Source: an optimization exercise on an open RTL-to-GDS flow (aim: small area and a short achievable clock period). Production flows keep margins and buffers that such runs may drop.
RTL that was checked went through simulation tests only; none was proved equivalent to the original.
Not every run is shown, and edits may drop behaviour that the tests do not exercise.
No functional check of the RTL was part of runs 1 and 7 to 10.

--- run.sh ---
#!/bin/bash
# synth_recipe.tcl (not shown) runs the flow's synth.tcl, then flattens the netlist and writes it again
# the make line also repeats each setting of config.mk as NAME=value (left out here)
make -C /OpenROAD-flow-scripts/flow DESIGN_CONFIG=/design/flow/config.mk WORK_HOME=/design/flow/orfs CLKGATE_MAP_FILE= SYNTH_SCRIPT=/design/flow/synth_recipe.tcl finish
--- config.mk ---
export PLATFORM = sky130hd
export DESIGN_NAME = user_logic
export DESIGN_NICKNAME = user_logic
export VERILOG_FILES = /design/flow/design.v
export SDC_FILE = /design/flow/constraint.sdc
export NUM_CORES = 4
export LEC_CHECK = 0
export ABC_AREA = 1
export CAP_MARGIN = 20
export CORE_MARGIN = 2
export CORE_UTILIZATION = 40
export SETUP_SLACK_MARGIN = 5
export SLEW_MARGIN = 20
export TNS_END_PERCENT = 5
--- constraint.sdc ---
create_clock -name core_clock -period 8.5 [get_ports {Bus2IP_Clk}]
set_input_delay 1.7000 -clock core_clock [delete_from_list [all_inputs] [get_ports {Bus2IP_Clk}]]
set_output_delay 1.7000 -clock core_clock [all_outputs]
set_load 0.01 [all_outputs]
--- design.v ---
module user_logic
(
  Bus2IP_Clk,
  Bus2IP_Reset,
  Bus2IP_Data,
  Bus2IP_BE,
  Bus2IP_RdCE,
  Bus2IP_WrCE,
  IP2Bus_Data,
  IP2Bus_RdAck,
  IP2Bus_WrAck,
  IP2Bus_Error
);
parameter C_SLV_DWIDTH                   = 32;
parameter C_NUM_REG                      = 3;
input                                     Bus2IP_Clk;
input                                     Bus2IP_Reset;
input      [0 : C_SLV_DWIDTH-1]           Bus2IP_Data;
input      [0 : C_SLV_DWIDTH/8-1]         Bus2IP_BE;
input      [0 : C_NUM_REG-1]              Bus2IP_RdCE;
input      [0 : C_NUM_REG-1]              Bus2IP_WrCE;
output     [0 : C_SLV_DWIDTH-1]           IP2Bus_Data;
output                                    IP2Bus_RdAck;
output                                    IP2Bus_WrAck;
output                                    IP2Bus_Error;
  reg  [0:31] slv_reg0;
  reg  [0:31] slv_reg1;
  reg  [0:31] slv_reg2;
  reg         rst_d;
  integer     k;
  always @(posedge Bus2IP_Clk) begin
    if (Bus2IP_Reset) begin
      slv_reg0 <= 0;
      slv_reg1 <= 0;
    end else begin
      for (k = 0; k < 32; k = k + 1) begin
        if (Bus2IP_WrCE == 3'b100 && Bus2IP_BE[k/8]) slv_reg0[k] <= Bus2IP_Data[k];
        if (Bus2IP_WrCE == 3'b010 && Bus2IP_BE[k/8]) slv_reg1[k] <= Bus2IP_Data[k];
      end
    end
  end
  wire [31:0] a, b;
  genvar g;
  generate for (g = 0; g < 32; g = g + 1) begin : le
    assign a[g] = slv_reg0[31-g];
    assign b[g] = slv_reg1[31-g];
  end endgenerate
  wire neg0 = b[1];
  wire one0 = b[0] ^ 1'b0;
  wire two0 = (b[1] & ~b[0] & ~1'b0) | (~b[1] & b[0] & 1'b0);
  wire pp0_0 = one0 & a[0];
  wire nc0 = neg0 & ~(one0 & a[0]);
  wire pp0_1 = ((one0 & a[1]) | (two0 & a[0])) ^ neg0;
  wire pp0_2 = ((one0 & a[2]) | (two0 & a[1])) ^ neg0;
  wire pp0_3 = ((one0 & a[3]) | (two0 & a[2])) ^ neg0;
  wire pp0_4 = ((one0 & a[4]) | (two0 & a[3])) ^ neg0;
  wire pp0_5 = ((one0 & a[5]) | (two0 & a[4])) ^ neg0;
  wire pp0_6 = ((one0 & a[6]) | (two0 & a[5])) ^ neg0;
  wire pp0_7 = ((one0 & a[7]) | (two0 & a[6])) ^ neg0;
  wire pp0_8 = ((one0 & a[8]) | (two0 & a[7])) ^ neg0;
  wire pp0_9 = ((one0 & a[9]) | (two0 & a[8])) ^ neg0;
  wire pp0_10 = ((one0 & a[10]) | (two0 & a[9])) ^ neg0;
  wire pp0_11 = ((one0 & a[11]) | (two0 & a[10])) ^ neg0;
  wire pp0_12 = ((one0 & a[12]) | (two0 & a[11])) ^ neg0;
  wire pp0_13 = ((one0 & a[13]) | (two0 & a[12])) ^ neg0;
  wire pp0_14 = ((one0 & a[14]) | (two0 & a[13])) ^ neg0;
  wire pp0_15 = ((one0 & a[15]) | (two0 & a[14])) ^ neg0;
  wire pp0_16 = ((one0 & a[16]) | (two0 & a[15])) ^ neg0;
  wire pp0_17 = ((one0 & a[17]) | (two0 & a[16])) ^ neg0;
  wire pp0_18 = ((one0 & a[18]) | (two0 & a[17])) ^ neg0;
  wire pp0_19 = ((one0 & a[19]) | (two0 & a[18])) ^ neg0;
  wire pp0_20 = ((one0 & a[20]) | (two0 & a[19])) ^ neg0;
  wire pp0_21 = ((one0 & a[21]) | (two0 & a[20])) ^ neg0;
  wire pp0_22 = ((one0 & a[22]) | (two0 & a[21])) ^ neg0;
  wire pp0_23 = ((one0 & a[23]) | (two0 & a[22])) ^ neg0;
  wire pp0_24 = ((one0 & a[24]) | (two0 & a[23])) ^ neg0;
  wire pp0_25 = ((one0 & a[25]) | (two0 & a[24])) ^ neg0;
  wire pp0_26 = ((one0 & a[26]) | (two0 & a[25])) ^ neg0;
  wire pp0_27 = ((one0 & a[27]) | (two0 & a[26])) ^ neg0;
  wire pp0_28 = ((one0 & a[28]) | (two0 & a[27])) ^ neg0;
  wire pp0_29 = ((one0 & a[29]) | (two0 & a[28])) ^ neg0;
  wire pp0_30 = ((one0 & a[30]) | (two0 & a[29])) ^ neg0;
  wire pp0_31 = ((one0 & a[31]) | (two0 & a[30])) ^ neg0;
  wire neg1 = b[3];
  wire one1 = b[2] ^ b[1];
  wire two1 = (b[3] & ~b[2] & ~b[1]) | (~b[3] & b[2] & b[1]);
  wire pp1_0 = one1 & a[0];
  wire nc1 = neg1 & ~(one1 & a[0]);
  wire pp1_1 = ((one1 & a[1]) | (two1 & a[0])) ^ neg1;
  wire pp1_2 = ((one1 & a[2]) | (two1 & a[1])) ^ neg1;
  wire pp1_3 = ((one1 & a[3]) | (two1 & a[2])) ^ neg1;
  wire pp1_4 = ((one1 & a[4]) | (two1 & a[3])) ^ neg1;
  wire pp1_5 = ((one1 & a[5]) | (two1 & a[4])) ^ neg1;
  wire pp1_6 = ((one1 & a[6]) | (two1 & a[5])) ^ neg1;
  wire pp1_7 = ((one1 & a[7]) | (two1 & a[6])) ^ neg1;
  wire pp1_8 = ((one1 & a[8]) | (two1 & a[7])) ^ neg1;
  wire pp1_9 = ((one1 & a[9]) | (two1 & a[8])) ^ neg1;
  wire pp1_10 = ((one1 & a[10]) | (two1 & a[9])) ^ neg1;
  wire pp1_11 = ((one1 & a[11]) | (two1 & a[10])) ^ neg1;
  wire pp1_12 = ((one1 & a[12]) | (two1 & a[11])) ^ neg1;
  wire pp1_13 = ((one1 & a[13]) | (two1 & a[12])) ^ neg1;
  wire pp1_14 = ((one1 & a[14]) | (two1 & a[13])) ^ neg1;
  wire pp1_15 = ((one1 & a[15]) | (two1 & a[14])) ^ neg1;
  wire pp1_16 = ((one1 & a[16]) | (two1 & a[15])) ^ neg1;
  wire pp1_17 = ((one1 & a[17]) | (two1 & a[16])) ^ neg1;
  wire pp1_18 = ((one1 & a[18]) | (two1 & a[17])) ^ neg1;
  wire pp1_19 = ((one1 & a[19]) | (two1 & a[18])) ^ neg1;
  wire pp1_20 = ((one1 & a[20]) | (two1 & a[19])) ^ neg1;
  wire pp1_21 = ((one1 & a[21]) | (two1 & a[20])) ^ neg1;
  wire pp1_22 = ((one1 & a[22]) | (two1 & a[21])) ^ neg1;
  wire pp1_23 = ((one1 & a[23]) | (two1 & a[22])) ^ neg1;
  wire pp1_24 = ((one1 & a[24]) | (two1 & a[23])) ^ neg1;
  wire pp1_25 = ((one1 & a[25]) | (two1 & a[24])) ^ neg1;
  wire pp1_26 = ((one1 & a[26]) | (two1 & a[25])) ^ neg1;
  wire pp1_27 = ((one1 & a[27]) | (two1 & a[26])) ^ neg1;
  wire pp1_28 = ((one1 & a[28]) | (two1 & a[27])) ^ neg1;
  wire pp1_29 = ((one1 & a[29]) | (two1 & a[28])) ^ neg1;
  wire neg2 = b[5];
  wire one2 = b[4] ^ b[3];
  wire two2 = (b[5] & ~b[4] & ~b[3]) | (~b[5] & b[4] & b[3]);
  wire pp2_0 = one2 & a[0];
  wire nc2 = neg2 & ~(one2 & a[0]);
  wire pp2_1 = ((one2 & a[1]) | (two2 & a[0])) ^ neg2;
  wire pp2_2 = ((one2 & a[2]) | (two2 & a[1])) ^ neg2;
  wire pp2_3 = ((one2 & a[3]) | (two2 & a[2])) ^ neg2;
  wire pp2_4 = ((one2 & a[4]) | (two2 & a[3])) ^ neg2;
  wire pp2_5 = ((one2 & a[5]) | (two2 & a[4])) ^ neg2;
  wire pp2_6 = ((one2 & a[6]) | (two2 & a[5])) ^ neg2;
  wire pp2_7 = ((one2 & a[7]) | (two2 & a[6])) ^ neg2;
  wire pp2_8 = ((one2 & a[8]) | (two2 & a[7])) ^ neg2;
  wire pp2_9 = ((one2 & a[9]) | (two2 & a[8])) ^ neg2;
  wire pp2_10 = ((one2 & a[10]) | (two2 & a[9])) ^ neg2;
  wire pp2_11 = ((one2 & a[11]) | (two2 & a[10])) ^ neg2;
  wire pp2_12 = ((one2 & a[12]) | (two2 & a[11])) ^ neg2;
  wire pp2_13 = ((one2 & a[13]) | (two2 & a[12])) ^ neg2;
  wire pp2_14 = ((one2 & a[14]) | (two2 & a[13])) ^ neg2;
  wire pp2_15 = ((one2 & a[15]) | (two2 & a[14])) ^ neg2;
  wire pp2_16 = ((one2 & a[16]) | (two2 & a[15])) ^ neg2;
  wire pp2_17 = ((one2 & a[17]) | (two2 & a[16])) ^ neg2;
  wire pp2_18 = ((one2 & a[18]) | (two2 & a[17])) ^ neg2;
  wire pp2_19 = ((one2 & a[19]) | (two2 & a[18])) ^ neg2;
  wire pp2_20 = ((one2 & a[20]) | (two2 & a[19])) ^ neg2;
  wire pp2_21 = ((one2 & a[21]) | (two2 & a[20])) ^ neg2;
  wire pp2_22 = ((one2 & a[22]) | (two2 & a[21])) ^ neg2;
  wire pp2_23 = ((one2 & a[23]) | (two2 & a[22])) ^ neg2;
  wire pp2_24 = ((one2 & a[24]) | (two2 & a[23])) ^ neg2;
  wire pp2_25 = ((one2 & a[25]) | (two2 & a[24])) ^ neg2;
  wire pp2_26 = ((one2 & a[26]) | (two2 & a[25])) ^ neg2;
  wire pp2_27 = ((one2 & a[27]) | (two2 & a[26])) ^ neg2;
  wire neg3 = b[7];
  wire one3 = b[6] ^ b[5];
  wire two3 = (b[7] & ~b[6] & ~b[5]) | (~b[7] & b[6] & b[5]);
  wire pp3_0 = one3 & a[0];
  wire nc3 = neg3 & ~(one3 & a[0]);
  wire pp3_1 = ((one3 & a[1]) | (two3 & a[0])) ^ neg3;
  wire pp3_2 = ((one3 & a[2]) | (two3 & a[1])) ^ neg3;
  wire pp3_3 = ((one3 & a[3]) | (two3 & a[2])) ^ neg3;
  wire pp3_4 = ((one3 & a[4]) | (two3 & a[3])) ^ neg3;
  wire pp3_5 = ((one3 & a[5]) | (two3 & a[4])) ^ neg3;
  wire pp3_6 = ((one3 & a[6]) | (two3 & a[5])) ^ neg3;
  wire pp3_7 = ((one3 & a[7]) | (two3 & a[6])) ^ neg3;
  wire pp3_8 = ((one3 & a[8]) | (two3 & a[7])) ^ neg3;
  wire pp3_9 = ((one3 & a[9]) | (two3 & a[8])) ^ neg3;
  wire pp3_10 = ((one3 & a[10]) | (two3 & a[9])) ^ neg3;
  wire pp3_11 = ((one3 & a[11]) | (two3 & a[10])) ^ neg3;
  wire pp3_12 = ((one3 & a[12]) | (two3 & a[11])) ^ neg3;
  wire pp3_13 = ((one3 & a[13]) | (two3 & a[12])) ^ neg3;
  wire pp3_14 = ((one3 & a[14]) | (two3 & a[13])) ^ neg3;
  wire pp3_15 = ((one3 & a[15]) | (two3 & a[14])) ^ neg3;
  wire pp3_16 = ((one3 & a[16]) | (two3 & a[15])) ^ neg3;
  wire pp3_17 = ((one3 & a[17]) | (two3 & a[16])) ^ neg3;
  wire pp3_18 = ((one3 & a[18]) | (two3 & a[17])) ^ neg3;
  wire pp3_19 = ((one3 & a[19]) | (two3 & a[18])) ^ neg3;
  wire pp3_20 = ((one3 & a[20]) | (two3 & a[19])) ^ neg3;
  wire pp3_21 = ((one3 & a[21]) | (two3 & a[20])) ^ neg3;
  wire pp3_22 = ((one3 & a[22]) | (two3 & a[21])) ^ neg3;
  wire pp3_23 = ((one3 & a[23]) | (two3 & a[22])) ^ neg3;
  wire pp3_24 = ((one3 & a[24]) | (two3 & a[23])) ^ neg3;
  wire pp3_25 = ((one3 & a[25]) | (two3 & a[24])) ^ neg3;
  wire neg4 = b[9];
  wire one4 = b[8] ^ b[7];
  wire two4 = (b[9] & ~b[8] & ~b[7]) | (~b[9] & b[8] & b[7]);
  wire pp4_0 = one4 & a[0];
  wire nc4 = neg4 & ~(one4 & a[0]);
  wire pp4_1 = ((one4 & a[1]) | (two4 & a[0])) ^ neg4;
  wire pp4_2 = ((one4 & a[2]) | (two4 & a[1])) ^ neg4;
  wire pp4_3 = ((one4 & a[3]) | (two4 & a[2])) ^ neg4;
  wire pp4_4 = ((one4 & a[4]) | (two4 & a[3])) ^ neg4;
  wire pp4_5 = ((one4 & a[5]) | (two4 & a[4])) ^ neg4;
  wire pp4_6 = ((one4 & a[6]) | (two4 & a[5])) ^ neg4;
  wire pp4_7 = ((one4 & a[7]) | (two4 & a[6])) ^ neg4;
  wire pp4_8 = ((one4 & a[8]) | (two4 & a[7])) ^ neg4;
  wire pp4_9 = ((one4 & a[9]) | (two4 & a[8])) ^ neg4;
  wire pp4_10 = ((one4 & a[10]) | (two4 & a[9])) ^ neg4;
  wire pp4_11 = ((one4 & a[11]) | (two4 & a[10])) ^ neg4;
  wire pp4_12 = ((one4 & a[12]) | (two4 & a[11])) ^ neg4;
  wire pp4_13 = ((one4 & a[13]) | (two4 & a[12])) ^ neg4;
  wire pp4_14 = ((one4 & a[14]) | (two4 & a[13])) ^ neg4;
  wire pp4_15 = ((one4 & a[15]) | (two4 & a[14])) ^ neg4;
  wire pp4_16 = ((one4 & a[16]) | (two4 & a[15])) ^ neg4;
  wire pp4_17 = ((one4 & a[17]) | (two4 & a[16])) ^ neg4;
  wire pp4_18 = ((one4 & a[18]) | (two4 & a[17])) ^ neg4;
  wire pp4_19 = ((one4 & a[19]) | (two4 & a[18])) ^ neg4;
  wire pp4_20 = ((one4 & a[20]) | (two4 & a[19])) ^ neg4;
  wire pp4_21 = ((one4 & a[21]) | (two4 & a[20])) ^ neg4;
  wire pp4_22 = ((one4 & a[22]) | (two4 & a[21])) ^ neg4;
  wire pp4_23 = ((one4 & a[23]) | (two4 & a[22])) ^ neg4;
  wire neg5 = b[11];
  wire one5 = b[10] ^ b[9];
  wire two5 = (b[11] & ~b[10] & ~b[9]) | (~b[11] & b[10] & b[9]);
  wire pp5_0 = one5 & a[0];
  wire nc5 = neg5 & ~(one5 & a[0]);
  wire pp5_1 = ((one5 & a[1]) | (two5 & a[0])) ^ neg5;
  wire pp5_2 = ((one5 & a[2]) | (two5 & a[1])) ^ neg5;
  wire pp5_3 = ((one5 & a[3]) | (two5 & a[2])) ^ neg5;
  wire pp5_4 = ((one5 & a[4]) | (two5 & a[3])) ^ neg5;
  wire pp5_5 = ((one5 & a[5]) | (two5 & a[4])) ^ neg5;
  wire pp5_6 = ((one5 & a[6]) | (two5 & a[5])) ^ neg5;
  wire pp5_7 = ((one5 & a[7]) | (two5 & a[6])) ^ neg5;
  wire pp5_8 = ((one5 & a[8]) | (two5 & a[7])) ^ neg5;
  wire pp5_9 = ((one5 & a[9]) | (two5 & a[8])) ^ neg5;
  wire pp5_10 = ((one5 & a[10]) | (two5 & a[9])) ^ neg5;
  wire pp5_11 = ((one5 & a[11]) | (two5 & a[10])) ^ neg5;
  wire pp5_12 = ((one5 & a[12]) | (two5 & a[11])) ^ neg5;
  wire pp5_13 = ((one5 & a[13]) | (two5 & a[12])) ^ neg5;
  wire pp5_14 = ((one5 & a[14]) | (two5 & a[13])) ^ neg5;
  wire pp5_15 = ((one5 & a[15]) | (two5 & a[14])) ^ neg5;
  wire pp5_16 = ((one5 & a[16]) | (two5 & a[15])) ^ neg5;
  wire pp5_17 = ((one5 & a[17]) | (two5 & a[16])) ^ neg5;
  wire pp5_18 = ((one5 & a[18]) | (two5 & a[17])) ^ neg5;
  wire pp5_19 = ((one5 & a[19]) | (two5 & a[18])) ^ neg5;
  wire pp5_20 = ((one5 & a[20]) | (two5 & a[19])) ^ neg5;
  wire pp5_21 = ((one5 & a[21]) | (two5 & a[20])) ^ neg5;
  wire neg6 = b[13];
  wire one6 = b[12] ^ b[11];
  wire two6 = (b[13] & ~b[12] & ~b[11]) | (~b[13] & b[12] & b[11]);
  wire pp6_0 = one6 & a[0];
  wire nc6 = neg6 & ~(one6 & a[0]);
  wire pp6_1 = ((one6 & a[1]) | (two6 & a[0])) ^ neg6;
  wire pp6_2 = ((one6 & a[2]) | (two6 & a[1])) ^ neg6;
  wire pp6_3 = ((one6 & a[3]) | (two6 & a[2])) ^ neg6;
  wire pp6_4 = ((one6 & a[4]) | (two6 & a[3])) ^ neg6;
  wire pp6_5 = ((one6 & a[5]) | (two6 & a[4])) ^ neg6;
  wire pp6_6 = ((one6 & a[6]) | (two6 & a[5])) ^ neg6;
  wire pp6_7 = ((one6 & a[7]) | (two6 & a[6])) ^ neg6;
  wire pp6_8 = ((one6 & a[8]) | (two6 & a[7])) ^ neg6;
  wire pp6_9 = ((one6 & a[9]) | (two6 & a[8])) ^ neg6;
  wire pp6_10 = ((one6 & a[10]) | (two6 & a[9])) ^ neg6;
  wire pp6_11 = ((one6 & a[11]) | (two6 & a[10])) ^ neg6;
  wire pp6_12 = ((one6 & a[12]) | (two6 & a[11])) ^ neg6;
  wire pp6_13 = ((one6 & a[13]) | (two6 & a[12])) ^ neg6;
  wire pp6_14 = ((one6 & a[14]) | (two6 & a[13])) ^ neg6;
  wire pp6_15 = ((one6 & a[15]) | (two6 & a[14])) ^ neg6;
  wire pp6_16 = ((one6 & a[16]) | (two6 & a[15])) ^ neg6;
  wire pp6_17 = ((one6 & a[17]) | (two6 & a[16])) ^ neg6;
  wire pp6_18 = ((one6 & a[18]) | (two6 & a[17])) ^ neg6;
  wire pp6_19 = ((one6 & a[19]) | (two6 & a[18])) ^ neg6;
  wire neg7 = b[15];
  wire one7 = b[14] ^ b[13];
  wire two7 = (b[15] & ~b[14] & ~b[13]) | (~b[15] & b[14] & b[13]);
  wire pp7_0 = one7 & a[0];
  wire nc7 = neg7 & ~(one7 & a[0]);
  wire pp7_1 = ((one7 & a[1]) | (two7 & a[0])) ^ neg7;
  wire pp7_2 = ((one7 & a[2]) | (two7 & a[1])) ^ neg7;
  wire pp7_3 = ((one7 & a[3]) | (two7 & a[2])) ^ neg7;
  wire pp7_4 = ((one7 & a[4]) | (two7 & a[3])) ^ neg7;
  wire pp7_5 = ((one7 & a[5]) | (two7 & a[4])) ^ neg7;
  wire pp7_6 = ((one7 & a[6]) | (two7 & a[5])) ^ neg7;
  wire pp7_7 = ((one7 & a[7]) | (two7 & a[6])) ^ neg7;
  wire pp7_8 = ((one7 & a[8]) | (two7 & a[7])) ^ neg7;
  wire pp7_9 = ((one7 & a[9]) | (two7 & a[8])) ^ neg7;
  wire pp7_10 = ((one7 & a[10]) | (two7 & a[9])) ^ neg7;
  wire pp7_11 = ((one7 & a[11]) | (two7 & a[10])) ^ neg7;
  wire pp7_12 = ((one7 & a[12]) | (two7 & a[11])) ^ neg7;
  wire pp7_13 = ((one7 & a[13]) | (two7 & a[12])) ^ neg7;
  wire pp7_14 = ((one7 & a[14]) | (two7 & a[13])) ^ neg7;
  wire pp7_15 = ((one7 & a[15]) | (two7 & a[14])) ^ neg7;
  wire pp7_16 = ((one7 & a[16]) | (two7 & a[15])) ^ neg7;
  wire pp7_17 = ((one7 & a[17]) | (two7 & a[16])) ^ neg7;
  wire neg8 = b[17];
  wire one8 = b[16] ^ b[15];
  wire two8 = (b[17] & ~b[16] & ~b[15]) | (~b[17] & b[16] & b[15]);
  wire pp8_0 = one8 & a[0];
  wire nc8 = neg8 & ~(one8 & a[0]);
  wire pp8_1 = ((one8 & a[1]) | (two8 & a[0])) ^ neg8;
  wire pp8_2 = ((one8 & a[2]) | (two8 & a[1])) ^ neg8;
  wire pp8_3 = ((one8 & a[3]) | (two8 & a[2])) ^ neg8;
  wire pp8_4 = ((one8 & a[4]) | (two8 & a[3])) ^ neg8;
  wire pp8_5 = ((one8 & a[5]) | (two8 & a[4])) ^ neg8;
  wire pp8_6 = ((one8 & a[6]) | (two8 & a[5])) ^ neg8;
  wire pp8_7 = ((one8 & a[7]) | (two8 & a[6])) ^ neg8;
  wire pp8_8 = ((one8 & a[8]) | (two8 & a[7])) ^ neg8;
  wire pp8_9 = ((one8 & a[9]) | (two8 & a[8])) ^ neg8;
  wire pp8_10 = ((one8 & a[10]) | (two8 & a[9])) ^ neg8;
  wire pp8_11 = ((one8 & a[11]) | (two8 & a[10])) ^ neg8;
  wire pp8_12 = ((one8 & a[12]) | (two8 & a[11])) ^ neg8;
  wire pp8_13 = ((one8 & a[13]) | (two8 & a[12])) ^ neg8;
  wire pp8_14 = ((one8 & a[14]) | (two8 & a[13])) ^ neg8;
  wire pp8_15 = ((one8 & a[15]) | (two8 & a[14])) ^ neg8;
  wire neg9 = b[19];
  wire one9 = b[18] ^ b[17];
  wire two9 = (b[19] & ~b[18] & ~b[17]) | (~b[19] & b[18] & b[17]);
  wire pp9_0 = one9 & a[0];
  wire nc9 = neg9 & ~(one9 & a[0]);
  wire pp9_1 = ((one9 & a[1]) | (two9 & a[0])) ^ neg9;
  wire pp9_2 = ((one9 & a[2]) | (two9 & a[1])) ^ neg9;
  wire pp9_3 = ((one9 & a[3]) | (two9 & a[2])) ^ neg9;
  wire pp9_4 = ((one9 & a[4]) | (two9 & a[3])) ^ neg9;
  wire pp9_5 = ((one9 & a[5]) | (two9 & a[4])) ^ neg9;
  wire pp9_6 = ((one9 & a[6]) | (two9 & a[5])) ^ neg9;
  wire pp9_7 = ((one9 & a[7]) | (two9 & a[6])) ^ neg9;
  wire pp9_8 = ((one9 & a[8]) | (two9 & a[7])) ^ neg9;
  wire pp9_9 = ((one9 & a[9]) | (two9 & a[8])) ^ neg9;
  wire pp9_10 = ((one9 & a[10]) | (two9 & a[9])) ^ neg9;
  wire pp9_11 = ((one9 & a[11]) | (two9 & a[10])) ^ neg9;
  wire pp9_12 = ((one9 & a[12]) | (two9 & a[11])) ^ neg9;
  wire pp9_13 = ((one9 & a[13]) | (two9 & a[12])) ^ neg9;
  wire neg10 = b[21];
  wire one10 = b[20] ^ b[19];
  wire two10 = (b[21] & ~b[20] & ~b[19]) | (~b[21] & b[20] & b[19]);
  wire pp10_0 = one10 & a[0];
  wire nc10 = neg10 & ~(one10 & a[0]);
  wire pp10_1 = ((one10 & a[1]) | (two10 & a[0])) ^ neg10;
  wire pp10_2 = ((one10 & a[2]) | (two10 & a[1])) ^ neg10;
  wire pp10_3 = ((one10 & a[3]) | (two10 & a[2])) ^ neg10;
  wire pp10_4 = ((one10 & a[4]) | (two10 & a[3])) ^ neg10;
  wire pp10_5 = ((one10 & a[5]) | (two10 & a[4])) ^ neg10;
  wire pp10_6 = ((one10 & a[6]) | (two10 & a[5])) ^ neg10;
  wire pp10_7 = ((one10 & a[7]) | (two10 & a[6])) ^ neg10;
  wire pp10_8 = ((one10 & a[8]) | (two10 & a[7])) ^ neg10;
  wire pp10_9 = ((one10 & a[9]) | (two10 & a[8])) ^ neg10;
  wire pp10_10 = ((one10 & a[10]) | (two10 & a[9])) ^ neg10;
  wire pp10_11 = ((one10 & a[11]) | (two10 & a[10])) ^ neg10;
  wire neg11 = b[23];
  wire one11 = b[22] ^ b[21];
  wire two11 = (b[23] & ~b[22] & ~b[21]) | (~b[23] & b[22] & b[21]);
  wire pp11_0 = one11 & a[0];
  wire nc11 = neg11 & ~(one11 & a[0]);
  wire pp11_1 = ((one11 & a[1]) | (two11 & a[0])) ^ neg11;
  wire pp11_2 = ((one11 & a[2]) | (two11 & a[1])) ^ neg11;
  wire pp11_3 = ((one11 & a[3]) | (two11 & a[2])) ^ neg11;
  wire pp11_4 = ((one11 & a[4]) | (two11 & a[3])) ^ neg11;
  wire pp11_5 = ((one11 & a[5]) | (two11 & a[4])) ^ neg11;
  wire pp11_6 = ((one11 & a[6]) | (two11 & a[5])) ^ neg11;
  wire pp11_7 = ((one11 & a[7]) | (two11 & a[6])) ^ neg11;
  wire pp11_8 = ((one11 & a[8]) | (two11 & a[7])) ^ neg11;
  wire pp11_9 = ((one11 & a[9]) | (two11 & a[8])) ^ neg11;
  wire neg12 = b[25];
  wire one12 = b[24] ^ b[23];
  wire two12 = (b[25] & ~b[24] & ~b[23]) | (~b[25] & b[24] & b[23]);
  wire pp12_0 = one12 & a[0];
  wire nc12 = neg12 & ~(one12 & a[0]);
  wire pp12_1 = ((one12 & a[1]) | (two12 & a[0])) ^ neg12;
  wire pp12_2 = ((one12 & a[2]) | (two12 & a[1])) ^ neg12;
  wire pp12_3 = ((one12 & a[3]) | (two12 & a[2])) ^ neg12;
  wire pp12_4 = ((one12 & a[4]) | (two12 & a[3])) ^ neg12;
  wire pp12_5 = ((one12 & a[5]) | (two12 & a[4])) ^ neg12;
  wire pp12_6 = ((one12 & a[6]) | (two12 & a[5])) ^ neg12;
  wire pp12_7 = ((one12 & a[7]) | (two12 & a[6])) ^ neg12;
  wire neg13 = b[27];
  wire one13 = b[26] ^ b[25];
  wire two13 = (b[27] & ~b[26] & ~b[25]) | (~b[27] & b[26] & b[25]);
  wire pp13_0 = one13 & a[0];
  wire nc13 = neg13 & ~(one13 & a[0]);
  wire pp13_1 = ((one13 & a[1]) | (two13 & a[0])) ^ neg13;
  wire pp13_2 = ((one13 & a[2]) | (two13 & a[1])) ^ neg13;
  wire pp13_3 = ((one13 & a[3]) | (two13 & a[2])) ^ neg13;
  wire pp13_4 = ((one13 & a[4]) | (two13 & a[3])) ^ neg13;
  wire pp13_5 = ((one13 & a[5]) | (two13 & a[4])) ^ neg13;
  wire neg14 = b[29];
  wire one14 = b[28] ^ b[27];
  wire two14 = (b[29] & ~b[28] & ~b[27]) | (~b[29] & b[28] & b[27]);
  wire pp14_0 = one14 & a[0];
  wire nc14 = neg14 & ~(one14 & a[0]);
  wire pp14_1 = ((one14 & a[1]) | (two14 & a[0])) ^ neg14;
  wire pp14_2 = ((one14 & a[2]) | (two14 & a[1])) ^ neg14;
  wire pp14_3 = ((one14 & a[3]) | (two14 & a[2])) ^ neg14;
  wire neg15 = b[31];
  wire one15 = b[30] ^ b[29];
  wire two15 = (b[31] & ~b[30] & ~b[29]) | (~b[31] & b[30] & b[29]);
  wire pp15_0 = one15 & a[0];
  wire pp15_1 = (one15 & (a[1] ^ (neg15 & a[0]))) | (two15 & a[0]);
  wire ps1 = pp0_3 ^ nc1;
  wire s1 = ps1 ^ pp1_1;
  wire c2 = (pp0_3 & nc1) | (ps1 & pp1_1);
  wire ps3 = pp0_4 ^ pp1_2;
  wire s3 = ps3 ^ pp2_0;
  wire c4 = (pp0_4 & pp1_2) | (ps3 & pp2_0);
  wire ps5 = pp0_5 ^ pp1_3;
  wire s5 = ps5 ^ nc2;
  wire c6 = (pp0_5 & pp1_3) | (ps5 & nc2);
  wire ps7 = pp2_1 ^ c4;
  wire s7 = ps7 ^ s5;
  wire c8 = (pp2_1 & c4) | (ps7 & s5);
  wire ps9 = pp0_6 ^ pp1_4;
  wire s9 = ps9 ^ pp2_2;
  wire c10 = (pp0_6 & pp1_4) | (ps9 & pp2_2);
  wire ps11 = pp3_0 ^ c6;
  wire s11 = ps11 ^ s9;
  wire c12 = (pp3_0 & c6) | (ps11 & s9);
  wire ps13 = pp0_7 ^ pp1_5;
  wire s13 = ps13 ^ pp2_3;
  wire c14 = (pp0_7 & pp1_5) | (ps13 & pp2_3);
  wire ps15 = nc3 ^ pp3_1;
  wire s15 = ps15 ^ c10;
  wire c16 = (nc3 & pp3_1) | (ps15 & c10);
  wire ps17 = s13 ^ c12;
  wire s17 = ps17 ^ s15;
  wire c18 = (s13 & c12) | (ps17 & s15);
  wire ps19 = pp0_8 ^ pp1_6;
  wire s19 = ps19 ^ pp2_4;
  wire c20 = (pp0_8 & pp1_6) | (ps19 & pp2_4);
  wire ps21 = pp3_2 ^ pp4_0;
  wire s21 = ps21 ^ c14;
  wire c22 = (pp3_2 & pp4_0) | (ps21 & c14);
  wire ps23 = s19 ^ c16;
  wire s23 = ps23 ^ s21;
  wire c24 = (s19 & c16) | (ps23 & s21);
  wire ps25 = pp0_9 ^ pp1_7;
  wire s25 = ps25 ^ pp2_5;
  wire c26 = (pp0_9 & pp1_7) | (ps25 & pp2_5);
  wire ps27 = pp3_3 ^ nc4;
  wire s27 = ps27 ^ pp4_1;
  wire c28 = (pp3_3 & nc4) | (ps27 & pp4_1);
  wire ps29 = c20 ^ s25;
  wire s29 = ps29 ^ s27;
  wire c30 = (c20 & s25) | (ps29 & s27);
  wire ps31 = c22 ^ s29;
  wire s31 = ps31 ^ c24;
  wire c32 = (c22 & s29) | (ps31 & c24);
  wire ps33 = pp0_10 ^ pp1_8;
  wire s33 = ps33 ^ pp2_6;
  wire c34 = (pp0_10 & pp1_8) | (ps33 & pp2_6);
  wire ps35 = pp3_4 ^ pp4_2;
  wire s35 = ps35 ^ pp5_0;
  wire c36 = (pp3_4 & pp4_2) | (ps35 & pp5_0);
  wire ps37 = c26 ^ c28;
  wire s37 = ps37 ^ s33;
  wire c38 = (c26 & c28) | (ps37 & s33);
  wire ps39 = s35 ^ c30;
  wire s39 = ps39 ^ s37;
  wire c40 = (s35 & c30) | (ps39 & s37);
  wire ps41 = pp0_11 ^ pp1_9;
  wire s41 = ps41 ^ pp2_7;
  wire c42 = (pp0_11 & pp1_9) | (ps41 & pp2_7);
  wire ps43 = pp3_5 ^ pp4_3;
  wire s43 = ps43 ^ nc5;
  wire c44 = (pp3_5 & pp4_3) | (ps43 & nc5);
  wire ps45 = pp5_1 ^ c34;
  wire s45 = ps45 ^ c36;
  wire c46 = (pp5_1 & c34) | (ps45 & c36);
  wire ps47 = s41 ^ s43;
  wire s47 = ps47 ^ c38;
  wire c48 = (s41 & s43) | (ps47 & c38);
  wire ps49 = s45 ^ c40;
  wire s49 = ps49 ^ s47;
  wire c50 = (s45 & c40) | (ps49 & s47);
  wire ps51 = pp0_12 ^ pp1_10;
  wire s51 = ps51 ^ pp2_8;
  wire c52 = (pp0_12 & pp1_10) | (ps51 & pp2_8);
  wire ps53 = pp3_6 ^ pp4_4;
  wire s53 = ps53 ^ pp5_2;
  wire c54 = (pp3_6 & pp4_4) | (ps53 & pp5_2);
  wire ps55 = pp6_0 ^ c42;
  wire s55 = ps55 ^ c44;
  wire c56 = (pp6_0 & c42) | (ps55 & c44);
  wire ps57 = s51 ^ s53;
  wire s57 = ps57 ^ c46;
  wire c58 = (s51 & s53) | (ps57 & c46);
  wire ps59 = s55 ^ c48;
  wire s59 = ps59 ^ s57;
  wire c60 = (s55 & c48) | (ps59 & s57);
  wire ps61 = pp0_13 ^ pp1_11;
  wire s61 = ps61 ^ pp2_9;
  wire c62 = (pp0_13 & pp1_11) | (ps61 & pp2_9);
  wire ps63 = pp3_7 ^ pp4_5;
  wire s63 = ps63 ^ pp5_3;
  wire c64 = (pp3_7 & pp4_5) | (ps63 & pp5_3);
  wire ps65 = nc6 ^ pp6_1;
  wire s65 = ps65 ^ c52;
  wire c66 = (nc6 & pp6_1) | (ps65 & c52);
  wire ps67 = c54 ^ s61;
  wire s67 = ps67 ^ s63;
  wire c68 = (c54 & s61) | (ps67 & s63);
  wire ps69 = c56 ^ s65;
  wire s69 = ps69 ^ s67;
  wire c70 = (c56 & s65) | (ps69 & s67);
  wire ps71 = c58 ^ s69;
  wire s71 = ps71 ^ c60;
  wire c72 = (c58 & s69) | (ps71 & c60);
  wire ps73 = pp0_14 ^ pp1_12;
  wire s73 = ps73 ^ pp2_10;
  wire c74 = (pp0_14 & pp1_12) | (ps73 & pp2_10);
  wire ps75 = pp3_8 ^ pp4_6;
  wire s75 = ps75 ^ pp5_4;
  wire c76 = (pp3_8 & pp4_6) | (ps75 & pp5_4);
  wire ps77 = pp6_2 ^ pp7_0;
  wire s77 = ps77 ^ c62;
  wire c78 = (pp6_2 & pp7_0) | (ps77 & c62);
  wire ps79 = c64 ^ s73;
  wire s79 = ps79 ^ s75;
  wire c80 = (c64 & s73) | (ps79 & s75);
  wire ps81 = c66 ^ c68;
  wire s81 = ps81 ^ s77;
  wire c82 = (c66 & c68) | (ps81 & s77);
  wire ps83 = s79 ^ c70;
  wire s83 = ps83 ^ s81;
  wire c84 = (s79 & c70) | (ps83 & s81);
  wire ps85 = pp0_15 ^ pp1_13;
  wire s85 = ps85 ^ pp2_11;
  wire c86 = (pp0_15 & pp1_13) | (ps85 & pp2_11);
  wire ps87 = pp3_9 ^ pp4_7;
  wire s87 = ps87 ^ pp5_5;
  wire c88 = (pp3_9 & pp4_7) | (ps87 & pp5_5);
  wire ps89 = pp6_3 ^ nc7;
  wire s89 = ps89 ^ pp7_1;
  wire c90 = (pp6_3 & nc7) | (ps89 & pp7_1);
  wire ps91 = c74 ^ c76;
  wire s91 = ps91 ^ s85;
  wire c92 = (c74 & c76) | (ps91 & s85);
  wire ps93 = s87 ^ s89;
  wire s93 = ps93 ^ c78;
  wire c94 = (s87 & s89) | (ps93 & c78);
  wire ps95 = c80 ^ s91;
  wire s95 = ps95 ^ c82;
  wire c96 = (c80 & s91) | (ps95 & c82);
  wire ps97 = s93 ^ c84;
  wire s97 = ps97 ^ s95;
  wire c98 = (s93 & c84) | (ps97 & s95);
  wire ps99 = pp0_16 ^ pp1_14;
  wire s99 = ps99 ^ pp2_12;
  wire c100 = (pp0_16 & pp1_14) | (ps99 & pp2_12);
  wire ps101 = pp3_10 ^ pp4_8;
  wire s101 = ps101 ^ pp5_6;
  wire c102 = (pp3_10 & pp4_8) | (ps101 & pp5_6);
  wire ps103 = pp6_4 ^ pp7_2;
  wire s103 = ps103 ^ pp8_0;
  wire c104 = (pp6_4 & pp7_2) | (ps103 & pp8_0);
  wire ps105 = c86 ^ c88;
  wire s105 = ps105 ^ c90;
  wire c106 = (c86 & c88) | (ps105 & c90);
  wire ps107 = s99 ^ s101;
  wire s107 = ps107 ^ s103;
  wire c108 = (s99 & s101) | (ps107 & s103);
  wire ps109 = c92 ^ s105;
  wire s109 = ps109 ^ s107;
  wire c110 = (c92 & s105) | (ps109 & s107);
  wire ps111 = c94 ^ s109;
  wire s111 = ps111 ^ c96;
  wire c112 = (c94 & s109) | (ps111 & c96);
  wire ps113 = pp0_17 ^ pp1_15;
  wire s113 = ps113 ^ pp2_13;
  wire c114 = (pp0_17 & pp1_15) | (ps113 & pp2_13);
  wire ps115 = pp3_11 ^ pp4_9;
  wire s115 = ps115 ^ pp5_7;
  wire c116 = (pp3_11 & pp4_9) | (ps115 & pp5_7);
  wire ps117 = pp6_5 ^ pp7_3;
  wire s117 = ps117 ^ nc8;
  wire c118 = (pp6_5 & pp7_3) | (ps117 & nc8);
  wire ps119 = pp8_1 ^ c100;
  wire s119 = ps119 ^ c102;
  wire c120 = (pp8_1 & c100) | (ps119 & c102);
  wire ps121 = c104 ^ s113;
  wire s121 = ps121 ^ s115;
  wire c122 = (c104 & s113) | (ps121 & s115);
  wire ps123 = s117 ^ c106;
  wire s123 = ps123 ^ c108;
  wire c124 = (s117 & c106) | (ps123 & c108);
  wire ps125 = s119 ^ s121;
  wire s125 = ps125 ^ c110;
  wire c126 = (s119 & s121) | (ps125 & c110);
  wire ps127 = s123 ^ s125;
  wire s127 = ps127 ^ c112;
  wire c128 = (s123 & s125) | (ps127 & c112);
  wire ps129 = pp0_18 ^ pp1_16;
  wire s129 = ps129 ^ pp2_14;
  wire c130 = (pp0_18 & pp1_16) | (ps129 & pp2_14);
  wire ps131 = pp3_12 ^ pp4_10;
  wire s131 = ps131 ^ pp5_8;
  wire c132 = (pp3_12 & pp4_10) | (ps131 & pp5_8);
  wire ps133 = pp6_6 ^ pp7_4;
  wire s133 = ps133 ^ pp8_2;
  wire c134 = (pp6_6 & pp7_4) | (ps133 & pp8_2);
  wire ps135 = pp9_0 ^ c114;
  wire s135 = ps135 ^ c116;
  wire c136 = (pp9_0 & c114) | (ps135 & c116);
  wire ps137 = c118 ^ s129;
  wire s137 = ps137 ^ s131;
  wire c138 = (c118 & s129) | (ps137 & s131);
  wire ps139 = s133 ^ c120;
  wire s139 = ps139 ^ c122;
  wire c140 = (s133 & c120) | (ps139 & c122);
  wire ps141 = s135 ^ s137;
  wire s141 = ps141 ^ c124;
  wire c142 = (s135 & s137) | (ps141 & c124);
  wire ps143 = s139 ^ c126;
  wire s143 = ps143 ^ s141;
  wire c144 = (s139 & c126) | (ps143 & s141);
  wire ps145 = pp0_19 ^ pp1_17;
  wire s145 = ps145 ^ pp2_15;
  wire c146 = (pp0_19 & pp1_17) | (ps145 & pp2_15);
  wire ps147 = pp3_13 ^ pp4_11;
  wire s147 = ps147 ^ pp5_9;
  wire c148 = (pp3_13 & pp4_11) | (ps147 & pp5_9);
  wire ps149 = pp6_7 ^ pp7_5;
  wire s149 = ps149 ^ pp8_3;
  wire c150 = (pp6_7 & pp7_5) | (ps149 & pp8_3);
  wire ps151 = nc9 ^ pp9_1;
  wire s151 = ps151 ^ c130;
  wire c152 = (nc9 & pp9_1) | (ps151 & c130);
  wire ps153 = c132 ^ c134;
  wire s153 = ps153 ^ s145;
  wire c154 = (c132 & c134) | (ps153 & s145);
  wire ps155 = s147 ^ s149;
  wire s155 = ps155 ^ c136;
  wire c156 = (s147 & s149) | (ps155 & c136);
  wire ps157 = c138 ^ s151;
  wire s157 = ps157 ^ s153;
  wire c158 = (c138 & s151) | (ps157 & s153);
  wire ps159 = c140 ^ s155;
  wire s159 = ps159 ^ s157;
  wire c160 = (c140 & s155) | (ps159 & s157);
  wire ps161 = c142 ^ s159;
  wire s161 = ps161 ^ c144;
  wire c162 = (c142 & s159) | (ps161 & c144);
  wire ps163 = pp0_20 ^ pp1_18;
  wire s163 = ps163 ^ pp2_16;
  wire c164 = (pp0_20 & pp1_18) | (ps163 & pp2_16);
  wire ps165 = pp3_14 ^ pp4_12;
  wire s165 = ps165 ^ pp5_10;
  wire c166 = (pp3_14 & pp4_12) | (ps165 & pp5_10);
  wire ps167 = pp6_8 ^ pp7_6;
  wire s167 = ps167 ^ pp8_4;
  wire c168 = (pp6_8 & pp7_6) | (ps167 & pp8_4);
  wire ps169 = pp9_2 ^ pp10_0;
  wire s169 = ps169 ^ c146;
  wire c170 = (pp9_2 & pp10_0) | (ps169 & c146);
  wire ps171 = c148 ^ c150;
  wire s171 = ps171 ^ s163;
  wire c172 = (c148 & c150) | (ps171 & s163);
  wire ps173 = s165 ^ s167;
  wire s173 = ps173 ^ c152;
  wire c174 = (s165 & s167) | (ps173 & c152);
  wire ps175 = c154 ^ s169;
  wire s175 = ps175 ^ s171;
  wire c176 = (c154 & s169) | (ps175 & s171);
  wire ps177 = c156 ^ s173;
  wire s177 = ps177 ^ c158;
  wire c178 = (c156 & s173) | (ps177 & c158);
  wire ps179 = s175 ^ c160;
  wire s179 = ps179 ^ s177;
  wire c180 = (s175 & c160) | (ps179 & s177);
  wire ps181 = pp0_21 ^ pp1_19;
  wire s181 = ps181 ^ pp2_17;
  wire c182 = (pp0_21 & pp1_19) | (ps181 & pp2_17);
  wire ps183 = pp3_15 ^ pp4_13;
  wire s183 = ps183 ^ pp5_11;
  wire c184 = (pp3_15 & pp4_13) | (ps183 & pp5_11);
  wire ps185 = pp6_9 ^ pp7_7;
  wire s185 = ps185 ^ pp8_5;
  wire c186 = (pp6_9 & pp7_7) | (ps185 & pp8_5);
  wire ps187 = pp9_3 ^ nc10;
  wire s187 = ps187 ^ pp10_1;
  wire c188 = (pp9_3 & nc10) | (ps187 & pp10_1);
  wire ps189 = c164 ^ c166;
  wire s189 = ps189 ^ c168;
  wire c190 = (c164 & c166) | (ps189 & c168);
  wire ps191 = s181 ^ s183;
  wire s191 = ps191 ^ s185;
  wire c192 = (s181 & s183) | (ps191 & s185);
  wire ps193 = s187 ^ c170;
  wire s193 = ps193 ^ c172;
  wire c194 = (s187 & c170) | (ps193 & c172);
  wire ps195 = s189 ^ s191;
  wire s195 = ps195 ^ c174;
  wire c196 = (s189 & s191) | (ps195 & c174);
  wire ps197 = c176 ^ s193;
  wire s197 = ps197 ^ s195;
  wire c198 = (c176 & s193) | (ps197 & s195);
  wire ps199 = c178 ^ s197;
  wire s199 = ps199 ^ c180;
  wire c200 = (c178 & s197) | (ps199 & c180);
  wire ps201 = pp0_22 ^ pp1_20;
  wire s201 = ps201 ^ pp2_18;
  wire c202 = (pp0_22 & pp1_20) | (ps201 & pp2_18);
  wire ps203 = pp3_16 ^ pp4_14;
  wire s203 = ps203 ^ pp5_12;
  wire c204 = (pp3_16 & pp4_14) | (ps203 & pp5_12);
  wire ps205 = pp6_10 ^ pp7_8;
  wire s205 = ps205 ^ pp8_6;
  wire c206 = (pp6_10 & pp7_8) | (ps205 & pp8_6);
  wire ps207 = pp9_4 ^ pp10_2;
  wire s207 = ps207 ^ pp11_0;
  wire c208 = (pp9_4 & pp10_2) | (ps207 & pp11_0);
  wire ps209 = c182 ^ c184;
  wire s209 = ps209 ^ c186;
  wire c210 = (c182 & c184) | (ps209 & c186);
  wire ps211 = c188 ^ s201;
  wire s211 = ps211 ^ s203;
  wire c212 = (c188 & s201) | (ps211 & s203);
  wire ps213 = s205 ^ s207;
  wire s213 = ps213 ^ c190;
  wire c214 = (s205 & s207) | (ps213 & c190);
  wire ps215 = c192 ^ s209;
  wire s215 = ps215 ^ s211;
  wire c216 = (c192 & s209) | (ps215 & s211);
  wire ps217 = c194 ^ s213;
  wire s217 = ps217 ^ s215;
  wire c218 = (c194 & s213) | (ps217 & s215);
  wire ps219 = c196 ^ s217;
  wire s219 = ps219 ^ c198;
  wire c220 = (c196 & s217) | (ps219 & c198);
  wire ps221 = pp0_23 ^ pp1_21;
  wire s221 = ps221 ^ pp2_19;
  wire c222 = (pp0_23 & pp1_21) | (ps221 & pp2_19);
  wire ps223 = pp3_17 ^ pp4_15;
  wire s223 = ps223 ^ pp5_13;
  wire c224 = (pp3_17 & pp4_15) | (ps223 & pp5_13);
  wire ps225 = pp6_11 ^ pp7_9;
  wire s225 = ps225 ^ pp8_7;
  wire c226 = (pp6_11 & pp7_9) | (ps225 & pp8_7);
  wire ps227 = pp9_5 ^ pp10_3;
  wire s227 = ps227 ^ nc11;
  wire c228 = (pp9_5 & pp10_3) | (ps227 & nc11);
  wire ps229 = pp11_1 ^ c202;
  wire s229 = ps229 ^ c204;
  wire c230 = (pp11_1 & c202) | (ps229 & c204);
  wire ps231 = c206 ^ c208;
  wire s231 = ps231 ^ s221;
  wire c232 = (c206 & c208) | (ps231 & s221);
  wire ps233 = s223 ^ s225;
  wire s233 = ps233 ^ s227;
  wire c234 = (s223 & s225) | (ps233 & s227);
  wire ps235 = c210 ^ c212;
  wire s235 = ps235 ^ s229;
  wire c236 = (c210 & c212) | (ps235 & s229);
  wire ps237 = s231 ^ s233;
  wire s237 = ps237 ^ c214;
  wire c238 = (s231 & s233) | (ps237 & c214);
  wire ps239 = c216 ^ s235;
  wire s239 = ps239 ^ s237;
  wire c240 = (c216 & s235) | (ps239 & s237);
  wire ps241 = c218 ^ s239;
  wire s241 = ps241 ^ c220;
  wire c242 = (c218 & s239) | (ps241 & c220);
  wire ps243 = pp0_24 ^ pp1_22;
  wire s243 = ps243 ^ pp2_20;
  wire c244 = (pp0_24 & pp1_22) | (ps243 & pp2_20);
  wire ps245 = pp3_18 ^ pp4_16;
  wire s245 = ps245 ^ pp5_14;
  wire c246 = (pp3_18 & pp4_16) | (ps245 & pp5_14);
  wire ps247 = pp6_12 ^ pp7_10;
  wire s247 = ps247 ^ pp8_8;
  wire c248 = (pp6_12 & pp7_10) | (ps247 & pp8_8);
  wire ps249 = pp9_6 ^ pp10_4;
  wire s249 = ps249 ^ pp11_2;
  wire c250 = (pp9_6 & pp10_4) | (ps249 & pp11_2);
  wire ps251 = pp12_0 ^ c222;
  wire s251 = ps251 ^ c224;
  wire c252 = (pp12_0 & c222) | (ps251 & c224);
  wire ps253 = c226 ^ c228;
  wire s253 = ps253 ^ s243;
  wire c254 = (c226 & c228) | (ps253 & s243);
  wire ps255 = s245 ^ s247;
  wire s255 = ps255 ^ s249;
  wire c256 = (s245 & s247) | (ps255 & s249);
  wire ps257 = c230 ^ c232;
  wire s257 = ps257 ^ c234;
  wire c258 = (c230 & c232) | (ps257 & c234);
  wire ps259 = s251 ^ s253;
  wire s259 = ps259 ^ s255;
  wire c260 = (s251 & s253) | (ps259 & s255);
  wire ps261 = c236 ^ s257;
  wire s261 = ps261 ^ s259;
  wire c262 = (c236 & s257) | (ps261 & s259);
  wire ps263 = c238 ^ s261;
  wire s263 = ps263 ^ c240;
  wire c264 = (c238 & s261) | (ps263 & c240);
  wire ps265 = pp0_25 ^ pp1_23;
  wire s265 = ps265 ^ pp2_21;
  wire c266 = (pp0_25 & pp1_23) | (ps265 & pp2_21);
  wire ps267 = pp3_19 ^ pp4_17;
  wire s267 = ps267 ^ pp5_15;
  wire c268 = (pp3_19 & pp4_17) | (ps267 & pp5_15);
  wire ps269 = pp6_13 ^ pp7_11;
  wire s269 = ps269 ^ pp8_9;
  wire c270 = (pp6_13 & pp7_11) | (ps269 & pp8_9);
  wire ps271 = pp9_7 ^ pp10_5;
  wire s271 = ps271 ^ pp11_3;
  wire c272 = (pp9_7 & pp10_5) | (ps271 & pp11_3);
  wire ps273 = nc12 ^ pp12_1;
  wire s273 = ps273 ^ c244;
  wire c274 = (nc12 & pp12_1) | (ps273 & c244);
  wire ps275 = c246 ^ c248;
  wire s275 = ps275 ^ c250;
  wire c276 = (c246 & c248) | (ps275 & c250);
  wire ps277 = s265 ^ s267;
  wire s277 = ps277 ^ s269;
  wire c278 = (s265 & s267) | (ps277 & s269);
  wire ps279 = s271 ^ c252;
  wire s279 = ps279 ^ c254;
  wire c280 = (s271 & c252) | (ps279 & c254);
  wire ps281 = c256 ^ s273;
  wire s281 = ps281 ^ s275;
  wire c282 = (c256 & s273) | (ps281 & s275);
  wire ps283 = s277 ^ c258;
  wire s283 = ps283 ^ c260;
  wire c284 = (s277 & c258) | (ps283 & c260);
  wire ps285 = s279 ^ s281;
  wire s285 = ps285 ^ c262;
  wire c286 = (s279 & s281) | (ps285 & c262);
  wire ps287 = s283 ^ s285;
  wire s287 = ps287 ^ c264;
  wire c288 = (s283 & s285) | (ps287 & c264);
  wire ps289 = pp0_26 ^ pp1_24;
  wire s289 = ps289 ^ pp2_22;
  wire c290 = (pp0_26 & pp1_24) | (ps289 & pp2_22);
  wire ps291 = pp3_20 ^ pp4_18;
  wire s291 = ps291 ^ pp5_16;
  wire c292 = (pp3_20 & pp4_18) | (ps291 & pp5_16);
  wire ps293 = pp6_14 ^ pp7_12;
  wire s293 = ps293 ^ pp8_10;
  wire c294 = (pp6_14 & pp7_12) | (ps293 & pp8_10);
  wire ps295 = pp9_8 ^ pp10_6;
  wire s295 = ps295 ^ pp11_4;
  wire c296 = (pp9_8 & pp10_6) | (ps295 & pp11_4);
  wire ps297 = pp12_2 ^ pp13_0;
  wire s297 = ps297 ^ c266;
  wire c298 = (pp12_2 & pp13_0) | (ps297 & c266);
  wire ps299 = c268 ^ c270;
  wire s299 = ps299 ^ c272;
  wire c300 = (c268 & c270) | (ps299 & c272);
  wire ps301 = s289 ^ s291;
  wire s301 = ps301 ^ s293;
  wire c302 = (s289 & s291) | (ps301 & s293);
  wire ps303 = s295 ^ c274;
  wire s303 = ps303 ^ c276;
  wire c304 = (s295 & c274) | (ps303 & c276);
  wire ps305 = c278 ^ s297;
  wire s305 = ps305 ^ s299;
  wire c306 = (c278 & s297) | (ps305 & s299);
  wire ps307 = s301 ^ c280;
  wire s307 = ps307 ^ c282;
  wire c308 = (s301 & c280) | (ps307 & c282);
  wire ps309 = s303 ^ s305;
  wire s309 = ps309 ^ c284;
  wire c310 = (s303 & s305) | (ps309 & c284);
  wire ps311 = s307 ^ c286;
  wire s311 = ps311 ^ s309;
  wire c312 = (s307 & c286) | (ps311 & s309);
  wire ps313 = pp0_27 ^ pp1_25;
  wire s313 = ps313 ^ pp2_23;
  wire c314 = (pp0_27 & pp1_25) | (ps313 & pp2_23);
  wire ps315 = pp3_21 ^ pp4_19;
  wire s315 = ps315 ^ pp5_17;
  wire c316 = (pp3_21 & pp4_19) | (ps315 & pp5_17);
  wire ps317 = pp6_15 ^ pp7_13;
  wire s317 = ps317 ^ pp8_11;
  wire c318 = (pp6_15 & pp7_13) | (ps317 & pp8_11);
  wire ps319 = pp9_9 ^ pp10_7;
  wire s319 = ps319 ^ pp11_5;
  wire c320 = (pp9_9 & pp10_7) | (ps319 & pp11_5);
  wire ps321 = pp12_3 ^ nc13;
  wire s321 = ps321 ^ pp13_1;
  wire c322 = (pp12_3 & nc13) | (ps321 & pp13_1);
  wire ps323 = c290 ^ c292;
  wire s323 = ps323 ^ c294;
  wire c324 = (c290 & c292) | (ps323 & c294);
  wire ps325 = c296 ^ s313;
  wire s325 = ps325 ^ s315;
  wire c326 = (c296 & s313) | (ps325 & s315);
  wire ps327 = s317 ^ s319;
  wire s327 = ps327 ^ s321;
  wire c328 = (s317 & s319) | (ps327 & s321);
  wire ps329 = c298 ^ c300;
  wire s329 = ps329 ^ c302;
  wire c330 = (c298 & c300) | (ps329 & c302);
  wire ps331 = s323 ^ s325;
  wire s331 = ps331 ^ s327;
  wire c332 = (s323 & s325) | (ps331 & s327);
  wire ps333 = c304 ^ c306;
  wire s333 = ps333 ^ s329;
  wire c334 = (c304 & c306) | (ps333 & s329);
  wire ps335 = s331 ^ c308;
  wire s335 = ps335 ^ s333;
  wire c336 = (s331 & c308) | (ps335 & s333);
  wire ps337 = c310 ^ s335;
  wire s337 = ps337 ^ c312;
  wire c338 = (c310 & s335) | (ps337 & c312);
  wire ps339 = pp0_28 ^ pp1_26;
  wire s339 = ps339 ^ pp2_24;
  wire c340 = (pp0_28 & pp1_26) | (ps339 & pp2_24);
  wire ps341 = pp3_22 ^ pp4_20;
  wire s341 = ps341 ^ pp5_18;
  wire c342 = (pp3_22 & pp4_20) | (ps341 & pp5_18);
  wire ps343 = pp6_16 ^ pp7_14;
  wire s343 = ps343 ^ pp8_12;
  wire c344 = (pp6_16 & pp7_14) | (ps343 & pp8_12);
  wire ps345 = pp9_10 ^ pp10_8;
  wire s345 = ps345 ^ pp11_6;
  wire c346 = (pp9_10 & pp10_8) | (ps345 & pp11_6);
  wire ps347 = pp12_4 ^ pp13_2;
  wire s347 = ps347 ^ pp14_0;
  wire c348 = (pp12_4 & pp13_2) | (ps347 & pp14_0);
  wire ps349 = c314 ^ c316;
  wire s349 = ps349 ^ c318;
  wire c350 = (c314 & c316) | (ps349 & c318);
  wire ps351 = c320 ^ c322;
  wire s351 = ps351 ^ s339;
  wire c352 = (c320 & c322) | (ps351 & s339);
  wire ps353 = s341 ^ s343;
  wire s353 = ps353 ^ s345;
  wire c354 = (s341 & s343) | (ps353 & s345);
  wire ps355 = s347 ^ c324;
  wire s355 = ps355 ^ c326;
  wire c356 = (s347 & c324) | (ps355 & c326);
  wire ps357 = c328 ^ s349;
  wire s357 = ps357 ^ s351;
  wire c358 = (c328 & s349) | (ps357 & s351);
  wire ps359 = s353 ^ c330;
  wire s359 = ps359 ^ c332;
  wire c360 = (s353 & c330) | (ps359 & c332);
  wire ps361 = s355 ^ s357;
  wire s361 = ps361 ^ c334;
  wire c362 = (s355 & s357) | (ps361 & c334);
  wire ps363 = s359 ^ c336;
  wire s363 = ps363 ^ s361;
  wire c364 = (s359 & c336) | (ps363 & s361);
  wire ps365 = pp0_29 ^ pp1_27;
  wire s365 = ps365 ^ pp2_25;
  wire c366 = (pp0_29 & pp1_27) | (ps365 & pp2_25);
  wire ps367 = pp3_23 ^ pp4_21;
  wire s367 = ps367 ^ pp5_19;
  wire c368 = (pp3_23 & pp4_21) | (ps367 & pp5_19);
  wire ps369 = pp6_17 ^ pp7_15;
  wire s369 = ps369 ^ pp8_13;
  wire c370 = (pp6_17 & pp7_15) | (ps369 & pp8_13);
  wire ps371 = pp9_11 ^ pp10_9;
  wire s371 = ps371 ^ pp11_7;
  wire c372 = (pp9_11 & pp10_9) | (ps371 & pp11_7);
  wire ps373 = pp12_5 ^ pp13_3;
  wire s373 = ps373 ^ nc14;
  wire c374 = (pp12_5 & pp13_3) | (ps373 & nc14);
  wire ps375 = pp14_1 ^ c340;
  wire s375 = ps375 ^ c342;
  wire c376 = (pp14_1 & c340) | (ps375 & c342);
  wire ps377 = c344 ^ c346;
  wire s377 = ps377 ^ c348;
  wire c378 = (c344 & c346) | (ps377 & c348);
  wire ps379 = s365 ^ s367;
  wire s379 = ps379 ^ s369;
  wire c380 = (s365 & s367) | (ps379 & s369);
  wire ps381 = s371 ^ s373;
  wire s381 = ps381 ^ c350;
  wire c382 = (s371 & s373) | (ps381 & c350);
  wire ps383 = c352 ^ c354;
  wire s383 = ps383 ^ s375;
  wire c384 = (c352 & c354) | (ps383 & s375);
  wire ps385 = s377 ^ s379;
  wire s385 = ps385 ^ c356;
  wire c386 = (s377 & s379) | (ps385 & c356);
  wire ps387 = s381 ^ c358;
  wire s387 = ps387 ^ s383;
  wire c388 = (s381 & c358) | (ps387 & s383);
  wire ps389 = c360 ^ s385;
  wire s389 = ps389 ^ s387;
  wire c390 = (c360 & s385) | (ps389 & s387);
  wire ps391 = c362 ^ s389;
  wire s391 = ps391 ^ c364;
  wire c392 = (c362 & s389) | (ps391 & c364);
  wire ps393 = pp0_30 ^ pp1_28;
  wire s393 = ps393 ^ pp2_26;
  wire c394 = (pp0_30 & pp1_28) | (ps393 & pp2_26);
  wire ps395 = pp3_24 ^ pp4_22;
  wire s395 = ps395 ^ pp5_20;
  wire c396 = (pp3_24 & pp4_22) | (ps395 & pp5_20);
  wire ps397 = pp6_18 ^ pp7_16;
  wire s397 = ps397 ^ pp8_14;
  wire c398 = (pp6_18 & pp7_16) | (ps397 & pp8_14);
  wire ps399 = pp9_12 ^ pp10_10;
  wire s399 = ps399 ^ pp11_8;
  wire c400 = (pp9_12 & pp10_10) | (ps399 & pp11_8);
  wire ps401 = pp12_6 ^ pp13_4;
  wire s401 = ps401 ^ pp14_2;
  wire c402 = (pp12_6 & pp13_4) | (ps401 & pp14_2);
  wire ps403 = pp15_0 ^ c366;
  wire s403 = ps403 ^ c368;
  wire c404 = (pp15_0 & c366) | (ps403 & c368);
  wire ps405 = c370 ^ c372;
  wire s405 = ps405 ^ c374;
  wire c406 = (c370 & c372) | (ps405 & c374);
  wire ps407 = s393 ^ s395;
  wire s407 = ps407 ^ s397;
  wire c408 = (s393 & s395) | (ps407 & s397);
  wire ps409 = s399 ^ s401;
  wire s409 = ps409 ^ c376;
  wire c410 = (s399 & s401) | (ps409 & c376);
  wire ps411 = c378 ^ c380;
  wire s411 = ps411 ^ s403;
  wire c412 = (c378 & c380) | (ps411 & s403);
  wire ps413 = s405 ^ s407;
  wire s413 = ps413 ^ c382;
  wire c414 = (s405 & s407) | (ps413 & c382);
  wire ps415 = c384 ^ s409;
  wire s415 = ps415 ^ s411;
  wire c416 = (c384 & s409) | (ps415 & s411);
  wire ps417 = c386 ^ s413;
  wire s417 = ps417 ^ c388;
  wire c418 = (c386 & s413) | (ps417 & c388);
  wire ps419 = s415 ^ c390;
  wire s419 = ps419 ^ s417;
  wire c420 = (s415 & c390) | (ps419 & s417);
  wire x421 = pp0_31 ^ pp1_29;
  wire x422 = pp2_27 ^ pp3_25;
  wire x423 = pp4_23 ^ pp5_21;
  wire x424 = pp6_19 ^ pp7_17;
  wire x425 = pp8_15 ^ pp9_13;
  wire x426 = pp10_11 ^ pp11_9;
  wire x427 = pp12_7 ^ pp13_5;
  wire x428 = pp14_3 ^ pp15_1;
  wire x429 = x421 ^ x422;
  wire x430 = x423 ^ x424;
  wire x431 = x425 ^ x426;
  wire x432 = x427 ^ x428;
  wire x433 = c394 ^ c396;
  wire x434 = c398 ^ c400;
  wire x435 = c402 ^ x429;
  wire x436 = x430 ^ x431;
  wire x437 = x432 ^ x433;
  wire x438 = x434 ^ x435;
  wire x439 = x436 ^ c404;
  wire x440 = c406 ^ c408;
  wire x441 = x437 ^ x438;
  wire x442 = x439 ^ x440;
  wire x443 = c410 ^ x441;
  wire x444 = c412 ^ x442;
  wire x445 = x443 ^ c414;
  wire x446 = x444 ^ c416;
  wire x447 = x445 ^ x446;
  wire x448 = c418 ^ x447;
  wire x449 = x448 ^ c420;
  wire x31 = x449;
  wire [31:0] rx = {x31, c392, s391, c338, s337, c288, s287, c242, s241, c200, s199, c162, s161, c128, s127, c98, s97, c72, s71, c50, s49, c32, s31, c18, s17, c8, s7, c2, s1, pp0_2, nc0, pp0_0};
  wire [31:0] ry = {1'b0, s419, 1'b0, s363, 1'b0, s311, 1'b0, s263, 1'b0, s219, 1'b0, s179, 1'b0, s143, 1'b0, s111, 1'b0, s83, 1'b0, s59, 1'b0, s39, 1'b0, s23, 1'b0, s11, 1'b0, s3, 1'b0, pp1_0, pp0_1, 1'b0};
  reg  [31:0] tx, ty;
  wire [31:0] psum = tx + ty;
  always @(posedge Bus2IP_Clk) begin
    tx <= rx;
    ty <= ry;
  end
  wire [31:0] pnext = (Bus2IP_Reset | rst_d) ? 32'd0 : psum;
  always @(posedge Bus2IP_Clk) begin
    rst_d <= Bus2IP_Reset;
    for (k = 0; k < 32; k = k + 1)
      slv_reg2[k] <= pnext[31-k];
  end
  reg [0:31] rdata;
  always @(*) begin
    case (Bus2IP_RdCE)
      3'b100:  rdata = slv_reg0;
      3'b010:  rdata = slv_reg1;
      3'b001:  rdata = slv_reg2;
      default: rdata = 32'd0;
    endcase
  end
  assign IP2Bus_Data  = rdata;
  assign IP2Bus_RdAck = |Bus2IP_RdCE;
  assign IP2Bus_WrAck = |Bus2IP_WrCE;
  assign IP2Bus_Error = 1'b0;
endmodule
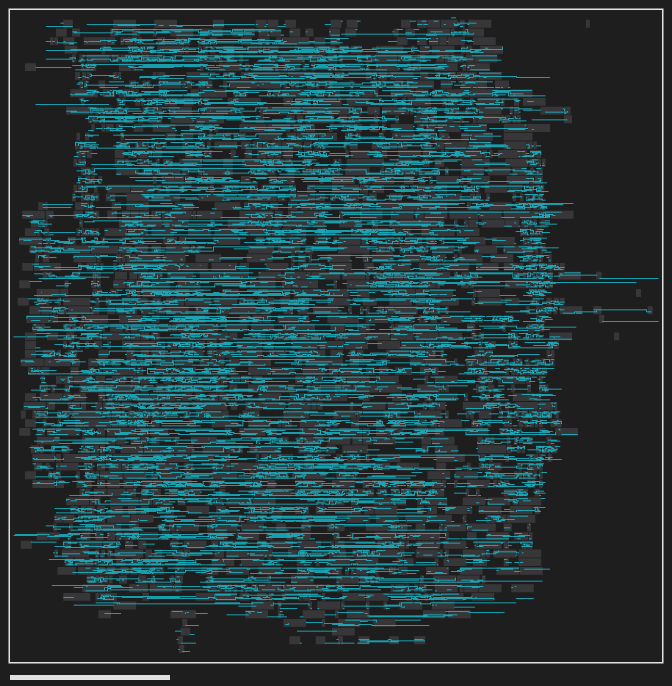
(run_1/met1.png)
Scale bar: 50 µm. Cells faint in the background.
wire length on this layer	24.5 mm
main direction	horizontal
longest straight run	65.8 µm
share of all routed wire	36%
nets with wire on the layer	2212
Global Route met1 Usage: 40.43%
via count of the routed design: 15950

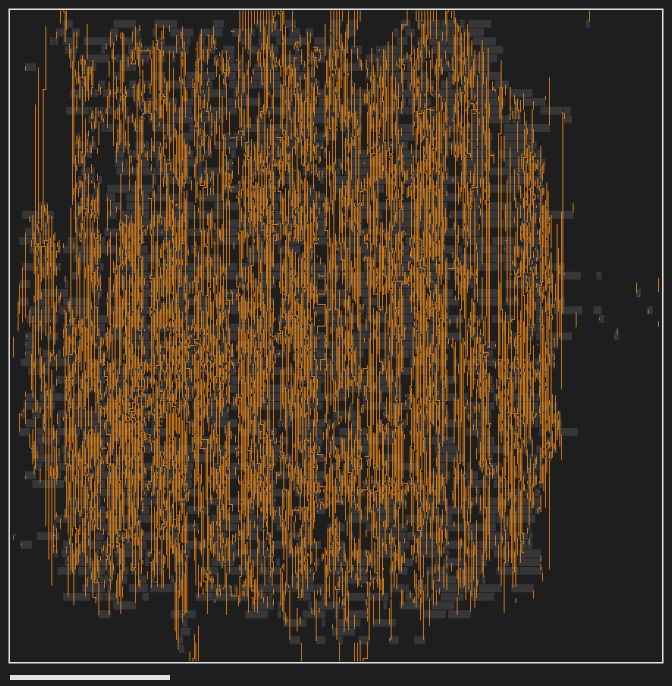
(run_1/met2.png)
Scale bar: 50 µm. Cells faint in the background.
wire length on this layer	30.0 mm
share of all routed wire	44%
nets with wire on the layer	2009

==> flow_summary.rst, run 1 <==
.. list-table::
   :header-rows: 1

   * - Metric
     - Value
   * - Non-filler instance count after layout
     - about 2600
   * - Launch point of the worst path
     - slv_reg0[18]
   * - Floorplan die width
     - 204.2 µm
   * - Most common cell type on the critical path
     - sky130_fd_sc_hd__fa_1
   * - Top cells by count, synth
     - 280 x sky130_fd_sc_hd__nand2_1, 246 x sky130_fd_sc_hd__xor2_1, 243 x sky130_fd_sc_hd__o22ai_1
   * - H-tree level count
     - 4
   * - Routing usage on met2
     - 50.62%
   * - Number of inserted filler cells in the final layout
     - 3727
   * - Number of nets produced by synthesis
     - approximately 2300
   * - GR Overflow Total
     - 0
   * - Maximum clock insertion buffer count
     - 2
   * - Worst-Skew Late Latency
     - around 0.47 ns
   * - CP Capture Type
     - register
   * - Met3 Resource Use GR
     - 9.694%
   * - Chip height
     - 204.2 µm
   * - Clk sinks
     - roughly 150
   * - Flops & latches, synth
     - about 150
   * - Maximum net fanout on the critical path
     - 10
   * - Clock transition at the registers of the reported paths
     - 0.08 ns
   * - Multiplexer area fraction after synthesis
     - 0%
   * - Post-synth cell types
     - 42
   * - Library cell with the largest summed area after synthesis
     - sky130_fd_sc_hd__fa_1
   * - Core Rows
     - 73
   * - Compound-cell area share of the yosys netlist
     - 17.72%
   * - Finish-stage setup viols
     - 0
   * - Max Cap Violations
     - 0
   * - Initial antenna violation count
     - 0
   * - Number of DRC markers in iteration 0
     - 2018
   * - Headroom to the max-slew limit
     - between 40% and 50%
   * - R2R Setup Slk
     - 3.65 ns
   * - Relative area change from synthesis to final layout
     - 24.83%
   * - Hold-critical path endpoint
     - slv_reg2[31]
   * - WL per Instance
     - roughly 26 µm
   * - Hold Violations, Final
     - 0
   * - Beginning of the worst hold path
     - tx[0]
   * - Xor-xnor portion of the synthesized cell area
     - 13.97%
   * - Worst hold-check path type
     - reg2reg
   * - Core outline area
     - 39640 µm²
   * - Critical path endpoint
     - tx[23]
   * - Tmin final
     - slightly below 5 ns
   * - TritonCTS buffer count
     - 17
   * - Required time of the worst setup path
     - ~8.9 ns
   * - Leading cell types in the layout, fill and taps excluded
     - 243 x sky130_fd_sc_hd__nand2_1, 240 x sky130_fd_sc_hd__xor2_1, 220 x sky130_fd_sc_hd__o22ai_1, 208 x sky130_fd_sc_hd__inv_1, 175 x sky130_fd_sc_hd__fa_1
   * - Worst clock skew
     - 0.01639 ns
   * - Most common library cell in the layout ignoring fill and taps
     - sky130_fd_sc_hd__nand2_1
   * - Cell chosen for the clock root
     - sky130_fd_sc_hd__clkbuf_16
   * - Count of placed standard cells including taps
     - 2461
   * - Leading register cell type out of synthesis
     - sky130_fd_sc_hd__dfxtp_1
   * - Worst flop-to-flop path endpoint
     - tx[23]
   * - Vias in the first global route
     - 16070
   * - Sequential area share after synthesis
     - 18.10%
   * - R2r startpoint
     - slv_reg0[18]
   * - Minimum setup slack after placement
     - 2.492 ns
   * - Run status
     - complete, no violations
   * - Max-slew violation count
     - 0
   * - Min-Delay Path Depth
     - 2
   * - Setup slack after layout
     - about 3.6 ns
   * - RD Place Congestion
     - 0.9286
   * - Total track usage
     - 32.56%
   * - Clock tree from TritonCTS
     - done
   * - Count leader, synth
     - sky130_fd_sc_hd__nand2_1
   * - Synthesis Warnings
     - 1
   * - Total half-perimeter wirelength after legalization and detailed placement
     - 42010 µm
   * - Post-CTS Setup Repair Bufs
     - 124
   * - Startpoint type of the worst setup path
     - register
   * - Overall routed net length
     - 67630 µm
   * - Dominant combinational cell family by area after synthesis
     - adder cells
   * - Top cell type's share of synthesized area
     - 26.34%
   * - Delay contributed by the slowest stage of the critical path
     - 0.68 ns
   * - Unrepaired setup endpoints after global routing
     - true
   * - Worst Path Arrival
     - 5.25 ns
   * - Effective utilization at floorplan
     - 40.46%
   * - First-pass GRT wire length
     - 100100 µm
   * - Setup Crit Path Kind
     - reg2reg
   * - Cells after Synth
     - 1981
   * - Period utilization
     - 57.07%
   * - Area fraction in and, or, nand and nor cells after synthesis
     - between 10 and 15%
   * - Max Freq
     - 0.2061 GHz
   * - EDFF count, synth
     - 0
   * - Area enclosed by the die boundary
     - 41710 µm²
   * - Number of remaining DRC errors
     - 0
   * - Post-CTS Resized
     - 323
   * - FF-to-FF path depth
     - 12
   * - Share of cells above drive strength 1
     - 19.60%
   * - Cell-by-cell listing of the critical path
     - clkinvlp_2, o22ai_1, xor2_1, fa_1, fa_1, fa_1, fa_1, inv_1, fa_1, inv_1, fa_1, inv_1
   * - Post-detailed-route count of antenna-violating nets
     - 0
   * - Global routing's busiest layer
     - met2
   * - Final standard cell area without fillers
     - 20020 µm²
   * - I/O pins
     - 79
   * - Number of iterations in the first detailed-routing pass
     - 7
   * - Adder-cell share of the synthesized area
     - 27.59%
   * - Port Buffers
     - 77
   * - Synth Area per Inst
     - 8.095 µm²
   * - Total negative slack for setup checks
     - 0 ns
   * - Final #Nets
     - 2380
   * - Diodes inserted
     - 0
   * - Hold-fix buffer count after cts
     - 0
   * - Area of the mapped netlist
     - 16040 µm²
   * - Placed Instance Area
     - 17170 µm²
   * - Avg Vias per Cell
     - 6.027
   * - Cell with the largest stage delay on the worst path
     - sky130_fd_sc_hd__clkinvlp_2
   * - Cell types occupying the most area after synthesis
     - sky130_fd_sc_hd__fa_1 26%, sky130_fd_sc_hd__dfxtp_1 18%, sky130_fd_sc_hd__xor2_1 13%
   * - Proportion of register bits with asynchronous set or reset after synthesis
     - 0%
   * - Maximum number of pins on one net before global-route repair
     - 67
   * - Transition time of the tightest slew-check pin
     - ~0.87 ns
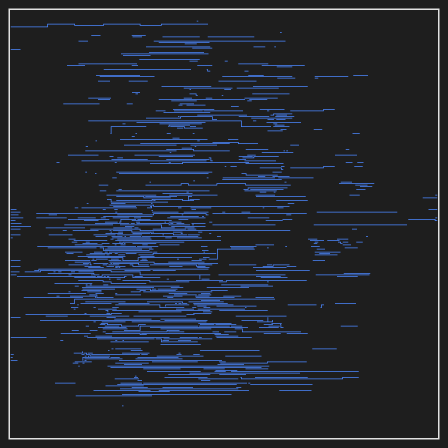
(run_1/met3.png)
share of all routed wire	13%
wire length on this layer	8660 µm
longest straight run	95.5 µm

==> run 1: cell type report <==
type	count	area [µm²]	area share, %
Multi-Input combinational cell	1444	12290	61.42
Sequential cell	145	2978	14.88
Timing Repair Buffer	232	2242	11.20
Inverter	256	1171	5.850
Tap cell	525	656.9	3.281
Clock buffer	17	425.4	2.125
Clock inverter	15	163.9	0.8188
Timing Repair inverter	13	86.33	0.4313
==> run 1: critical path: cells and delay by family (launching register included) <==
kind | cells | cell delay (ns)
flip-flops | 1 | 0.51
AO/OA/AOI/OAI | 1 | 0.35
adder cells (fa/ha/maj) | 6 | 2.74
XOR/XNOR | 1 | 0.23
buffers and inverters | 4 | 0.94
==> run 1: per-stage QoR <==
stage | utilization, % | hold slack, ns
6_report | 50.50 | 0.4202
5_1_grt | 50.50 | 0.4317
4_1_cts | 50.10 | 0.4175
3_5_place_dp | 43.31 | 0.4071
3_3_place_gp | 43.31 | 0.4006
2_1_floorplan | - | 0.3936
==> run 1: per-layer routing <==
layer / routed length [µm] / vias to the layer above
met5: 0 / -
met4: 4390 / 0
met3: 8659 / 297
met2: 30040 / 1174
met1: 24550 / 7672
li1: - / 6811
==> run_1/met4.png <==
Cells faint in the background.
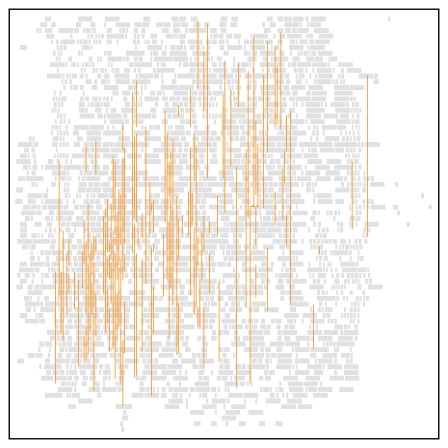

## Run 2: files that changed since run 1, shown whole
==> design.v <==
module user_logic
(
  Bus2IP_Clk,
  Bus2IP_Reset,
  Bus2IP_Data,
  Bus2IP_BE,
  Bus2IP_RdCE,
  Bus2IP_WrCE,
  IP2Bus_Data,
  IP2Bus_RdAck,
  IP2Bus_WrAck,
  IP2Bus_Error
);
parameter C_SLV_DWIDTH                   = 32;
parameter C_NUM_REG                      = 3;
input                                     Bus2IP_Clk;
input                                     Bus2IP_Reset;
input      [0 : C_SLV_DWIDTH-1]           Bus2IP_Data;
input      [0 : C_SLV_DWIDTH/8-1]         Bus2IP_BE;
input      [0 : C_NUM_REG-1]              Bus2IP_RdCE;
input      [0 : C_NUM_REG-1]              Bus2IP_WrCE;
output     [0 : C_SLV_DWIDTH-1]           IP2Bus_Data;
output                                    IP2Bus_RdAck;
output                                    IP2Bus_WrAck;
output                                    IP2Bus_Error;
  reg  [0:31] slv_reg0;
  reg  [0:31] slv_reg1;
  reg  [0:31] slv_reg2;
  reg         rst_d;
  integer     k;
  always @(posedge Bus2IP_Clk) begin
    if (Bus2IP_Reset) begin
      slv_reg0 <= 0;
      slv_reg1 <= 0;
    end else begin
      for (k = 0; k < 32; k = k + 1) begin
        if (Bus2IP_WrCE == 3'b100 && Bus2IP_BE[k/8]) slv_reg0[k] <= Bus2IP_Data[k];
        if (Bus2IP_WrCE == 3'b010 && Bus2IP_BE[k/8]) slv_reg1[k] <= Bus2IP_Data[k];
      end
    end
  end
  wire [31:0] a, b;
  genvar g;
  generate for (g = 0; g < 32; g = g + 1) begin : le
    assign a[g] = slv_reg0[31-g];
    assign b[g] = slv_reg1[31-g];
  end endgenerate
  wire neg0 = b[1];
  wire one0 = b[0] ^ 1'b0;
  wire two0 = (b[1] & ~b[0] & ~1'b0) | (~b[1] & b[0] & 1'b0);
  wire pp0_0 = one0 & a[0];
  wire nc0 = neg0 & ~(one0 & a[0]);
  wire pp0_1 = ((one0 & a[1]) | (two0 & a[0])) ^ neg0;
  wire pp0_2 = ((one0 & a[2]) | (two0 & a[1])) ^ neg0;
  wire pp0_3 = ((one0 & a[3]) | (two0 & a[2])) ^ neg0;
  wire pp0_4 = ((one0 & a[4]) | (two0 & a[3])) ^ neg0;
  wire pp0_5 = ((one0 & a[5]) | (two0 & a[4])) ^ neg0;
  wire pp0_6 = ((one0 & a[6]) | (two0 & a[5])) ^ neg0;
  wire pp0_7 = ((one0 & a[7]) | (two0 & a[6])) ^ neg0;
  wire pp0_8 = ((one0 & a[8]) | (two0 & a[7])) ^ neg0;
  wire pp0_9 = ((one0 & a[9]) | (two0 & a[8])) ^ neg0;
  wire pp0_10 = ((one0 & a[10]) | (two0 & a[9])) ^ neg0;
  wire pp0_11 = ((one0 & a[11]) | (two0 & a[10])) ^ neg0;
  wire pp0_12 = ((one0 & a[12]) | (two0 & a[11])) ^ neg0;
  wire pp0_13 = ((one0 & a[13]) | (two0 & a[12])) ^ neg0;
  wire pp0_14 = ((one0 & a[14]) | (two0 & a[13])) ^ neg0;
  wire pp0_15 = ((one0 & a[15]) | (two0 & a[14])) ^ neg0;
  wire pp0_16 = ((one0 & a[16]) | (two0 & a[15])) ^ neg0;
  wire pp0_17 = ((one0 & a[17]) | (two0 & a[16])) ^ neg0;
  wire pp0_18 = ((one0 & a[18]) | (two0 & a[17])) ^ neg0;
  wire pp0_19 = ((one0 & a[19]) | (two0 & a[18])) ^ neg0;
  wire pp0_20 = ((one0 & a[20]) | (two0 & a[19])) ^ neg0;
  wire pp0_21 = ((one0 & a[21]) | (two0 & a[20])) ^ neg0;
  wire pp0_22 = ((one0 & a[22]) | (two0 & a[21])) ^ neg0;
  wire pp0_23 = ((one0 & a[23]) | (two0 & a[22])) ^ neg0;
  wire pp0_24 = ((one0 & a[24]) | (two0 & a[23])) ^ neg0;
  wire pp0_25 = ((one0 & a[25]) | (two0 & a[24])) ^ neg0;
  wire pp0_26 = ((one0 & a[26]) | (two0 & a[25])) ^ neg0;
  wire pp0_27 = ((one0 & a[27]) | (two0 & a[26])) ^ neg0;
  wire pp0_28 = ((one0 & a[28]) | (two0 & a[27])) ^ neg0;
  wire pp0_29 = ((one0 & a[29]) | (two0 & a[28])) ^ neg0;
  wire pp0_30 = ((one0 & a[30]) | (two0 & a[29])) ^ neg0;
  wire pp0_31 = ((one0 & a[31]) | (two0 & a[30])) ^ neg0;
  wire neg1 = b[3];
  wire one1 = b[2] ^ b[1];
  wire two1 = (b[3] & ~b[2] & ~b[1]) | (~b[3] & b[2] & b[1]);
  wire pp1_0 = one1 & a[0];
  wire nc1 = neg1 & ~(one1 & a[0]);
  wire pp1_1 = ((one1 & a[1]) | (two1 & a[0])) ^ neg1;
  wire pp1_2 = ((one1 & a[2]) | (two1 & a[1])) ^ neg1;
  wire pp1_3 = ((one1 & a[3]) | (two1 & a[2])) ^ neg1;
  wire pp1_4 = ((one1 & a[4]) | (two1 & a[3])) ^ neg1;
  wire pp1_5 = ((one1 & a[5]) | (two1 & a[4])) ^ neg1;
  wire pp1_6 = ((one1 & a[6]) | (two1 & a[5])) ^ neg1;
  wire pp1_7 = ((one1 & a[7]) | (two1 & a[6])) ^ neg1;
  wire pp1_8 = ((one1 & a[8]) | (two1 & a[7])) ^ neg1;
  wire pp1_9 = ((one1 & a[9]) | (two1 & a[8])) ^ neg1;
  wire pp1_10 = ((one1 & a[10]) | (two1 & a[9])) ^ neg1;
  wire pp1_11 = ((one1 & a[11]) | (two1 & a[10])) ^ neg1;
  wire pp1_12 = ((one1 & a[12]) | (two1 & a[11])) ^ neg1;
  wire pp1_13 = ((one1 & a[13]) | (two1 & a[12])) ^ neg1;
  wire pp1_14 = ((one1 & a[14]) | (two1 & a[13])) ^ neg1;
  wire pp1_15 = ((one1 & a[15]) | (two1 & a[14])) ^ neg1;
  wire pp1_16 = ((one1 & a[16]) | (two1 & a[15])) ^ neg1;
  wire pp1_17 = ((one1 & a[17]) | (two1 & a[16])) ^ neg1;
  wire pp1_18 = ((one1 & a[18]) | (two1 & a[17])) ^ neg1;
  wire pp1_19 = ((one1 & a[19]) | (two1 & a[18])) ^ neg1;
  wire pp1_20 = ((one1 & a[20]) | (two1 & a[19])) ^ neg1;
  wire pp1_21 = ((one1 & a[21]) | (two1 & a[20])) ^ neg1;
  wire pp1_22 = ((one1 & a[22]) | (two1 & a[21])) ^ neg1;
  wire pp1_23 = ((one1 & a[23]) | (two1 & a[22])) ^ neg1;
  wire pp1_24 = ((one1 & a[24]) | (two1 & a[23])) ^ neg1;
  wire pp1_25 = ((one1 & a[25]) | (two1 & a[24])) ^ neg1;
  wire pp1_26 = ((one1 & a[26]) | (two1 & a[25])) ^ neg1;
  wire pp1_27 = ((one1 & a[27]) | (two1 & a[26])) ^ neg1;
  wire pp1_28 = ((one1 & a[28]) | (two1 & a[27])) ^ neg1;
  wire pp1_29 = ((one1 & a[29]) | (two1 & a[28])) ^ neg1;
  wire neg2 = b[5];
  wire one2 = b[4] ^ b[3];
  wire two2 = (b[5] & ~b[4] & ~b[3]) | (~b[5] & b[4] & b[3]);
  wire pp2_0 = one2 & a[0];
  wire nc2 = neg2 & ~(one2 & a[0]);
  wire pp2_1 = ((one2 & a[1]) | (two2 & a[0])) ^ neg2;
  wire pp2_2 = ((one2 & a[2]) | (two2 & a[1])) ^ neg2;
  wire pp2_3 = ((one2 & a[3]) | (two2 & a[2])) ^ neg2;
  wire pp2_4 = ((one2 & a[4]) | (two2 & a[3])) ^ neg2;
  wire pp2_5 = ((one2 & a[5]) | (two2 & a[4])) ^ neg2;
  wire pp2_6 = ((one2 & a[6]) | (two2 & a[5])) ^ neg2;
  wire pp2_7 = ((one2 & a[7]) | (two2 & a[6])) ^ neg2;
  wire pp2_8 = ((one2 & a[8]) | (two2 & a[7])) ^ neg2;
  wire pp2_9 = ((one2 & a[9]) | (two2 & a[8])) ^ neg2;
  wire pp2_10 = ((one2 & a[10]) | (two2 & a[9])) ^ neg2;
  wire pp2_11 = ((one2 & a[11]) | (two2 & a[10])) ^ neg2;
  wire pp2_12 = ((one2 & a[12]) | (two2 & a[11])) ^ neg2;
  wire pp2_13 = ((one2 & a[13]) | (two2 & a[12])) ^ neg2;
  wire pp2_14 = ((one2 & a[14]) | (two2 & a[13])) ^ neg2;
  wire pp2_15 = ((one2 & a[15]) | (two2 & a[14])) ^ neg2;
  wire pp2_16 = ((one2 & a[16]) | (two2 & a[15])) ^ neg2;
  wire pp2_17 = ((one2 & a[17]) | (two2 & a[16])) ^ neg2;
  wire pp2_18 = ((one2 & a[18]) | (two2 & a[17])) ^ neg2;
  wire pp2_19 = ((one2 & a[19]) | (two2 & a[18])) ^ neg2;
  wire pp2_20 = ((one2 & a[20]) | (two2 & a[19])) ^ neg2;
  wire pp2_21 = ((one2 & a[21]) | (two2 & a[20])) ^ neg2;
  wire pp2_22 = ((one2 & a[22]) | (two2 & a[21])) ^ neg2;
  wire pp2_23 = ((one2 & a[23]) | (two2 & a[22])) ^ neg2;
  wire pp2_24 = ((one2 & a[24]) | (two2 & a[23])) ^ neg2;
  wire pp2_25 = ((one2 & a[25]) | (two2 & a[24])) ^ neg2;
  wire pp2_26 = ((one2 & a[26]) | (two2 & a[25])) ^ neg2;
  wire pp2_27 = ((one2 & a[27]) | (two2 & a[26])) ^ neg2;
  wire neg3 = b[7];
  wire one3 = b[6] ^ b[5];
  wire two3 = (b[7] & ~b[6] & ~b[5]) | (~b[7] & b[6] & b[5]);
  wire pp3_0 = one3 & a[0];
  wire nc3 = neg3 & ~(one3 & a[0]);
  wire pp3_1 = ((one3 & a[1]) | (two3 & a[0])) ^ neg3;
  wire pp3_2 = ((one3 & a[2]) | (two3 & a[1])) ^ neg3;
  wire pp3_3 = ((one3 & a[3]) | (two3 & a[2])) ^ neg3;
  wire pp3_4 = ((one3 & a[4]) | (two3 & a[3])) ^ neg3;
  wire pp3_5 = ((one3 & a[5]) | (two3 & a[4])) ^ neg3;
  wire pp3_6 = ((one3 & a[6]) | (two3 & a[5])) ^ neg3;
  wire pp3_7 = ((one3 & a[7]) | (two3 & a[6])) ^ neg3;
  wire pp3_8 = ((one3 & a[8]) | (two3 & a[7])) ^ neg3;
  wire pp3_9 = ((one3 & a[9]) | (two3 & a[8])) ^ neg3;
  wire pp3_10 = ((one3 & a[10]) | (two3 & a[9])) ^ neg3;
  wire pp3_11 = ((one3 & a[11]) | (two3 & a[10])) ^ neg3;
  wire pp3_12 = ((one3 & a[12]) | (two3 & a[11])) ^ neg3;
  wire pp3_13 = ((one3 & a[13]) | (two3 & a[12])) ^ neg3;
  wire pp3_14 = ((one3 & a[14]) | (two3 & a[13])) ^ neg3;
  wire pp3_15 = ((one3 & a[15]) | (two3 & a[14])) ^ neg3;
  wire pp3_16 = ((one3 & a[16]) | (two3 & a[15])) ^ neg3;
  wire pp3_17 = ((one3 & a[17]) | (two3 & a[16])) ^ neg3;
  wire pp3_18 = ((one3 & a[18]) | (two3 & a[17])) ^ neg3;
  wire pp3_19 = ((one3 & a[19]) | (two3 & a[18])) ^ neg3;
  wire pp3_20 = ((one3 & a[20]) | (two3 & a[19])) ^ neg3;
  wire pp3_21 = ((one3 & a[21]) | (two3 & a[20])) ^ neg3;
  wire pp3_22 = ((one3 & a[22]) | (two3 & a[21])) ^ neg3;
  wire pp3_23 = ((one3 & a[23]) | (two3 & a[22])) ^ neg3;
  wire pp3_24 = ((one3 & a[24]) | (two3 & a[23])) ^ neg3;
  wire pp3_25 = ((one3 & a[25]) | (two3 & a[24])) ^ neg3;
  wire neg4 = b[9];
  wire one4 = b[8] ^ b[7];
  wire two4 = (b[9] & ~b[8] & ~b[7]) | (~b[9] & b[8] & b[7]);
  wire pp4_0 = one4 & a[0];
  wire nc4 = neg4 & ~(one4 & a[0]);
  wire pp4_1 = ((one4 & a[1]) | (two4 & a[0])) ^ neg4;
  wire pp4_2 = ((one4 & a[2]) | (two4 & a[1])) ^ neg4;
  wire pp4_3 = ((one4 & a[3]) | (two4 & a[2])) ^ neg4;
  wire pp4_4 = ((one4 & a[4]) | (two4 & a[3])) ^ neg4;
  wire pp4_5 = ((one4 & a[5]) | (two4 & a[4])) ^ neg4;
  wire pp4_6 = ((one4 & a[6]) | (two4 & a[5])) ^ neg4;
  wire pp4_7 = ((one4 & a[7]) | (two4 & a[6])) ^ neg4;
  wire pp4_8 = ((one4 & a[8]) | (two4 & a[7])) ^ neg4;
  wire pp4_9 = ((one4 & a[9]) | (two4 & a[8])) ^ neg4;
  wire pp4_10 = ((one4 & a[10]) | (two4 & a[9])) ^ neg4;
  wire pp4_11 = ((one4 & a[11]) | (two4 & a[10])) ^ neg4;
  wire pp4_12 = ((one4 & a[12]) | (two4 & a[11])) ^ neg4;
  wire pp4_13 = ((one4 & a[13]) | (two4 & a[12])) ^ neg4;
  wire pp4_14 = ((one4 & a[14]) | (two4 & a[13])) ^ neg4;
  wire pp4_15 = ((one4 & a[15]) | (two4 & a[14])) ^ neg4;
  wire pp4_16 = ((one4 & a[16]) | (two4 & a[15])) ^ neg4;
  wire pp4_17 = ((one4 & a[17]) | (two4 & a[16])) ^ neg4;
  wire pp4_18 = ((one4 & a[18]) | (two4 & a[17])) ^ neg4;
  wire pp4_19 = ((one4 & a[19]) | (two4 & a[18])) ^ neg4;
  wire pp4_20 = ((one4 & a[20]) | (two4 & a[19])) ^ neg4;
  wire pp4_21 = ((one4 & a[21]) | (two4 & a[20])) ^ neg4;
  wire pp4_22 = ((one4 & a[22]) | (two4 & a[21])) ^ neg4;
  wire pp4_23 = ((one4 & a[23]) | (two4 & a[22])) ^ neg4;
  wire neg5 = b[11];
  wire one5 = b[10] ^ b[9];
  wire two5 = (b[11] & ~b[10] & ~b[9]) | (~b[11] & b[10] & b[9]);
  wire pp5_0 = one5 & a[0];
  wire nc5 = neg5 & ~(one5 & a[0]);
  wire pp5_1 = ((one5 & a[1]) | (two5 & a[0])) ^ neg5;
  wire pp5_2 = ((one5 & a[2]) | (two5 & a[1])) ^ neg5;
  wire pp5_3 = ((one5 & a[3]) | (two5 & a[2])) ^ neg5;
  wire pp5_4 = ((one5 & a[4]) | (two5 & a[3])) ^ neg5;
  wire pp5_5 = ((one5 & a[5]) | (two5 & a[4])) ^ neg5;
  wire pp5_6 = ((one5 & a[6]) | (two5 & a[5])) ^ neg5;
  wire pp5_7 = ((one5 & a[7]) | (two5 & a[6])) ^ neg5;
  wire pp5_8 = ((one5 & a[8]) | (two5 & a[7])) ^ neg5;
  wire pp5_9 = ((one5 & a[9]) | (two5 & a[8])) ^ neg5;
  wire pp5_10 = ((one5 & a[10]) | (two5 & a[9])) ^ neg5;
  wire pp5_11 = ((one5 & a[11]) | (two5 & a[10])) ^ neg5;
  wire pp5_12 = ((one5 & a[12]) | (two5 & a[11])) ^ neg5;
  wire pp5_13 = ((one5 & a[13]) | (two5 & a[12])) ^ neg5;
  wire pp5_14 = ((one5 & a[14]) | (two5 & a[13])) ^ neg5;
  wire pp5_15 = ((one5 & a[15]) | (two5 & a[14])) ^ neg5;
  wire pp5_16 = ((one5 & a[16]) | (two5 & a[15])) ^ neg5;
  wire pp5_17 = ((one5 & a[17]) | (two5 & a[16])) ^ neg5;
  wire pp5_18 = ((one5 & a[18]) | (two5 & a[17])) ^ neg5;
  wire pp5_19 = ((one5 & a[19]) | (two5 & a[18])) ^ neg5;
  wire pp5_20 = ((one5 & a[20]) | (two5 & a[19])) ^ neg5;
  wire pp5_21 = ((one5 & a[21]) | (two5 & a[20])) ^ neg5;
  wire neg6 = b[13];
  wire one6 = b[12] ^ b[11];
  wire two6 = (b[13] & ~b[12] & ~b[11]) | (~b[13] & b[12] & b[11]);
  wire pp6_0 = one6 & a[0];
  wire nc6 = neg6 & ~(one6 & a[0]);
  wire pp6_1 = ((one6 & a[1]) | (two6 & a[0])) ^ neg6;
  wire pp6_2 = ((one6 & a[2]) | (two6 & a[1])) ^ neg6;
  wire pp6_3 = ((one6 & a[3]) | (two6 & a[2])) ^ neg6;
  wire pp6_4 = ((one6 & a[4]) | (two6 & a[3])) ^ neg6;
  wire pp6_5 = ((one6 & a[5]) | (two6 & a[4])) ^ neg6;
  wire pp6_6 = ((one6 & a[6]) | (two6 & a[5])) ^ neg6;
  wire pp6_7 = ((one6 & a[7]) | (two6 & a[6])) ^ neg6;
  wire pp6_8 = ((one6 & a[8]) | (two6 & a[7])) ^ neg6;
  wire pp6_9 = ((one6 & a[9]) | (two6 & a[8])) ^ neg6;
  wire pp6_10 = ((one6 & a[10]) | (two6 & a[9])) ^ neg6;
  wire pp6_11 = ((one6 & a[11]) | (two6 & a[10])) ^ neg6;
  wire pp6_12 = ((one6 & a[12]) | (two6 & a[11])) ^ neg6;
  wire pp6_13 = ((one6 & a[13]) | (two6 & a[12])) ^ neg6;
  wire pp6_14 = ((one6 & a[14]) | (two6 & a[13])) ^ neg6;
  wire pp6_15 = ((one6 & a[15]) | (two6 & a[14])) ^ neg6;
  wire pp6_16 = ((one6 & a[16]) | (two6 & a[15])) ^ neg6;
  wire pp6_17 = ((one6 & a[17]) | (two6 & a[16])) ^ neg6;
  wire pp6_18 = ((one6 & a[18]) | (two6 & a[17])) ^ neg6;
  wire pp6_19 = ((one6 & a[19]) | (two6 & a[18])) ^ neg6;
  wire neg7 = b[15];
  wire one7 = b[14] ^ b[13];
  wire two7 = (b[15] & ~b[14] & ~b[13]) | (~b[15] & b[14] & b[13]);
  wire pp7_0 = one7 & a[0];
  wire nc7 = neg7 & ~(one7 & a[0]);
  wire pp7_1 = ((one7 & a[1]) | (two7 & a[0])) ^ neg7;
  wire pp7_2 = ((one7 & a[2]) | (two7 & a[1])) ^ neg7;
  wire pp7_3 = ((one7 & a[3]) | (two7 & a[2])) ^ neg7;
  wire pp7_4 = ((one7 & a[4]) | (two7 & a[3])) ^ neg7;
  wire pp7_5 = ((one7 & a[5]) | (two7 & a[4])) ^ neg7;
  wire pp7_6 = ((one7 & a[6]) | (two7 & a[5])) ^ neg7;
  wire pp7_7 = ((one7 & a[7]) | (two7 & a[6])) ^ neg7;
  wire pp7_8 = ((one7 & a[8]) | (two7 & a[7])) ^ neg7;
  wire pp7_9 = ((one7 & a[9]) | (two7 & a[8])) ^ neg7;
  wire pp7_10 = ((one7 & a[10]) | (two7 & a[9])) ^ neg7;
  wire pp7_11 = ((one7 & a[11]) | (two7 & a[10])) ^ neg7;
  wire pp7_12 = ((one7 & a[12]) | (two7 & a[11])) ^ neg7;
  wire pp7_13 = ((one7 & a[13]) | (two7 & a[12])) ^ neg7;
  wire pp7_14 = ((one7 & a[14]) | (two7 & a[13])) ^ neg7;
  wire pp7_15 = ((one7 & a[15]) | (two7 & a[14])) ^ neg7;
  wire pp7_16 = ((one7 & a[16]) | (two7 & a[15])) ^ neg7;
  wire pp7_17 = ((one7 & a[17]) | (two7 & a[16])) ^ neg7;
  wire neg8 = b[17];
  wire one8 = b[16] ^ b[15];
  wire two8 = (b[17] & ~b[16] & ~b[15]) | (~b[17] & b[16] & b[15]);
  wire pp8_0 = one8 & a[0];
  wire nc8 = neg8 & ~(one8 & a[0]);
  wire pp8_1 = ((one8 & a[1]) | (two8 & a[0])) ^ neg8;
  wire pp8_2 = ((one8 & a[2]) | (two8 & a[1])) ^ neg8;
  wire pp8_3 = ((one8 & a[3]) | (two8 & a[2])) ^ neg8;
  wire pp8_4 = ((one8 & a[4]) | (two8 & a[3])) ^ neg8;
  wire pp8_5 = ((one8 & a[5]) | (two8 & a[4])) ^ neg8;
  wire pp8_6 = ((one8 & a[6]) | (two8 & a[5])) ^ neg8;
  wire pp8_7 = ((one8 & a[7]) | (two8 & a[6])) ^ neg8;
  wire pp8_8 = ((one8 & a[8]) | (two8 & a[7])) ^ neg8;
  wire pp8_9 = ((one8 & a[9]) | (two8 & a[8])) ^ neg8;
  wire pp8_10 = ((one8 & a[10]) | (two8 & a[9])) ^ neg8;
  wire pp8_11 = ((one8 & a[11]) | (two8 & a[10])) ^ neg8;
  wire pp8_12 = ((one8 & a[12]) | (two8 & a[11])) ^ neg8;
  wire pp8_13 = ((one8 & a[13]) | (two8 & a[12])) ^ neg8;
  wire pp8_14 = ((one8 & a[14]) | (two8 & a[13])) ^ neg8;
  wire pp8_15 = ((one8 & a[15]) | (two8 & a[14])) ^ neg8;
  wire neg9 = b[19];
  wire one9 = b[18] ^ b[17];
  wire two9 = (b[19] & ~b[18] & ~b[17]) | (~b[19] & b[18] & b[17]);
  wire pp9_0 = one9 & a[0];
  wire nc9 = neg9 & ~(one9 & a[0]);
  wire pp9_1 = ((one9 & a[1]) | (two9 & a[0])) ^ neg9;
  wire pp9_2 = ((one9 & a[2]) | (two9 & a[1])) ^ neg9;
  wire pp9_3 = ((one9 & a[3]) | (two9 & a[2])) ^ neg9;
  wire pp9_4 = ((one9 & a[4]) | (two9 & a[3])) ^ neg9;
  wire pp9_5 = ((one9 & a[5]) | (two9 & a[4])) ^ neg9;
  wire pp9_6 = ((one9 & a[6]) | (two9 & a[5])) ^ neg9;
  wire pp9_7 = ((one9 & a[7]) | (two9 & a[6])) ^ neg9;
  wire pp9_8 = ((one9 & a[8]) | (two9 & a[7])) ^ neg9;
  wire pp9_9 = ((one9 & a[9]) | (two9 & a[8])) ^ neg9;
  wire pp9_10 = ((one9 & a[10]) | (two9 & a[9])) ^ neg9;
  wire pp9_11 = ((one9 & a[11]) | (two9 & a[10])) ^ neg9;
  wire pp9_12 = ((one9 & a[12]) | (two9 & a[11])) ^ neg9;
  wire pp9_13 = ((one9 & a[13]) | (two9 & a[12])) ^ neg9;
  wire neg10 = b[21];
  wire one10 = b[20] ^ b[19];
  wire two10 = (b[21] & ~b[20] & ~b[19]) | (~b[21] & b[20] & b[19]);
  wire pp10_0 = one10 & a[0];
  wire nc10 = neg10 & ~(one10 & a[0]);
  wire pp10_1 = ((one10 & a[1]) | (two10 & a[0])) ^ neg10;
  wire pp10_2 = ((one10 & a[2]) | (two10 & a[1])) ^ neg10;
  wire pp10_3 = ((one10 & a[3]) | (two10 & a[2])) ^ neg10;
  wire pp10_4 = ((one10 & a[4]) | (two10 & a[3])) ^ neg10;
  wire pp10_5 = ((one10 & a[5]) | (two10 & a[4])) ^ neg10;
  wire pp10_6 = ((one10 & a[6]) | (two10 & a[5])) ^ neg10;
  wire pp10_7 = ((one10 & a[7]) | (two10 & a[6])) ^ neg10;
  wire pp10_8 = ((one10 & a[8]) | (two10 & a[7])) ^ neg10;
  wire pp10_9 = ((one10 & a[9]) | (two10 & a[8])) ^ neg10;
  wire pp10_10 = ((one10 & a[10]) | (two10 & a[9])) ^ neg10;
  wire pp10_11 = ((one10 & a[11]) | (two10 & a[10])) ^ neg10;
  wire neg11 = b[23];
  wire one11 = b[22] ^ b[21];
  wire two11 = (b[23] & ~b[22] & ~b[21]) | (~b[23] & b[22] & b[21]);
  wire pp11_0 = one11 & a[0];
  wire nc11 = neg11 & ~(one11 & a[0]);
  wire pp11_1 = ((one11 & a[1]) | (two11 & a[0])) ^ neg11;
  wire pp11_2 = ((one11 & a[2]) | (two11 & a[1])) ^ neg11;
  wire pp11_3 = ((one11 & a[3]) | (two11 & a[2])) ^ neg11;
  wire pp11_4 = ((one11 & a[4]) | (two11 & a[3])) ^ neg11;
  wire pp11_5 = ((one11 & a[5]) | (two11 & a[4])) ^ neg11;
  wire pp11_6 = ((one11 & a[6]) | (two11 & a[5])) ^ neg11;
  wire pp11_7 = ((one11 & a[7]) | (two11 & a[6])) ^ neg11;
  wire pp11_8 = ((one11 & a[8]) | (two11 & a[7])) ^ neg11;
  wire pp11_9 = ((one11 & a[9]) | (two11 & a[8])) ^ neg11;
  wire neg12 = b[25];
  wire one12 = b[24] ^ b[23];
  wire two12 = (b[25] & ~b[24] & ~b[23]) | (~b[25] & b[24] & b[23]);
  wire pp12_0 = one12 & a[0];
  wire nc12 = neg12 & ~(one12 & a[0]);
  wire pp12_1 = ((one12 & a[1]) | (two12 & a[0])) ^ neg12;
  wire pp12_2 = ((one12 & a[2]) | (two12 & a[1])) ^ neg12;
  wire pp12_3 = ((one12 & a[3]) | (two12 & a[2])) ^ neg12;
  wire pp12_4 = ((one12 & a[4]) | (two12 & a[3])) ^ neg12;
  wire pp12_5 = ((one12 & a[5]) | (two12 & a[4])) ^ neg12;
  wire pp12_6 = ((one12 & a[6]) | (two12 & a[5])) ^ neg12;
  wire pp12_7 = ((one12 & a[7]) | (two12 & a[6])) ^ neg12;
  wire neg13 = b[27];
  wire one13 = b[26] ^ b[25];
  wire two13 = (b[27] & ~b[26] & ~b[25]) | (~b[27] & b[26] & b[25]);
  wire pp13_0 = one13 & a[0];
  wire nc13 = neg13 & ~(one13 & a[0]);
  wire pp13_1 = ((one13 & a[1]) | (two13 & a[0])) ^ neg13;
  wire pp13_2 = ((one13 & a[2]) | (two13 & a[1])) ^ neg13;
  wire pp13_3 = ((one13 & a[3]) | (two13 & a[2])) ^ neg13;
  wire pp13_4 = ((one13 & a[4]) | (two13 & a[3])) ^ neg13;
  wire pp13_5 = ((one13 & a[5]) | (two13 & a[4])) ^ neg13;
  wire neg14 = b[29];
  wire one14 = b[28] ^ b[27];
  wire two14 = (b[29] & ~b[28] & ~b[27]) | (~b[29] & b[28] & b[27]);
  wire pp14_0 = one14 & a[0];
  wire nc14 = neg14 & ~(one14 & a[0]);
  wire pp14_1 = ((one14 & a[1]) | (two14 & a[0])) ^ neg14;
  wire pp14_2 = ((one14 & a[2]) | (two14 & a[1])) ^ neg14;
  wire pp14_3 = ((one14 & a[3]) | (two14 & a[2])) ^ neg14;
  wire neg15 = b[31];
  wire one15 = b[30] ^ b[29];
  wire two15 = (b[31] & ~b[30] & ~b[29]) | (~b[31] & b[30] & b[29]);
  wire pp15_0 = one15 & a[0];
  wire pp15_1 = (one15 & (a[1] ^ (neg15 & a[0]))) | (two15 & a[0]);
  wire s1, c2;
  fa us1 (.a(pp0_3), .b(nc1), .c(pp1_1), .s(s1), .co(c2));
  wire s3, c4;
  fa us3 (.a(pp0_4), .b(pp1_2), .c(pp2_0), .s(s3), .co(c4));
  wire s5, c6;
  fa us5 (.a(pp0_5), .b(pp1_3), .c(nc2), .s(s5), .co(c6));
  wire s7, c8;
  fa us7 (.a(pp2_1), .b(c4), .c(s5), .s(s7), .co(c8));
  wire s9, c10;
  fa us9 (.a(pp0_6), .b(pp1_4), .c(pp2_2), .s(s9), .co(c10));
  wire s11, c12;
  fa us11 (.a(pp3_0), .b(c6), .c(s9), .s(s11), .co(c12));
  wire s13, c14;
  fa us13 (.a(pp0_7), .b(pp1_5), .c(pp2_3), .s(s13), .co(c14));
  wire s15, c16;
  fa us15 (.a(nc3), .b(pp3_1), .c(c10), .s(s15), .co(c16));
  wire s17, c18;
  fa us17 (.a(s13), .b(c12), .c(s15), .s(s17), .co(c18));
  wire s19, c20;
  fa us19 (.a(pp0_8), .b(pp1_6), .c(pp2_4), .s(s19), .co(c20));
  wire s21, c22;
  fa us21 (.a(pp3_2), .b(pp4_0), .c(c14), .s(s21), .co(c22));
  wire s23, c24;
  fa us23 (.a(s19), .b(c16), .c(s21), .s(s23), .co(c24));
  wire s25, c26;
  fa us25 (.a(pp0_9), .b(pp1_7), .c(pp2_5), .s(s25), .co(c26));
  wire s27, c28;
  fa us27 (.a(pp3_3), .b(nc4), .c(pp4_1), .s(s27), .co(c28));
  wire s29, c30;
  fa us29 (.a(c20), .b(s25), .c(s27), .s(s29), .co(c30));
  wire s31, c32;
  fa us31 (.a(c22), .b(s29), .c(c24), .s(s31), .co(c32));
  wire s33, c34;
  fa us33 (.a(pp0_10), .b(pp1_8), .c(pp2_6), .s(s33), .co(c34));
  wire s35, c36;
  fa us35 (.a(pp3_4), .b(pp4_2), .c(pp5_0), .s(s35), .co(c36));
  wire s37, c38;
  fa us37 (.a(c26), .b(c28), .c(s33), .s(s37), .co(c38));
  wire s39, c40;
  fa us39 (.a(s35), .b(c30), .c(s37), .s(s39), .co(c40));
  wire s41, c42;
  fa us41 (.a(pp0_11), .b(pp1_9), .c(pp2_7), .s(s41), .co(c42));
  wire s43, c44;
  fa us43 (.a(pp3_5), .b(pp4_3), .c(nc5), .s(s43), .co(c44));
  wire s45, c46;
  fa us45 (.a(pp5_1), .b(c34), .c(c36), .s(s45), .co(c46));
  wire s47, c48;
  fa us47 (.a(s41), .b(s43), .c(c38), .s(s47), .co(c48));
  wire s49, c50;
  fa us49 (.a(s45), .b(c40), .c(s47), .s(s49), .co(c50));
  wire s51, c52;
  fa us51 (.a(pp0_12), .b(pp1_10), .c(pp2_8), .s(s51), .co(c52));
  wire s53, c54;
  fa us53 (.a(pp3_6), .b(pp4_4), .c(pp5_2), .s(s53), .co(c54));
  wire s55, c56;
  fa us55 (.a(pp6_0), .b(c42), .c(c44), .s(s55), .co(c56));
  wire s57, c58;
  fa us57 (.a(s51), .b(s53), .c(c46), .s(s57), .co(c58));
  wire s59, c60;
  fa us59 (.a(s55), .b(c48), .c(s57), .s(s59), .co(c60));
  wire s61, c62;
  fa us61 (.a(pp0_13), .b(pp1_11), .c(pp2_9), .s(s61), .co(c62));
  wire s63, c64;
  fa us63 (.a(pp3_7), .b(pp4_5), .c(pp5_3), .s(s63), .co(c64));
  wire s65, c66;
  fa us65 (.a(nc6), .b(pp6_1), .c(c52), .s(s65), .co(c66));
  wire s67, c68;
  fa us67 (.a(c54), .b(s61), .c(s63), .s(s67), .co(c68));
  wire s69, c70;
  fa us69 (.a(c56), .b(s65), .c(s67), .s(s69), .co(c70));
  wire s71, c72;
  fa us71 (.a(c58), .b(s69), .c(c60), .s(s71), .co(c72));
  wire s73, c74;
  fa us73 (.a(pp0_14), .b(pp1_12), .c(pp2_10), .s(s73), .co(c74));
  wire s75, c76;
  fa us75 (.a(pp3_8), .b(pp4_6), .c(pp5_4), .s(s75), .co(c76));
  wire s77, c78;
  fa us77 (.a(pp6_2), .b(pp7_0), .c(c62), .s(s77), .co(c78));
  wire s79, c80;
  fa us79 (.a(c64), .b(s73), .c(s75), .s(s79), .co(c80));
  wire s81, c82;
  fa us81 (.a(c66), .b(c68), .c(s77), .s(s81), .co(c82));
  wire s83, c84;
  fa us83 (.a(s79), .b(c70), .c(s81), .s(s83), .co(c84));
  wire s85, c86;
  fa us85 (.a(pp0_15), .b(pp1_13), .c(pp2_11), .s(s85), .co(c86));
  wire s87, c88;
  fa us87 (.a(pp3_9), .b(pp4_7), .c(pp5_5), .s(s87), .co(c88));
  wire s89, c90;
  fa us89 (.a(pp6_3), .b(nc7), .c(pp7_1), .s(s89), .co(c90));
  wire s91, c92;
  fa us91 (.a(c74), .b(c76), .c(s85), .s(s91), .co(c92));
  wire s93, c94;
  fa us93 (.a(s87), .b(s89), .c(c78), .s(s93), .co(c94));
  wire s95, c96;
  fa us95 (.a(c80), .b(s91), .c(c82), .s(s95), .co(c96));
  wire s97, c98;
  fa us97 (.a(s93), .b(c84), .c(s95), .s(s97), .co(c98));
  wire s99, c100;
  fa us99 (.a(pp0_16), .b(pp1_14), .c(pp2_12), .s(s99), .co(c100));
  wire s101, c102;
  fa us101 (.a(pp3_10), .b(pp4_8), .c(pp5_6), .s(s101), .co(c102));
  wire s103, c104;
  fa us103 (.a(pp6_4), .b(pp7_2), .c(pp8_0), .s(s103), .co(c104));
  wire s105, c106;
  fa us105 (.a(c86), .b(c88), .c(c90), .s(s105), .co(c106));
  wire s107, c108;
  fa us107 (.a(s99), .b(s101), .c(s103), .s(s107), .co(c108));
  wire s109, c110;
  fa us109 (.a(c92), .b(s105), .c(s107), .s(s109), .co(c110));
  wire s111, c112;
  fa us111 (.a(c94), .b(s109), .c(c96), .s(s111), .co(c112));
  wire s113, c114;
  fa us113 (.a(pp0_17), .b(pp1_15), .c(pp2_13), .s(s113), .co(c114));
  wire s115, c116;
  fa us115 (.a(pp3_11), .b(pp4_9), .c(pp5_7), .s(s115), .co(c116));
  wire s117, c118;
  fa us117 (.a(pp6_5), .b(pp7_3), .c(nc8), .s(s117), .co(c118));
  wire s119, c120;
  fa us119 (.a(pp8_1), .b(c100), .c(c102), .s(s119), .co(c120));
  wire s121, c122;
  fa us121 (.a(c104), .b(s113), .c(s115), .s(s121), .co(c122));
  wire s123, c124;
  fa us123 (.a(s117), .b(c106), .c(c108), .s(s123), .co(c124));
  wire s125, c126;
  fa us125 (.a(s119), .b(s121), .c(c110), .s(s125), .co(c126));
  wire s127, c128;
  fa us127 (.a(s123), .b(s125), .c(c112), .s(s127), .co(c128));
  wire s129, c130;
  fa us129 (.a(pp0_18), .b(pp1_16), .c(pp2_14), .s(s129), .co(c130));
  wire s131, c132;
  fa us131 (.a(pp3_12), .b(pp4_10), .c(pp5_8), .s(s131), .co(c132));
  wire s133, c134;
  fa us133 (.a(pp6_6), .b(pp7_4), .c(pp8_2), .s(s133), .co(c134));
  wire s135, c136;
  fa us135 (.a(pp9_0), .b(c114), .c(c116), .s(s135), .co(c136));
  wire s137, c138;
  fa us137 (.a(c118), .b(s129), .c(s131), .s(s137), .co(c138));
  wire s139, c140;
  fa us139 (.a(s133), .b(c120), .c(c122), .s(s139), .co(c140));
  wire s141, c142;
  fa us141 (.a(s135), .b(s137), .c(c124), .s(s141), .co(c142));
  wire s143, c144;
  fa us143 (.a(s139), .b(c126), .c(s141), .s(s143), .co(c144));
  wire s145, c146;
  fa us145 (.a(pp0_19), .b(pp1_17), .c(pp2_15), .s(s145), .co(c146));
  wire s147, c148;
  fa us147 (.a(pp3_13), .b(pp4_11), .c(pp5_9), .s(s147), .co(c148));
  wire s149, c150;
  fa us149 (.a(pp6_7), .b(pp7_5), .c(pp8_3), .s(s149), .co(c150));
  wire s151, c152;
  fa us151 (.a(nc9), .b(pp9_1), .c(c130), .s(s151), .co(c152));
  wire s153, c154;
  fa us153 (.a(c132), .b(c134), .c(s145), .s(s153), .co(c154));
  wire s155, c156;
  fa us155 (.a(s147), .b(s149), .c(c136), .s(s155), .co(c156));
  wire s157, c158;
  fa us157 (.a(c138), .b(s151), .c(s153), .s(s157), .co(c158));
  wire s159, c160;
  fa us159 (.a(c140), .b(s155), .c(s157), .s(s159), .co(c160));
  wire s161, c162;
  fa us161 (.a(c142), .b(s159), .c(c144), .s(s161), .co(c162));
  wire s163, c164;
  fa us163 (.a(pp0_20), .b(pp1_18), .c(pp2_16), .s(s163), .co(c164));
  wire s165, c166;
  fa us165 (.a(pp3_14), .b(pp4_12), .c(pp5_10), .s(s165), .co(c166));
  wire s167, c168;
  fa us167 (.a(pp6_8), .b(pp7_6), .c(pp8_4), .s(s167), .co(c168));
  wire s169, c170;
  fa us169 (.a(pp9_2), .b(pp10_0), .c(c146), .s(s169), .co(c170));
  wire s171, c172;
  fa us171 (.a(c148), .b(c150), .c(s163), .s(s171), .co(c172));
  wire s173, c174;
  fa us173 (.a(s165), .b(s167), .c(c152), .s(s173), .co(c174));
  wire s175, c176;
  fa us175 (.a(c154), .b(s169), .c(s171), .s(s175), .co(c176));
  wire s177, c178;
  fa us177 (.a(c156), .b(s173), .c(c158), .s(s177), .co(c178));
  wire s179, c180;
  fa us179 (.a(s175), .b(c160), .c(s177), .s(s179), .co(c180));
  wire s181, c182;
  fa us181 (.a(pp0_21), .b(pp1_19), .c(pp2_17), .s(s181), .co(c182));
  wire s183, c184;
  fa us183 (.a(pp3_15), .b(pp4_13), .c(pp5_11), .s(s183), .co(c184));
  wire s185, c186;
  fa us185 (.a(pp6_9), .b(pp7_7), .c(pp8_5), .s(s185), .co(c186));
  wire s187, c188;
  fa us187 (.a(pp9_3), .b(nc10), .c(pp10_1), .s(s187), .co(c188));
  wire s189, c190;
  fa us189 (.a(c164), .b(c166), .c(c168), .s(s189), .co(c190));
  wire s191, c192;
  fa us191 (.a(s181), .b(s183), .c(s185), .s(s191), .co(c192));
  wire s193, c194;
  fa us193 (.a(s187), .b(c170), .c(c172), .s(s193), .co(c194));
  wire s195, c196;
  fa us195 (.a(s189), .b(s191), .c(c174), .s(s195), .co(c196));
  wire s197, c198;
  fa us197 (.a(c176), .b(s193), .c(s195), .s(s197), .co(c198));
  wire s199, c200;
  fa us199 (.a(c178), .b(s197), .c(c180), .s(s199), .co(c200));
  wire s201, c202;
  fa us201 (.a(pp0_22), .b(pp1_20), .c(pp2_18), .s(s201), .co(c202));
  wire s203, c204;
  fa us203 (.a(pp3_16), .b(pp4_14), .c(pp5_12), .s(s203), .co(c204));
  wire s205, c206;
  fa us205 (.a(pp6_10), .b(pp7_8), .c(pp8_6), .s(s205), .co(c206));
  wire s207, c208;
  fa us207 (.a(pp9_4), .b(pp10_2), .c(pp11_0), .s(s207), .co(c208));
  wire s209, c210;
  fa us209 (.a(c182), .b(c184), .c(c186), .s(s209), .co(c210));
  wire s211, c212;
  fa us211 (.a(c188), .b(s201), .c(s203), .s(s211), .co(c212));
  wire s213, c214;
  fa us213 (.a(s205), .b(s207), .c(c190), .s(s213), .co(c214));
  wire s215, c216;
  fa us215 (.a(c192), .b(s209), .c(s211), .s(s215), .co(c216));
  wire s217, c218;
  fa us217 (.a(c194), .b(s213), .c(s215), .s(s217), .co(c218));
  wire s219, c220;
  fa us219 (.a(c196), .b(s217), .c(c198), .s(s219), .co(c220));
  wire s221, c222;
  fa us221 (.a(pp0_23), .b(pp1_21), .c(pp2_19), .s(s221), .co(c222));
  wire s223, c224;
  fa us223 (.a(pp3_17), .b(pp4_15), .c(pp5_13), .s(s223), .co(c224));
  wire s225, c226;
  fa us225 (.a(pp6_11), .b(pp7_9), .c(pp8_7), .s(s225), .co(c226));
  wire s227, c228;
  fa us227 (.a(pp9_5), .b(pp10_3), .c(nc11), .s(s227), .co(c228));
  wire s229, c230;
  fa us229 (.a(pp11_1), .b(c202), .c(c204), .s(s229), .co(c230));
  wire s231, c232;
  fa us231 (.a(c206), .b(c208), .c(s221), .s(s231), .co(c232));
  wire s233, c234;
  fa us233 (.a(s223), .b(s225), .c(s227), .s(s233), .co(c234));
  wire s235, c236;
  fa us235 (.a(c210), .b(c212), .c(s229), .s(s235), .co(c236));
  wire s237, c238;
  fa us237 (.a(s231), .b(s233), .c(c214), .s(s237), .co(c238));
  wire s239, c240;
  fa us239 (.a(c216), .b(s235), .c(s237), .s(s239), .co(c240));
  wire s241, c242;
  fa us241 (.a(c218), .b(s239), .c(c220), .s(s241), .co(c242));
  wire s243, c244;
  fa us243 (.a(pp0_24), .b(pp1_22), .c(pp2_20), .s(s243), .co(c244));
  wire s245, c246;
  fa us245 (.a(pp3_18), .b(pp4_16), .c(pp5_14), .s(s245), .co(c246));
  wire s247, c248;
  fa us247 (.a(pp6_12), .b(pp7_10), .c(pp8_8), .s(s247), .co(c248));
  wire s249, c250;
  fa us249 (.a(pp9_6), .b(pp10_4), .c(pp11_2), .s(s249), .co(c250));
  wire s251, c252;
  fa us251 (.a(pp12_0), .b(c222), .c(c224), .s(s251), .co(c252));
  wire s253, c254;
  fa us253 (.a(c226), .b(c228), .c(s243), .s(s253), .co(c254));
  wire s255, c256;
  fa us255 (.a(s245), .b(s247), .c(s249), .s(s255), .co(c256));
  wire s257, c258;
  fa us257 (.a(c230), .b(c232), .c(c234), .s(s257), .co(c258));
  wire s259, c260;
  fa us259 (.a(s251), .b(s253), .c(s255), .s(s259), .co(c260));
  wire s261, c262;
  fa us261 (.a(c236), .b(s257), .c(s259), .s(s261), .co(c262));
  wire s263, c264;
  fa us263 (.a(c238), .b(s261), .c(c240), .s(s263), .co(c264));
  wire s265, c266;
  fa us265 (.a(pp0_25), .b(pp1_23), .c(pp2_21), .s(s265), .co(c266));
  wire s267, c268;
  fa us267 (.a(pp3_19), .b(pp4_17), .c(pp5_15), .s(s267), .co(c268));
  wire s269, c270;
  fa us269 (.a(pp6_13), .b(pp7_11), .c(pp8_9), .s(s269), .co(c270));
  wire s271, c272;
  fa us271 (.a(pp9_7), .b(pp10_5), .c(pp11_3), .s(s271), .co(c272));
  wire s273, c274;
  fa us273 (.a(nc12), .b(pp12_1), .c(c244), .s(s273), .co(c274));
  wire s275, c276;
  fa us275 (.a(c246), .b(c248), .c(c250), .s(s275), .co(c276));
  wire s277, c278;
  fa us277 (.a(s265), .b(s267), .c(s269), .s(s277), .co(c278));
  wire s279, c280;
  fa us279 (.a(s271), .b(c252), .c(c254), .s(s279), .co(c280));
  wire s281, c282;
  fa us281 (.a(c256), .b(s273), .c(s275), .s(s281), .co(c282));
  wire s283, c284;
  fa us283 (.a(s277), .b(c258), .c(c260), .s(s283), .co(c284));
  wire s285, c286;
  fa us285 (.a(s279), .b(s281), .c(c262), .s(s285), .co(c286));
  wire s287, c288;
  fa us287 (.a(s283), .b(s285), .c(c264), .s(s287), .co(c288));
  wire s289, c290;
  fa us289 (.a(pp0_26), .b(pp1_24), .c(pp2_22), .s(s289), .co(c290));
  wire s291, c292;
  fa us291 (.a(pp3_20), .b(pp4_18), .c(pp5_16), .s(s291), .co(c292));
  wire s293, c294;
  fa us293 (.a(pp6_14), .b(pp7_12), .c(pp8_10), .s(s293), .co(c294));
  wire s295, c296;
  fa us295 (.a(pp9_8), .b(pp10_6), .c(pp11_4), .s(s295), .co(c296));
  wire s297, c298;
  fa us297 (.a(pp12_2), .b(pp13_0), .c(c266), .s(s297), .co(c298));
  wire s299, c300;
  fa us299 (.a(c268), .b(c270), .c(c272), .s(s299), .co(c300));
  wire s301, c302;
  fa us301 (.a(s289), .b(s291), .c(s293), .s(s301), .co(c302));
  wire s303, c304;
  fa us303 (.a(s295), .b(c274), .c(c276), .s(s303), .co(c304));
  wire s305, c306;
  fa us305 (.a(c278), .b(s297), .c(s299), .s(s305), .co(c306));
  wire s307, c308;
  fa us307 (.a(s301), .b(c280), .c(c282), .s(s307), .co(c308));
  wire s309, c310;
  fa us309 (.a(s303), .b(s305), .c(c284), .s(s309), .co(c310));
  wire s311, c312;
  fa us311 (.a(s307), .b(c286), .c(s309), .s(s311), .co(c312));
  wire s313, c314;
  fa us313 (.a(pp0_27), .b(pp1_25), .c(pp2_23), .s(s313), .co(c314));
  wire s315, c316;
  fa us315 (.a(pp3_21), .b(pp4_19), .c(pp5_17), .s(s315), .co(c316));
  wire s317, c318;
  fa us317 (.a(pp6_15), .b(pp7_13), .c(pp8_11), .s(s317), .co(c318));
  wire s319, c320;
  fa us319 (.a(pp9_9), .b(pp10_7), .c(pp11_5), .s(s319), .co(c320));
  wire s321, c322;
  fa us321 (.a(pp12_3), .b(nc13), .c(pp13_1), .s(s321), .co(c322));
  wire s323, c324;
  fa us323 (.a(c290), .b(c292), .c(c294), .s(s323), .co(c324));
  wire s325, c326;
  fa us325 (.a(c296), .b(s313), .c(s315), .s(s325), .co(c326));
  wire s327, c328;
  fa us327 (.a(s317), .b(s319), .c(s321), .s(s327), .co(c328));
  wire s329, c330;
  fa us329 (.a(c298), .b(c300), .c(c302), .s(s329), .co(c330));
  wire s331, c332;
  fa us331 (.a(s323), .b(s325), .c(s327), .s(s331), .co(c332));
  wire s333, c334;
  fa us333 (.a(c304), .b(c306), .c(s329), .s(s333), .co(c334));
  wire s335, c336;
  fa us335 (.a(s331), .b(c308), .c(s333), .s(s335), .co(c336));
  wire s337, c338;
  fa us337 (.a(c310), .b(s335), .c(c312), .s(s337), .co(c338));
  wire s339, c340;
  fa us339 (.a(pp0_28), .b(pp1_26), .c(pp2_24), .s(s339), .co(c340));
  wire s341, c342;
  fa us341 (.a(pp3_22), .b(pp4_20), .c(pp5_18), .s(s341), .co(c342));
  wire s343, c344;
  fa us343 (.a(pp6_16), .b(pp7_14), .c(pp8_12), .s(s343), .co(c344));
  wire s345, c346;
  fa us345 (.a(pp9_10), .b(pp10_8), .c(pp11_6), .s(s345), .co(c346));
  wire s347, c348;
  fa us347 (.a(pp12_4), .b(pp13_2), .c(pp14_0), .s(s347), .co(c348));
  wire s349, c350;
  fa us349 (.a(c314), .b(c316), .c(c318), .s(s349), .co(c350));
  wire s351, c352;
  fa us351 (.a(c320), .b(c322), .c(s339), .s(s351), .co(c352));
  wire s353, c354;
  fa us353 (.a(s341), .b(s343), .c(s345), .s(s353), .co(c354));
  wire s355, c356;
  fa us355 (.a(s347), .b(c324), .c(c326), .s(s355), .co(c356));
  wire s357, c358;
  fa us357 (.a(c328), .b(s349), .c(s351), .s(s357), .co(c358));
  wire s359, c360;
  fa us359 (.a(s353), .b(c330), .c(c332), .s(s359), .co(c360));
  wire s361, c362;
  fa us361 (.a(s355), .b(s357), .c(c334), .s(s361), .co(c362));
  wire s363, c364;
  fa us363 (.a(s359), .b(c336), .c(s361), .s(s363), .co(c364));
  wire s365, c366;
  fa us365 (.a(pp0_29), .b(pp1_27), .c(pp2_25), .s(s365), .co(c366));
  wire s367, c368;
  fa us367 (.a(pp3_23), .b(pp4_21), .c(pp5_19), .s(s367), .co(c368));
  wire s369, c370;
  fa us369 (.a(pp6_17), .b(pp7_15), .c(pp8_13), .s(s369), .co(c370));
  wire s371, c372;
  fa us371 (.a(pp9_11), .b(pp10_9), .c(pp11_7), .s(s371), .co(c372));
  wire s373, c374;
  fa us373 (.a(pp12_5), .b(pp13_3), .c(nc14), .s(s373), .co(c374));
  wire s375, c376;
  fa us375 (.a(pp14_1), .b(c340), .c(c342), .s(s375), .co(c376));
  wire s377, c378;
  fa us377 (.a(c344), .b(c346), .c(c348), .s(s377), .co(c378));
  wire s379, c380;
  fa us379 (.a(s365), .b(s367), .c(s369), .s(s379), .co(c380));
  wire s381, c382;
  fa us381 (.a(s371), .b(s373), .c(c350), .s(s381), .co(c382));
  wire s383, c384;
  fa us383 (.a(c352), .b(c354), .c(s375), .s(s383), .co(c384));
  wire s385, c386;
  fa us385 (.a(s377), .b(s379), .c(c356), .s(s385), .co(c386));
  wire s387, c388;
  fa us387 (.a(s381), .b(c358), .c(s383), .s(s387), .co(c388));
  wire s389, c390;
  fa us389 (.a(c360), .b(s385), .c(s387), .s(s389), .co(c390));
  wire s391, c392;
  fa us391 (.a(c362), .b(s389), .c(c364), .s(s391), .co(c392));
  wire s393, c394;
  fa us393 (.a(pp0_30), .b(pp1_28), .c(pp2_26), .s(s393), .co(c394));
  wire s395, c396;
  fa us395 (.a(pp3_24), .b(pp4_22), .c(pp5_20), .s(s395), .co(c396));
  wire s397, c398;
  fa us397 (.a(pp6_18), .b(pp7_16), .c(pp8_14), .s(s397), .co(c398));
  wire s399, c400;
  fa us399 (.a(pp9_12), .b(pp10_10), .c(pp11_8), .s(s399), .co(c400));
  wire s401, c402;
  fa us401 (.a(pp12_6), .b(pp13_4), .c(pp14_2), .s(s401), .co(c402));
  wire s403, c404;
  fa us403 (.a(pp15_0), .b(c366), .c(c368), .s(s403), .co(c404));
  wire s405, c406;
  fa us405 (.a(c370), .b(c372), .c(c374), .s(s405), .co(c406));
  wire s407, c408;
  fa us407 (.a(s393), .b(s395), .c(s397), .s(s407), .co(c408));
  wire s409, c410;
  fa us409 (.a(s399), .b(s401), .c(c376), .s(s409), .co(c410));
  wire s411, c412;
  fa us411 (.a(c378), .b(c380), .c(s403), .s(s411), .co(c412));
  wire s413, c414;
  fa us413 (.a(s405), .b(s407), .c(c382), .s(s413), .co(c414));
  wire s415, c416;
  fa us415 (.a(c384), .b(s409), .c(s411), .s(s415), .co(c416));
  wire s417, c418;
  fa us417 (.a(c386), .b(s413), .c(c388), .s(s417), .co(c418));
  wire s419, c420;
  fa us419 (.a(s415), .b(c390), .c(s417), .s(s419), .co(c420));
  wire s421;
  fa us421 (.a(pp0_31), .b(pp1_29), .c(pp2_27), .s(s421), .co());
  wire s422;
  fa us422 (.a(pp3_25), .b(pp4_23), .c(pp5_21), .s(s422), .co());
  wire s423;
  fa us423 (.a(pp6_19), .b(pp7_17), .c(pp8_15), .s(s423), .co());
  wire s424;
  fa us424 (.a(pp9_13), .b(pp10_11), .c(pp11_9), .s(s424), .co());
  wire s425;
  fa us425 (.a(pp12_7), .b(pp13_5), .c(pp14_3), .s(s425), .co());
  wire s426;
  fa us426 (.a(pp15_1), .b(c394), .c(c396), .s(s426), .co());
  wire s427;
  fa us427 (.a(c398), .b(c400), .c(c402), .s(s427), .co());
  wire s428;
  fa us428 (.a(s421), .b(s422), .c(s423), .s(s428), .co());
  wire s429;
  fa us429 (.a(s424), .b(s425), .c(c404), .s(s429), .co());
  wire s430;
  fa us430 (.a(c406), .b(c408), .c(s426), .s(s430), .co());
  wire s431;
  fa us431 (.a(s427), .b(s428), .c(c410), .s(s431), .co());
  wire s432;
  fa us432 (.a(c412), .b(s429), .c(s430), .s(s432), .co());
  wire s433;
  fa us433 (.a(c414), .b(s431), .c(c416), .s(s433), .co());
  wire s434;
  fa us434 (.a(s432), .b(c418), .c(s433), .s(s434), .co());
  wire x31a = c420;
  wire x31b = s434;
  wire x435 = c420 ^ s434;
  wire x31 = x435;
  wire [31:0] rx = {x31a, c392, s391, c338, s337, c288, s287, c242, s241, c200, s199, c162, s161, c128, s127, c98, s97, c72, s71, c50, s49, c32, s31, c18, s17, c8, s7, c2, s1, pp0_2, nc0, pp0_0};
  wire [31:0] ry = {x31b, s419, 1'b0, s363, 1'b0, s311, 1'b0, s263, 1'b0, s219, 1'b0, s179, 1'b0, s143, 1'b0, s111, 1'b0, s83, 1'b0, s59, 1'b0, s39, 1'b0, s23, 1'b0, s11, 1'b0, s3, 1'b0, pp1_0, pp0_1, 1'b0};
  reg  [31:0] tx, ty;
  always @(posedge Bus2IP_Clk) begin
    tx <= rx;
    ty <= ry;
  end
  wire adg0_0 = tx[0] & ty[0];
  wire adp0 = tx[0] ^ ty[0];
  wire adg1_1 = tx[1] & ty[1];
  wire adp1 = tx[1] ^ ty[1];
  wire adg2_2 = tx[2] & ty[2];
  wire adp2 = tx[2] ^ ty[2];
  wire adg3_3 = tx[3] & ty[3];
  wire adp3 = tx[3] ^ ty[3];
  wire adg4_4 = tx[4] & ty[4];
  wire adp4 = tx[4] ^ ty[4];
  wire adg5_5 = tx[5] & ty[5];
  wire adp5 = tx[5] ^ ty[5];
  wire adg6_6 = tx[6] & ty[6];
  wire adp6 = tx[6] ^ ty[6];
  wire adg7_7 = tx[7] & ty[7];
  wire adp7 = tx[7] ^ ty[7];
  wire adg8_8 = tx[8] & ty[8];
  wire adp8 = tx[8] ^ ty[8];
  wire adg9_9 = tx[9] & ty[9];
  wire adp9 = tx[9] ^ ty[9];
  wire adg10_10 = tx[10] & ty[10];
  wire adp10 = tx[10] ^ ty[10];
  wire adg11_11 = tx[11] & ty[11];
  wire adp11 = tx[11] ^ ty[11];
  wire adg12_12 = tx[12] & ty[12];
  wire adp12 = tx[12] ^ ty[12];
  wire adg13_13 = tx[13] & ty[13];
  wire adp13 = tx[13] ^ ty[13];
  wire adg14_14 = tx[14] & ty[14];
  wire adp14 = tx[14] ^ ty[14];
  wire adg15_15 = tx[15] & ty[15];
  wire adp15 = tx[15] ^ ty[15];
  wire adg16_16 = tx[16] & ty[16];
  wire adp16 = tx[16] ^ ty[16];
  wire adg17_17 = tx[17] & ty[17];
  wire adp17 = tx[17] ^ ty[17];
  wire adg18_18 = tx[18] & ty[18];
  wire adp18 = tx[18] ^ ty[18];
  wire adg19_19 = tx[19] & ty[19];
  wire adp19 = tx[19] ^ ty[19];
  wire adg20_20 = tx[20] & ty[20];
  wire adp20 = tx[20] ^ ty[20];
  wire adg21_21 = tx[21] & ty[21];
  wire adp21 = tx[21] ^ ty[21];
  wire adg22_22 = tx[22] & ty[22];
  wire adp22 = tx[22] ^ ty[22];
  wire adg23_23 = tx[23] & ty[23];
  wire adp23 = tx[23] ^ ty[23];
  wire adg24_24 = tx[24] & ty[24];
  wire adp24 = tx[24] ^ ty[24];
  wire adg25_25 = tx[25] & ty[25];
  wire adp25 = tx[25] ^ ty[25];
  wire adg26_26 = tx[26] & ty[26];
  wire adp26 = tx[26] ^ ty[26];
  wire adg27_27 = tx[27] & ty[27];
  wire adp27 = tx[27] ^ ty[27];
  wire adg28_28 = tx[28] & ty[28];
  wire adp28 = tx[28] ^ ty[28];
  wire adg29_29 = tx[29] & ty[29];
  wire adp29 = tx[29] ^ ty[29];
  wire adg30_30 = tx[30] & ty[30];
  wire adp30 = tx[30] ^ ty[30];
  wire adg31_31 = tx[31] & ty[31];
  wire adp31 = tx[31] ^ ty[31];
  wire adg1_0 = adg1_1 | (adp1 & adg0_0);
  wire adP1_0 = adp1 & adp0;
  wire adg2_0 = adg2_2 | (adp2 & adg1_0);
  wire adP2_0 = adp2 & adP1_0;
  wire adg3_0 = adg3_3 | (adp3 & adg2_0);
  wire adP3_0 = adp3 & adP2_0;
  wire adg5_4 = adg5_5 | (adp5 & adg4_4);
  wire adP5_4 = adp5 & adp4;
  wire adg6_4 = adg6_6 | (adp6 & adg5_4);
  wire adP6_4 = adp6 & adP5_4;
  wire adg7_4 = adg7_7 | (adp7 & adg6_4);
  wire adP7_4 = adp7 & adP6_4;
  wire adg9_8 = adg9_9 | (adp9 & adg8_8);
  wire adP9_8 = adp9 & adp8;
  wire adg10_8 = adg10_10 | (adp10 & adg9_8);
  wire adP10_8 = adp10 & adP9_8;
  wire adg11_8 = adg11_11 | (adp11 & adg10_8);
  wire adP11_8 = adp11 & adP10_8;
  wire adg13_12 = adg13_13 | (adp13 & adg12_12);
  wire adP13_12 = adp13 & adp12;
  wire adg14_12 = adg14_14 | (adp14 & adg13_12);
  wire adP14_12 = adp14 & adP13_12;
  wire adg15_12 = adg15_15 | (adp15 & adg14_12);
  wire adP15_12 = adp15 & adP14_12;
  wire adg17_16 = adg17_17 | (adp17 & adg16_16);
  wire adP17_16 = adp17 & adp16;
  wire adg18_16 = adg18_18 | (adp18 & adg17_16);
  wire adP18_16 = adp18 & adP17_16;
  wire adg19_16 = adg19_19 | (adp19 & adg18_16);
  wire adP19_16 = adp19 & adP18_16;
  wire adg21_20 = adg21_21 | (adp21 & adg20_20);
  wire adP21_20 = adp21 & adp20;
  wire adg22_20 = adg22_22 | (adp22 & adg21_20);
  wire adP22_20 = adp22 & adP21_20;
  wire adg23_20 = adg23_23 | (adp23 & adg22_20);
  wire adP23_20 = adp23 & adP22_20;
  wire adg25_24 = adg25_25 | (adp25 & adg24_24);
  wire adP25_24 = adp25 & adp24;
  wire adg26_24 = adg26_26 | (adp26 & adg25_24);
  wire adP26_24 = adp26 & adP25_24;
  wire adg27_24 = adg27_27 | (adp27 & adg26_24);
  wire adP27_24 = adp27 & adP26_24;
  wire adg29_28 = adg29_29 | (adp29 & adg28_28);
  wire adP29_28 = adp29 & adp28;
  wire adg30_28 = adg30_30 | (adp30 & adg29_28);
  wire adP30_28 = adp30 & adP29_28;
  wire adg31_28 = adg31_31 | (adp31 & adg30_28);
  wire adP31_28 = adp31 & adP30_28;
  wire adg7_0 = adg7_4 | (adP7_4 & adg3_0);
  wire adP7_0 = adP7_4 & adP3_0;
  wire adg11_0 = adg11_8 | (adP11_8 & adg7_0);
  wire adP11_0 = adP11_8 & adP7_0;
  wire adg15_0 = adg15_12 | (adP15_12 & adg11_0);
  wire adP15_0 = adP15_12 & adP11_0;
  wire adg19_0 = adg19_16 | (adP19_16 & adg15_0);
  wire adP19_0 = adP19_16 & adP15_0;
  wire adg23_0 = adg23_20 | (adP23_20 & adg19_0);
  wire adP23_0 = adP23_20 & adP19_0;
  wire adg27_0 = adg27_24 | (adP27_24 & adg23_0);
  wire adP27_0 = adP27_24 & adP23_0;
  wire adg31_0 = adg31_28 | (adP31_28 & adg27_0);
  wire adP31_0 = adP31_28 & adP27_0;
  wire adg4_0 = adg4_4 | (adp4 & adg3_0);
  wire adP4_0 = adp4 & adP3_0;
  wire adg5_0 = adg5_4 | (adP5_4 & adg3_0);
  wire adP5_0 = adP5_4 & adP3_0;
  wire adg6_0 = adg6_4 | (adP6_4 & adg3_0);
  wire adP6_0 = adP6_4 & adP3_0;
  wire adg8_0 = adg8_8 | (adp8 & adg7_0);
  wire adP8_0 = adp8 & adP7_0;
  wire adg9_0 = adg9_8 | (adP9_8 & adg7_0);
  wire adP9_0 = adP9_8 & adP7_0;
  wire adg10_0 = adg10_8 | (adP10_8 & adg7_0);
  wire adP10_0 = adP10_8 & adP7_0;
  wire adg12_0 = adg12_12 | (adp12 & adg11_0);
  wire adP12_0 = adp12 & adP11_0;
  wire adg13_0 = adg13_12 | (adP13_12 & adg11_0);
  wire adP13_0 = adP13_12 & adP11_0;
  wire adg14_0 = adg14_12 | (adP14_12 & adg11_0);
  wire adP14_0 = adP14_12 & adP11_0;
  wire adg16_0 = adg16_16 | (adp16 & adg15_0);
  wire adP16_0 = adp16 & adP15_0;
  wire adg17_0 = adg17_16 | (adP17_16 & adg15_0);
  wire adP17_0 = adP17_16 & adP15_0;
  wire adg18_0 = adg18_16 | (adP18_16 & adg15_0);
  wire adP18_0 = adP18_16 & adP15_0;
  wire adg20_0 = adg20_20 | (adp20 & adg19_0);
  wire adP20_0 = adp20 & adP19_0;
  wire adg21_0 = adg21_20 | (adP21_20 & adg19_0);
  wire adP21_0 = adP21_20 & adP19_0;
  wire adg22_0 = adg22_20 | (adP22_20 & adg19_0);
  wire adP22_0 = adP22_20 & adP19_0;
  wire adg24_0 = adg24_24 | (adp24 & adg23_0);
  wire adP24_0 = adp24 & adP23_0;
  wire adg25_0 = adg25_24 | (adP25_24 & adg23_0);
  wire adP25_0 = adP25_24 & adP23_0;
  wire adg26_0 = adg26_24 | (adP26_24 & adg23_0);
  wire adP26_0 = adP26_24 & adP23_0;
  wire adg28_0 = adg28_28 | (adp28 & adg27_0);
  wire adP28_0 = adp28 & adP27_0;
  wire adg29_0 = adg29_28 | (adP29_28 & adg27_0);
  wire adP29_0 = adP29_28 & adP27_0;
  wire adg30_0 = adg30_28 | (adP30_28 & adg27_0);
  wire adP30_0 = adP30_28 & adP27_0;
  wire [31:0] psum = {(adp31 ^ adg30_0), (adp30 ^ adg29_0), (adp29 ^ adg28_0), (adp28 ^ adg27_0), (adp27 ^ adg26_0), (adp26 ^ adg25_0), (adp25 ^ adg24_0), (adp24 ^ adg23_0), (adp23 ^ adg22_0), (adp22 ^ adg21_0), (adp21 ^ adg20_0), (adp20 ^ adg19_0), (adp19 ^ adg18_0), (adp18 ^ adg17_0), (adp17 ^ adg16_0), (adp16 ^ adg15_0), (adp15 ^ adg14_0), (adp14 ^ adg13_0), (adp13 ^ adg12_0), (adp12 ^ adg11_0), (adp11 ^ adg10_0), (adp10 ^ adg9_0), (adp9 ^ adg8_0), (adp8 ^ adg7_0), (adp7 ^ adg6_0), (adp6 ^ adg5_0), (adp5 ^ adg4_0), (adp4 ^ adg3_0), (adp3 ^ adg2_0), (adp2 ^ adg1_0), (adp1 ^ adg0_0), (adp0)};
  wire [31:0] pnext = (Bus2IP_Reset | rst_d) ? 32'd0 : psum;
  always @(posedge Bus2IP_Clk) begin
    rst_d <= Bus2IP_Reset;
    for (k = 0; k < 32; k = k + 1)
      slv_reg2[k] <= pnext[31-k];
  end
  reg [0:31] rdata;
  always @(*) begin
    case (Bus2IP_RdCE)
      3'b100:  rdata = slv_reg0;
      3'b010:  rdata = slv_reg1;
      3'b001:  rdata = slv_reg2;
      default: rdata = 32'd0;
    endcase
  end
  assign IP2Bus_Data  = rdata;
  assign IP2Bus_RdAck = |Bus2IP_RdCE;
  assign IP2Bus_WrAck = |Bus2IP_WrCE;
  assign IP2Bus_Error = 1'b0;
endmodule
module fa (input a, input b, input c, output s, output co);
  assign s  = a ^ b ^ c;
  assign co = (a & b) | (a & c) | (b & c);
endmodule
==> config.mk <==
export PLATFORM = sky130hd
export DESIGN_NAME = user_logic
export DESIGN_NICKNAME = user_logic
export VERILOG_FILES = /design/flow/design.v
export SDC_FILE = /design/flow/constraint.sdc
export NUM_CORES = 4
export LEC_CHECK = 0
export ABC_AREA = 1
export CAP_MARGIN = 20
export CORE_MARGIN = 2
export CORE_UTILIZATION = 40
export SLEW_MARGIN = 20
export SYNTH_HIERARCHICAL = 1
export SYNTH_MINIMUM_KEEP_SIZE = 0
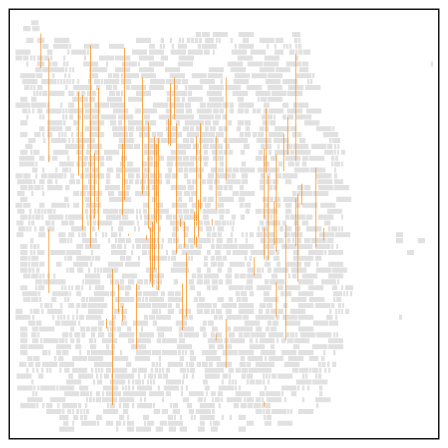
(run_2/met4.png)
Cells faint in the background.
longest straight run	93.2 µm
wire length on this layer	1790 µm
main direction	vertical
overall routed net length: 49030 µm
via count of the routed design: 12630

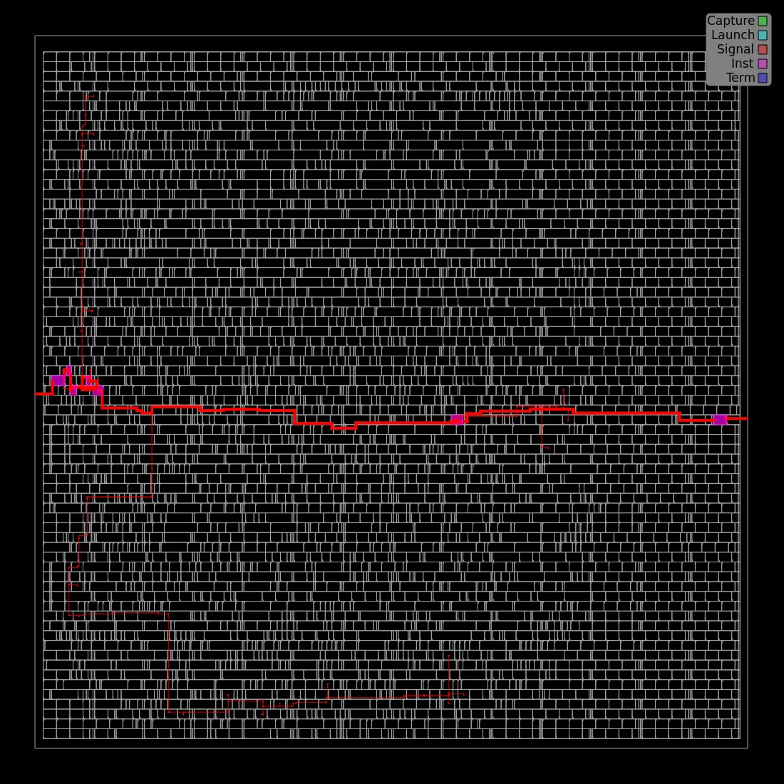
(run_2/final_worst_path.png)
Tmin final: 5.724 ns
non-filler instance count after layout: 2107
total negative slack for setup checks: 0 ns

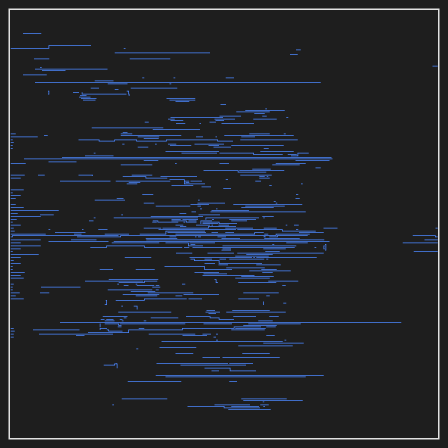
(run_2/met3.png)
nets with wire on the layer	229
share of all routed wire	11%
wire length on this layer	5170 µm
met3 Resource Use GR: 7.256%

==> flow_summary.rst, run 2 <==
.. list-table::
   :header-rows: 1

   * - Metric
     - Value
   * - Maximum net fanout on the critical path
     - 22 (+12)
   * - Library cell with the largest summed area after synthesis
     - sky130_fd_sc_hd__fa_1
   * - CP Capture Type
     - primary output
   * - Post-CTS Resized
     - 0 (-100%)
   * - Total track usage
     - 25.68% (-6.9 points)
   * - Max Freq
     - 0.1747 GHz (-15%)
   * - Number of nets produced by synthesis
     - 1930 (-14%)
   * - Chip height
     - 197.6 µm (-3.2%)
   * - Post-detailed-route count of antenna-violating nets
     - 0 (unchanged)
   * - Clock transition at the registers of the reported paths
     - 0.07 ns (about the same)
   * - Port Buffers
     - 77 (unchanged)
   * - Share of cells above drive strength 1
     - 5.925% (-14 points)
   * - Hold slack final
     - 0.4178 ns (-0.002408 ns)
   * - First-pass GRT wire length
     - 75540 µm (-25%)
   * - Global Route met1 Usage
     - 33.48% (-7.0 points)
   * - Vias in the first global route
     - 12790 (-20%)
   * - Most common library cell in the layout ignoring fill and taps
     - sky130_fd_sc_hd__xor2_1
   * - Total half-perimeter wirelength after legalization and detailed placement
     - 33870 µm (-19%)
   * - FF-to-FF path depth
     - 12 (unchanged)
   * - Synthesis Warnings
     - 7 (+6)
   * - Finish-stage setup viols
     - 0 (unchanged)
   * - Worst clock skew
     - 0.01343 ns (-0.002962 ns)
   * - Cell-by-cell listing of the critical path
     - clkdlybuf4s50_1, inv_1, nor3_1, inv_1, buf_4, o221ai_1, clkdlybuf4s50_1
   * - Effective utilization at floorplan
     - 40.77% (+0.31 points)
   * - Detailed-routed wire length on met3
     - 5174 µm (-40%)
   * - Met2 WL
     - 22290 µm (-26%)
   * - Synth Area per Inst
     - 9.155 µm² (+13%)
   * - R2R Setup Slk
     - 3.01 ns (-0.64 ns)
   * - Maximum number of pins on one net before global-route repair
     - 65 (-3.0%)
   * - Post-CTS Setup Repair Bufs
     - 0 (-100%)
   * - Number of DRC markers in iteration 0
     - 1247 (-38%)
   * - R2r startpoint
     - slv_reg1[14]
   * - WL per Instance
     - 23.27 µm (-8.9%)
   * - Global routing's busiest layer
     - met2
   * - TritonCTS buffer count
     - 17 (unchanged)
   * - Floorplan die width
     - 197.6 µm (-3.2%)
   * - Worst Path Arrival
     - 4.02 ns (-1.23 ns)
   * - Headroom to the max-slew limit
     - 20.34% (-22 points)
   * - Flops & latches, synth
     - 146 (+0.69%)
   * - Max Cap Violations
     - 0 (unchanged)
   * - Cell chosen for the clock root
     - sky130_fd_sc_hd__clkbuf_16
   * - EDFF count, synth
     - 0 (unchanged)
   * - Startpoint type of the worst setup path
     - input port
   * - Relative area change from synthesis to final layout
     - 11.44%
   * - Maximum clock insertion buffer count
     - 2 (unchanged)
   * - Proportion of register bits with asynchronous set or reset after synthesis
     - 0% (unchanged)
   * - H-tree level count
     - 4 (unchanged)
   * - Avg Vias per Cell
     - 5.992 (-0.58%)
   * - Required time of the worst setup path
     - 6.80 ns (-2.10 ns)
   * - RD Place Congestion
     - 0.9207 (-0.85%)
   * - Cell with the largest stage delay on the worst path
     - sky130_fd_sc_hd__clkdlybuf4s50_1
   * - Clk sinks
     - 146 (+0.69%)
   * - GR Overflow Total
     - 0 (unchanged)
   * - Worst hold-check path type
     - reg2reg
   * - Run status
     - complete, no violations
   * - Launch point of the worst path
     - Bus2IP_RdCE[1]
   * - Worst-Skew Late Latency
     - 0.45 ns (-0.02 ns)
   * - Top cell type's share of synthesized area
     - 30.97% (+4.6 points)
   * - Leading register cell type out of synthesis
     - sky130_fd_sc_hd__dfxtp_1
   * - Hold Violations, Final
     - 0 (unchanged)
   * - Period utilization
     - 67.34% (+10 points)
   * - Post-synth cell types
     - 34 (-19%)
   * - Cell types occupying the most area after synthesis
     - sky130_fd_sc_hd__fa_1 31%, sky130_fd_sc_hd__dfxtp_1 19%, sky130_fd_sc_hd__xor2_1 15%
   * - Area enclosed by the die boundary
     - 39050 µm² (-6.4%)
   * - Max-slew violation count
     - 0 (unchanged)
   * - Beginning of the worst hold path
     - tx[0]
   * - Count leader, synth
     - sky130_fd_sc_hd__xor2_1
   * - Cells after Synth
     - 1638 (-17%)
   * - Core Rows
     - 70 (-4.1%)
   * - Unrepaired setup endpoints after global routing
     - false
   * - Top layer in use
     - met5
   * - Hold-fix buffer count after cts
     - 0 (unchanged)
   * - Core outline area
     - 36790 µm² (-7.2%)
   * - Top cells by count, synth
     - 262 x sky130_fd_sc_hd__xor2_1, 255 x sky130_fd_sc_hd__o22ai_1, 232 x sky130_fd_sc_hd__fa_1
   * - Area of the mapped netlist
     - 15000 µm² (-6.5%)
   * - Worst flop-to-flop path endpoint
     - tx[29]
   * - Initial antenna violation count
     - 2 (+2)
   * - Routing usage on met2
     - 40.13% (-10 points)
   * - I/O pins
     - 79 (unchanged)
   * - Final #Nets
     - 1916 (-19%)
   * - Clock tree from TritonCTS
     - done
   * - Leading cell types in the layout, fill and taps excluded
     - 262 x sky130_fd_sc_hd__xor2_1, 255 x sky130_fd_sc_hd__o22ai_1, 232 x sky130_fd_sc_hd__fa_1, 157 x sky130_fd_sc_hd__nand2_1, 144 x sky130_fd_sc_hd__dfxtp_1
   * - Critical path endpoint
     - IP2Bus_Data[14]
   * - Setup Crit Path Kind
     - in2out
   * - Met1 routed wirelength after detailed routing
     - 19770 µm (-19%)
   * - Number of remaining DRC errors
     - 0 (unchanged)
   * - Hold-critical path endpoint
     - slv_reg2[31]
   * - Transition time of the tightest slew-check pin
     - 1.188 ns (+0.3225 ns)
   * - Number of iterations in the first detailed-routing pass
     - 6 (-1)
   * - Sequential area share after synthesis
     - 19.49% (+1.4 points)
   * - Delay contributed by the slowest stage of the critical path
     - 0.62 ns (-0.06 ns)
   * - Min-Delay Path Depth
     - 2 (unchanged)
## run 2: layout make-up
class,instances,area [µm²]
Timing Repair Buffer,118,1074
Sequential cell,146,2925
Tap cell,468,585.6
Fill cell,3543,20070
Clock buffer,17,425.4
Antenna cell,2,5.005
Inverter,124,466.7
Multi-Input combinational cell,1217,11020
Clock inverter,15,210.2
## run 2: kinds of logic after synthesis
kind of cell,count (synthesis),share of synthesized area [%]
AOI/OAI and AO/OA,390,17.20
adders and majority gates,248,32.31
DFF,146,19.49
other,1,0.02501
buffers and inverters,275,7.025
xor gates and xnor gates,263,15.36
and+or+nand+nor,315,8.586
## run 2: critical path: cells and delay by family
family	cells	cell delay, ns
buf+inv	5	1.70
compound gates	1	0.40
simple gates	1	0.22
## run 2: per-stage QoR
stage	area, µm²	utilization [%]	setup slack (ns)	std cells
after floorplan	15000	-	3.836	1638
after global placement	16070	43.69	2.879	2073
after detailed placement	16070	43.69	2.866	2073
after CTS	16710	45.42	2.858	2105
after global routing	16710	45.42	2.695	2105
final	16710	45.43	2.776	2107
## run 2: Yosys stat by module, one instance, submodules excluded
| module | cells inside | flops+latches |
|---|---|---|
| user_logic | 1414 | 146 |
| fa | 1 | 0 |
==> run_2/met1.png <==
Scale bar: 50 µm. Cells faint in the background.
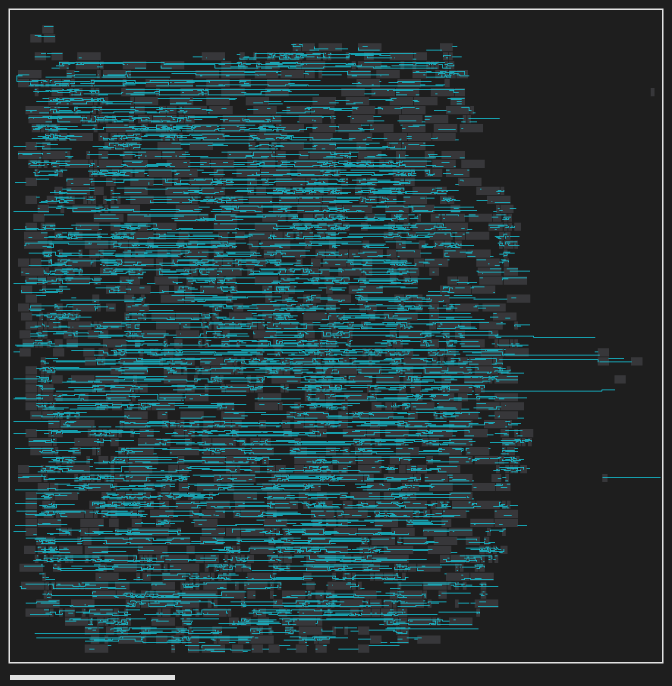

==> run 3, diff against run 2 <==
--- a/config.mk
+++ b/config.mk
@@ -10,5 +10,7 @@
 export CORE_MARGIN = 2
 export CORE_UTILIZATION = 40
+export SETUP_SLACK_MARGIN = 4
 export SLEW_MARGIN = 20
 export SYNTH_HIERARCHICAL = 1
 export SYNTH_MINIMUM_KEEP_SIZE = 0
+export TNS_END_PERCENT = 5
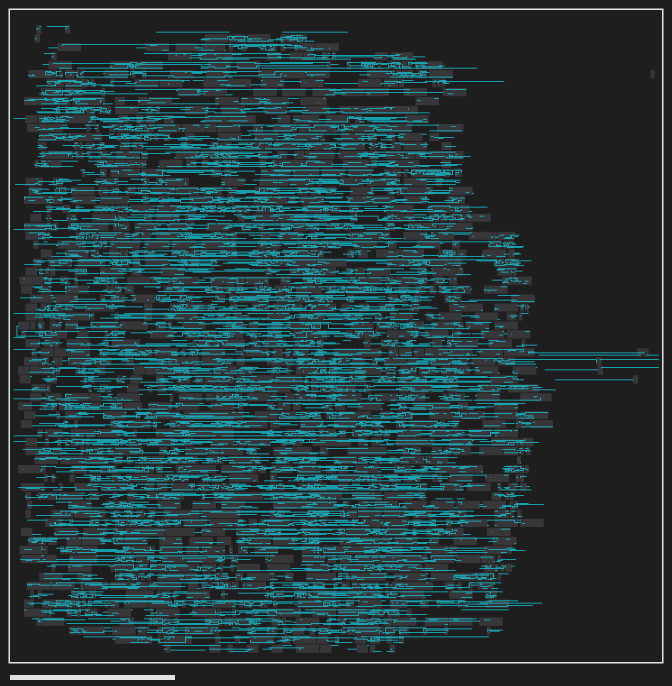
(run_3/met1.png)
Scale bar: 50 µm. Cells faint in the background.
nets with wire on the layer	1798
share of all routed wire	40%
wire length on this layer	21.7 mm
Global Route met1 Usage: 35.89%
overall routed net length: 54410 µm

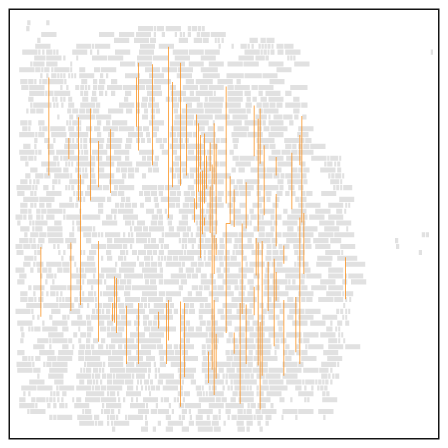
(run_3/met4.png)
Cells faint in the background.
nets with wire on the layer	61
main direction	vertical
share of all routed wire	4.5%
longest straight run	94.5 µm
via count of the routed design: 13200

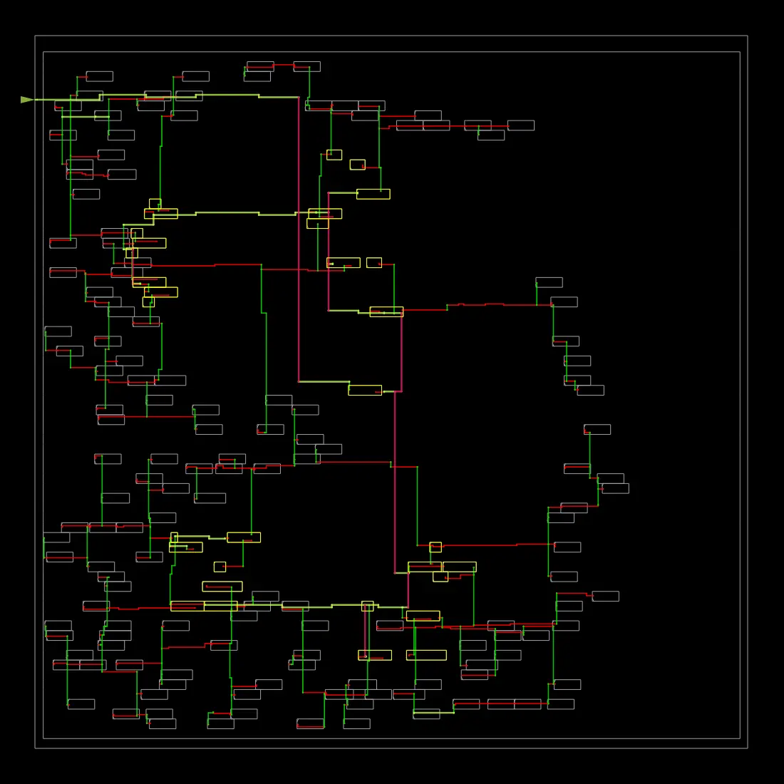
(run_3/final_clocks.png)
TritonCTS buffer count: 17
clock buffer count in the final layout: 17
Worst-Skew Late Latency: 0.45 ns

==> flow_summary.rst, run 3 <==
.. list-table::
   :header-rows: 1

   * - Metric
     - Value
   * - Run status
     - complete, no violations
   * - Count of plain and timing-repair buffers in the layout
     - 185 (+57%)
   * - Top cells by count, synth
     - 262 x sky130_fd_sc_hd__xor2_1, 255 x sky130_fd_sc_hd__o22ai_1, 232 x sky130_fd_sc_hd__fa_1
   * - Count leader, synth
     - sky130_fd_sc_hd__xor2_1
   * - Initial antenna violation count
     - 0 (-2)
   * - Area fraction in and, or, nand and nor cells after synthesis
     - 8.586% (unchanged)
   * - RD Place Congestion
     - 0.8899 (-3.3%)
   * - Core Rows
     - 70 (unchanged)
   * - GR Overflow Total
     - 0 (unchanged)
   * - Tmin final
     - 4.552 ns (-1.172 ns)
   * - Clk sinks
     - 146 (unchanged)
   * - Unrepaired setup endpoints after global routing
     - true
   * - Worst clock skew
     - 0.01331 ns (-0.0001157 ns)
   * - Core outline area
     - 36790 µm² (unchanged)
   * - Chip height
     - 197.6 µm (unchanged)
   * - Xor-xnor portion of the synthesized cell area
     - 15.36% (unchanged)
   * - Met1 routed wirelength after detailed routing
     - 21710 µm (+9.8%)
   * - Adder-cell share of the synthesized area
     - 32.31% (unchanged)
   * - Max Freq
     - 0.2197 GHz (+26%)
   * - Library cell with the largest summed area after synthesis
     - sky130_fd_sc_hd__fa_1
   * - Routing usage on met2
     - 43.19% (+3.1 points)
   * - Cell with the largest stage delay on the worst path
     - sky130_fd_sc_hd__inv_1
   * - WL per Instance
     - 25.04 µm (+7.6%)
   * - Vias in the first global route
     - 13500 (+5.5%)
   * - Post-synth cell types
     - 34 (unchanged)
   * - CP Capture Type
     - register
   * - Number of inserted filler cells in the final layout
     - 3331 (-6.0%)
   * - Area of the mapped netlist
     - 15000 µm² (unchanged)
   * - Delay contributed by the slowest stage of the critical path
     - 0.58 ns (-0.04 ns)
   * - Top layer in use
     - met4
   * - Depth of the critical timing path with buffers and inverters included
     - 10 (+3)
   * - Met3 Resource Use GR
     - 5.976% (-1.3 points)
   * - First-pass GRT wire length
     - 80250 µm (+6.2%)
   * - Flops & latches, synth
     - 146 (unchanged)
   * - Worst Path Arrival
     - 4.87 ns (+0.85 ns)
   * - Number of remaining DRC errors
     - 0 (unchanged)
   * - Hold Violations, Final
     - 0 (unchanged)
   * - Leading cell types in the layout, fill and taps excluded
     - 261 x sky130_fd_sc_hd__xor2_1, 242 x sky130_fd_sc_hd__o22ai_1, 215 x sky130_fd_sc_hd__fa_1, 137 x sky130_fd_sc_hd__nand2_1, 135 x sky130_fd_sc_hd__dfxtp_1
   * - Post-CTS Setup Repair Bufs
     - 47 (+47)
   * - Most common cell type on the critical path
     - sky130_fd_sc_hd__fa_1
   * - Required time of the worst setup path
     - 8.81 ns (+2.01 ns)
   * - Maximum number of pins on one net before global-route repair
     - 66 (+1.5%)
   * - Diodes inserted
     - 0 (-2)
   * - Post-CTS Resized
     - 182 (+182)
   * - Startpoint type of the worst setup path
     - register
   * - Met2 WL
     - 24660 µm (+11%)
   * - Cell chosen for the clock root
     - sky130_fd_sc_hd__clkbuf_16
   * - Proportion of register bits with asynchronous set or reset after synthesis
     - 0% (unchanged)
   * - Top cell type's share of synthesized area
     - 30.97% (unchanged)
   * - Effective utilization at floorplan
     - 40.77% (unchanged)
   * - Kind of cell with the highest combined delay on the critical path
     - adder cells
   * - Setup slack after layout
     - 3.948 ns (+1.172 ns)
   * - Largest cell class
     - multi-input combinational cells
   * - Total negative slack for setup checks
     - 0 ns (unchanged)
   * - R2r startpoint
     - slv_reg0[12]
   * - Critical path endpoint
     - tx[25]
   * - Non-clock buffers, area share
     - 11.30% (+4.9 points)
   * - Maximum net fanout on the critical path
     - 15 (-32%)
   * - Multiplexer area fraction after synthesis
     - 0% (unchanged)
   * - Synth Area per Inst
     - 9.155 µm² (unchanged)
   * - Share of cells above drive strength 1
     - 17.48% (+12 points)
   * - Synthesis Warnings
     - 7 (unchanged)
   * - Minimum setup slack after placement
     - 2.888 ns (+0.02102 ns)
   * - Period utilization
     - 53.55% (-14 points)
   * - FF-to-FF path depth
     - 10 (-2)
   * - Number of iterations in the first detailed-routing pass
     - 6 (unchanged)
   * - Fraction of standard cell area in multi-input logic
     - 63.03% (-2.9 points)
   * - Relative area change from synthesis to final layout
     - 21.08%
   * - Global routing's busiest layer
     - met2
   * - Clock transition at the registers of the reported paths
     - 0.07 ns (about the same)
   * - Max Cap Violations
     - 0 (unchanged)
   * - Setup Crit Path Kind
     - reg2reg
   * - Port Buffers
     - 77 (unchanged)
   * - Launch point of the worst path
     - slv_reg0[12]
   * - Max-slew violation count
     - 0 (unchanged)
   * - Finish-stage setup viols
     - 0 (unchanged)
   * - Combined area of the multi-input logic cells
     - 11440 µm² (+3.8%)
   * - Floorplan die width
     - 197.6 µm (unchanged)
   * - Cells after Synth
     - 1638 (unchanged)
   * - Sequential portion of the cell area
     - 16.27% (-1.2 points)
   * - Clock buffer and inverter area fraction after layout
     - 3.377% (-0.43 points)
   * - Area taken by flip-flops and latches
     - 2954 µm² (+0.98%)
   * - R2R Setup Slk
     - 3.95 ns (+0.94 ns)
   * - Avg Vias per Cell
     - 6.076 (+1.4%)
   * - Clock tree from TritonCTS
     - done
   * - Worst flop-to-flop path endpoint
     - tx[25]
   * - Final #Nets
     - 1984 (+3.5%)
   * - Dominant combinational cell family by area after synthesis
     - adder cells
   * - Total track usage
     - 27.40% (+1.7 points)
   * - EDFF count, synth
     - 0 (unchanged)
   * - Hold-fix buffer count after cts
     - 0 (unchanged)
   * - Total half-perimeter wirelength after legalization and detailed placement
     - 34270 µm (+1.2%)
   * - Buffers & Inverters on Critical Path
     - 1 (-4)
run 3: stage by stage:
step | util, % | hold WS, ns | cells | instance area, µm²
6_report | 49.36 | 0.4092 | 2173 | 18160
5_1_grt | 49.36 | 0.4348 | 2173 | 18160
4_1_cts | 48.46 | 0.4121 | 2164 | 17820
3_5_place_dp | 43.71 | 0.4066 | 2074 | 16080
3_3_place_gp | 43.71 | 0.4003 | 2074 | 16080
2_1_floorplan | - | 0.3936 | 1638 | 15010
run 3: worst min path at each step:
| stage | startpoint | endpoint | slack, ns | cells after the start |
|---|---|---|---|---|
| 3_3_place_gp | tx[0] | slv_reg2[31] | 0.40 | 2 |
| 2_1_floorplan | tx[0] | slv_reg2[31] | 0.39 | 2 |
| 5_1_grt | tx[0] | slv_reg2[31] | 0.43 | 2 |
| 3_5_place_dp | tx[0] | slv_reg2[31] | 0.41 | 2 |
| 4_1_cts | tx[0] | slv_reg2[31] | 0.41 | 2 |
| 6_report | tx[0] | slv_reg2[31] | 0.41 | 2 |
run 3: Yosys stat by module, one instance, submodules excluded:
module	area, µm²	copies in the design	flip-flops and latches
fa	20.02	224	0
user_logic	10510	1	146
==> run_3/met2.png <==
Scale bar: 50 µm. Cells faint in the background.
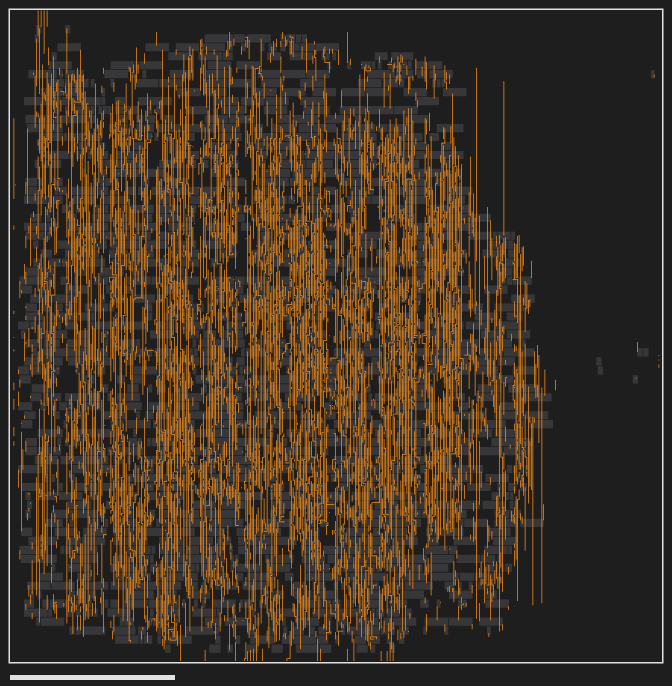

==> run 4, diff against run 3 <==
--- a/config.mk
+++ b/config.mk
@@ -9,5 +9,5 @@
 export CAP_MARGIN = 20
 export CORE_MARGIN = 2
-export CORE_UTILIZATION = 40
+export CORE_UTILIZATION = 65
 export SETUP_SLACK_MARGIN = 4
 export SLEW_MARGIN = 20
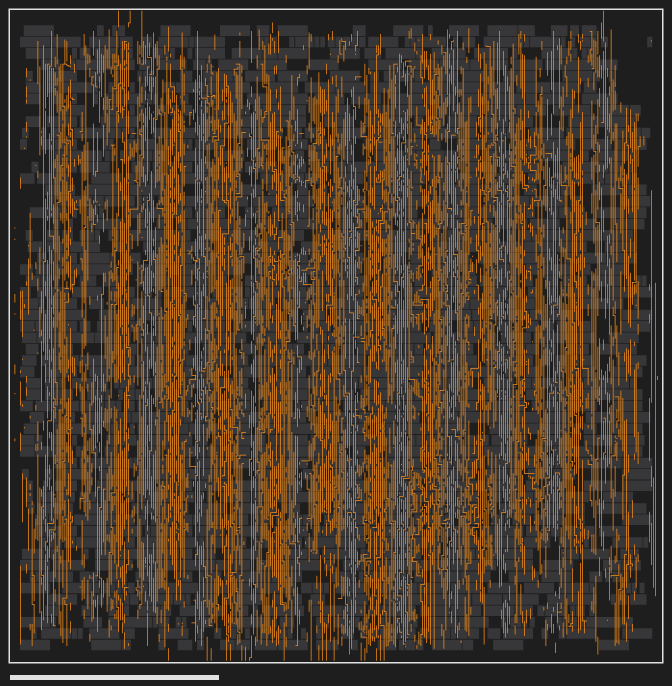
(run_4/met2.png)
Scale bar: 50 µm. Cells faint in the background.
share of all routed wire	43%
wire length on this layer	23.8 mm
longest straight run	74.8 µm
nets with wire on the layer	1740
main direction	vertical
overall routed net length: 56010 µm
routing usage on met2: 63.93%
via count of the routed design: 14290

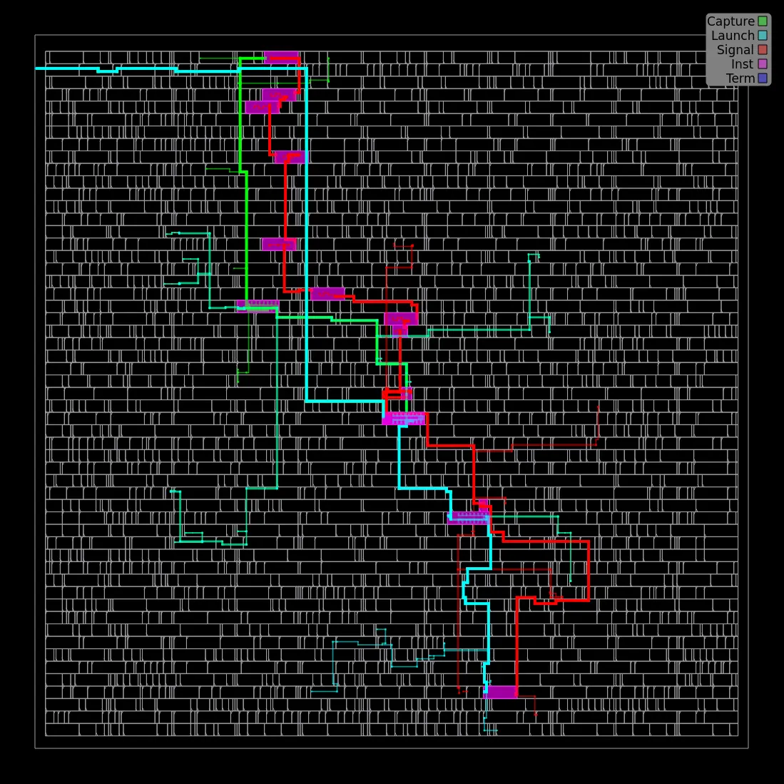
(run_4/final_worst_path.png)
Tmin final: 4.752 ns
non-filler instance count after layout: 2015
core occupancy in the finished layout: 81.32%

==> flow_summary.rst, run 4 <==
.. list-table::
   :header-rows: 1

   * - Metric
     - Value
   * - Largest cell class
     - multi-input combinational cells
   * - Number of iterations in the first detailed-routing pass
     - 11 (+5)
   * - Port Buffers
     - 77 (unchanged)
   * - Clock transition at the registers of the reported paths
     - 0.07 ns (about the same)
   * - WL per Instance
     - 27.79 µm (+11%)
   * - Core Rows
     - 55 (-21%)
   * - Period utilization
     - 55.91% (+2.4 points)
   * - Total track usage
     - 43.09% (+16 points)
   * - Count of placed standard cells including taps
     - 1887 (-9.0%)
   * - Initial antenna violation count
     - 1 (+1)
   * - Setup slack after layout
     - 3.748 ns (-0.2008 ns)
   * - Diodes inserted
     - 0 (unchanged)
   * - Relative area change from synthesis to final layout
     - 22.77%
   * - Hold-critical path endpoint
     - slv_reg2[31]
   * - Count leader, synth
     - sky130_fd_sc_hd__xor2_1
   * - Total negative slack for setup checks
     - 0 ns (unchanged)
   * - Min-Delay Path Depth
     - 2 (unchanged)
   * - Sequential portion of the cell area
     - 16.07% (-0.20 points)
   * - Synthesis Warnings
     - 7 (unchanged)
   * - Area taken by flip-flops and latches
     - 2959 µm² (+0.17%)
   * - Flops & latches, synth
     - 146 (unchanged)
   * - Top cells by count, synth
     - 262 x sky130_fd_sc_hd__xor2_1, 255 x sky130_fd_sc_hd__o22ai_1, 232 x sky130_fd_sc_hd__fa_1
   * - Global routing's busiest layer
     - met2
   * - Hold-fix buffer count after cts
     - 0 (unchanged)
   * - Met3 Resource Use GR
     - 15.11% (+9.1 points)
   * - Cells after Synth
     - 1638 (unchanged)
   * - First-pass GRT wire length
     - 78450 µm (-2.2%)
   * - Maximum net fanout on the critical path
     - 10 (-5)
   * - R2R Setup Slk
     - 3.75 ns (-0.20 ns)
   * - Met1 routed wirelength after detailed routing
     - 19280 µm (-11%)
   * - Top layer in use
     - met5
   * - Cell chosen for the clock root
     - sky130_fd_sc_hd__clkbuf_16
   * - Unrepaired setup endpoints after global routing
     - true
   * - Post-synth cell types
     - 34 (unchanged)
   * - Maximum number of pins on one net before global-route repair
     - 66 (unchanged)
   * - Placed Instance Area
     - 15820 µm² (-1.6%)
   * - Run status
     - complete, no violations
   * - Final #Nets
     - 2010 (+1.3%)
   * - EDFF count, synth
     - 0 (unchanged)
   * - RD Place Congestion
     - 0.9046 (+1.7%)
   * - Library cell with the largest summed area after synthesis
     - sky130_fd_sc_hd__fa_1
   * - Required time of the worst setup path
     - 8.82 ns (about the same)
   * - Avg Vias per Cell
     - 7.090 (+17%)
   * - GR Overflow Total
     - 0 (unchanged)
   * - Beginning of the worst hold path
     - tx[0]
   * - Max-slew violation count
     - 0 (unchanged)
   * - Finish-stage setup viols
     - 0 (unchanged)
   * - Setup Crit Path Kind
     - reg2reg
   * - Non-clock buffers, area share
     - 12.67% (+1.4 points)
   * - Effective utilization at floorplan
     - 66.23% (+25 points)
   * - Total half-perimeter wirelength after legalization and detailed placement
     - 31480 µm (-8.1%)
   * - Share of cells above drive strength 1
     - 20.40% (+2.9 points)
   * - Launch point of the worst path
     - slv_reg0[18]
   * - Fraction of standard cell area in multi-input logic
     - 63.05% (about the same)
   * - Number of remaining DRC errors
     - 0 (unchanged)
   * - Combined area of the multi-input logic cells
     - 11610 µm² (+1.4%)
   * - Minimum setup slack after placement
     - 2.653 ns (-0.2349 ns)
   * - Vias in the first global route
     - 13300 (-1.5%)
   * - Met2 WL
     - 23810 µm (-3.4%)
   * - FF-to-FF path depth
     - 9 (-1)
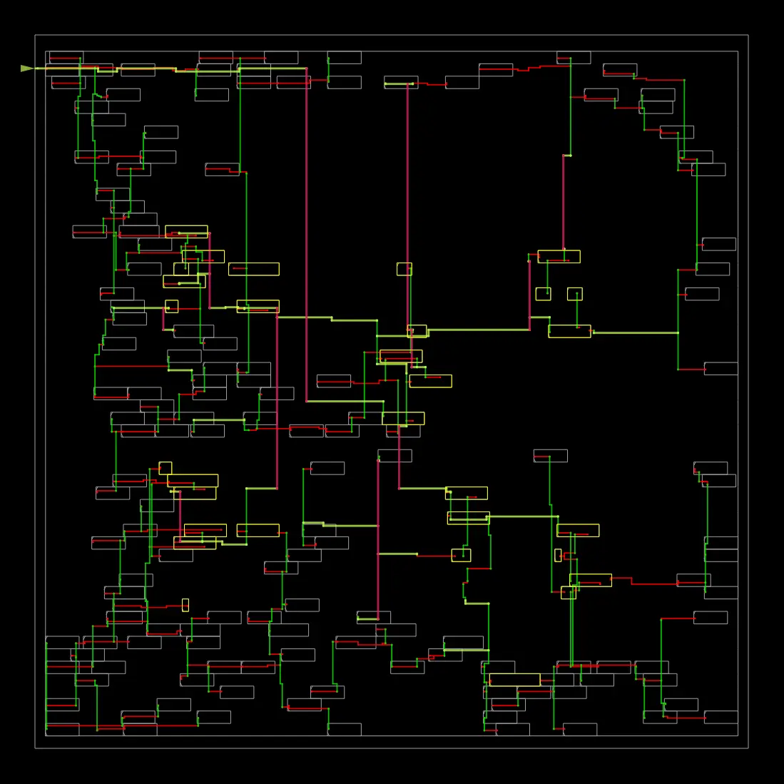
(run_4/final_clocks.png)
clk sinks: 146
clock buffer count in the final layout: 19

-- run 4: logic make-up after synthesis --
group / after synthesis / synth area share (%)
flip-flops: 146 / 19.49
AND/OR/NAND/NOR: 315 / 8.586
buffers and inverters: 275 / 7.025
other: 1 / 0.02501
adder cells (fa/ha/maj): 248 / 32.31
AO/OA/AOI/OAI: 390 / 17.20
XOR/XNOR: 263 / 15.36
-- run 4: critical path, stage by stage (launching register included) --
cell and delay (ns):
sky130_fd_sc_hd__dfxtp_1 0.52, sky130_fd_sc_hd__clkinvlp_2 0.69, sky130_fd_sc_hd__o22ai_1 0.47, sky130_fd_sc_hd__xor2_1 0.20, sky130_fd_sc_hd__fa_1 0.47, sky130_fd_sc_hd__fa_1 0.43, sky130_fd_sc_hd__fa_1 0.52, sky130_fd_sc_hd__fa_1 0.41
sky130_fd_sc_hd__fa_1 0.51, sky130_fd_sc_hd__fa_1 0.41
-- run 4: what timing repair did --
action,in CTS,in global routing
pin swaps,20,60
setup endpoints to repair,59,47
gates resized for setup,286,107
gates cloned,14,7
setup buffers,33,43
-- run 4: modules after synthesis, one instance, submodules excluded --
module | area, µm² | times used | flops+latches
user_logic | 10510 | 1 | 146
fa | 20.02 | 224 | 0
==> run_4/met4.png <==
Cells faint in the background.
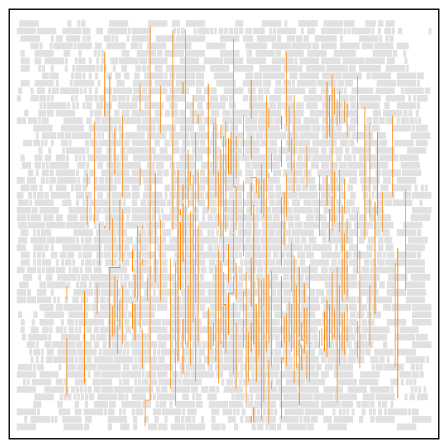

--- run 5: outline of the changes from run 4 ---
design.v: 1034 -> 1154 lines; modules unchanged: 1
  user_logic: edited, 1030 -> 1150 lines
--- a/config.mk
+++ b/config.mk
@@ -7,9 +7,9 @@
 export LEC_CHECK = 0
 export ABC_AREA = 1
-export CAP_MARGIN = 20
+export CAP_MARGIN = 0
 export CORE_MARGIN = 2
-export CORE_UTILIZATION = 65
+export CORE_UTILIZATION = 40
 export SETUP_SLACK_MARGIN = 4
-export SLEW_MARGIN = 20
+export SLEW_MARGIN = 0
 export SYNTH_HIERARCHICAL = 1
 export SYNTH_MINIMUM_KEEP_SIZE = 0
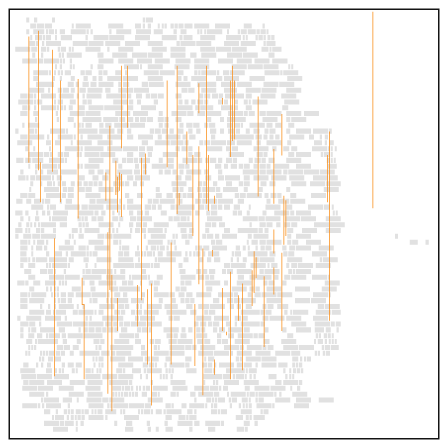
(run_5/met4.png)
Cells faint in the background.
nets with wire on the layer	49
share of all routed wire	4.3%
main direction	vertical
wire length on this layer	2170 µm

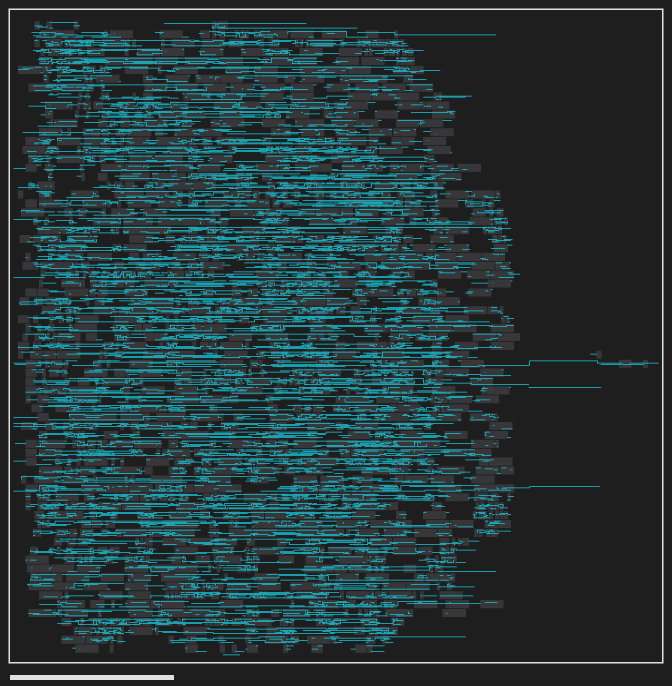
(run_5/met1.png)
Scale bar: 50 µm. Cells faint in the background.
main direction	horizontal
nets with wire on the layer	1748
share of all routed wire	40%
longest straight run	139 µm
wire length on this layer	20.5 mm
Global Route met1 Usage: 34.23%
overall routed net length: 50840 µm

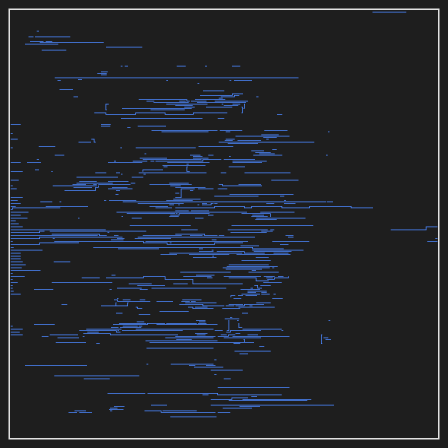
(run_5/met3.png)
longest straight run	113 µm
nets with wire on the layer	237
met3 Resource Use GR: 6.582%
via count of the routed design: 12770

==> flow_summary.rst, run 5 <==
.. list-table::
   :header-rows: 1

   * - Metric
     - Value
   * - Sequential portion of the cell area
     - 18.47% (+2.4 points)
   * - Startpoint type of the worst setup path
     - input port
   * - Total half-perimeter wirelength after legalization and detailed placement
     - 33680 µm (+7.0%)
   * - Worst-Skew Late Latency
     - 0.46 ns
   * - Diodes inserted
     - 1 (+1)
   * - Final #Nets
     - 1930 (-4.0%)
   * - Maximum clock insertion buffer count
     - 2
   * - Number of inserted filler cells in the final layout
     - roughly 3600
   * - Clock transition at the registers of the reported paths
     - 0.07 ns (about the same)
   * - Run status
     - complete, no violations
   * - Synthesis Warnings
     - 7 (unchanged)
   * - Number of non-clock inverters
     - 124
   * - Share of cells above drive strength 1
     - 9.752% (-11 points)
   * - Total negative slack for setup checks
     - 0 ns (unchanged)
   * - Finish-stage setup viols
     - 0 (unchanged)
   * - Max Cap Violations
     - 0
   * - Hold Violations, Final
     - 0
   * - Transition time of the tightest slew-check pin
     - ~0.93 ns
   * - Chip height
     - 199.2 µm
   * - Post-detailed-route count of antenna-violating nets
     - 0
   * - Top cells by count, synth
     - 262 x sky130_fd_sc_hd__xor2_1, 255 x sky130_fd_sc_hd__o22ai_1, 232 x sky130_fd_sc_hd__fa_1
   * - Area of the mapped netlist
     - 15240 µm²
   * - Relative area change from synthesis to final layout
     - 12.89%
   * - Cells after Synth
     - 1650 (+0.73%)
   * - Clock buffer count in the final layout
     - 21 (+2)
   * - Max Freq
     - 0.2206 GHz
   * - Post-synth cell types
     - 34 (unchanged)
   * - Number of remaining DRC errors
     - 0 (unchanged)
   * - Non-clock buffers, area share
     - 6.627% (-6.0 points)
   * - Flops & latches, synth
     - 158 (+8.2%)
   * - Worst hold-check path type
     - reg2reg
   * - Sequential cell count of the final layout
     - between 150 and 200
   * - R2r startpoint
     - slv_reg1[20]
   * - Required time of the worst setup path
     - 6.80 ns (-2.02 ns)
   * - Maximum number of pins on one net before global-route repair
     - 66 (unchanged)
   * - I/O pins
     - 79
   * - Vias in the first global route
     - 12940 (-2.7%)
   * - Number of well-tap cells placed
     - 511
   * - Core outline area
     - approximately 38000 µm²
   * - Floorplan die width
     - 199.2 µm
   * - Setup Crit Path Kind
     - in2out
   * - Core Rows
     - 71 (+29%)
   * - Number of DRC markers in iteration 0
     - 1190
   * - Delay contributed by the slowest stage of the critical path
     - 0.22 ns (-0.47 ns)
   * - GR Overflow Total
     - 0 (unchanged)
   * - TritonCTS buffer count
     - 17
   * - Leading register cell type out of synthesis
     - sky130_fd_sc_hd__dfxtp_1
   * - Buffers & Inverters on Critical Path
     - 6 (+5)
   * - Worst clock skew
     - 0.01487 ns
   * - Cell chosen for the clock root
     - sky130_fd_sc_hd__clkbuf_16
   * - Count leader, synth
     - sky130_fd_sc_hd__xor2_1
   * - WL per Instance
     - 23.50 µm (-15%)
   * - Total track usage
     - 26.41% (-17 points)
   * - Clock buffer and inverter area fraction after layout
     - 3.303%
   * - Proportion of register bits with asynchronous set or reset after synthesis
     - 0%
   * - Worst flop-to-flop path endpoint
     - t19_0
   * - Synth Area per Inst
     - around 9 µm²
   * - Hold-fix buffer count after cts
     - 0 (unchanged)
   * - Leading cell types in the layout, fill and taps excluded
     - 262 x sky130_fd_sc_hd__xor2_1, 255 x sky130_fd_sc_hd__o22ai_1, 232 x sky130_fd_sc_hd__fa_1, 153 x sky130_fd_sc_hd__dfxtp_1, 149 x sky130_fd_sc_hd__nand2_1
   * - Hold-critical path endpoint
     - slv_reg2[31]
   * - Top cell type's share of synthesized area
     - a little under a third
   * - Initial antenna violation count
     - 3 (+2)
   * - Beginning of the worst hold path
     - t0_0
   * - Clk sinks
     - 158 (+8.2%)
   * - Area taken by flip-flops and latches
     - 3177 µm² (+7.4%)
   * - Maximum net fanout on the critical path
     - 8 (-2)
   * - Multi-input combinational cell count
     - 1217
   * - Cell-by-cell listing of the critical path
     - buf_2, inv_2, nor3_4, inv_2, buf_6, buf_12, o221ai_4, buf_2
   * - Tmin final
     - 4.532 ns (-0.2202 ns)
   * - Unrepaired setup endpoints after global routing
     - true
   * - Library cell with the largest summed area after synthesis
     - sky130_fd_sc_hd__fa_1
   * - Critical path endpoint
     - IP2Bus_Data[15]
   * - Count of plain and timing-repair buffers in the layout
     - 120
   * - Hold slack final
     - 0.4234 ns
   * - Cell with the largest stage delay on the worst path
     - sky130_fd_sc_hd__o221ai_4
   * - FF-to-FF path depth
     - 13 (+4)
   * - Clock tree from TritonCTS
     - done
   * - RD Place Congestion
     - 0.8729 (-3.5%)
   * - CP Capture Type
     - primary output
   * - R2R Setup Slk
     - 4.01 ns (+0.26 ns)
   * - Area enclosed by the die boundary
     - between 30000 and 40000 µm²
   * - Registers with the most flip-flops
     - slv_reg0 (32), slv_reg1 (32), slv_reg2 (32)
   * - Effective utilization at floorplan
     - 40.55% (-26 points)
   * - Worst Path Arrival
     - roughly 2.8 ns
   * - Largest cell class
     - multi-input combinational cells
   * - Headroom to the max-slew limit
     - 37.95%
   * - Max-slew violation count
     - 0 (unchanged)
   * - Number of nets produced by synthesis
     - about 1900
   * - EDFF count, synth
     - 0 (unchanged)
   * - Most common library cell in the layout ignoring fill and taps
     - sky130_fd_sc_hd__xor2_1
   * - Kind of cell with the highest combined delay on the critical path
     - buffers and inverters
   * - Period utilization
     - 53.32% (-2.6 points)
   * - Cell types occupying the most area after synthesis
     - sky130_fd_sc_hd__fa_1 30%, sky130_fd_sc_hd__dfxtp_1 21%, sky130_fd_sc_hd__xor2_1 15%
   * - First-pass GRT wire length
     - 78090 µm (-0.47%)
   * - H-tree level count
     - 4
   * - Launch point of the worst path
     - Bus2IP_RdCE[1]
   * - Avg Vias per Cell
     - 5.905 (-17%)
   * - Port Buffers
     - 77 (unchanged)
   * - Fraction of standard cell area in multi-input logic
     - 65.13% (+2.1 points)
   * - Combined area of the multi-input logic cells
     - 11200 µm² (-3.5%)
   * - Depth of the critical timing path with buffers and inverters included
     - 8 (-1)
   * - Min-Delay Path Depth
     - 2 (unchanged)
   * - Number of iterations in the first detailed-routing pass
     - 8 (-3)
   * - Count of placed standard cells including taps
     - 2119 (+12%)
   * - Non-filler instance count after layout
     - 2163 (+7.3%)
   * - Sequential area share after synthesis
     - around a fifth
run 5: changes by cell type after synthesis, sizes merged:
cell,previous run,this run
buf,31,32
dfxtp,146,158
clkbuf,120,119
run 5: timing repair:
item                                    CTS  global route
endpoints found under the setup margin   68            31
gates cloned                              4             0
buffers inserted                          6             1
pin swaps                                 4             0
resized for setup                       191            18
run 5: cell families (layout without fill, tap and decap cells):
group,count (synthesis),after routing,share of synthesized area (%)
AND/OR/NAND/NOR,315,315,8.450
buffers and inverters,275,276,6.915
other,1,2,0.02461
AO/OA/AOI/OAI,390,390,16.93
adder cells (fa/ha/maj),248,248,31.80
flip-flops,158,158,20.76
XOR/XNOR,263,263,15.12
run 5: stage by stage:
stage	util (%)	cell area (µm²)	setup slack, ns
after floorplan	-	15240	4.341
after global placement	43.38	16300	3.037
after detailed placement	43.38	16300	3.034
after CTS	45.60	17130	3.932
after global routing	45.77	17200	3.901
final	45.77	17200	3.968
run 5: metal layers:
layer	share of wire [%]	GRT usage [%]	wire length, µm
met4	4.3	11.94	2173
met3	10	6.582	5085
met1	40	34.23	20470
met5	0	0	0
met2	45	41.68	23110
==> run 6, diff against run 5 <==
--- a/config.mk
+++ b/config.mk
@@ -7,9 +7,9 @@
 export LEC_CHECK = 0
 export ABC_AREA = 1
-export CAP_MARGIN = 0
+export CAP_MARGIN = 20
 export CORE_MARGIN = 2
 export CORE_UTILIZATION = 40
 export SETUP_SLACK_MARGIN = 4
-export SLEW_MARGIN = 0
+export SLEW_MARGIN = 20
 export SYNTH_HIERARCHICAL = 1
 export SYNTH_MINIMUM_KEEP_SIZE = 0
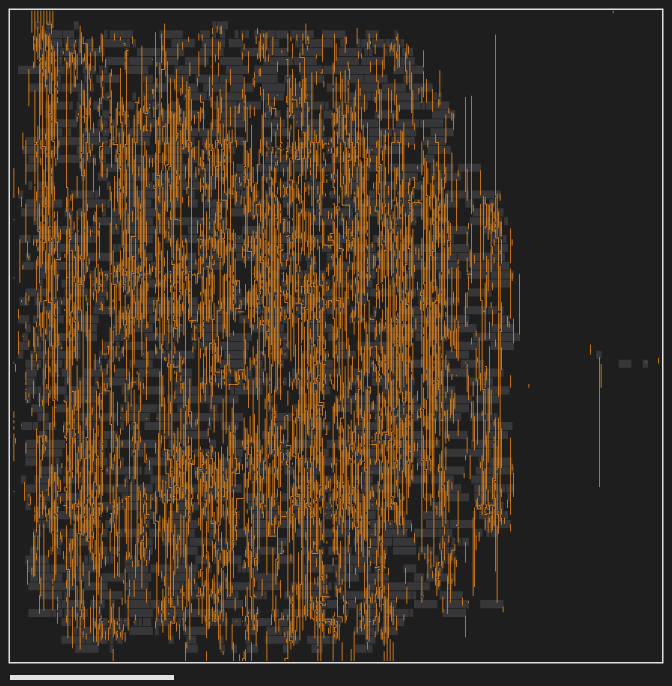
(run_6/met2.png)
Scale bar: 50 µm. Cells faint in the background.
nets with wire on the layer	1589
longest straight run	105 µm
main direction	vertical
routing usage on met2: 41.68%

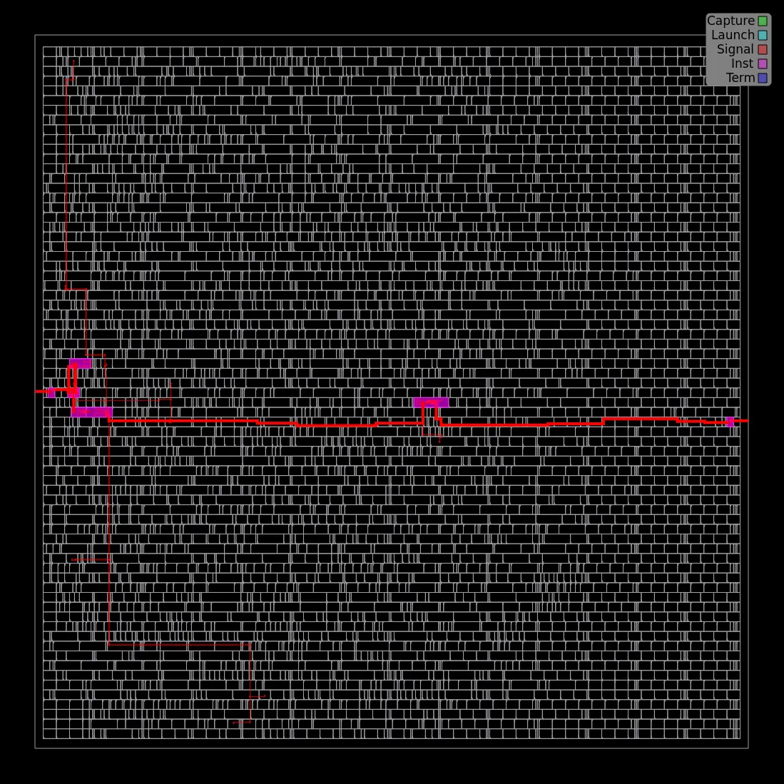
(run_6/final_worst_path.png)
Tmin final: 4.532 ns
setup slack after layout: 3.968 ns
core occupancy in the finished layout: 45.77%
non-filler instance count after layout: 2163

==> flow_summary.rst, run 6 <==
.. list-table::
   :header-rows: 1

   * - Metric
     - Value
   * - Run status
     - complete, no violations
   * - Total half-perimeter wirelength after legalization and detailed placement
     - 33680 µm (unchanged)
   * - Sequential area share after synthesis
     - 20.76% (unchanged)
   * - Worst flop-to-flop path endpoint
     - t19_0
   * - Transition time of the tightest slew-check pin
     - 0.9297 ns (unchanged)
   * - Final #Nets
     - 1930 (unchanged)
   * - Met1 routed wirelength after detailed routing
     - 20470 µm (unchanged)
   * - Overall routed net length
     - 50840 µm (unchanged)
   * - Most common library cell in the layout ignoring fill and taps
     - sky130_fd_sc_hd__xor2_1
   * - Relative area change from synthesis to final layout
     - 12.89% (unchanged)
   * - CP Capture Type
     - primary output
   * - Share of cells above drive strength 1
     - 9.752% (unchanged)
   * - Chip height
     - 199.2 µm (unchanged)
   * - Registers with the most flip-flops
     - slv_reg0 (32), slv_reg1 (32), slv_reg2 (32)
   * - WL per Instance
     - 23.50 µm (unchanged)
   * - Post-CTS Resized
     - 191 (unchanged)
   * - Total track usage
     - 26.41% (unchanged)
   * - RD Place Congestion
     - 0.8729 (unchanged)
   * - Setup Crit Path Kind
     - in2out
   * - Period utilization
     - 53.32% (unchanged)
   * - Flops & latches, synth
     - 158 (unchanged)
   * - Worst Path Arrival
     - 2.83 ns (about the same)
   * - Top cells by count, synth
     - 262 x sky130_fd_sc_hd__xor2_1, 255 x sky130_fd_sc_hd__o22ai_1, 232 x sky130_fd_sc_hd__fa_1
   * - Total negative slack for setup checks
     - 0 ns (unchanged)
   * - Global Route met1 Usage
     - 34.23% (unchanged)
   * - Worst hold-check path type
     - reg2reg
   * - Hold-critical path endpoint
     - slv_reg2[31]
   * - Core outline area
     - 37580 µm² (unchanged)
   * - Vias in the first global route
     - 12940 (unchanged)
   * - Met3 Resource Use GR
     - 6.582% (unchanged)
   * - Hold-fix buffer count after cts
     - 0 (unchanged)
   * - Hold Violations, Final
     - 0 (unchanged)
   * - FF-to-FF path depth
     - 13 (unchanged)
   * - Count leader, synth
     - sky130_fd_sc_hd__xor2_1
   * - Required time of the worst setup path
     - 6.80 ns (about the same)
   * - Leading cell types in the layout, fill and taps excluded
     - 262 x sky130_fd_sc_hd__xor2_1, 255 x sky130_fd_sc_hd__o22ai_1, 232 x sky130_fd_sc_hd__fa_1, 153 x sky130_fd_sc_hd__dfxtp_1, 149 x sky130_fd_sc_hd__nand2_1
   * - Initial antenna violation count
     - 3 (unchanged)
   * - Library cell with the largest summed area after synthesis
     - sky130_fd_sc_hd__fa_1
   * - Cell types occupying the most area after synthesis
     - sky130_fd_sc_hd__fa_1 30%, sky130_fd_sc_hd__dfxtp_1 21%, sky130_fd_sc_hd__xor2_1 15%
   * - Global routing's busiest layer
     - met2
   * - Hold slack final
     - 0.4234 ns (unchanged)
   * - EDFF count, synth
     - 0 (unchanged)
   * - H-tree level count
     - 4 (unchanged)
   * - Max Cap Violations
     - 0 (unchanged)
   * - Max Freq
     - 0.2206 GHz (unchanged)
   * - Top layer in use
     - met4
   * - Post-detailed-route count of antenna-violating nets
     - 0 (unchanged)
   * - Maximum clock insertion buffer count
     - 2 (unchanged)
   * - Number of nets produced by synthesis
     - 1942 (unchanged)
   * - Top cell type's share of synthesized area
     - 30.48% (unchanged)
   * - Minimum setup slack after placement
     - 3.034 ns (unchanged)
   * - Cell chosen for the clock root
     - sky130_fd_sc_hd__clkbuf_16
   * - Maximum number of pins on one net before global-route repair
     - 66 (unchanged)
   * - Avg Vias per Cell
     - 5.905 (unchanged)
   * - Headroom to the max-slew limit
     - 37.95% (unchanged)
   * - Floorplan die width
     - 199.2 µm (unchanged)
   * - Launch point of the worst path
     - Bus2IP_RdCE[1]
   * - Clock tree from TritonCTS
     - done
   * - Area of the mapped netlist
     - 15240 µm² (unchanged)
   * - R2R Setup Slk
     - 4.01 ns (about the same)
   * - Port Buffers
     - 77 (unchanged)
   * - Core Rows
     - 71 (unchanged)
   * - I/O pins
     - 79 (unchanged)
   * - Min-Delay Path Depth
     - 2 (unchanged)
   * - Final standard cell area without fillers
     - 17200 µm² (unchanged)
   * - TritonCTS buffer count
     - 17 (unchanged)
   * - Synth Area per Inst
     - 9.234 µm² (unchanged)
   * - Number of iterations in the first detailed-routing pass
     - 8 (unchanged)
   * - Post-CTS Setup Repair Bufs
     - 6 (unchanged)
   * - Number of remaining DRC errors
     - 0 (unchanged)
   * - Startpoint type of the worst setup path
     - input port
   * - Met2 WL
     - 23110 µm (unchanged)
   * - Placed Instance Area
     - 16300 µm² (unchanged)
   * - GR Overflow Total
     - 0 (unchanged)
   * - Via count of the routed design
     - 12770 (unchanged)
   * - Detailed-routed wire length on met3
     - 5085 µm (unchanged)
   * - Count of placed standard cells including taps
     - 2119 (unchanged)
   * - Maximum net fanout on the critical path
     - 8 (unchanged)
   * - R2r startpoint
     - slv_reg1[20]
   * - Cells after Synth
     - 1650 (unchanged)
   * - Leading register cell type out of synthesis
     - sky130_fd_sc_hd__dfxtp_1
   * - Clock transition at the registers of the reported paths
     - 0.07 ns (about the same)
   * - Proportion of register bits with asynchronous set or reset after synthesis
     - 0% (unchanged)
   * - Area enclosed by the die boundary
     - 39670 µm² (unchanged)
   * - Unrepaired setup endpoints after global routing
     - true
   * - Synthesis Warnings
     - 7 (unchanged)
   * - Finish-stage setup viols
     - 0 (unchanged)
   * - Beginning of the worst hold path
     - t0_0
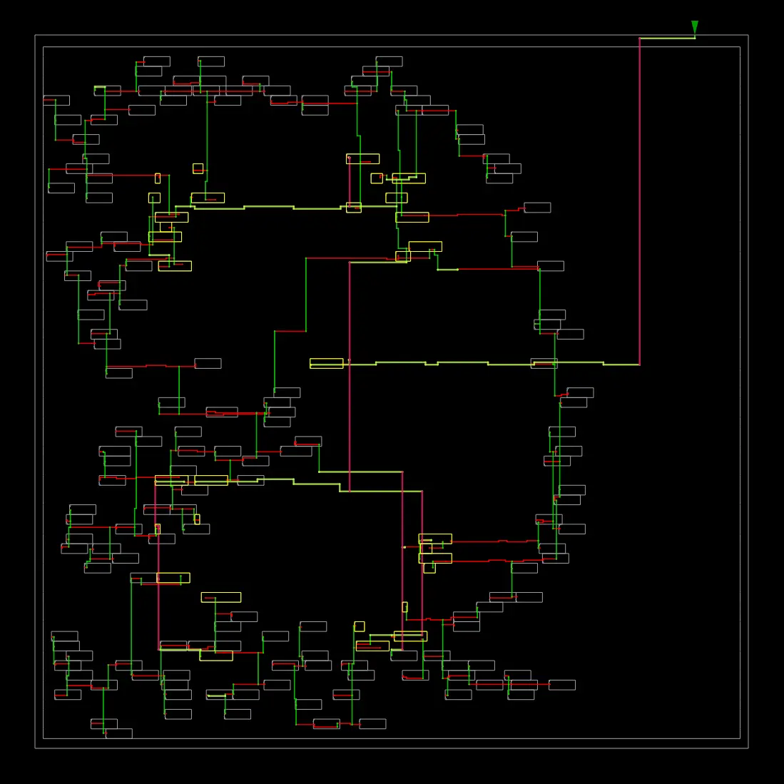
(run_6/final_clocks.png)
Worst-Skew Late Latency: 0.46 ns
worst clock skew: 0.01487 ns
clk sinks: 158

[run 6: cell counts in the layout (fill, tap and decap cells not counted)]
No cell type changed its count.
[run 6: critical path: stages]
cell and delay [ns]:
sky130_fd_sc_hd__buf_2 0.10, sky130_fd_sc_hd__inv_2 0.05, sky130_fd_sc_hd__nor3_4 0.19, sky130_fd_sc_hd__inv_2 0.09
sky130_fd_sc_hd__buf_6 0.13, sky130_fd_sc_hd__buf_12 0.15, sky130_fd_sc_hd__o221ai_4 0.22, sky130_fd_sc_hd__buf_2 0.19
[run 6: cell families after synthesis]
kind of cell / count (synthesis) / share of synthesized area, %
compound gates: 390 / 16.93
other cells: 1 / 0.02461
xor+xnor: 263 / 15.12
buf+inv: 275 / 6.915
simple gates: 315 / 8.450
fa+ha+maj: 248 / 31.80
flops: 158 / 20.76
[run 6: layout make-up]
cell class	instances	area [µm²]
antenna	1	2.502
clock buffer	21	440.4
clock inverter	11	127.6
fill	3632	20380
inverter	124	470.5
multi-input combinational	1217	11200
sequential	158	3177
tap	511	639.4
timing repair buffer	120	1140
[run 6: Yosys stat by module (local to each module, per instance)]
module	flops+latches	area [µm²]
user_logic	158	10750
fa	0	20.02
==> run 7, diff against run 6 <==
--- a/design.v
+++ b/design.v
@@ -1135,13 +1135,7 @@
       slv_reg2[k] <= pnext[31-k];
   end
-  reg [0:31] rdata;
-  always @(*) begin
-    case (Bus2IP_RdCE)
-      3'b100:  rdata = slv_reg0;
-      3'b010:  rdata = slv_reg1;
-      3'b001:  rdata = slv_reg2;
-      default: rdata = 32'd0;
-    endcase
-  end
+  wire rd0 = Bus2IP_RdCE[0], rd1 = Bus2IP_RdCE[1], rd2 = Bus2IP_RdCE[2];
+  wire rdv = (rd0 ^ rd1 ^ rd2) & ~(rd0 & rd1);
+  wire [0:31] rdata = {32{rdv}} & (({32{rd0}} & slv_reg0) | ({32{rd1}} & slv_reg1) | ({32{rd2}} & slv_reg2));
   assign IP2Bus_Data  = rdata;
   assign IP2Bus_RdAck = |Bus2IP_RdCE;
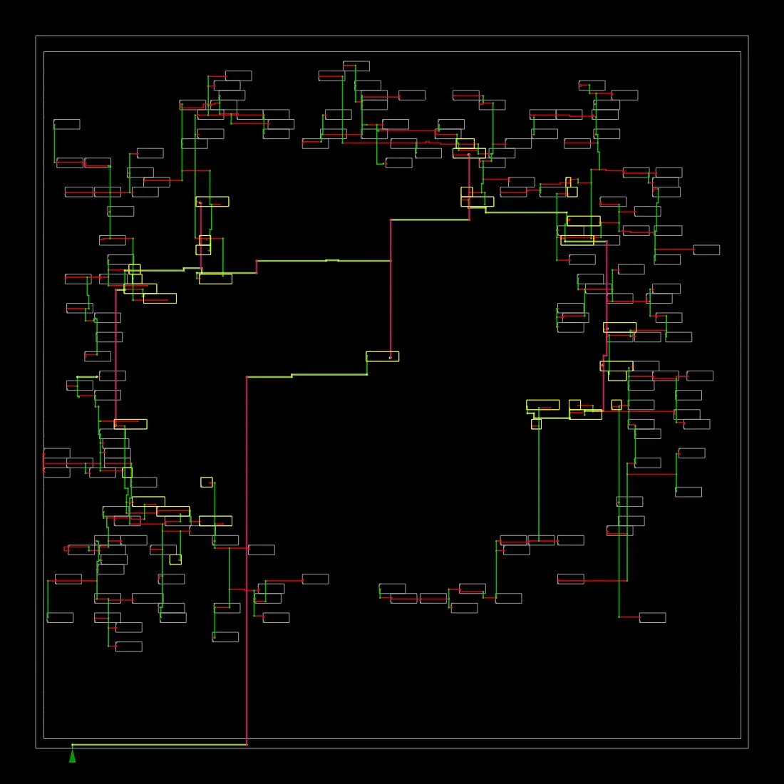
(run_7/final_clocks.png)
Worst-Skew Late Latency: 0.45 ns
worst clock skew: 0.01000 ns
sequential cell count of the final layout: 158

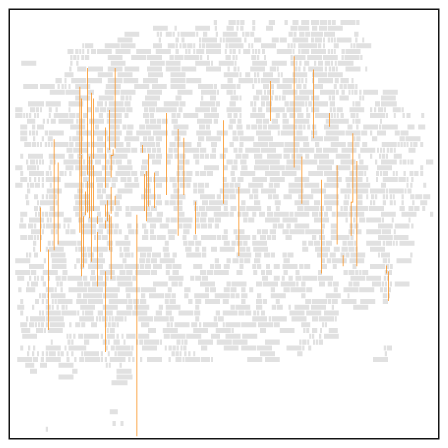
(run_7/met4.png)
Cells faint in the background.
nets with wire on the layer	40
wire length on this layer	1510 µm
longest straight run	103 µm
main direction	vertical
share of all routed wire	2.9%
overall routed net length: 52550 µm
via count of the routed design: 13060

==> flow_summary.rst, run 7 <==
.. list-table::
   :header-rows: 1

   * - Metric
     - Value
   * - Maximum clock insertion buffer count
     - 2 (unchanged)
   * - Number of iterations in the first detailed-routing pass
     - 8 (unchanged)
   * - RD Place Congestion
     - 0.8589 (-1.6%)
   * - Global routing's busiest layer
     - met2
   * - Hold-critical path endpoint
     - slv_reg2[31]
   * - Final #Nets
     - 1972 (+2.2%)
   * - Max Freq
     - 0.2122 GHz (-3.8%)
   * - EDFF count, synth
     - 0 (unchanged)
   * - Period utilization
     - 55.43% (+2.1 points)
   * - Launch point of the worst path
     - Bus2IP_RdCE[0]
   * - Leading register cell type out of synthesis
     - sky130_fd_sc_hd__dfxtp_1
   * - Run status
     - complete, no violations
   * - Registers with the most flip-flops
     - slv_reg0 (32), slv_reg1 (32), slv_reg2 (32)
   * - R2R Setup Slk
     - 3.96 ns (-0.05 ns)
   * - Cell types occupying the most area after synthesis
     - sky130_fd_sc_hd__fa_1 30%, sky130_fd_sc_hd__dfxtp_1 21%, sky130_fd_sc_hd__xor2_1 15%
   * - Beginning of the worst hold path
     - t0_0
   * - Tmin final
     - 4.712 ns (+0.1797 ns)
   * - Diodes inserted
     - 0 (-1)
   * - Count of placed standard cells including taps
     - 2147 (+1.3%)
   * - Delay contributed by the slowest stage of the critical path
     - 0.25 ns (+0.03 ns)
   * - Vias in the first global route
     - 13520 (+4.5%)
   * - Maximum number of pins on one net before global-route repair
     - 67 (+1.5%)
   * - Met3 Resource Use GR
     - 6.199% (-0.38 points)
   * - Floorplan die width
     - 200.3 µm (+0.59%)
   * - Number of nets produced by synthesis
     - 1979 (+1.9%)
   * - Clk sinks
     - 158 (unchanged)
   * - Number of remaining DRC errors
     - 0 (unchanged)
   * - Proportion of register bits with asynchronous set or reset after synthesis
     - 0% (unchanged)
   * - Transition time of the tightest slew-check pin
     - 1.063 ns (+0.1337 ns)
   * - Top layer in use
     - met4
   * - Worst hold-check path type
     - reg2reg
   * - Worst Path Arrival
     - 3.01 ns (+0.18 ns)
   * - Sequential area share after synthesis
     - 20.51% (-0.25 points)
   * - Required time of the worst setup path
     - 6.80 ns (about the same)
   * - Final standard cell area without fillers
     - 17480 µm² (+1.6%)
   * - Initial antenna violation count
     - 0 (-3)
   * - Setup slack after layout
     - 3.788 ns (-0.1797 ns)
   * - WL per Instance
     - 23.86 µm (+1.5%)
   * - Area enclosed by the die boundary
     - 40140 µm² (+1.2%)
   * - Placed Instance Area
     - 16430 µm² (+0.80%)
   * - Leading cell types in the layout, fill and taps excluded
     - 262 x sky130_fd_sc_hd__xor2_1, 247 x sky130_fd_sc_hd__o22ai_1, 232 x sky130_fd_sc_hd__fa_1, 216 x sky130_fd_sc_hd__nand2_1, 152 x sky130_fd_sc_hd__dfxtp_1
   * - CP Capture Type
     - primary output
   * - Core occupancy in the finished layout
     - 46.18% (+0.41 points)
   * - Finish-stage setup viols
     - 0 (unchanged)
   * - Global Route met1 Usage
     - 35.63% (+1.4 points)
   * - Hold Violations, Final
     - 0 (unchanged)
   * - Startpoint type of the worst setup path
     - input port
   * - GR Overflow Total
     - 0 (unchanged)
   * - FF-to-FF path depth
     - 11 (-2)
   * - Routing usage on met2
     - 40.34% (-1.3 points)
   * - Clock tree from TritonCTS
     - done
   * - Count leader, synth
     - sky130_fd_sc_hd__xor2_1
   * - Non-filler instance count after layout
     - 2203 (+1.8%)
   * - I/O pins
     - 79 (unchanged)
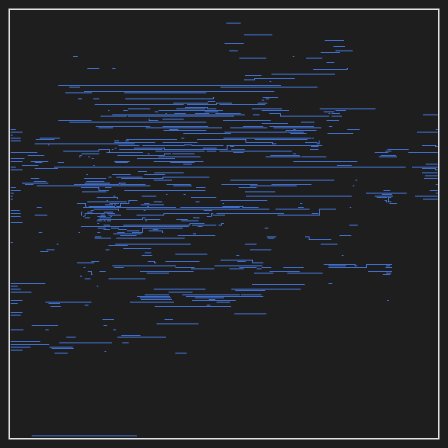
(run_7/met3.png)
longest straight run	164 µm
nets with wire on the layer	242
main direction	horizontal

[run 7: critical path: cells and delay by family]
kind	cells	cell delay, ns
buffers and inverters	5	0.64
AO/OA/AOI/OAI	3	0.41
adder cells (fa/ha/maj)	1	0.25
[run 7: cells by family (layout without fill, tap and decap cells)]
logic type	count (synthesis)	count (layout)	share of synthesized area, %
fa+ha+maj	249	249	31.50
other cells	1	1	0.02432
buf+inv	248	251	6.240
simple gates	361	361	9.648
mux	14	15	1.022
compound gates	392	394	16.11
xor+xnor	263	263	14.94
flops	158	158	20.51
[run 7: area by class of cell]
cell class | instances | area (µm²) | share of cell area (%)
clock buffer | 20 | 456.7 | 2.613
inverter | 95 | 360.3 | 2.062
clock inverter | 12 | 101.3 | 0.5799
sequential | 158 | 3173 | 18.16
tap | 511 | 639.4 | 3.658
timing repair buffer | 124 | 1191 | 6.816
multi-input combinational | 1283 | 11550 | 66.12
[run 7: what timing repair did]
item / 4_1_cts / 5_1_grt
pin swaps: 4 / 0
buffers inserted: 19 / 0
cloned: 4 / 1
resized for setup: 188 / 22
endpoints found under the setup margin: 69 / 53
==> run_7/met1.png <==
Scale bar: 50 µm. Cells faint in the background.
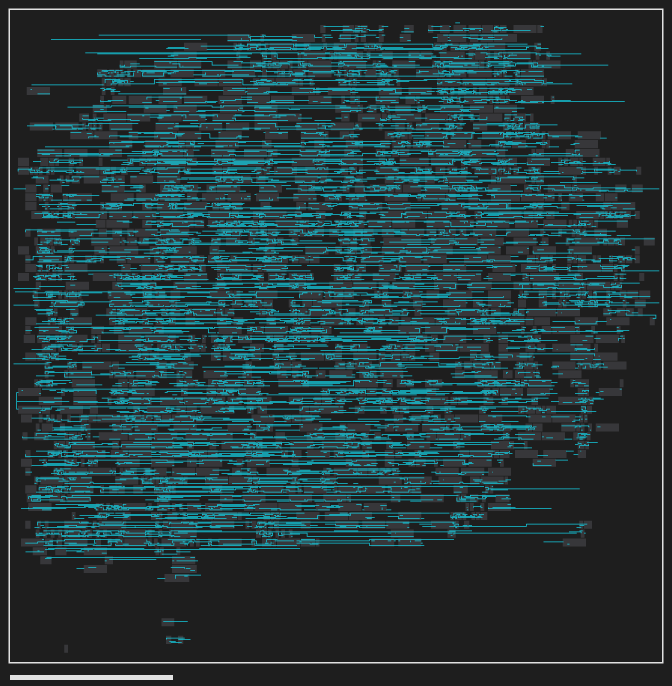

==> run 8, diff against run 7 <==
--- a/design.v
+++ b/design.v
@@ -809,29 +809,83 @@
   wire x31a = s412;
   wire x31b = c400;
-  wire x436 = s412 ^ c400;
-  wire x437 = s413 ^ x436;
-  wire x31 = x437;
+  wire x438 = s412 ^ c400;
+  wire x439 = s413 ^ x438;
+  wire x31 = x439;
   wire [31:0] rx = {x31a, s397, c348, s345, c300, s297, s275, c234, c216, c196, c178, c162, s161, c128, s127, c98, s97, c72, s71, c50, s49, c32, s31, c18, s17, c8, s7, c2, s1, pp0_2, nc0, pp0_0};
   wire [31:0] ry = {x31b, c374, s373, c324, s323, c278, s277, c236, s235, c198, c180, s179, 1'b0, s143, 1'b0, s111, 1'b0, s83, 1'b0, s59, 1'b0, s39, 1'b0, s23, 1'b0, s11, 1'b0, s3, 1'b0, pp1_0, pp0_1, 1'b0};
+  wire log0_0 = pp0_0 & 1'b0;
+  wire lop0 = pp0_0 ^ 1'b0;
+  wire log1_1 = nc0 & pp0_1;
+  wire lop1 = nc0 ^ pp0_1;
+  wire log2_2 = pp0_2 & pp1_0;
+  wire lop2 = pp0_2 ^ pp1_0;
+  wire log3_3 = s1 & 1'b0;
+  wire lop3 = s1 ^ 1'b0;
+  wire log4_4 = c2 & s3;
+  wire lop4 = c2 ^ s3;
+  wire log5_5 = s7 & 1'b0;
+  wire lop5 = s7 ^ 1'b0;
+  wire log6_6 = c8 & s11;
+  wire lop6 = c8 ^ s11;
+  wire log7_7 = s17 & 1'b0;
+  wire lop7 = s17 ^ 1'b0;
+  wire log8_8 = c18 & s23;
+  wire lop8 = c18 ^ s23;
+  wire log9_9 = s31 & 1'b0;
+  wire lop9 = s31 ^ 1'b0;
+  wire log10_10 = c32 & s39;
+  wire lop10 = c32 ^ s39;
+  wire log11_11 = s49 & 1'b0;
+  wire lop11 = s49 ^ 1'b0;
+  wire log1_0 = log1_1 | (lop1 & log0_0);
+  wire loP1_0 = lop1 & lop0;
+  wire log2_0 = log2_2 | (lop2 & log1_0);
+  wire loP2_0 = lop2 & loP1_0;
+  wire log3_0 = log3_3 | (lop3 & log2_0);
+  wire loP3_0 = lop3 & loP2_0;
+  wire log4_0 = log4_4 | (lop4 & log3_0);
+  wire loP4_0 = lop4 & loP3_0;
+  wire log5_0 = log5_5 | (lop5 & log4_0);
+  wire loP5_0 = lop5 & loP4_0;
+  wire log6_0 = log6_6 | (lop6 & log5_0);
+  wire loP6_0 = lop6 & loP5_0;
+  wire log7_0 = log7_7 | (lop7 & log6_0);
+  wire loP7_0 = lop7 & loP6_0;
+  wire log8_0 = log8_8 | (lop8 & log7_0);
+  wire loP8_0 = lop8 & loP7_0;
+  wire log9_0 = log9_9 | (lop9 & log8_0);
+  wire loP9_0 = lop9 & loP8_0;
+  wire log10_0 = log10_10 | (lop10 & log9_0);
+  wire loP10_0 = lop10 & loP9_0;
+  wire log11_0 = log11_11 | (lop11 & log10_0);
+  wire loP11_0 = lop11 & loP10_0;
+  wire lsum0 = lop0;
+  wire lsum1 = lop1 ^ log0_0;
+  wire lsum2 = lop2 ^ log1_0;
+  wire lsum3 = lop3 ^ log2_0;
+  wire lsum4 = lop4 ^ log3_0;
+  wire lsum5 = lop5 ^ log4_0;
+  wire lsum6 = lop6 ^ log5_0;
+  wire lsum7 = lop7 ^ log6_0;
+  wire lsum8 = lop8 ^ log7_0;
+  wire lsum9 = lop9 ^ log8_0;
+  wire lsum10 = lop10 ^ log9_0;
+  wire lsum11 = lop11 ^ log10_0;
+  wire lcout = log11_0;
   reg t0_0;
   reg t1_0;
-  reg t1_1;
   reg t2_0;
-  reg t2_1;
   reg t3_0;
   reg t4_0;
-  reg t4_1;
   reg t5_0;
   reg t6_0;
-  reg t6_1;
   reg t7_0;
   reg t8_0;
-  reg t8_1;
   reg t9_0;
   reg t10_0;
-  reg t10_1;
   reg t11_0;
   reg t12_0;
   reg t12_1;
+  reg t12_2;
   reg t13_0;
   reg t14_0;
@@ -876,24 +930,19 @@
   reg t31_2;
   always @(posedge Bus2IP_Clk) begin
-    t0_0 <= pp0_0;
-    t1_0 <= nc0;
-    t1_1 <= pp0_1;
-    t2_0 <= pp0_2;
-    t2_1 <= pp1_0;
-    t3_0 <= s1;
-    t4_0 <= c2;
-    t4_1 <= s3;
-    t5_0 <= s7;
-    t6_0 <= c8;
-    t6_1 <= s11;
-    t7_0 <= s17;
-    t8_0 <= c18;
-    t8_1 <= s23;
-    t9_0 <= s31;
-    t10_0 <= c32;
-    t10_1 <= s39;
-    t11_0 <= s49;
+    t0_0 <= lsum0;
+    t1_0 <= lsum1;
+    t2_0 <= lsum2;
+    t3_0 <= lsum3;
+    t4_0 <= lsum4;
+    t5_0 <= lsum5;
+    t6_0 <= lsum6;
+    t7_0 <= lsum7;
+    t8_0 <= lsum8;
+    t9_0 <= lsum9;
+    t10_0 <= lsum10;
+    t11_0 <= lsum11;
     t12_0 <= c50;
     t12_1 <= s59;
+    t12_2 <= lcout;
     t13_0 <= s71;
     t14_0 <= c72;
@@ -939,53 +988,55 @@
   end
   wire s414, c415;
-  fa us414 (.a(t21_0), .b(t21_1), .c(t21_2), .s(s414), .co(c415));
+  fa us414 (.a(t12_0), .b(t12_1), .c(t12_2), .s(s414), .co(c415));
   wire s416, c417;
-  fa us416 (.a(t22_0), .b(t22_1), .c(t22_2), .s(s416), .co(c417));
+  fa us416 (.a(t21_0), .b(t21_1), .c(t21_2), .s(s416), .co(c417));
   wire s418, c419;
-  fa us418 (.a(t23_0), .b(t23_1), .c(c417), .s(s418), .co(c419));
+  fa us418 (.a(t22_0), .b(t22_1), .c(t22_2), .s(s418), .co(c419));
   wire s420, c421;
-  fa us420 (.a(t24_0), .b(t24_1), .c(t24_2), .s(s420), .co(c421));
+  fa us420 (.a(t23_0), .b(t23_1), .c(c419), .s(s420), .co(c421));
   wire s422, c423;
-  fa us422 (.a(t25_0), .b(t25_1), .c(c421), .s(s422), .co(c423));
+  fa us422 (.a(t24_0), .b(t24_1), .c(t24_2), .s(s422), .co(c423));
   wire s424, c425;
-  fa us424 (.a(t26_0), .b(t26_1), .c(t26_2), .s(s424), .co(c425));
+  fa us424 (.a(t25_0), .b(t25_1), .c(c423), .s(s424), .co(c425));
   wire s426, c427;
-  fa us426 (.a(t27_0), .b(t27_1), .c(c425), .s(s426), .co(c427));
+  fa us426 (.a(t26_0), .b(t26_1), .c(t26_2), .s(s426), .co(c427));
   wire s428, c429;
-  fa us428 (.a(t28_0), .b(t28_1), .c(t28_2), .s(s428), .co(c429));
+  fa us428 (.a(t27_0), .b(t27_1), .c(c427), .s(s428), .co(c429));
   wire s430, c431;
-  fa us430 (.a(t29_0), .b(t29_1), .c(c429), .s(s430), .co(c431));
+  fa us430 (.a(t28_0), .b(t28_1), .c(t28_2), .s(s430), .co(c431));
   wire s432, c433;
-  fa us432 (.a(t30_0), .b(t30_1), .c(t30_2), .s(s432), .co(c433));
+  fa us432 (.a(t29_0), .b(t29_1), .c(c431), .s(s432), .co(c433));
   wire s434, c435;
-  fa us434 (.a(t31_0), .b(t31_1), .c(t31_2), .s(s434), .co(c435));
+  fa us434 (.a(t30_0), .b(t30_1), .c(t30_2), .s(s434), .co(c435));
+  wire s436, c437;
+  fa us436 (.a(t31_0), .b(t31_1), .c(t31_2), .s(s436), .co(c437));
   wire adg0_0 = t0_0 & 1'b0;
   wire adp0 = t0_0 ^ 1'b0;
-  wire adg1_1 = t1_0 & t1_1;
-  wire adp1 = t1_0 ^ t1_1;
-  wire adg2_2 = t2_0 & t2_1;
-  wire adp2 = t2_0 ^ t2_1;
+  wire adg1_1 = t1_0 & 1'b0;
+  wire adp1 = t1_0 ^ 1'b0;
+  wire adg2_2 = t2_0 & 1'b0;
+  wire adp2 = t2_0 ^ 1'b0;
   wire adg3_3 = t3_0 & 1'b0;
   wire adp3 = t3_0 ^ 1'b0;
-  wire adg4_4 = t4_0 & t4_1;
-  wire adp4 = t4_0 ^ t4_1;
+  wire adg4_4 = t4_0 & 1'b0;
+  wire adp4 = t4_0 ^ 1'b0;
   wire adg5_5 = t5_0 & 1'b0;
   wire adp5 = t5_0 ^ 1'b0;
-  wire adg6_6 = t6_0 & t6_1;
-  wire adp6 = t6_0 ^ t6_1;
+  wire adg6_6 = t6_0 & 1'b0;
+  wire adp6 = t6_0 ^ 1'b0;
   wire adg7_7 = t7_0 & 1'b0;
   wire adp7 = t7_0 ^ 1'b0;
-  wire adg8_8 = t8_0 & t8_1;
-  wire adp8 = t8_0 ^ t8_1;
+  wire adg8_8 = t8_0 & 1'b0;
+  wire adp8 = t8_0 ^ 1'b0;
   wire adg9_9 = t9_0 & 1'b0;
   wire adp9 = t9_0 ^ 1'b0;
-  wire adg10_10 = t10_0 & t10_1;
-  wire adp10 = t10_0 ^ t10_1;
+  wire adg10_10 = t10_0 & 1'b0;
+  wire adp10 = t10_0 ^ 1'b0;
   wire adg11_11 = t11_0 & 1'b0;
   wire adp11 = t11_0 ^ 1'b0;
-  wire adg12_12 = t12_0 & t12_1;
-  wire adp12 = t12_0 ^ t12_1;
-  wire adg13_13 = t13_0 & 1'b0;
-  wire adp13 = t13_0 ^ 1'b0;
+  wire adg12_12 = s414 & 1'b0;
+  wire adp12 = s414 ^ 1'b0;
+  wire adg13_13 = t13_0 & c415;
+  wire adp13 = t13_0 ^ c415;
   wire adg14_14 = t14_0 & t14_1;
   wire adp14 = t14_0 ^ t14_1;
@@ -1002,26 +1053,26 @@
   wire adg20_20 = t20_0 & t20_1;
   wire adp20 = t20_0 ^ t20_1;
-  wire adg21_21 = s414 & 1'b0;
-  wire adp21 = s414 ^ 1'b0;
-  wire adg22_22 = c415 & s416;
-  wire adp22 = c415 ^ s416;
-  wire adg23_23 = s418 & 1'b0;
-  wire adp23 = s418 ^ 1'b0;
-  wire adg24_24 = c419 & s420;
-  wire adp24 = c419 ^ s420;
-  wire adg25_25 = s422 & 1'b0;
-  wire adp25 = s422 ^ 1'b0;
-  wire adg26_26 = c423 & s424;
-  wire adp26 = c423 ^ s424;
-  wire adg27_27 = s426 & 1'b0;
-  wire adp27 = s426 ^ 1'b0;
-  wire adg28_28 = c427 & s428;
-  wire adp28 = c427 ^ s428;
-  wire adg29_29 = s430 & 1'b0;
-  wire adp29 = s430 ^ 1'b0;
-  wire adg30_30 = c431 & s432;
-  wire adp30 = c431 ^ s432;
-  wire adg31_31 = c433 & s434;
-  wire adp31 = c433 ^ s434;
+  wire adg21_21 = s416 & 1'b0;
+  wire adp21 = s416 ^ 1'b0;
+  wire adg22_22 = c417 & s418;
+  wire adp22 = c417 ^ s418;
+  wire adg23_23 = s420 & 1'b0;
+  wire adp23 = s420 ^ 1'b0;
+  wire adg24_24 = c421 & s422;
+  wire adp24 = c421 ^ s422;
+  wire adg25_25 = s424 & 1'b0;
+  wire adp25 = s424 ^ 1'b0;
+  wire adg26_26 = c425 & s426;
+  wire adp26 = c425 ^ s426;
+  wire adg27_27 = s428 & 1'b0;
+  wire adp27 = s428 ^ 1'b0;
+  wire adg28_28 = c429 & s430;
+  wire adp28 = c429 ^ s430;
+  wire adg29_29 = s432 & 1'b0;
+  wire adp29 = s432 ^ 1'b0;
+  wire adg30_30 = c433 & s434;
+  wire adp30 = c433 ^ s434;
+  wire adg31_31 = c435 & s436;
+  wire adp31 = c435 ^ s436;
   wire adg1_0 = adg1_1 | (adp1 & adg0_0);
   wire adP1_0 = adp1 & adp0;
@@ -1135,7 +1186,13 @@
       slv_reg2[k] <= pnext[31-k];
   end
-  wire rd0 = Bus2IP_RdCE[0], rd1 = Bus2IP_RdCE[1], rd2 = Bus2IP_RdCE[2];
-  wire rdv = (rd0 ^ rd1 ^ rd2) & ~(rd0 & rd1);
-  wire [0:31] rdata = {32{rdv}} & (({32{rd0}} & slv_reg0) | ({32{rd1}} & slv_reg1) | ({32{rd2}} & slv_reg2));
+  reg [0:31] rdata;
+  always @(*) begin
+    case (Bus2IP_RdCE)
+      3'b100:  rdata = slv_reg0;
+      3'b010:  rdata = slv_reg1;
+      3'b001:  rdata = slv_reg2;
+      default: rdata = 32'd0;
+    endcase
+  end
   assign IP2Bus_Data  = rdata;
   assign IP2Bus_RdAck = |Bus2IP_RdCE;
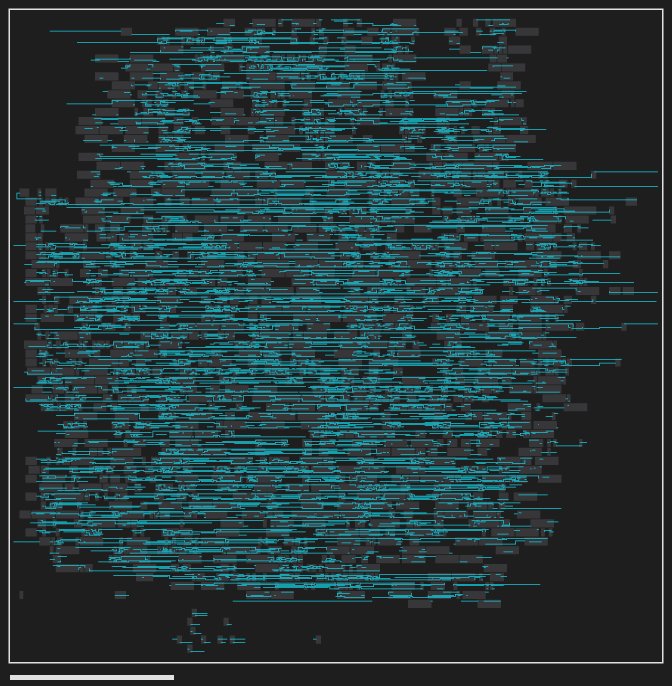
(run_8/met1.png)
Scale bar: 50 µm. Cells faint in the background.
nets with wire on the layer	1728
wire length on this layer	21.1 mm
longest straight run	112 µm
share of all routed wire	41%
main direction	horizontal
Global Route met1 Usage: 33.69%
overall routed net length: 51910 µm
via count of the routed design: 12540

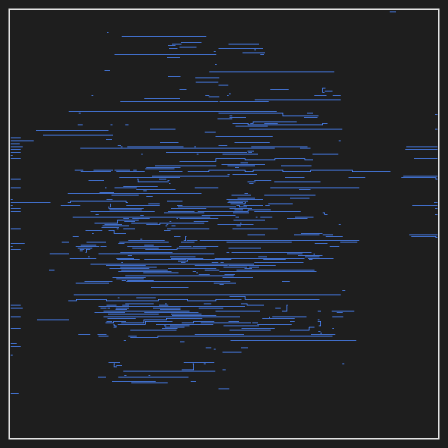
(run_8/met3.png)
wire length on this layer	5380 µm
nets with wire on the layer	227
main direction	horizontal
longest straight run	124 µm

==> flow_summary.rst, run 8 <==
.. list-table::
   :header-rows: 1

   * - Metric
     - Value
   * - Maximum clock insertion buffer count
     - 2 (unchanged)
   * - Cell with the largest stage delay on the worst path
     - sky130_fd_sc_hd__buf_2
   * - TritonCTS buffer count
     - 17
   * - Met2 WL
     - 22960 µm
   * - Routing usage on met2
     - 38.95% (-1.4 points)
   * - Vias in the first global route
     - 12480 (-7.7%)
   * - Global routing's busiest layer
     - met2
   * - Period utilization
     - 53.11% (-2.3 points)
   * - Diodes inserted
     - 0 (unchanged)
   * - Sequential area share after synthesis
     - 20.27% (-0.24 points)
   * - Beginning of the worst hold path
     - t5_0
   * - Registers with the most flip-flops
     - slv_reg0 (32), slv_reg1 (32), slv_reg2 (32)
   * - Number of iterations in the first detailed-routing pass
     - 5 (-3)
   * - Hold Violations, Final
     - 0 (unchanged)
   * - Detailed-routed wire length on met3
     - 5376 µm
   * - Buffers & Inverters on Critical Path
     - 5 (unchanged)
   * - Clock tree from TritonCTS
     - done
   * - Required time of the worst setup path
     - 6.80 ns (about the same)
   * - Final standard cell area without fillers
     - 17160 µm² (-1.8%)
   * - Proportion of register bits with asynchronous set or reset after synthesis
     - 0% (unchanged)
   * - Area enclosed by the die boundary
     - 39350 µm² (-2.0%)
   * - Critical path endpoint
     - IP2Bus_Data[8]
   * - FF-to-FF path depth
     - 11 (unchanged)
   * - Top layer in use
     - met4
   * - Worst Path Arrival
     - 2.81 ns (-0.20 ns)
   * - Worst-Skew Late Latency
     - 0.46 ns (about the same)
   * - Leading cell types in the layout, fill and taps excluded
     - 256 x sky130_fd_sc_hd__xor2_1, 245 x sky130_fd_sc_hd__o22ai_1, 235 x sky130_fd_sc_hd__fa_1, 176 x sky130_fd_sc_hd__nand2_1, 147 x sky130_fd_sc_hd__dfxtp_1
   * - Minimum setup slack after placement
     - roughly 3 ns
   * - Met1 routed wirelength after detailed routing
     - about 21000 µm
   * - Count of placed standard cells including taps
     - 2080 (-3.1%)
   * - Kind of cell with the highest combined delay on the critical path
     - buffers and inverters
   * - Met3 Resource Use GR
     - 7.545% (+1.3 points)
   * - Worst clock skew
     - 0.01105 ns (+0.001045 ns)
   * - Setup slack after layout
     - 3.986 ns (+0.1978 ns)
   * - Effective utilization at floorplan
     - 40.41%
   * - Relative area change from synthesis to final layout
     - 13.53%
   * - R2R Setup Slk
     - 4.06 ns (+0.10 ns)
   * - Cell-by-cell listing of the critical path
     - buf_2, inv_2, nand2_2, nor2_4, buf_12, buf_16, nand2_1, o211ai_1, buf_2
   * - Finish-stage setup viols
     - 0 (unchanged)
   * - RD Place Congestion
     - 0.8795 (+2.4%)
   * - GR Overflow Total
     - 0 (unchanged)
   * - Synth Area per Inst
     - 9.369 µm²
   * - Depth of the critical timing path with buffers and inverters included
     - 9 (unchanged)
   * - Top cells by count, synth
     - 256 x sky130_fd_sc_hd__xor2_1, 245 x sky130_fd_sc_hd__o22ai_1, 235 x sky130_fd_sc_hd__fa_1
   * - WL per Instance
     - 24.28 µm (+1.8%)
   * - Floorplan die width
     - 198.4 µm (-0.98%)
   * - Library cell with the largest summed area after synthesis
     - sky130_fd_sc_hd__fa_1
   * - Cells after Synth
     - 1613
   * - I/O pins
     - 79 (unchanged)
   * - Worst hold-check path type
     - reg2reg
   * - Maximum number of pins on one net before global-route repair
     - 67 (unchanged)
   * - Hold slack final
     - 0.4101 ns
   * - Initial antenna violation count
     - 0 (unchanged)
   * - Max Freq
     - 0.2215 GHz (+4.4%)
   * - Launch point of the worst path
     - Bus2IP_RdCE[0]
   * - CP Capture Type
     - primary output
   * - Transition time of the tightest slew-check pin
     - 1.028 ns (-0.03566 ns)
   * - Core occupancy in the finished layout
     - 45.87% (-0.31 points)
   * - Total negative slack for setup checks
     - 0 ns
   * - Share of cells above drive strength 1
     - between 10% and 20%
   * - Count leader, synth
     - sky130_fd_sc_hd__xor2_1
   * - Hold-critical path endpoint
     - slv_reg2[26]
   * - Number of nets produced by synthesis
     - 1908 (-3.6%)
   * - Chip height
     - 198.4 µm
   * - Max-slew violation count
     - 0
   * - EDFF count, synth
     - 0 (unchanged)
   * - Leading register cell type out of synthesis
     - sky130_fd_sc_hd__dfxtp_1
   * - Placed Instance Area
     - 16100 µm² (-2.0%)
   * - Total half-perimeter wirelength after legalization and detailed placement
     - 32640 µm
   * - Number of remaining DRC errors
     - 0 (unchanged)
   * - R2r startpoint
     - slv_reg1[24]
   * - Clock transition at the registers of the reported paths
     - ~0.07 ns
   * - Core Rows
     - 71
   * - Startpoint type of the worst setup path
     - input port
   * - Top cell type's share of synthesized area
     - 31.13%
   * - Clk sinks
     - 153 (-3.2%)
   * - Final #Nets
     - 1909 (-3.2%)
   * - Worst flop-to-flop path endpoint
     - t19_0
   * - Cell types occupying the most area after synthesis
     - sky130_fd_sc_hd__fa_1 31%, sky130_fd_sc_hd__dfxtp_1 20%, sky130_fd_sc_hd__xor2_1 15%
   * - Total track usage
     - between 20 and 30%
   * - Delay contributed by the slowest stage of the critical path
     - 0.20 ns (-0.05 ns)
   * - First-pass GRT wire length
     - 74740 µm
   * - Cell chosen for the clock root
     - sky130_fd_sc_hd__clkbuf_16
   * - Tmin final
     - 4.514 ns (-0.1978 ns)
   * - Non-filler instance count after layout
     - 2138 (-3.0%)
   * - Run status
     - complete, no violations
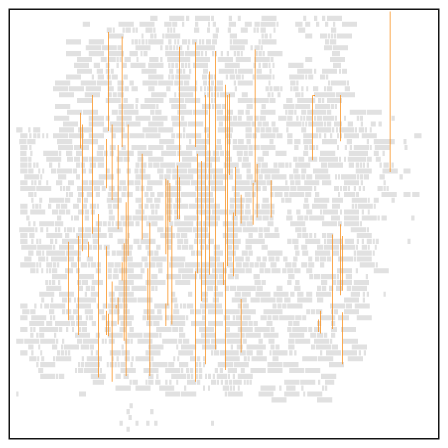
(run_8/met4.png)
Cells faint in the background.
nets with wire on the layer	50
longest straight run	138 µm
wire length on this layer	2510 µm
main direction	vertical

==> run 8: cells by family (layout without fill, tap and decap cells) <==
group	after synthesis	after routing	synth area share, %
muxes	14	16	1.143
and+or+nand+nor	302	302	7.907
DFF	153	153	20.27
AOI/OAI and AO/OA	384	384	16.43
adders and majority gates	251	251	32.46
buffers and inverters	248	260	6.698
other	1	1	0.02481
xor gates and xnor gates	260	260	15.07
==> run 8: layout make-up <==
cell class                 count  area (µm²)  area share [%]
sequential                   153        3075           17.93
clock buffer                  18       439.2           2.560
tap                          511       639.4           3.727
timing repair buffer         129        1314           7.658
inverter                      98       381.6           2.224
clock inverter                14       148.9          0.8679
multi-input combinational   1214       11150           65.01
timing repair inverter         1       5.005         0.02917
==> run 8: repair_timing <==
item / CTS / global route
gates cloned: 6 / 7
setup endpoints to repair: 76 / 47
gates resized for setup: 170 / 34
buffers inserted: 8 / 5
pin swaps: 11 / 9
==> run 8: modules after synthesis (local to each module, per instance) <==
module,flops+latches,cell area [µm²],cells inside
fa,0,20.02,1
user_logic,153,10610,1388
==> run_8/final_worst_path.png <==
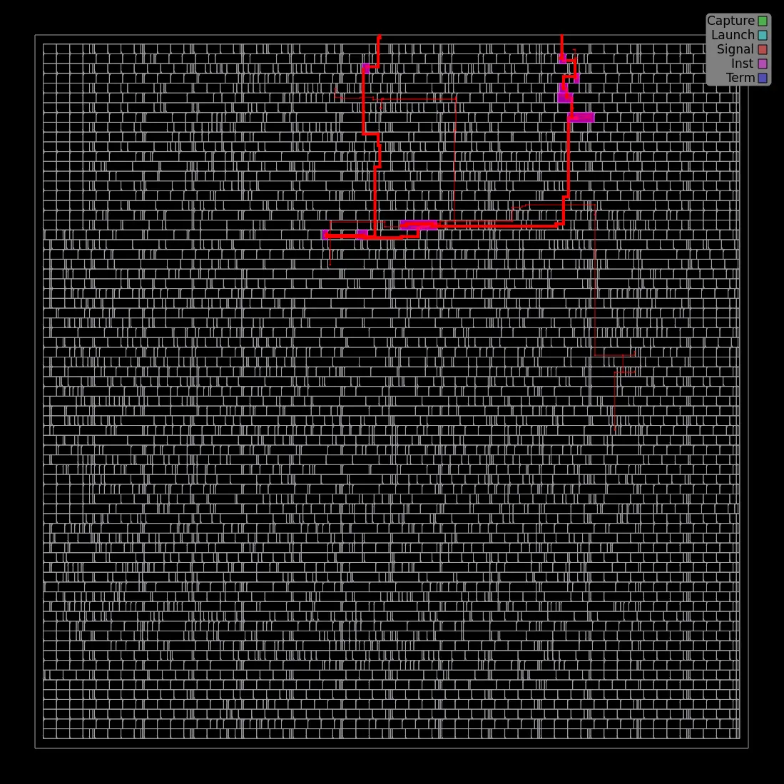

==> run 9, diff against run 8 <==
--- a/config.mk
+++ b/config.mk
@@ -10,5 +10,5 @@
 export CORE_MARGIN = 2
 export CORE_UTILIZATION = 40
-export SETUP_SLACK_MARGIN = 4
+export SETUP_SLACK_MARGIN = 4.25
 export SLEW_MARGIN = 20
 export SYNTH_HIERARCHICAL = 1
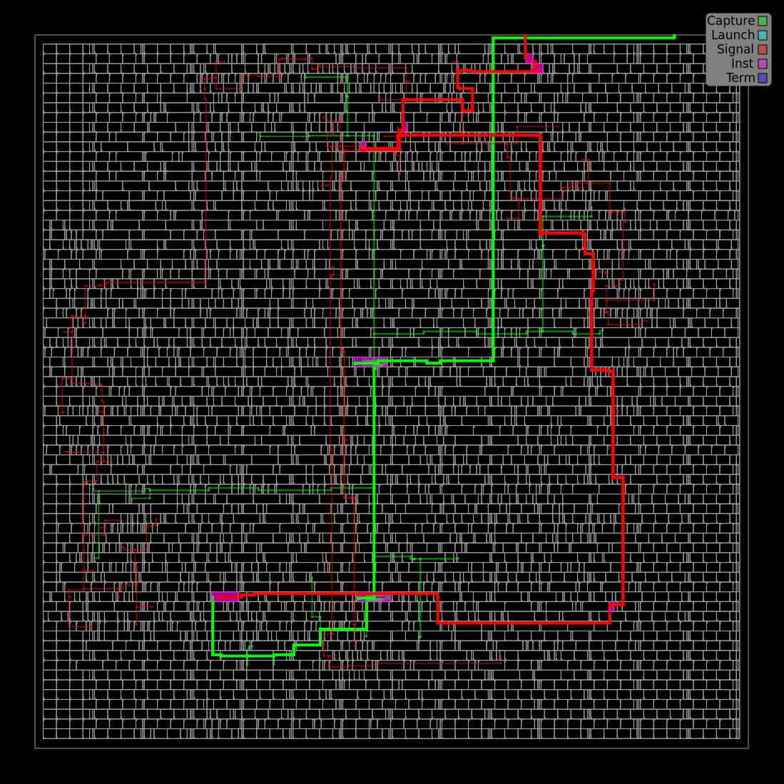
(run_9/final_worst_path.png)
Tmin final: 4.494 ns
non-filler instance count after layout: 2151

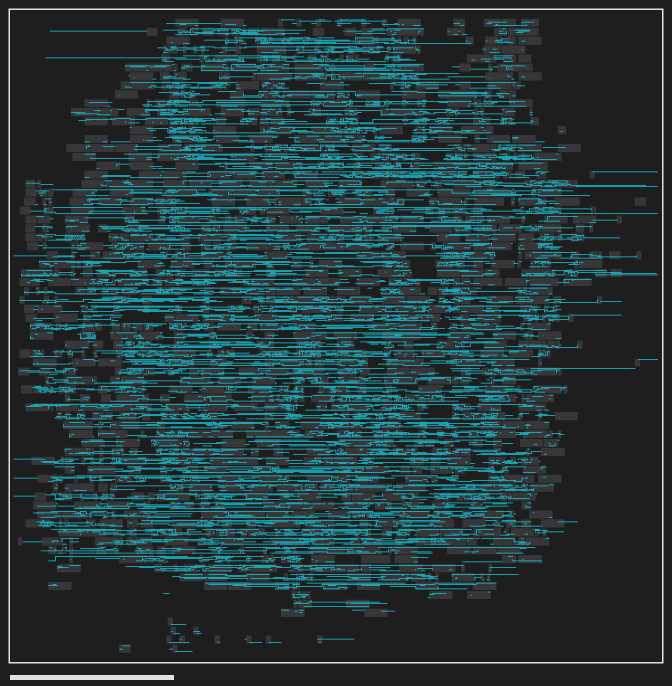
(run_9/met1.png)
Scale bar: 50 µm. Cells faint in the background.
share of all routed wire	41%
nets with wire on the layer	1751
longest straight run	88.3 µm
main direction	horizontal
Global Route met1 Usage: 36.48%
overall routed net length: 52240 µm
via count of the routed design: 12670

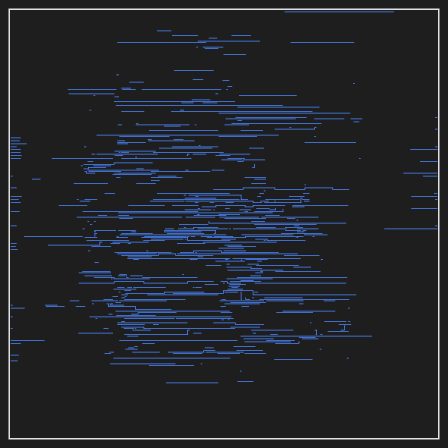
(run_9/met3.png)
wire length on this layer	5680 µm
main direction	horizontal
nets with wire on the layer	224
longest straight run	84.2 µm
share of all routed wire	11%

==> flow_summary.rst, run 9 <==
.. list-table::
   :header-rows: 1

   * - Metric
     - Value
   * - Area taken by flip-flops and latches
     - 3083 µm² (+0.24%)
   * - Chip height
     - 198.4 µm (unchanged)
   * - Cells after Synth
     - 1613 (unchanged)
   * - Multiplexer area fraction after synthesis
     - 1.143% (unchanged)
   * - Clock transition at the registers of the reported paths
     - 0.07 ns (about the same)
   * - Routing usage on met2
     - 41.48% (+2.5 points)
   * - Area enclosed by the die boundary
     - 39350 µm² (unchanged)
   * - R2r startpoint
     - slv_reg1[22]
   * - GR Overflow Total
     - 0 (unchanged)
   * - Sequential area share after synthesis
     - 20.27% (unchanged)
   * - Effective utilization at floorplan
     - 40.41% (unchanged)
   * - Top cells by count, synth
     - 256 x sky130_fd_sc_hd__xor2_1, 245 x sky130_fd_sc_hd__o22ai_1, 235 x sky130_fd_sc_hd__fa_1
   * - Number of iterations in the first detailed-routing pass
     - 5 (unchanged)
   * - Leading cell types in the layout, fill and taps excluded
     - 256 x sky130_fd_sc_hd__xor2_1, 244 x sky130_fd_sc_hd__o22ai_1, 235 x sky130_fd_sc_hd__fa_1, 174 x sky130_fd_sc_hd__nand2_1, 145 x sky130_fd_sc_hd__dfxtp_1
   * - Flops & latches, synth
     - 153
   * - Cell types occupying the most area after synthesis
     - sky130_fd_sc_hd__fa_1 31%, sky130_fd_sc_hd__dfxtp_1 20%, sky130_fd_sc_hd__xor2_1 15%
   * - Proportion of register bits with asynchronous set or reset after synthesis
     - 0% (unchanged)
   * - Count of plain and timing-repair buffers in the layout
     - 140 (+8.5%)
   * - Detailed-routed wire length on met3
     - 5676 µm (+5.6%)
   * - Total half-perimeter wirelength after legalization and detailed placement
     - 32930 µm (+0.89%)
   * - Hold Violations, Final
     - 0 (unchanged)
   * - Number of well-tap cells placed
     - 511 (unchanged)
   * - Number of nets produced by synthesis
     - 1908 (unchanged)
   * - Headroom to the max-slew limit
     - 27.18%
   * - Top cell type's share of synthesized area
     - 31.13% (unchanged)
   * - Met1 routed wirelength after detailed routing
     - 21210 µm (+0.68%)
   * - WL per Instance
     - 24.29 µm (about the same)
   * - Startpoint type of the worst setup path
     - input port
   * - Max Cap Violations
     - 0
   * - Number of inserted filler cells in the final layout
     - 3535
   * - R2R Setup Slk
     - 4.14 ns (+0.08 ns)
   * - Period utilization
     - 52.88% (-0.23 points)
   * - Total negative slack for setup checks
     - 0 ns (unchanged)
   * - Worst-Skew Late Latency
     - 0.46 ns (about the same)
   * - Sequential portion of the cell area
     - 17.80% (-0.13 points)
   * - Compound-cell area share of the yosys netlist
     - 16.43% (unchanged)
   * - Combined area of the multi-input logic cells
     - 11210 µm² (+0.48%)
   * - Registers with the most flip-flops
     - slv_reg0 (32), slv_reg1 (32), slv_reg2 (32)
   * - Area of the mapped netlist
     - approximately 15000 µm²
   * - Xor-xnor portion of the synthesized cell area
     - 15.07% (unchanged)
   * - Depth of the critical timing path with buffers and inverters included
     - 5 (-4)
   * - Final #Nets
     - 1922 (+0.68%)
   * - Met2 WL
     - 22900 µm (-0.28%)
   * - Launch point of the worst path
     - Bus2IP_Reset
   * - First-pass GRT wire length
     - 79720 µm (+6.7%)
   * - Dominant combinational cell family by area after synthesis
     - adder cells
   * - Setup Crit Path Kind
     - in2reg
   * - EDFF count, synth
     - 0 (unchanged)
   * - Post-synth cell types
     - 33
   * - Minimum setup slack after placement
     - 2.899 ns (-0.03998 ns)
   * - H-tree level count
     - 4
   * - Maximum clock insertion buffer count
     - 2 (unchanged)
   * - Clock buffer and inverter area fraction after layout
     - 3.453% (+0.025 points)
   * - Number of non-clock inverters
     - 99 (unchanged)
   * - Core Rows
     - 71 (unchanged)
   * - Required time of the worst setup path
     - 8.79 ns (+1.99 ns)
   * - Leading register cell type out of synthesis
     - sky130_fd_sc_hd__dfxtp_1
   * - FF-to-FF path depth
     - 10 (-1)
   * - Delay contributed by the slowest stage of the critical path
     - 1.10 ns (+0.90 ns)
   * - Clock tree from TritonCTS
     - done
   * - Count leader, synth
     - sky130_fd_sc_hd__xor2_1
   * - Kind of cell with the highest combined delay on the critical path
     - simple AND/OR/NAND/NOR gates
   * - Sequential cell count of the final layout
     - 153 (unchanged)
   * - Maximum number of pins on one net before global-route repair
     - 67 (unchanged)
   * - Met3 Resource Use GR
     - 8.104% (+0.56 points)
   * - Maximum net fanout on the critical path
     - 66
   * - Multi-input combinational cell count
     - 1216 (+0.16%)
   * - Hold-fix buffer count after cts
     - 0
   * - Run status
     - complete, no violations
   * - Synth Area per Inst
     - 9.369 µm² (unchanged)
   * - Cell chosen for the clock root
     - sky130_fd_sc_hd__clkbuf_16
   * - Diodes inserted
     - 0 (unchanged)
   * - Synthesis Warnings
     - 7
   * - Hold slack final
     - 0.4093 ns (-0.0008210 ns)
   * - Total track usage
     - 27.41% (+1.7 points)
   * - Post-CTS Setup Repair Bufs
     - 30 (+22)
   * - Number of remaining DRC errors
     - 0 (unchanged)
   * - Max-slew violation count
     - 0 (unchanged)
   * - Transition time of the tightest slew-check pin
     - 1.091 ns (+0.06333 ns)
   * - Initial antenna violation count
     - 0 (unchanged)
   * - Clk sinks
     - 153 (unchanged)
   * - Post-detailed-route count of antenna-violating nets
     - 0
   * - Worst hold-check path type
     - reg2reg
   * - Non-clock buffers, area share
     - 8.141% (+0.48 points)
   * - Floorplan die width
     - 198.4 µm (unchanged)
   * - Worst clock skew
     - 0.01936 ns (+0.008320 ns)
   * - Unrepaired setup endpoints after global routing
     - true
   * - Area fraction in and, or, nand and nor cells after synthesis
     - 7.907% (unchanged)
   * - Most common cell type on the critical path
     - sky130_fd_sc_hd__nor2_1
   * - Vias in the first global route
     - 13090 (+4.9%)
   * - Worst Path Arrival
     - 4.78 ns (+1.97 ns)
   * - I/O pins
     - 79 (unchanged)
   * - Number of DRC markers in iteration 0
     - 1347
   * - Finish-stage setup viols
     - 0 (unchanged)
   * - Min-Delay Path Depth
     - 2
   * - Library cell with the largest summed area after synthesis
     - sky130_fd_sc_hd__fa_1
   * - Post-CTS Resized
     - 216 (+27%)
   * - Clock buffer count in the final layout
     - 18 (unchanged)
   * - Critical path endpoint
     - slv_reg2[19]
   * - Cell with the largest stage delay on the worst path
     - sky130_fd_sc_hd__clkinv_1
   * - Beginning of the worst hold path
     - t8_0
   * - Count of placed standard cells including taps
     - 2077 (-0.14%)
   * - Worst flop-to-flop path endpoint
     - t19_0
   * - Core outline area
     - 37400 µm²
   * - Fraction of standard cell area in multi-input logic
     - 64.70% (-0.31 points)
   * - Avg Vias per Cell
     - 5.891
   * - Relative area change from synthesis to final layout
     - 14.62%
   * - Top layer in use
     - met4
   * - Global routing's busiest layer
     - met2
   * - Max Freq
     - 0.2225 GHz (+0.44%)
   * - Cell-by-cell listing of the critical path
     - buf_2, buf_4, nor2_1, clkinv_1, nor2_1
   * - Adder-cell share of the synthesized area
     - 32.46% (unchanged)
   * - Share of cells above drive strength 1
     - 12.07% (+1.0 points)
   * - Port Buffers
     - 77
   * - TritonCTS buffer count
     - 17 (unchanged)
   * - Hold-critical path endpoint
     - slv_reg2[23]
   * - Setup slack after layout
     - 4.006 ns (+0.01958 ns)
   * - Largest cell class
     - multi-input combinational cells
   * - Buffers & Inverters on Critical Path
     - 3 (-2)
   * - Most common library cell in the layout ignoring fill and taps
     - sky130_fd_sc_hd__xor2_1
   * - RD Place Congestion
     - 0.9105 (+3.5%)
   * - CP Capture Type
     - register
## run 9: Yosys stat by module (local to each module, per instance)
module / flip-flops and latches / cell area, µm² / copies in the design / cells
fa: 0 / 20.02 / 225 / 1
user_logic: 153 / 10610 / 1 / 1388
## run 9: stage by stage
step / instance area [µm²] / utilization [%]
final: 17320 / 46.31
after global routing: 17320 / 46.31
after CTS: 17300 / 46.26
after detailed placement: 16080 / 43.00
after global placement: 16080 / 43.00
after floorplan: 15120 / -
## run 9: worst register-to-register path: stages, from the launching register on
cell and delay (ns):
sky130_fd_sc_hd__dfxtp_4 0.46, sky130_fd_sc_hd__or2_2 0.42, sky130_fd_sc_hd__mux2_4 0.36, sky130_fd_sc_hd__o22ai_1 0.16, sky130_fd_sc_hd__xor2_1 0.22, sky130_fd_sc_hd__fa_1 0.48
sky130_fd_sc_hd__fa_1 0.49, sky130_fd_sc_hd__fa_1 0.39, sky130_fd_sc_hd__fa_1 0.40, sky130_fd_sc_hd__fa_1 0.41, sky130_fd_sc_hd__fa_1 0.45
==> run_9/final_clocks.png <==
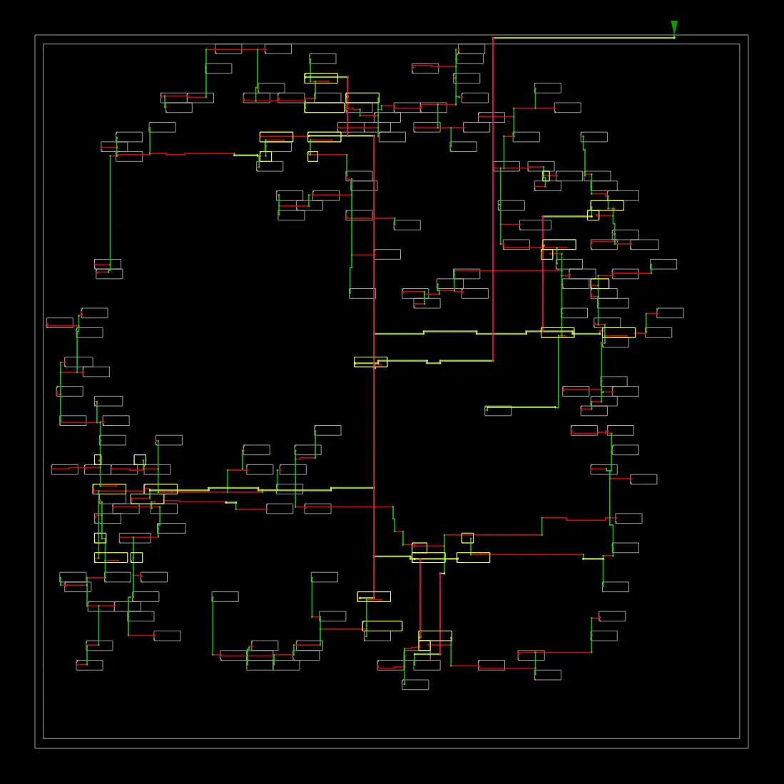

==> run 10, diff against run 9 <==
--- a/config.mk
+++ b/config.mk
@@ -10,5 +10,5 @@
 export CORE_MARGIN = 2
 export CORE_UTILIZATION = 40
-export SETUP_SLACK_MARGIN = 4.25
+export SETUP_SLACK_MARGIN = 4.5
 export SLEW_MARGIN = 20
 export SYNTH_HIERARCHICAL = 1
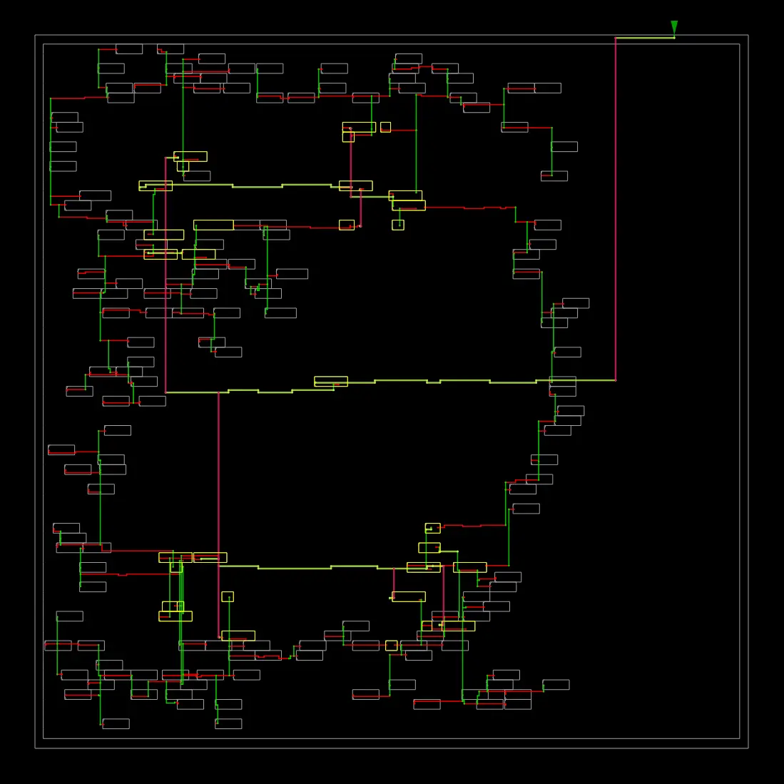
(run_10/final_clocks.png)
Worst-Skew Late Latency: 0.46 ns
clk sinks: 153
clock buffer count in the final layout: 17

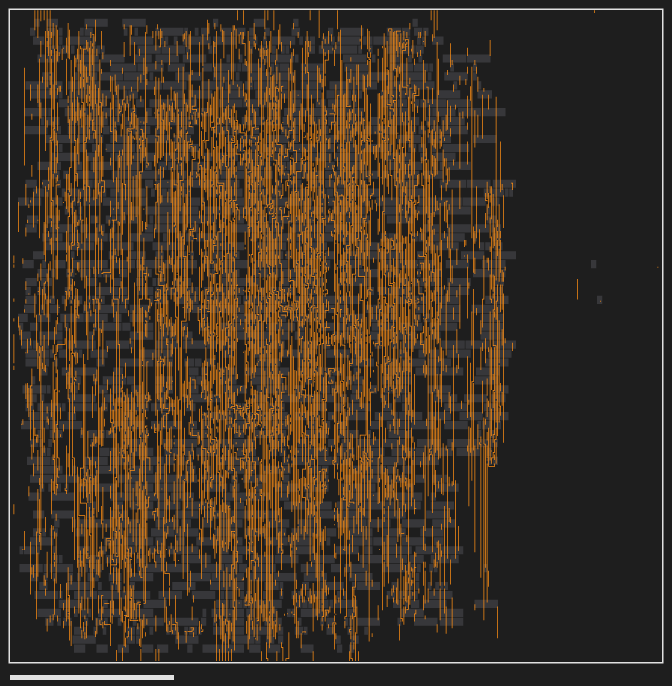
(run_10/met2.png)
Scale bar: 50 µm. Cells faint in the background.
nets with wire on the layer	1639
longest straight run	70.7 µm
wire length on this layer	24.2 mm
main direction	vertical
via count of the routed design: 13250
routing usage on met2: 41.39%
overall routed net length: 56070 µm

==> flow_summary.rst, run 10 <==
.. list-table::
   :header-rows: 1

   * - Metric
     - Value
   * - Unrepaired setup endpoints after global routing
     - true
   * - Worst clock skew
     - 0.01426 ns (-0.005104 ns)
   * - Number of well-tap cells placed
     - 511 (unchanged)
   * - Port Buffers
     - 77 (unchanged)
   * - Run status
     - complete, no violations
   * - Worst hold-check path type
     - reg2reg
   * - Setup Crit Path Kind
     - in2out
   * - Relative area change from synthesis to final layout
     - 17.82%
   * - Floorplan die width
     - 198.4 µm (unchanged)
   * - Top cells by count, synth
     - 256 x sky130_fd_sc_hd__xor2_1, 245 x sky130_fd_sc_hd__o22ai_1, 235 x sky130_fd_sc_hd__fa_1
   * - Minimum setup slack after placement
     - 2.747 ns (-0.1513 ns)
   * - H-tree level count
     - 4 (unchanged)
   * - Diodes inserted
     - 0 (unchanged)
   * - Sequential area share after synthesis
     - 20.27% (unchanged)
   * - Chip height
     - 198.4 µm (unchanged)
   * - Largest cell class
     - multi-input combinational cells
   * - RD Place Congestion
     - 0.8761 (-3.8%)
   * - Synthesis Warnings
     - 7 (unchanged)
   * - Area taken by flip-flops and latches
     - 3093 µm² (+0.32%)
   * - Maximum net fanout on the critical path
     - 8 (-88%)
   * - TritonCTS buffer count
     - 17 (unchanged)
   * - Cell with the largest stage delay on the worst path
     - sky130_fd_sc_hd__buf_2
   * - Launch point of the worst path
     - Bus2IP_RdCE[0]
   * - FF-to-FF path depth
     - 9 (-1)
   * - Total track usage
     - 26.54% (-0.87 points)
   * - R2r startpoint
     - slv_reg1[8]
   * - Cell chosen for the clock root
     - sky130_fd_sc_hd__clkbuf_16
   * - Area of the mapped netlist
     - 15110 µm² (unchanged)
   * - Non-clock buffers, area share
     - 9.044% (+0.90 points)
   * - Min-Delay Path Depth
     - 2 (unchanged)
   * - Finish-stage setup viols
     - 0 (unchanged)
   * - Hold-critical path endpoint
     - slv_reg2[26]
   * - Initial antenna violation count
     - 0 (unchanged)
   * - Number of remaining DRC errors
     - 0 (unchanged)
   * - Number of non-clock inverters
     - 103 (+4.0%)
   * - Combined area of the multi-input logic cells
     - 11410 µm² (+1.8%)
   * - Registers with the most flip-flops
     - slv_reg0 (32), slv_reg1 (32), slv_reg2 (32)
   * - Dominant combinational cell family by area after synthesis
     - adder cells
   * - Maximum clock insertion buffer count
     - 2 (unchanged)
   * - Critical path endpoint
     - IP2Bus_Data[14]
   * - Cell-by-cell listing of the critical path
     - buf_12, nor2_4, nand2_2, inv_4, buf_12, buf_16, nand2_2, o211ai_1, buf_2
   * - Most common library cell in the layout ignoring fill and taps
     - sky130_fd_sc_hd__xor2_1
   * - Top cell type's share of synthesized area
     - 31.13% (unchanged)
   * - Compound-cell area share of the yosys netlist
     - 16.43% (unchanged)
   * - Effective utilization at floorplan
     - 40.41% (unchanged)
   * - Beginning of the worst hold path
     - t5_0
   * - Fraction of standard cell area in multi-input logic
     - 64.06% (-0.64 points)
   * - Leading register cell type out of synthesis
     - sky130_fd_sc_hd__dfxtp_1
   * - Buffers & Inverters on Critical Path
     - 5 (+2)
   * - GR Overflow Total
     - 0 (unchanged)
   * - Hold-fix buffer count after cts
     - 0 (unchanged)
   * - Post-synth cell types
     - 33 (unchanged)
   * - R2R Setup Slk
     - 4.13 ns (about the same)
   * - Max-slew violation count
     - 0 (unchanged)
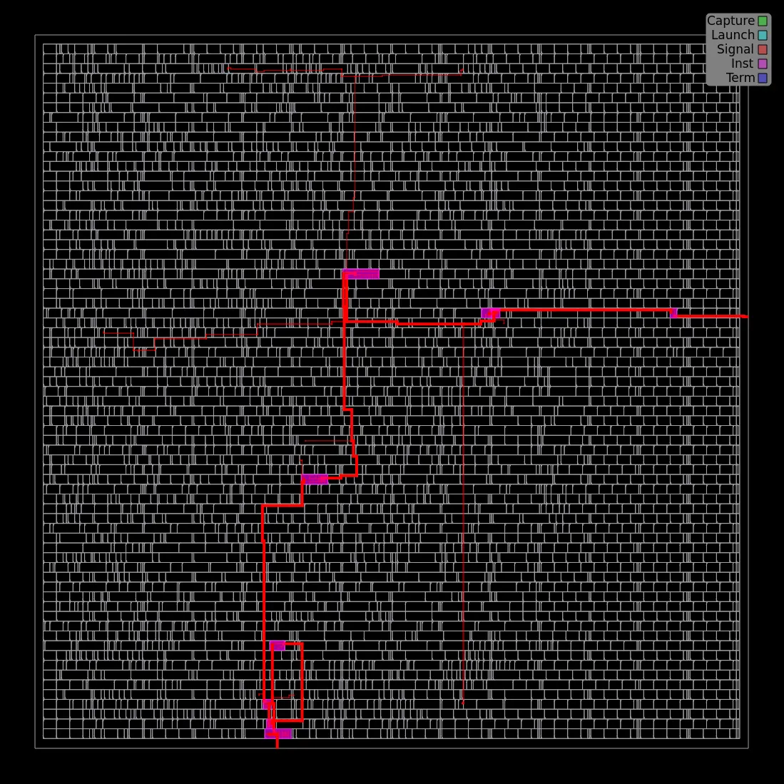
(run_10/final_worst_path.png)
non-filler instance count after layout: 2178
Tmin final: 4.500 ns
setup slack after layout: 4.000 ns
core occupancy in the finished layout: 47.61%

-- run 10: cell count changes in the layout (fill, tap and decap cells not counted), sizes merged, moves of 3 or more --
cell           previous run  this run
inv                      93        87
clkinv                   14         9
clkbuf                   18        29
mux2                     18        21
clkinvlp                  4        20
clkdlybuf4s15             0         8
-- run 10: modules after synthesis, one instance, submodules excluded --
module      cell area [µm²]  cells
fa                    20.02      1
user_logic            10610   1388
-- run 10: timing repair --
action,in CTS,in global routing
gates resized for setup,147,104
endpoints found under the hold margin,0,0
setup buffers,12,33
setup endpoints to repair,81,73
gates cloned,7,16
pin swaps,7,17
-- run 10: metrics by stage --
step	cell area, µm²	cells	hold slack [ns]
2_1_floorplan	15230	1613	0.3936
3_3_place_gp	16130	2078	0.3979
3_5_place_dp	16130	2078	0.3979
4_1_cts	17060	2129	0.4101
5_1_grt	17800	2178	0.4297
6_report	17800	2178	0.4122
-- run 10: layer usage --
layer,track usage [%],up-vias,part of all wire (%),wire length (µm)
met3,5.748,257,11,6321
met1,34.66,6523,38,21410
met4,13.95,0,7.3,4095
met5,0,-,0,0
li1,-,5504,-,-
met2,41.39,964,43,24240

## Gallery

Met2 routing.
Scale bar: 50 µm. Cells faint in the background.
(a)
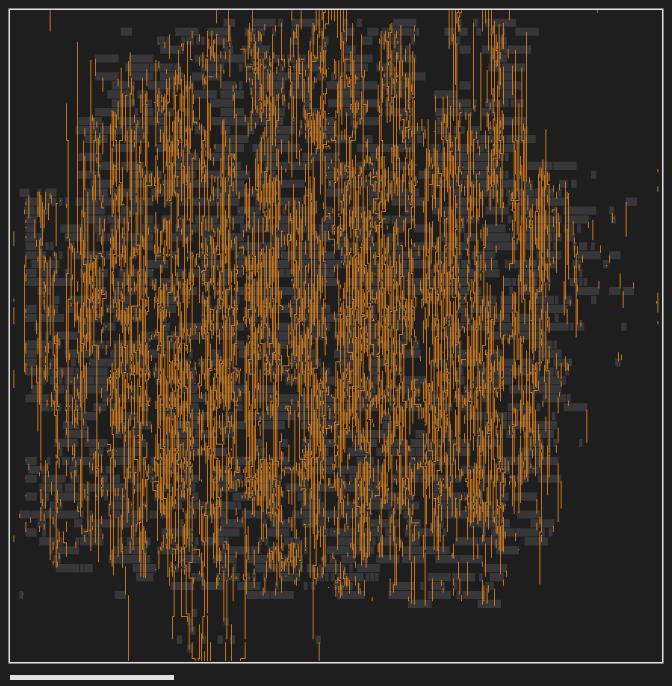
(b)
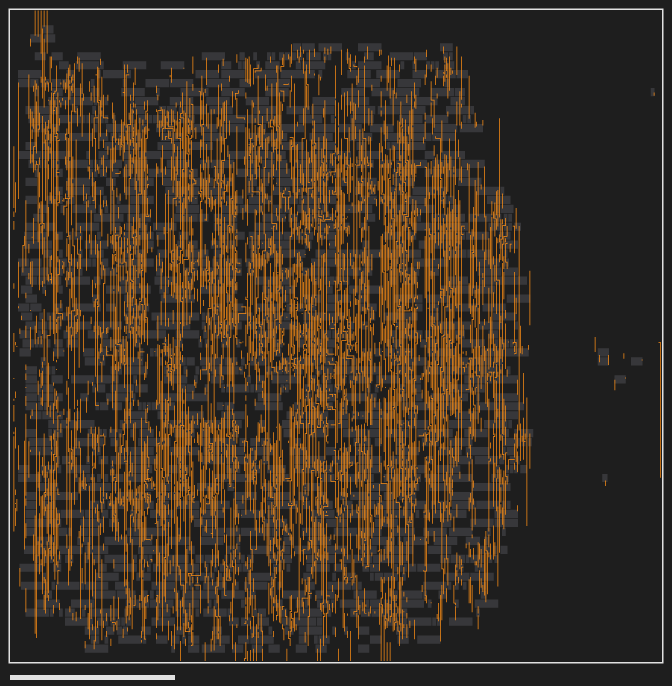
(c)
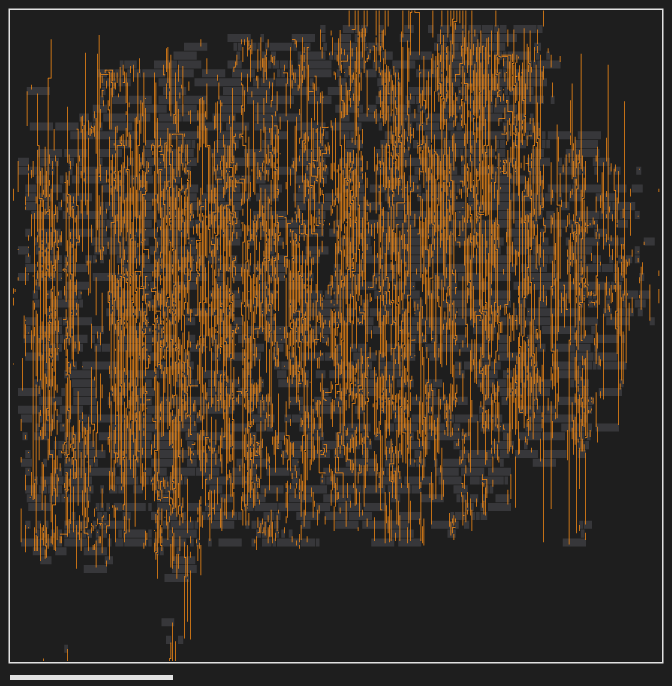
run 2 -> (b)
run 8 -> (a)
run 7 -> (c)

Key to (c):
share of all routed wire	45%
main direction	vertical
wire length on this layer	23.7 mm
longest straight run	79.4 µm


==> layout pictures side by side <==
Worst path highlighted.
panel A
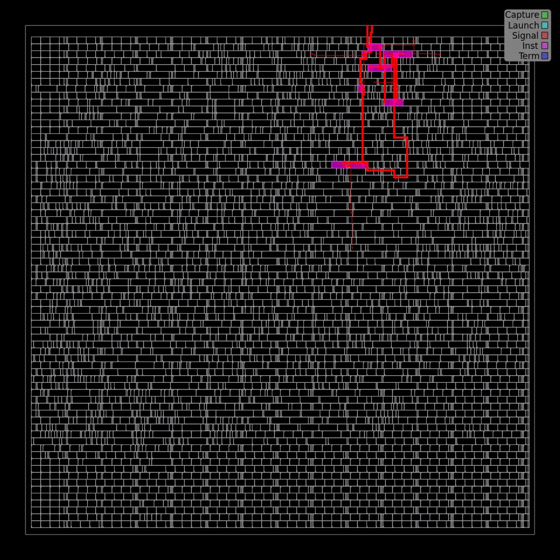
panel B
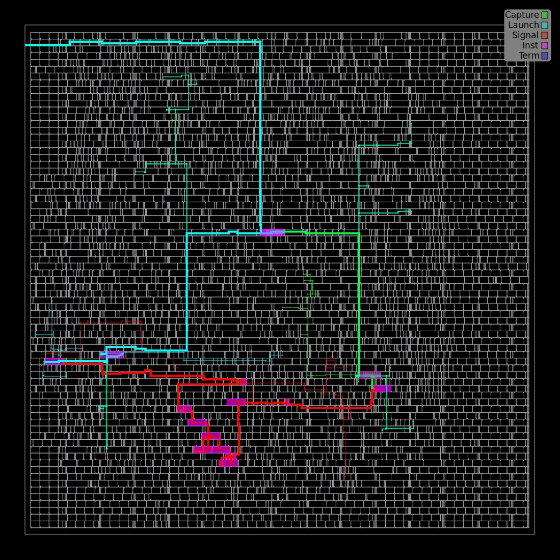
Of these, most cells: panel B
panel A -> run 7
panel B -> run 1

==> what the ideal ports hide <==
Ports are ideal in the flow. The routed layouts listed here were re-timed in OpenROAD. Step 1: set_driving_cell puts a clkbuf_16 on Bus2IP_Clk and a buf_2 on each other input, an assumption about the parent block. Step 2 also shifts input and output timing later by t, the mid clock arrival at the registers, as if the neighbouring blocks saw the same clock. Three values: ideal, step 1, step 2; two values: the first two.
run | shift t [ns] | setup WS [ns] | worst hold slack (ns)
run 1 | 0.516 | 3.649 / 3.649 / 3.649 | 0.420 / 0.420 / 0.420
run 2 | 0.504 | 2.776 / 2.752 / 2.752 | 0.418 / 0.418 / 0.418
run 3 | 0.497 | 3.948 / 3.948 / 3.948 | 0.409 / 0.409 / 0.409
run 4 | 0.492 | 3.748 / 3.748 / 3.748 | 0.446 / 0.446 / 0.446
run 5 | 0.502 | 3.968 / 3.947 / 3.947 | 0.423 / 0.423 / 0.423
run 6 | 0.502 | 3.968 / 3.947 / 3.947 | 0.423 / 0.423 / 0.423
run 7 | 0.496 | 3.788 / 3.749 / 3.749 | 0.430 / 0.430 / 0.430
run 8 | 0.509 | 3.986 / 3.966 / 3.966 | 0.410 / 0.410 / 0.410
run 9 | 0.502 | 4.006 / 4.009 / 3.536 | 0.409 / 0.409 / 0.409
run 10 | 0.503 | 4.000 / 3.953 / 3.953 | 0.412 / 0.412 / 0.412
After both steps every run listed still meets setup and hold. The setup slack of run 9, which loses most, moves by +0.003 ns with the drivers and by -0.470 ns with both steps.
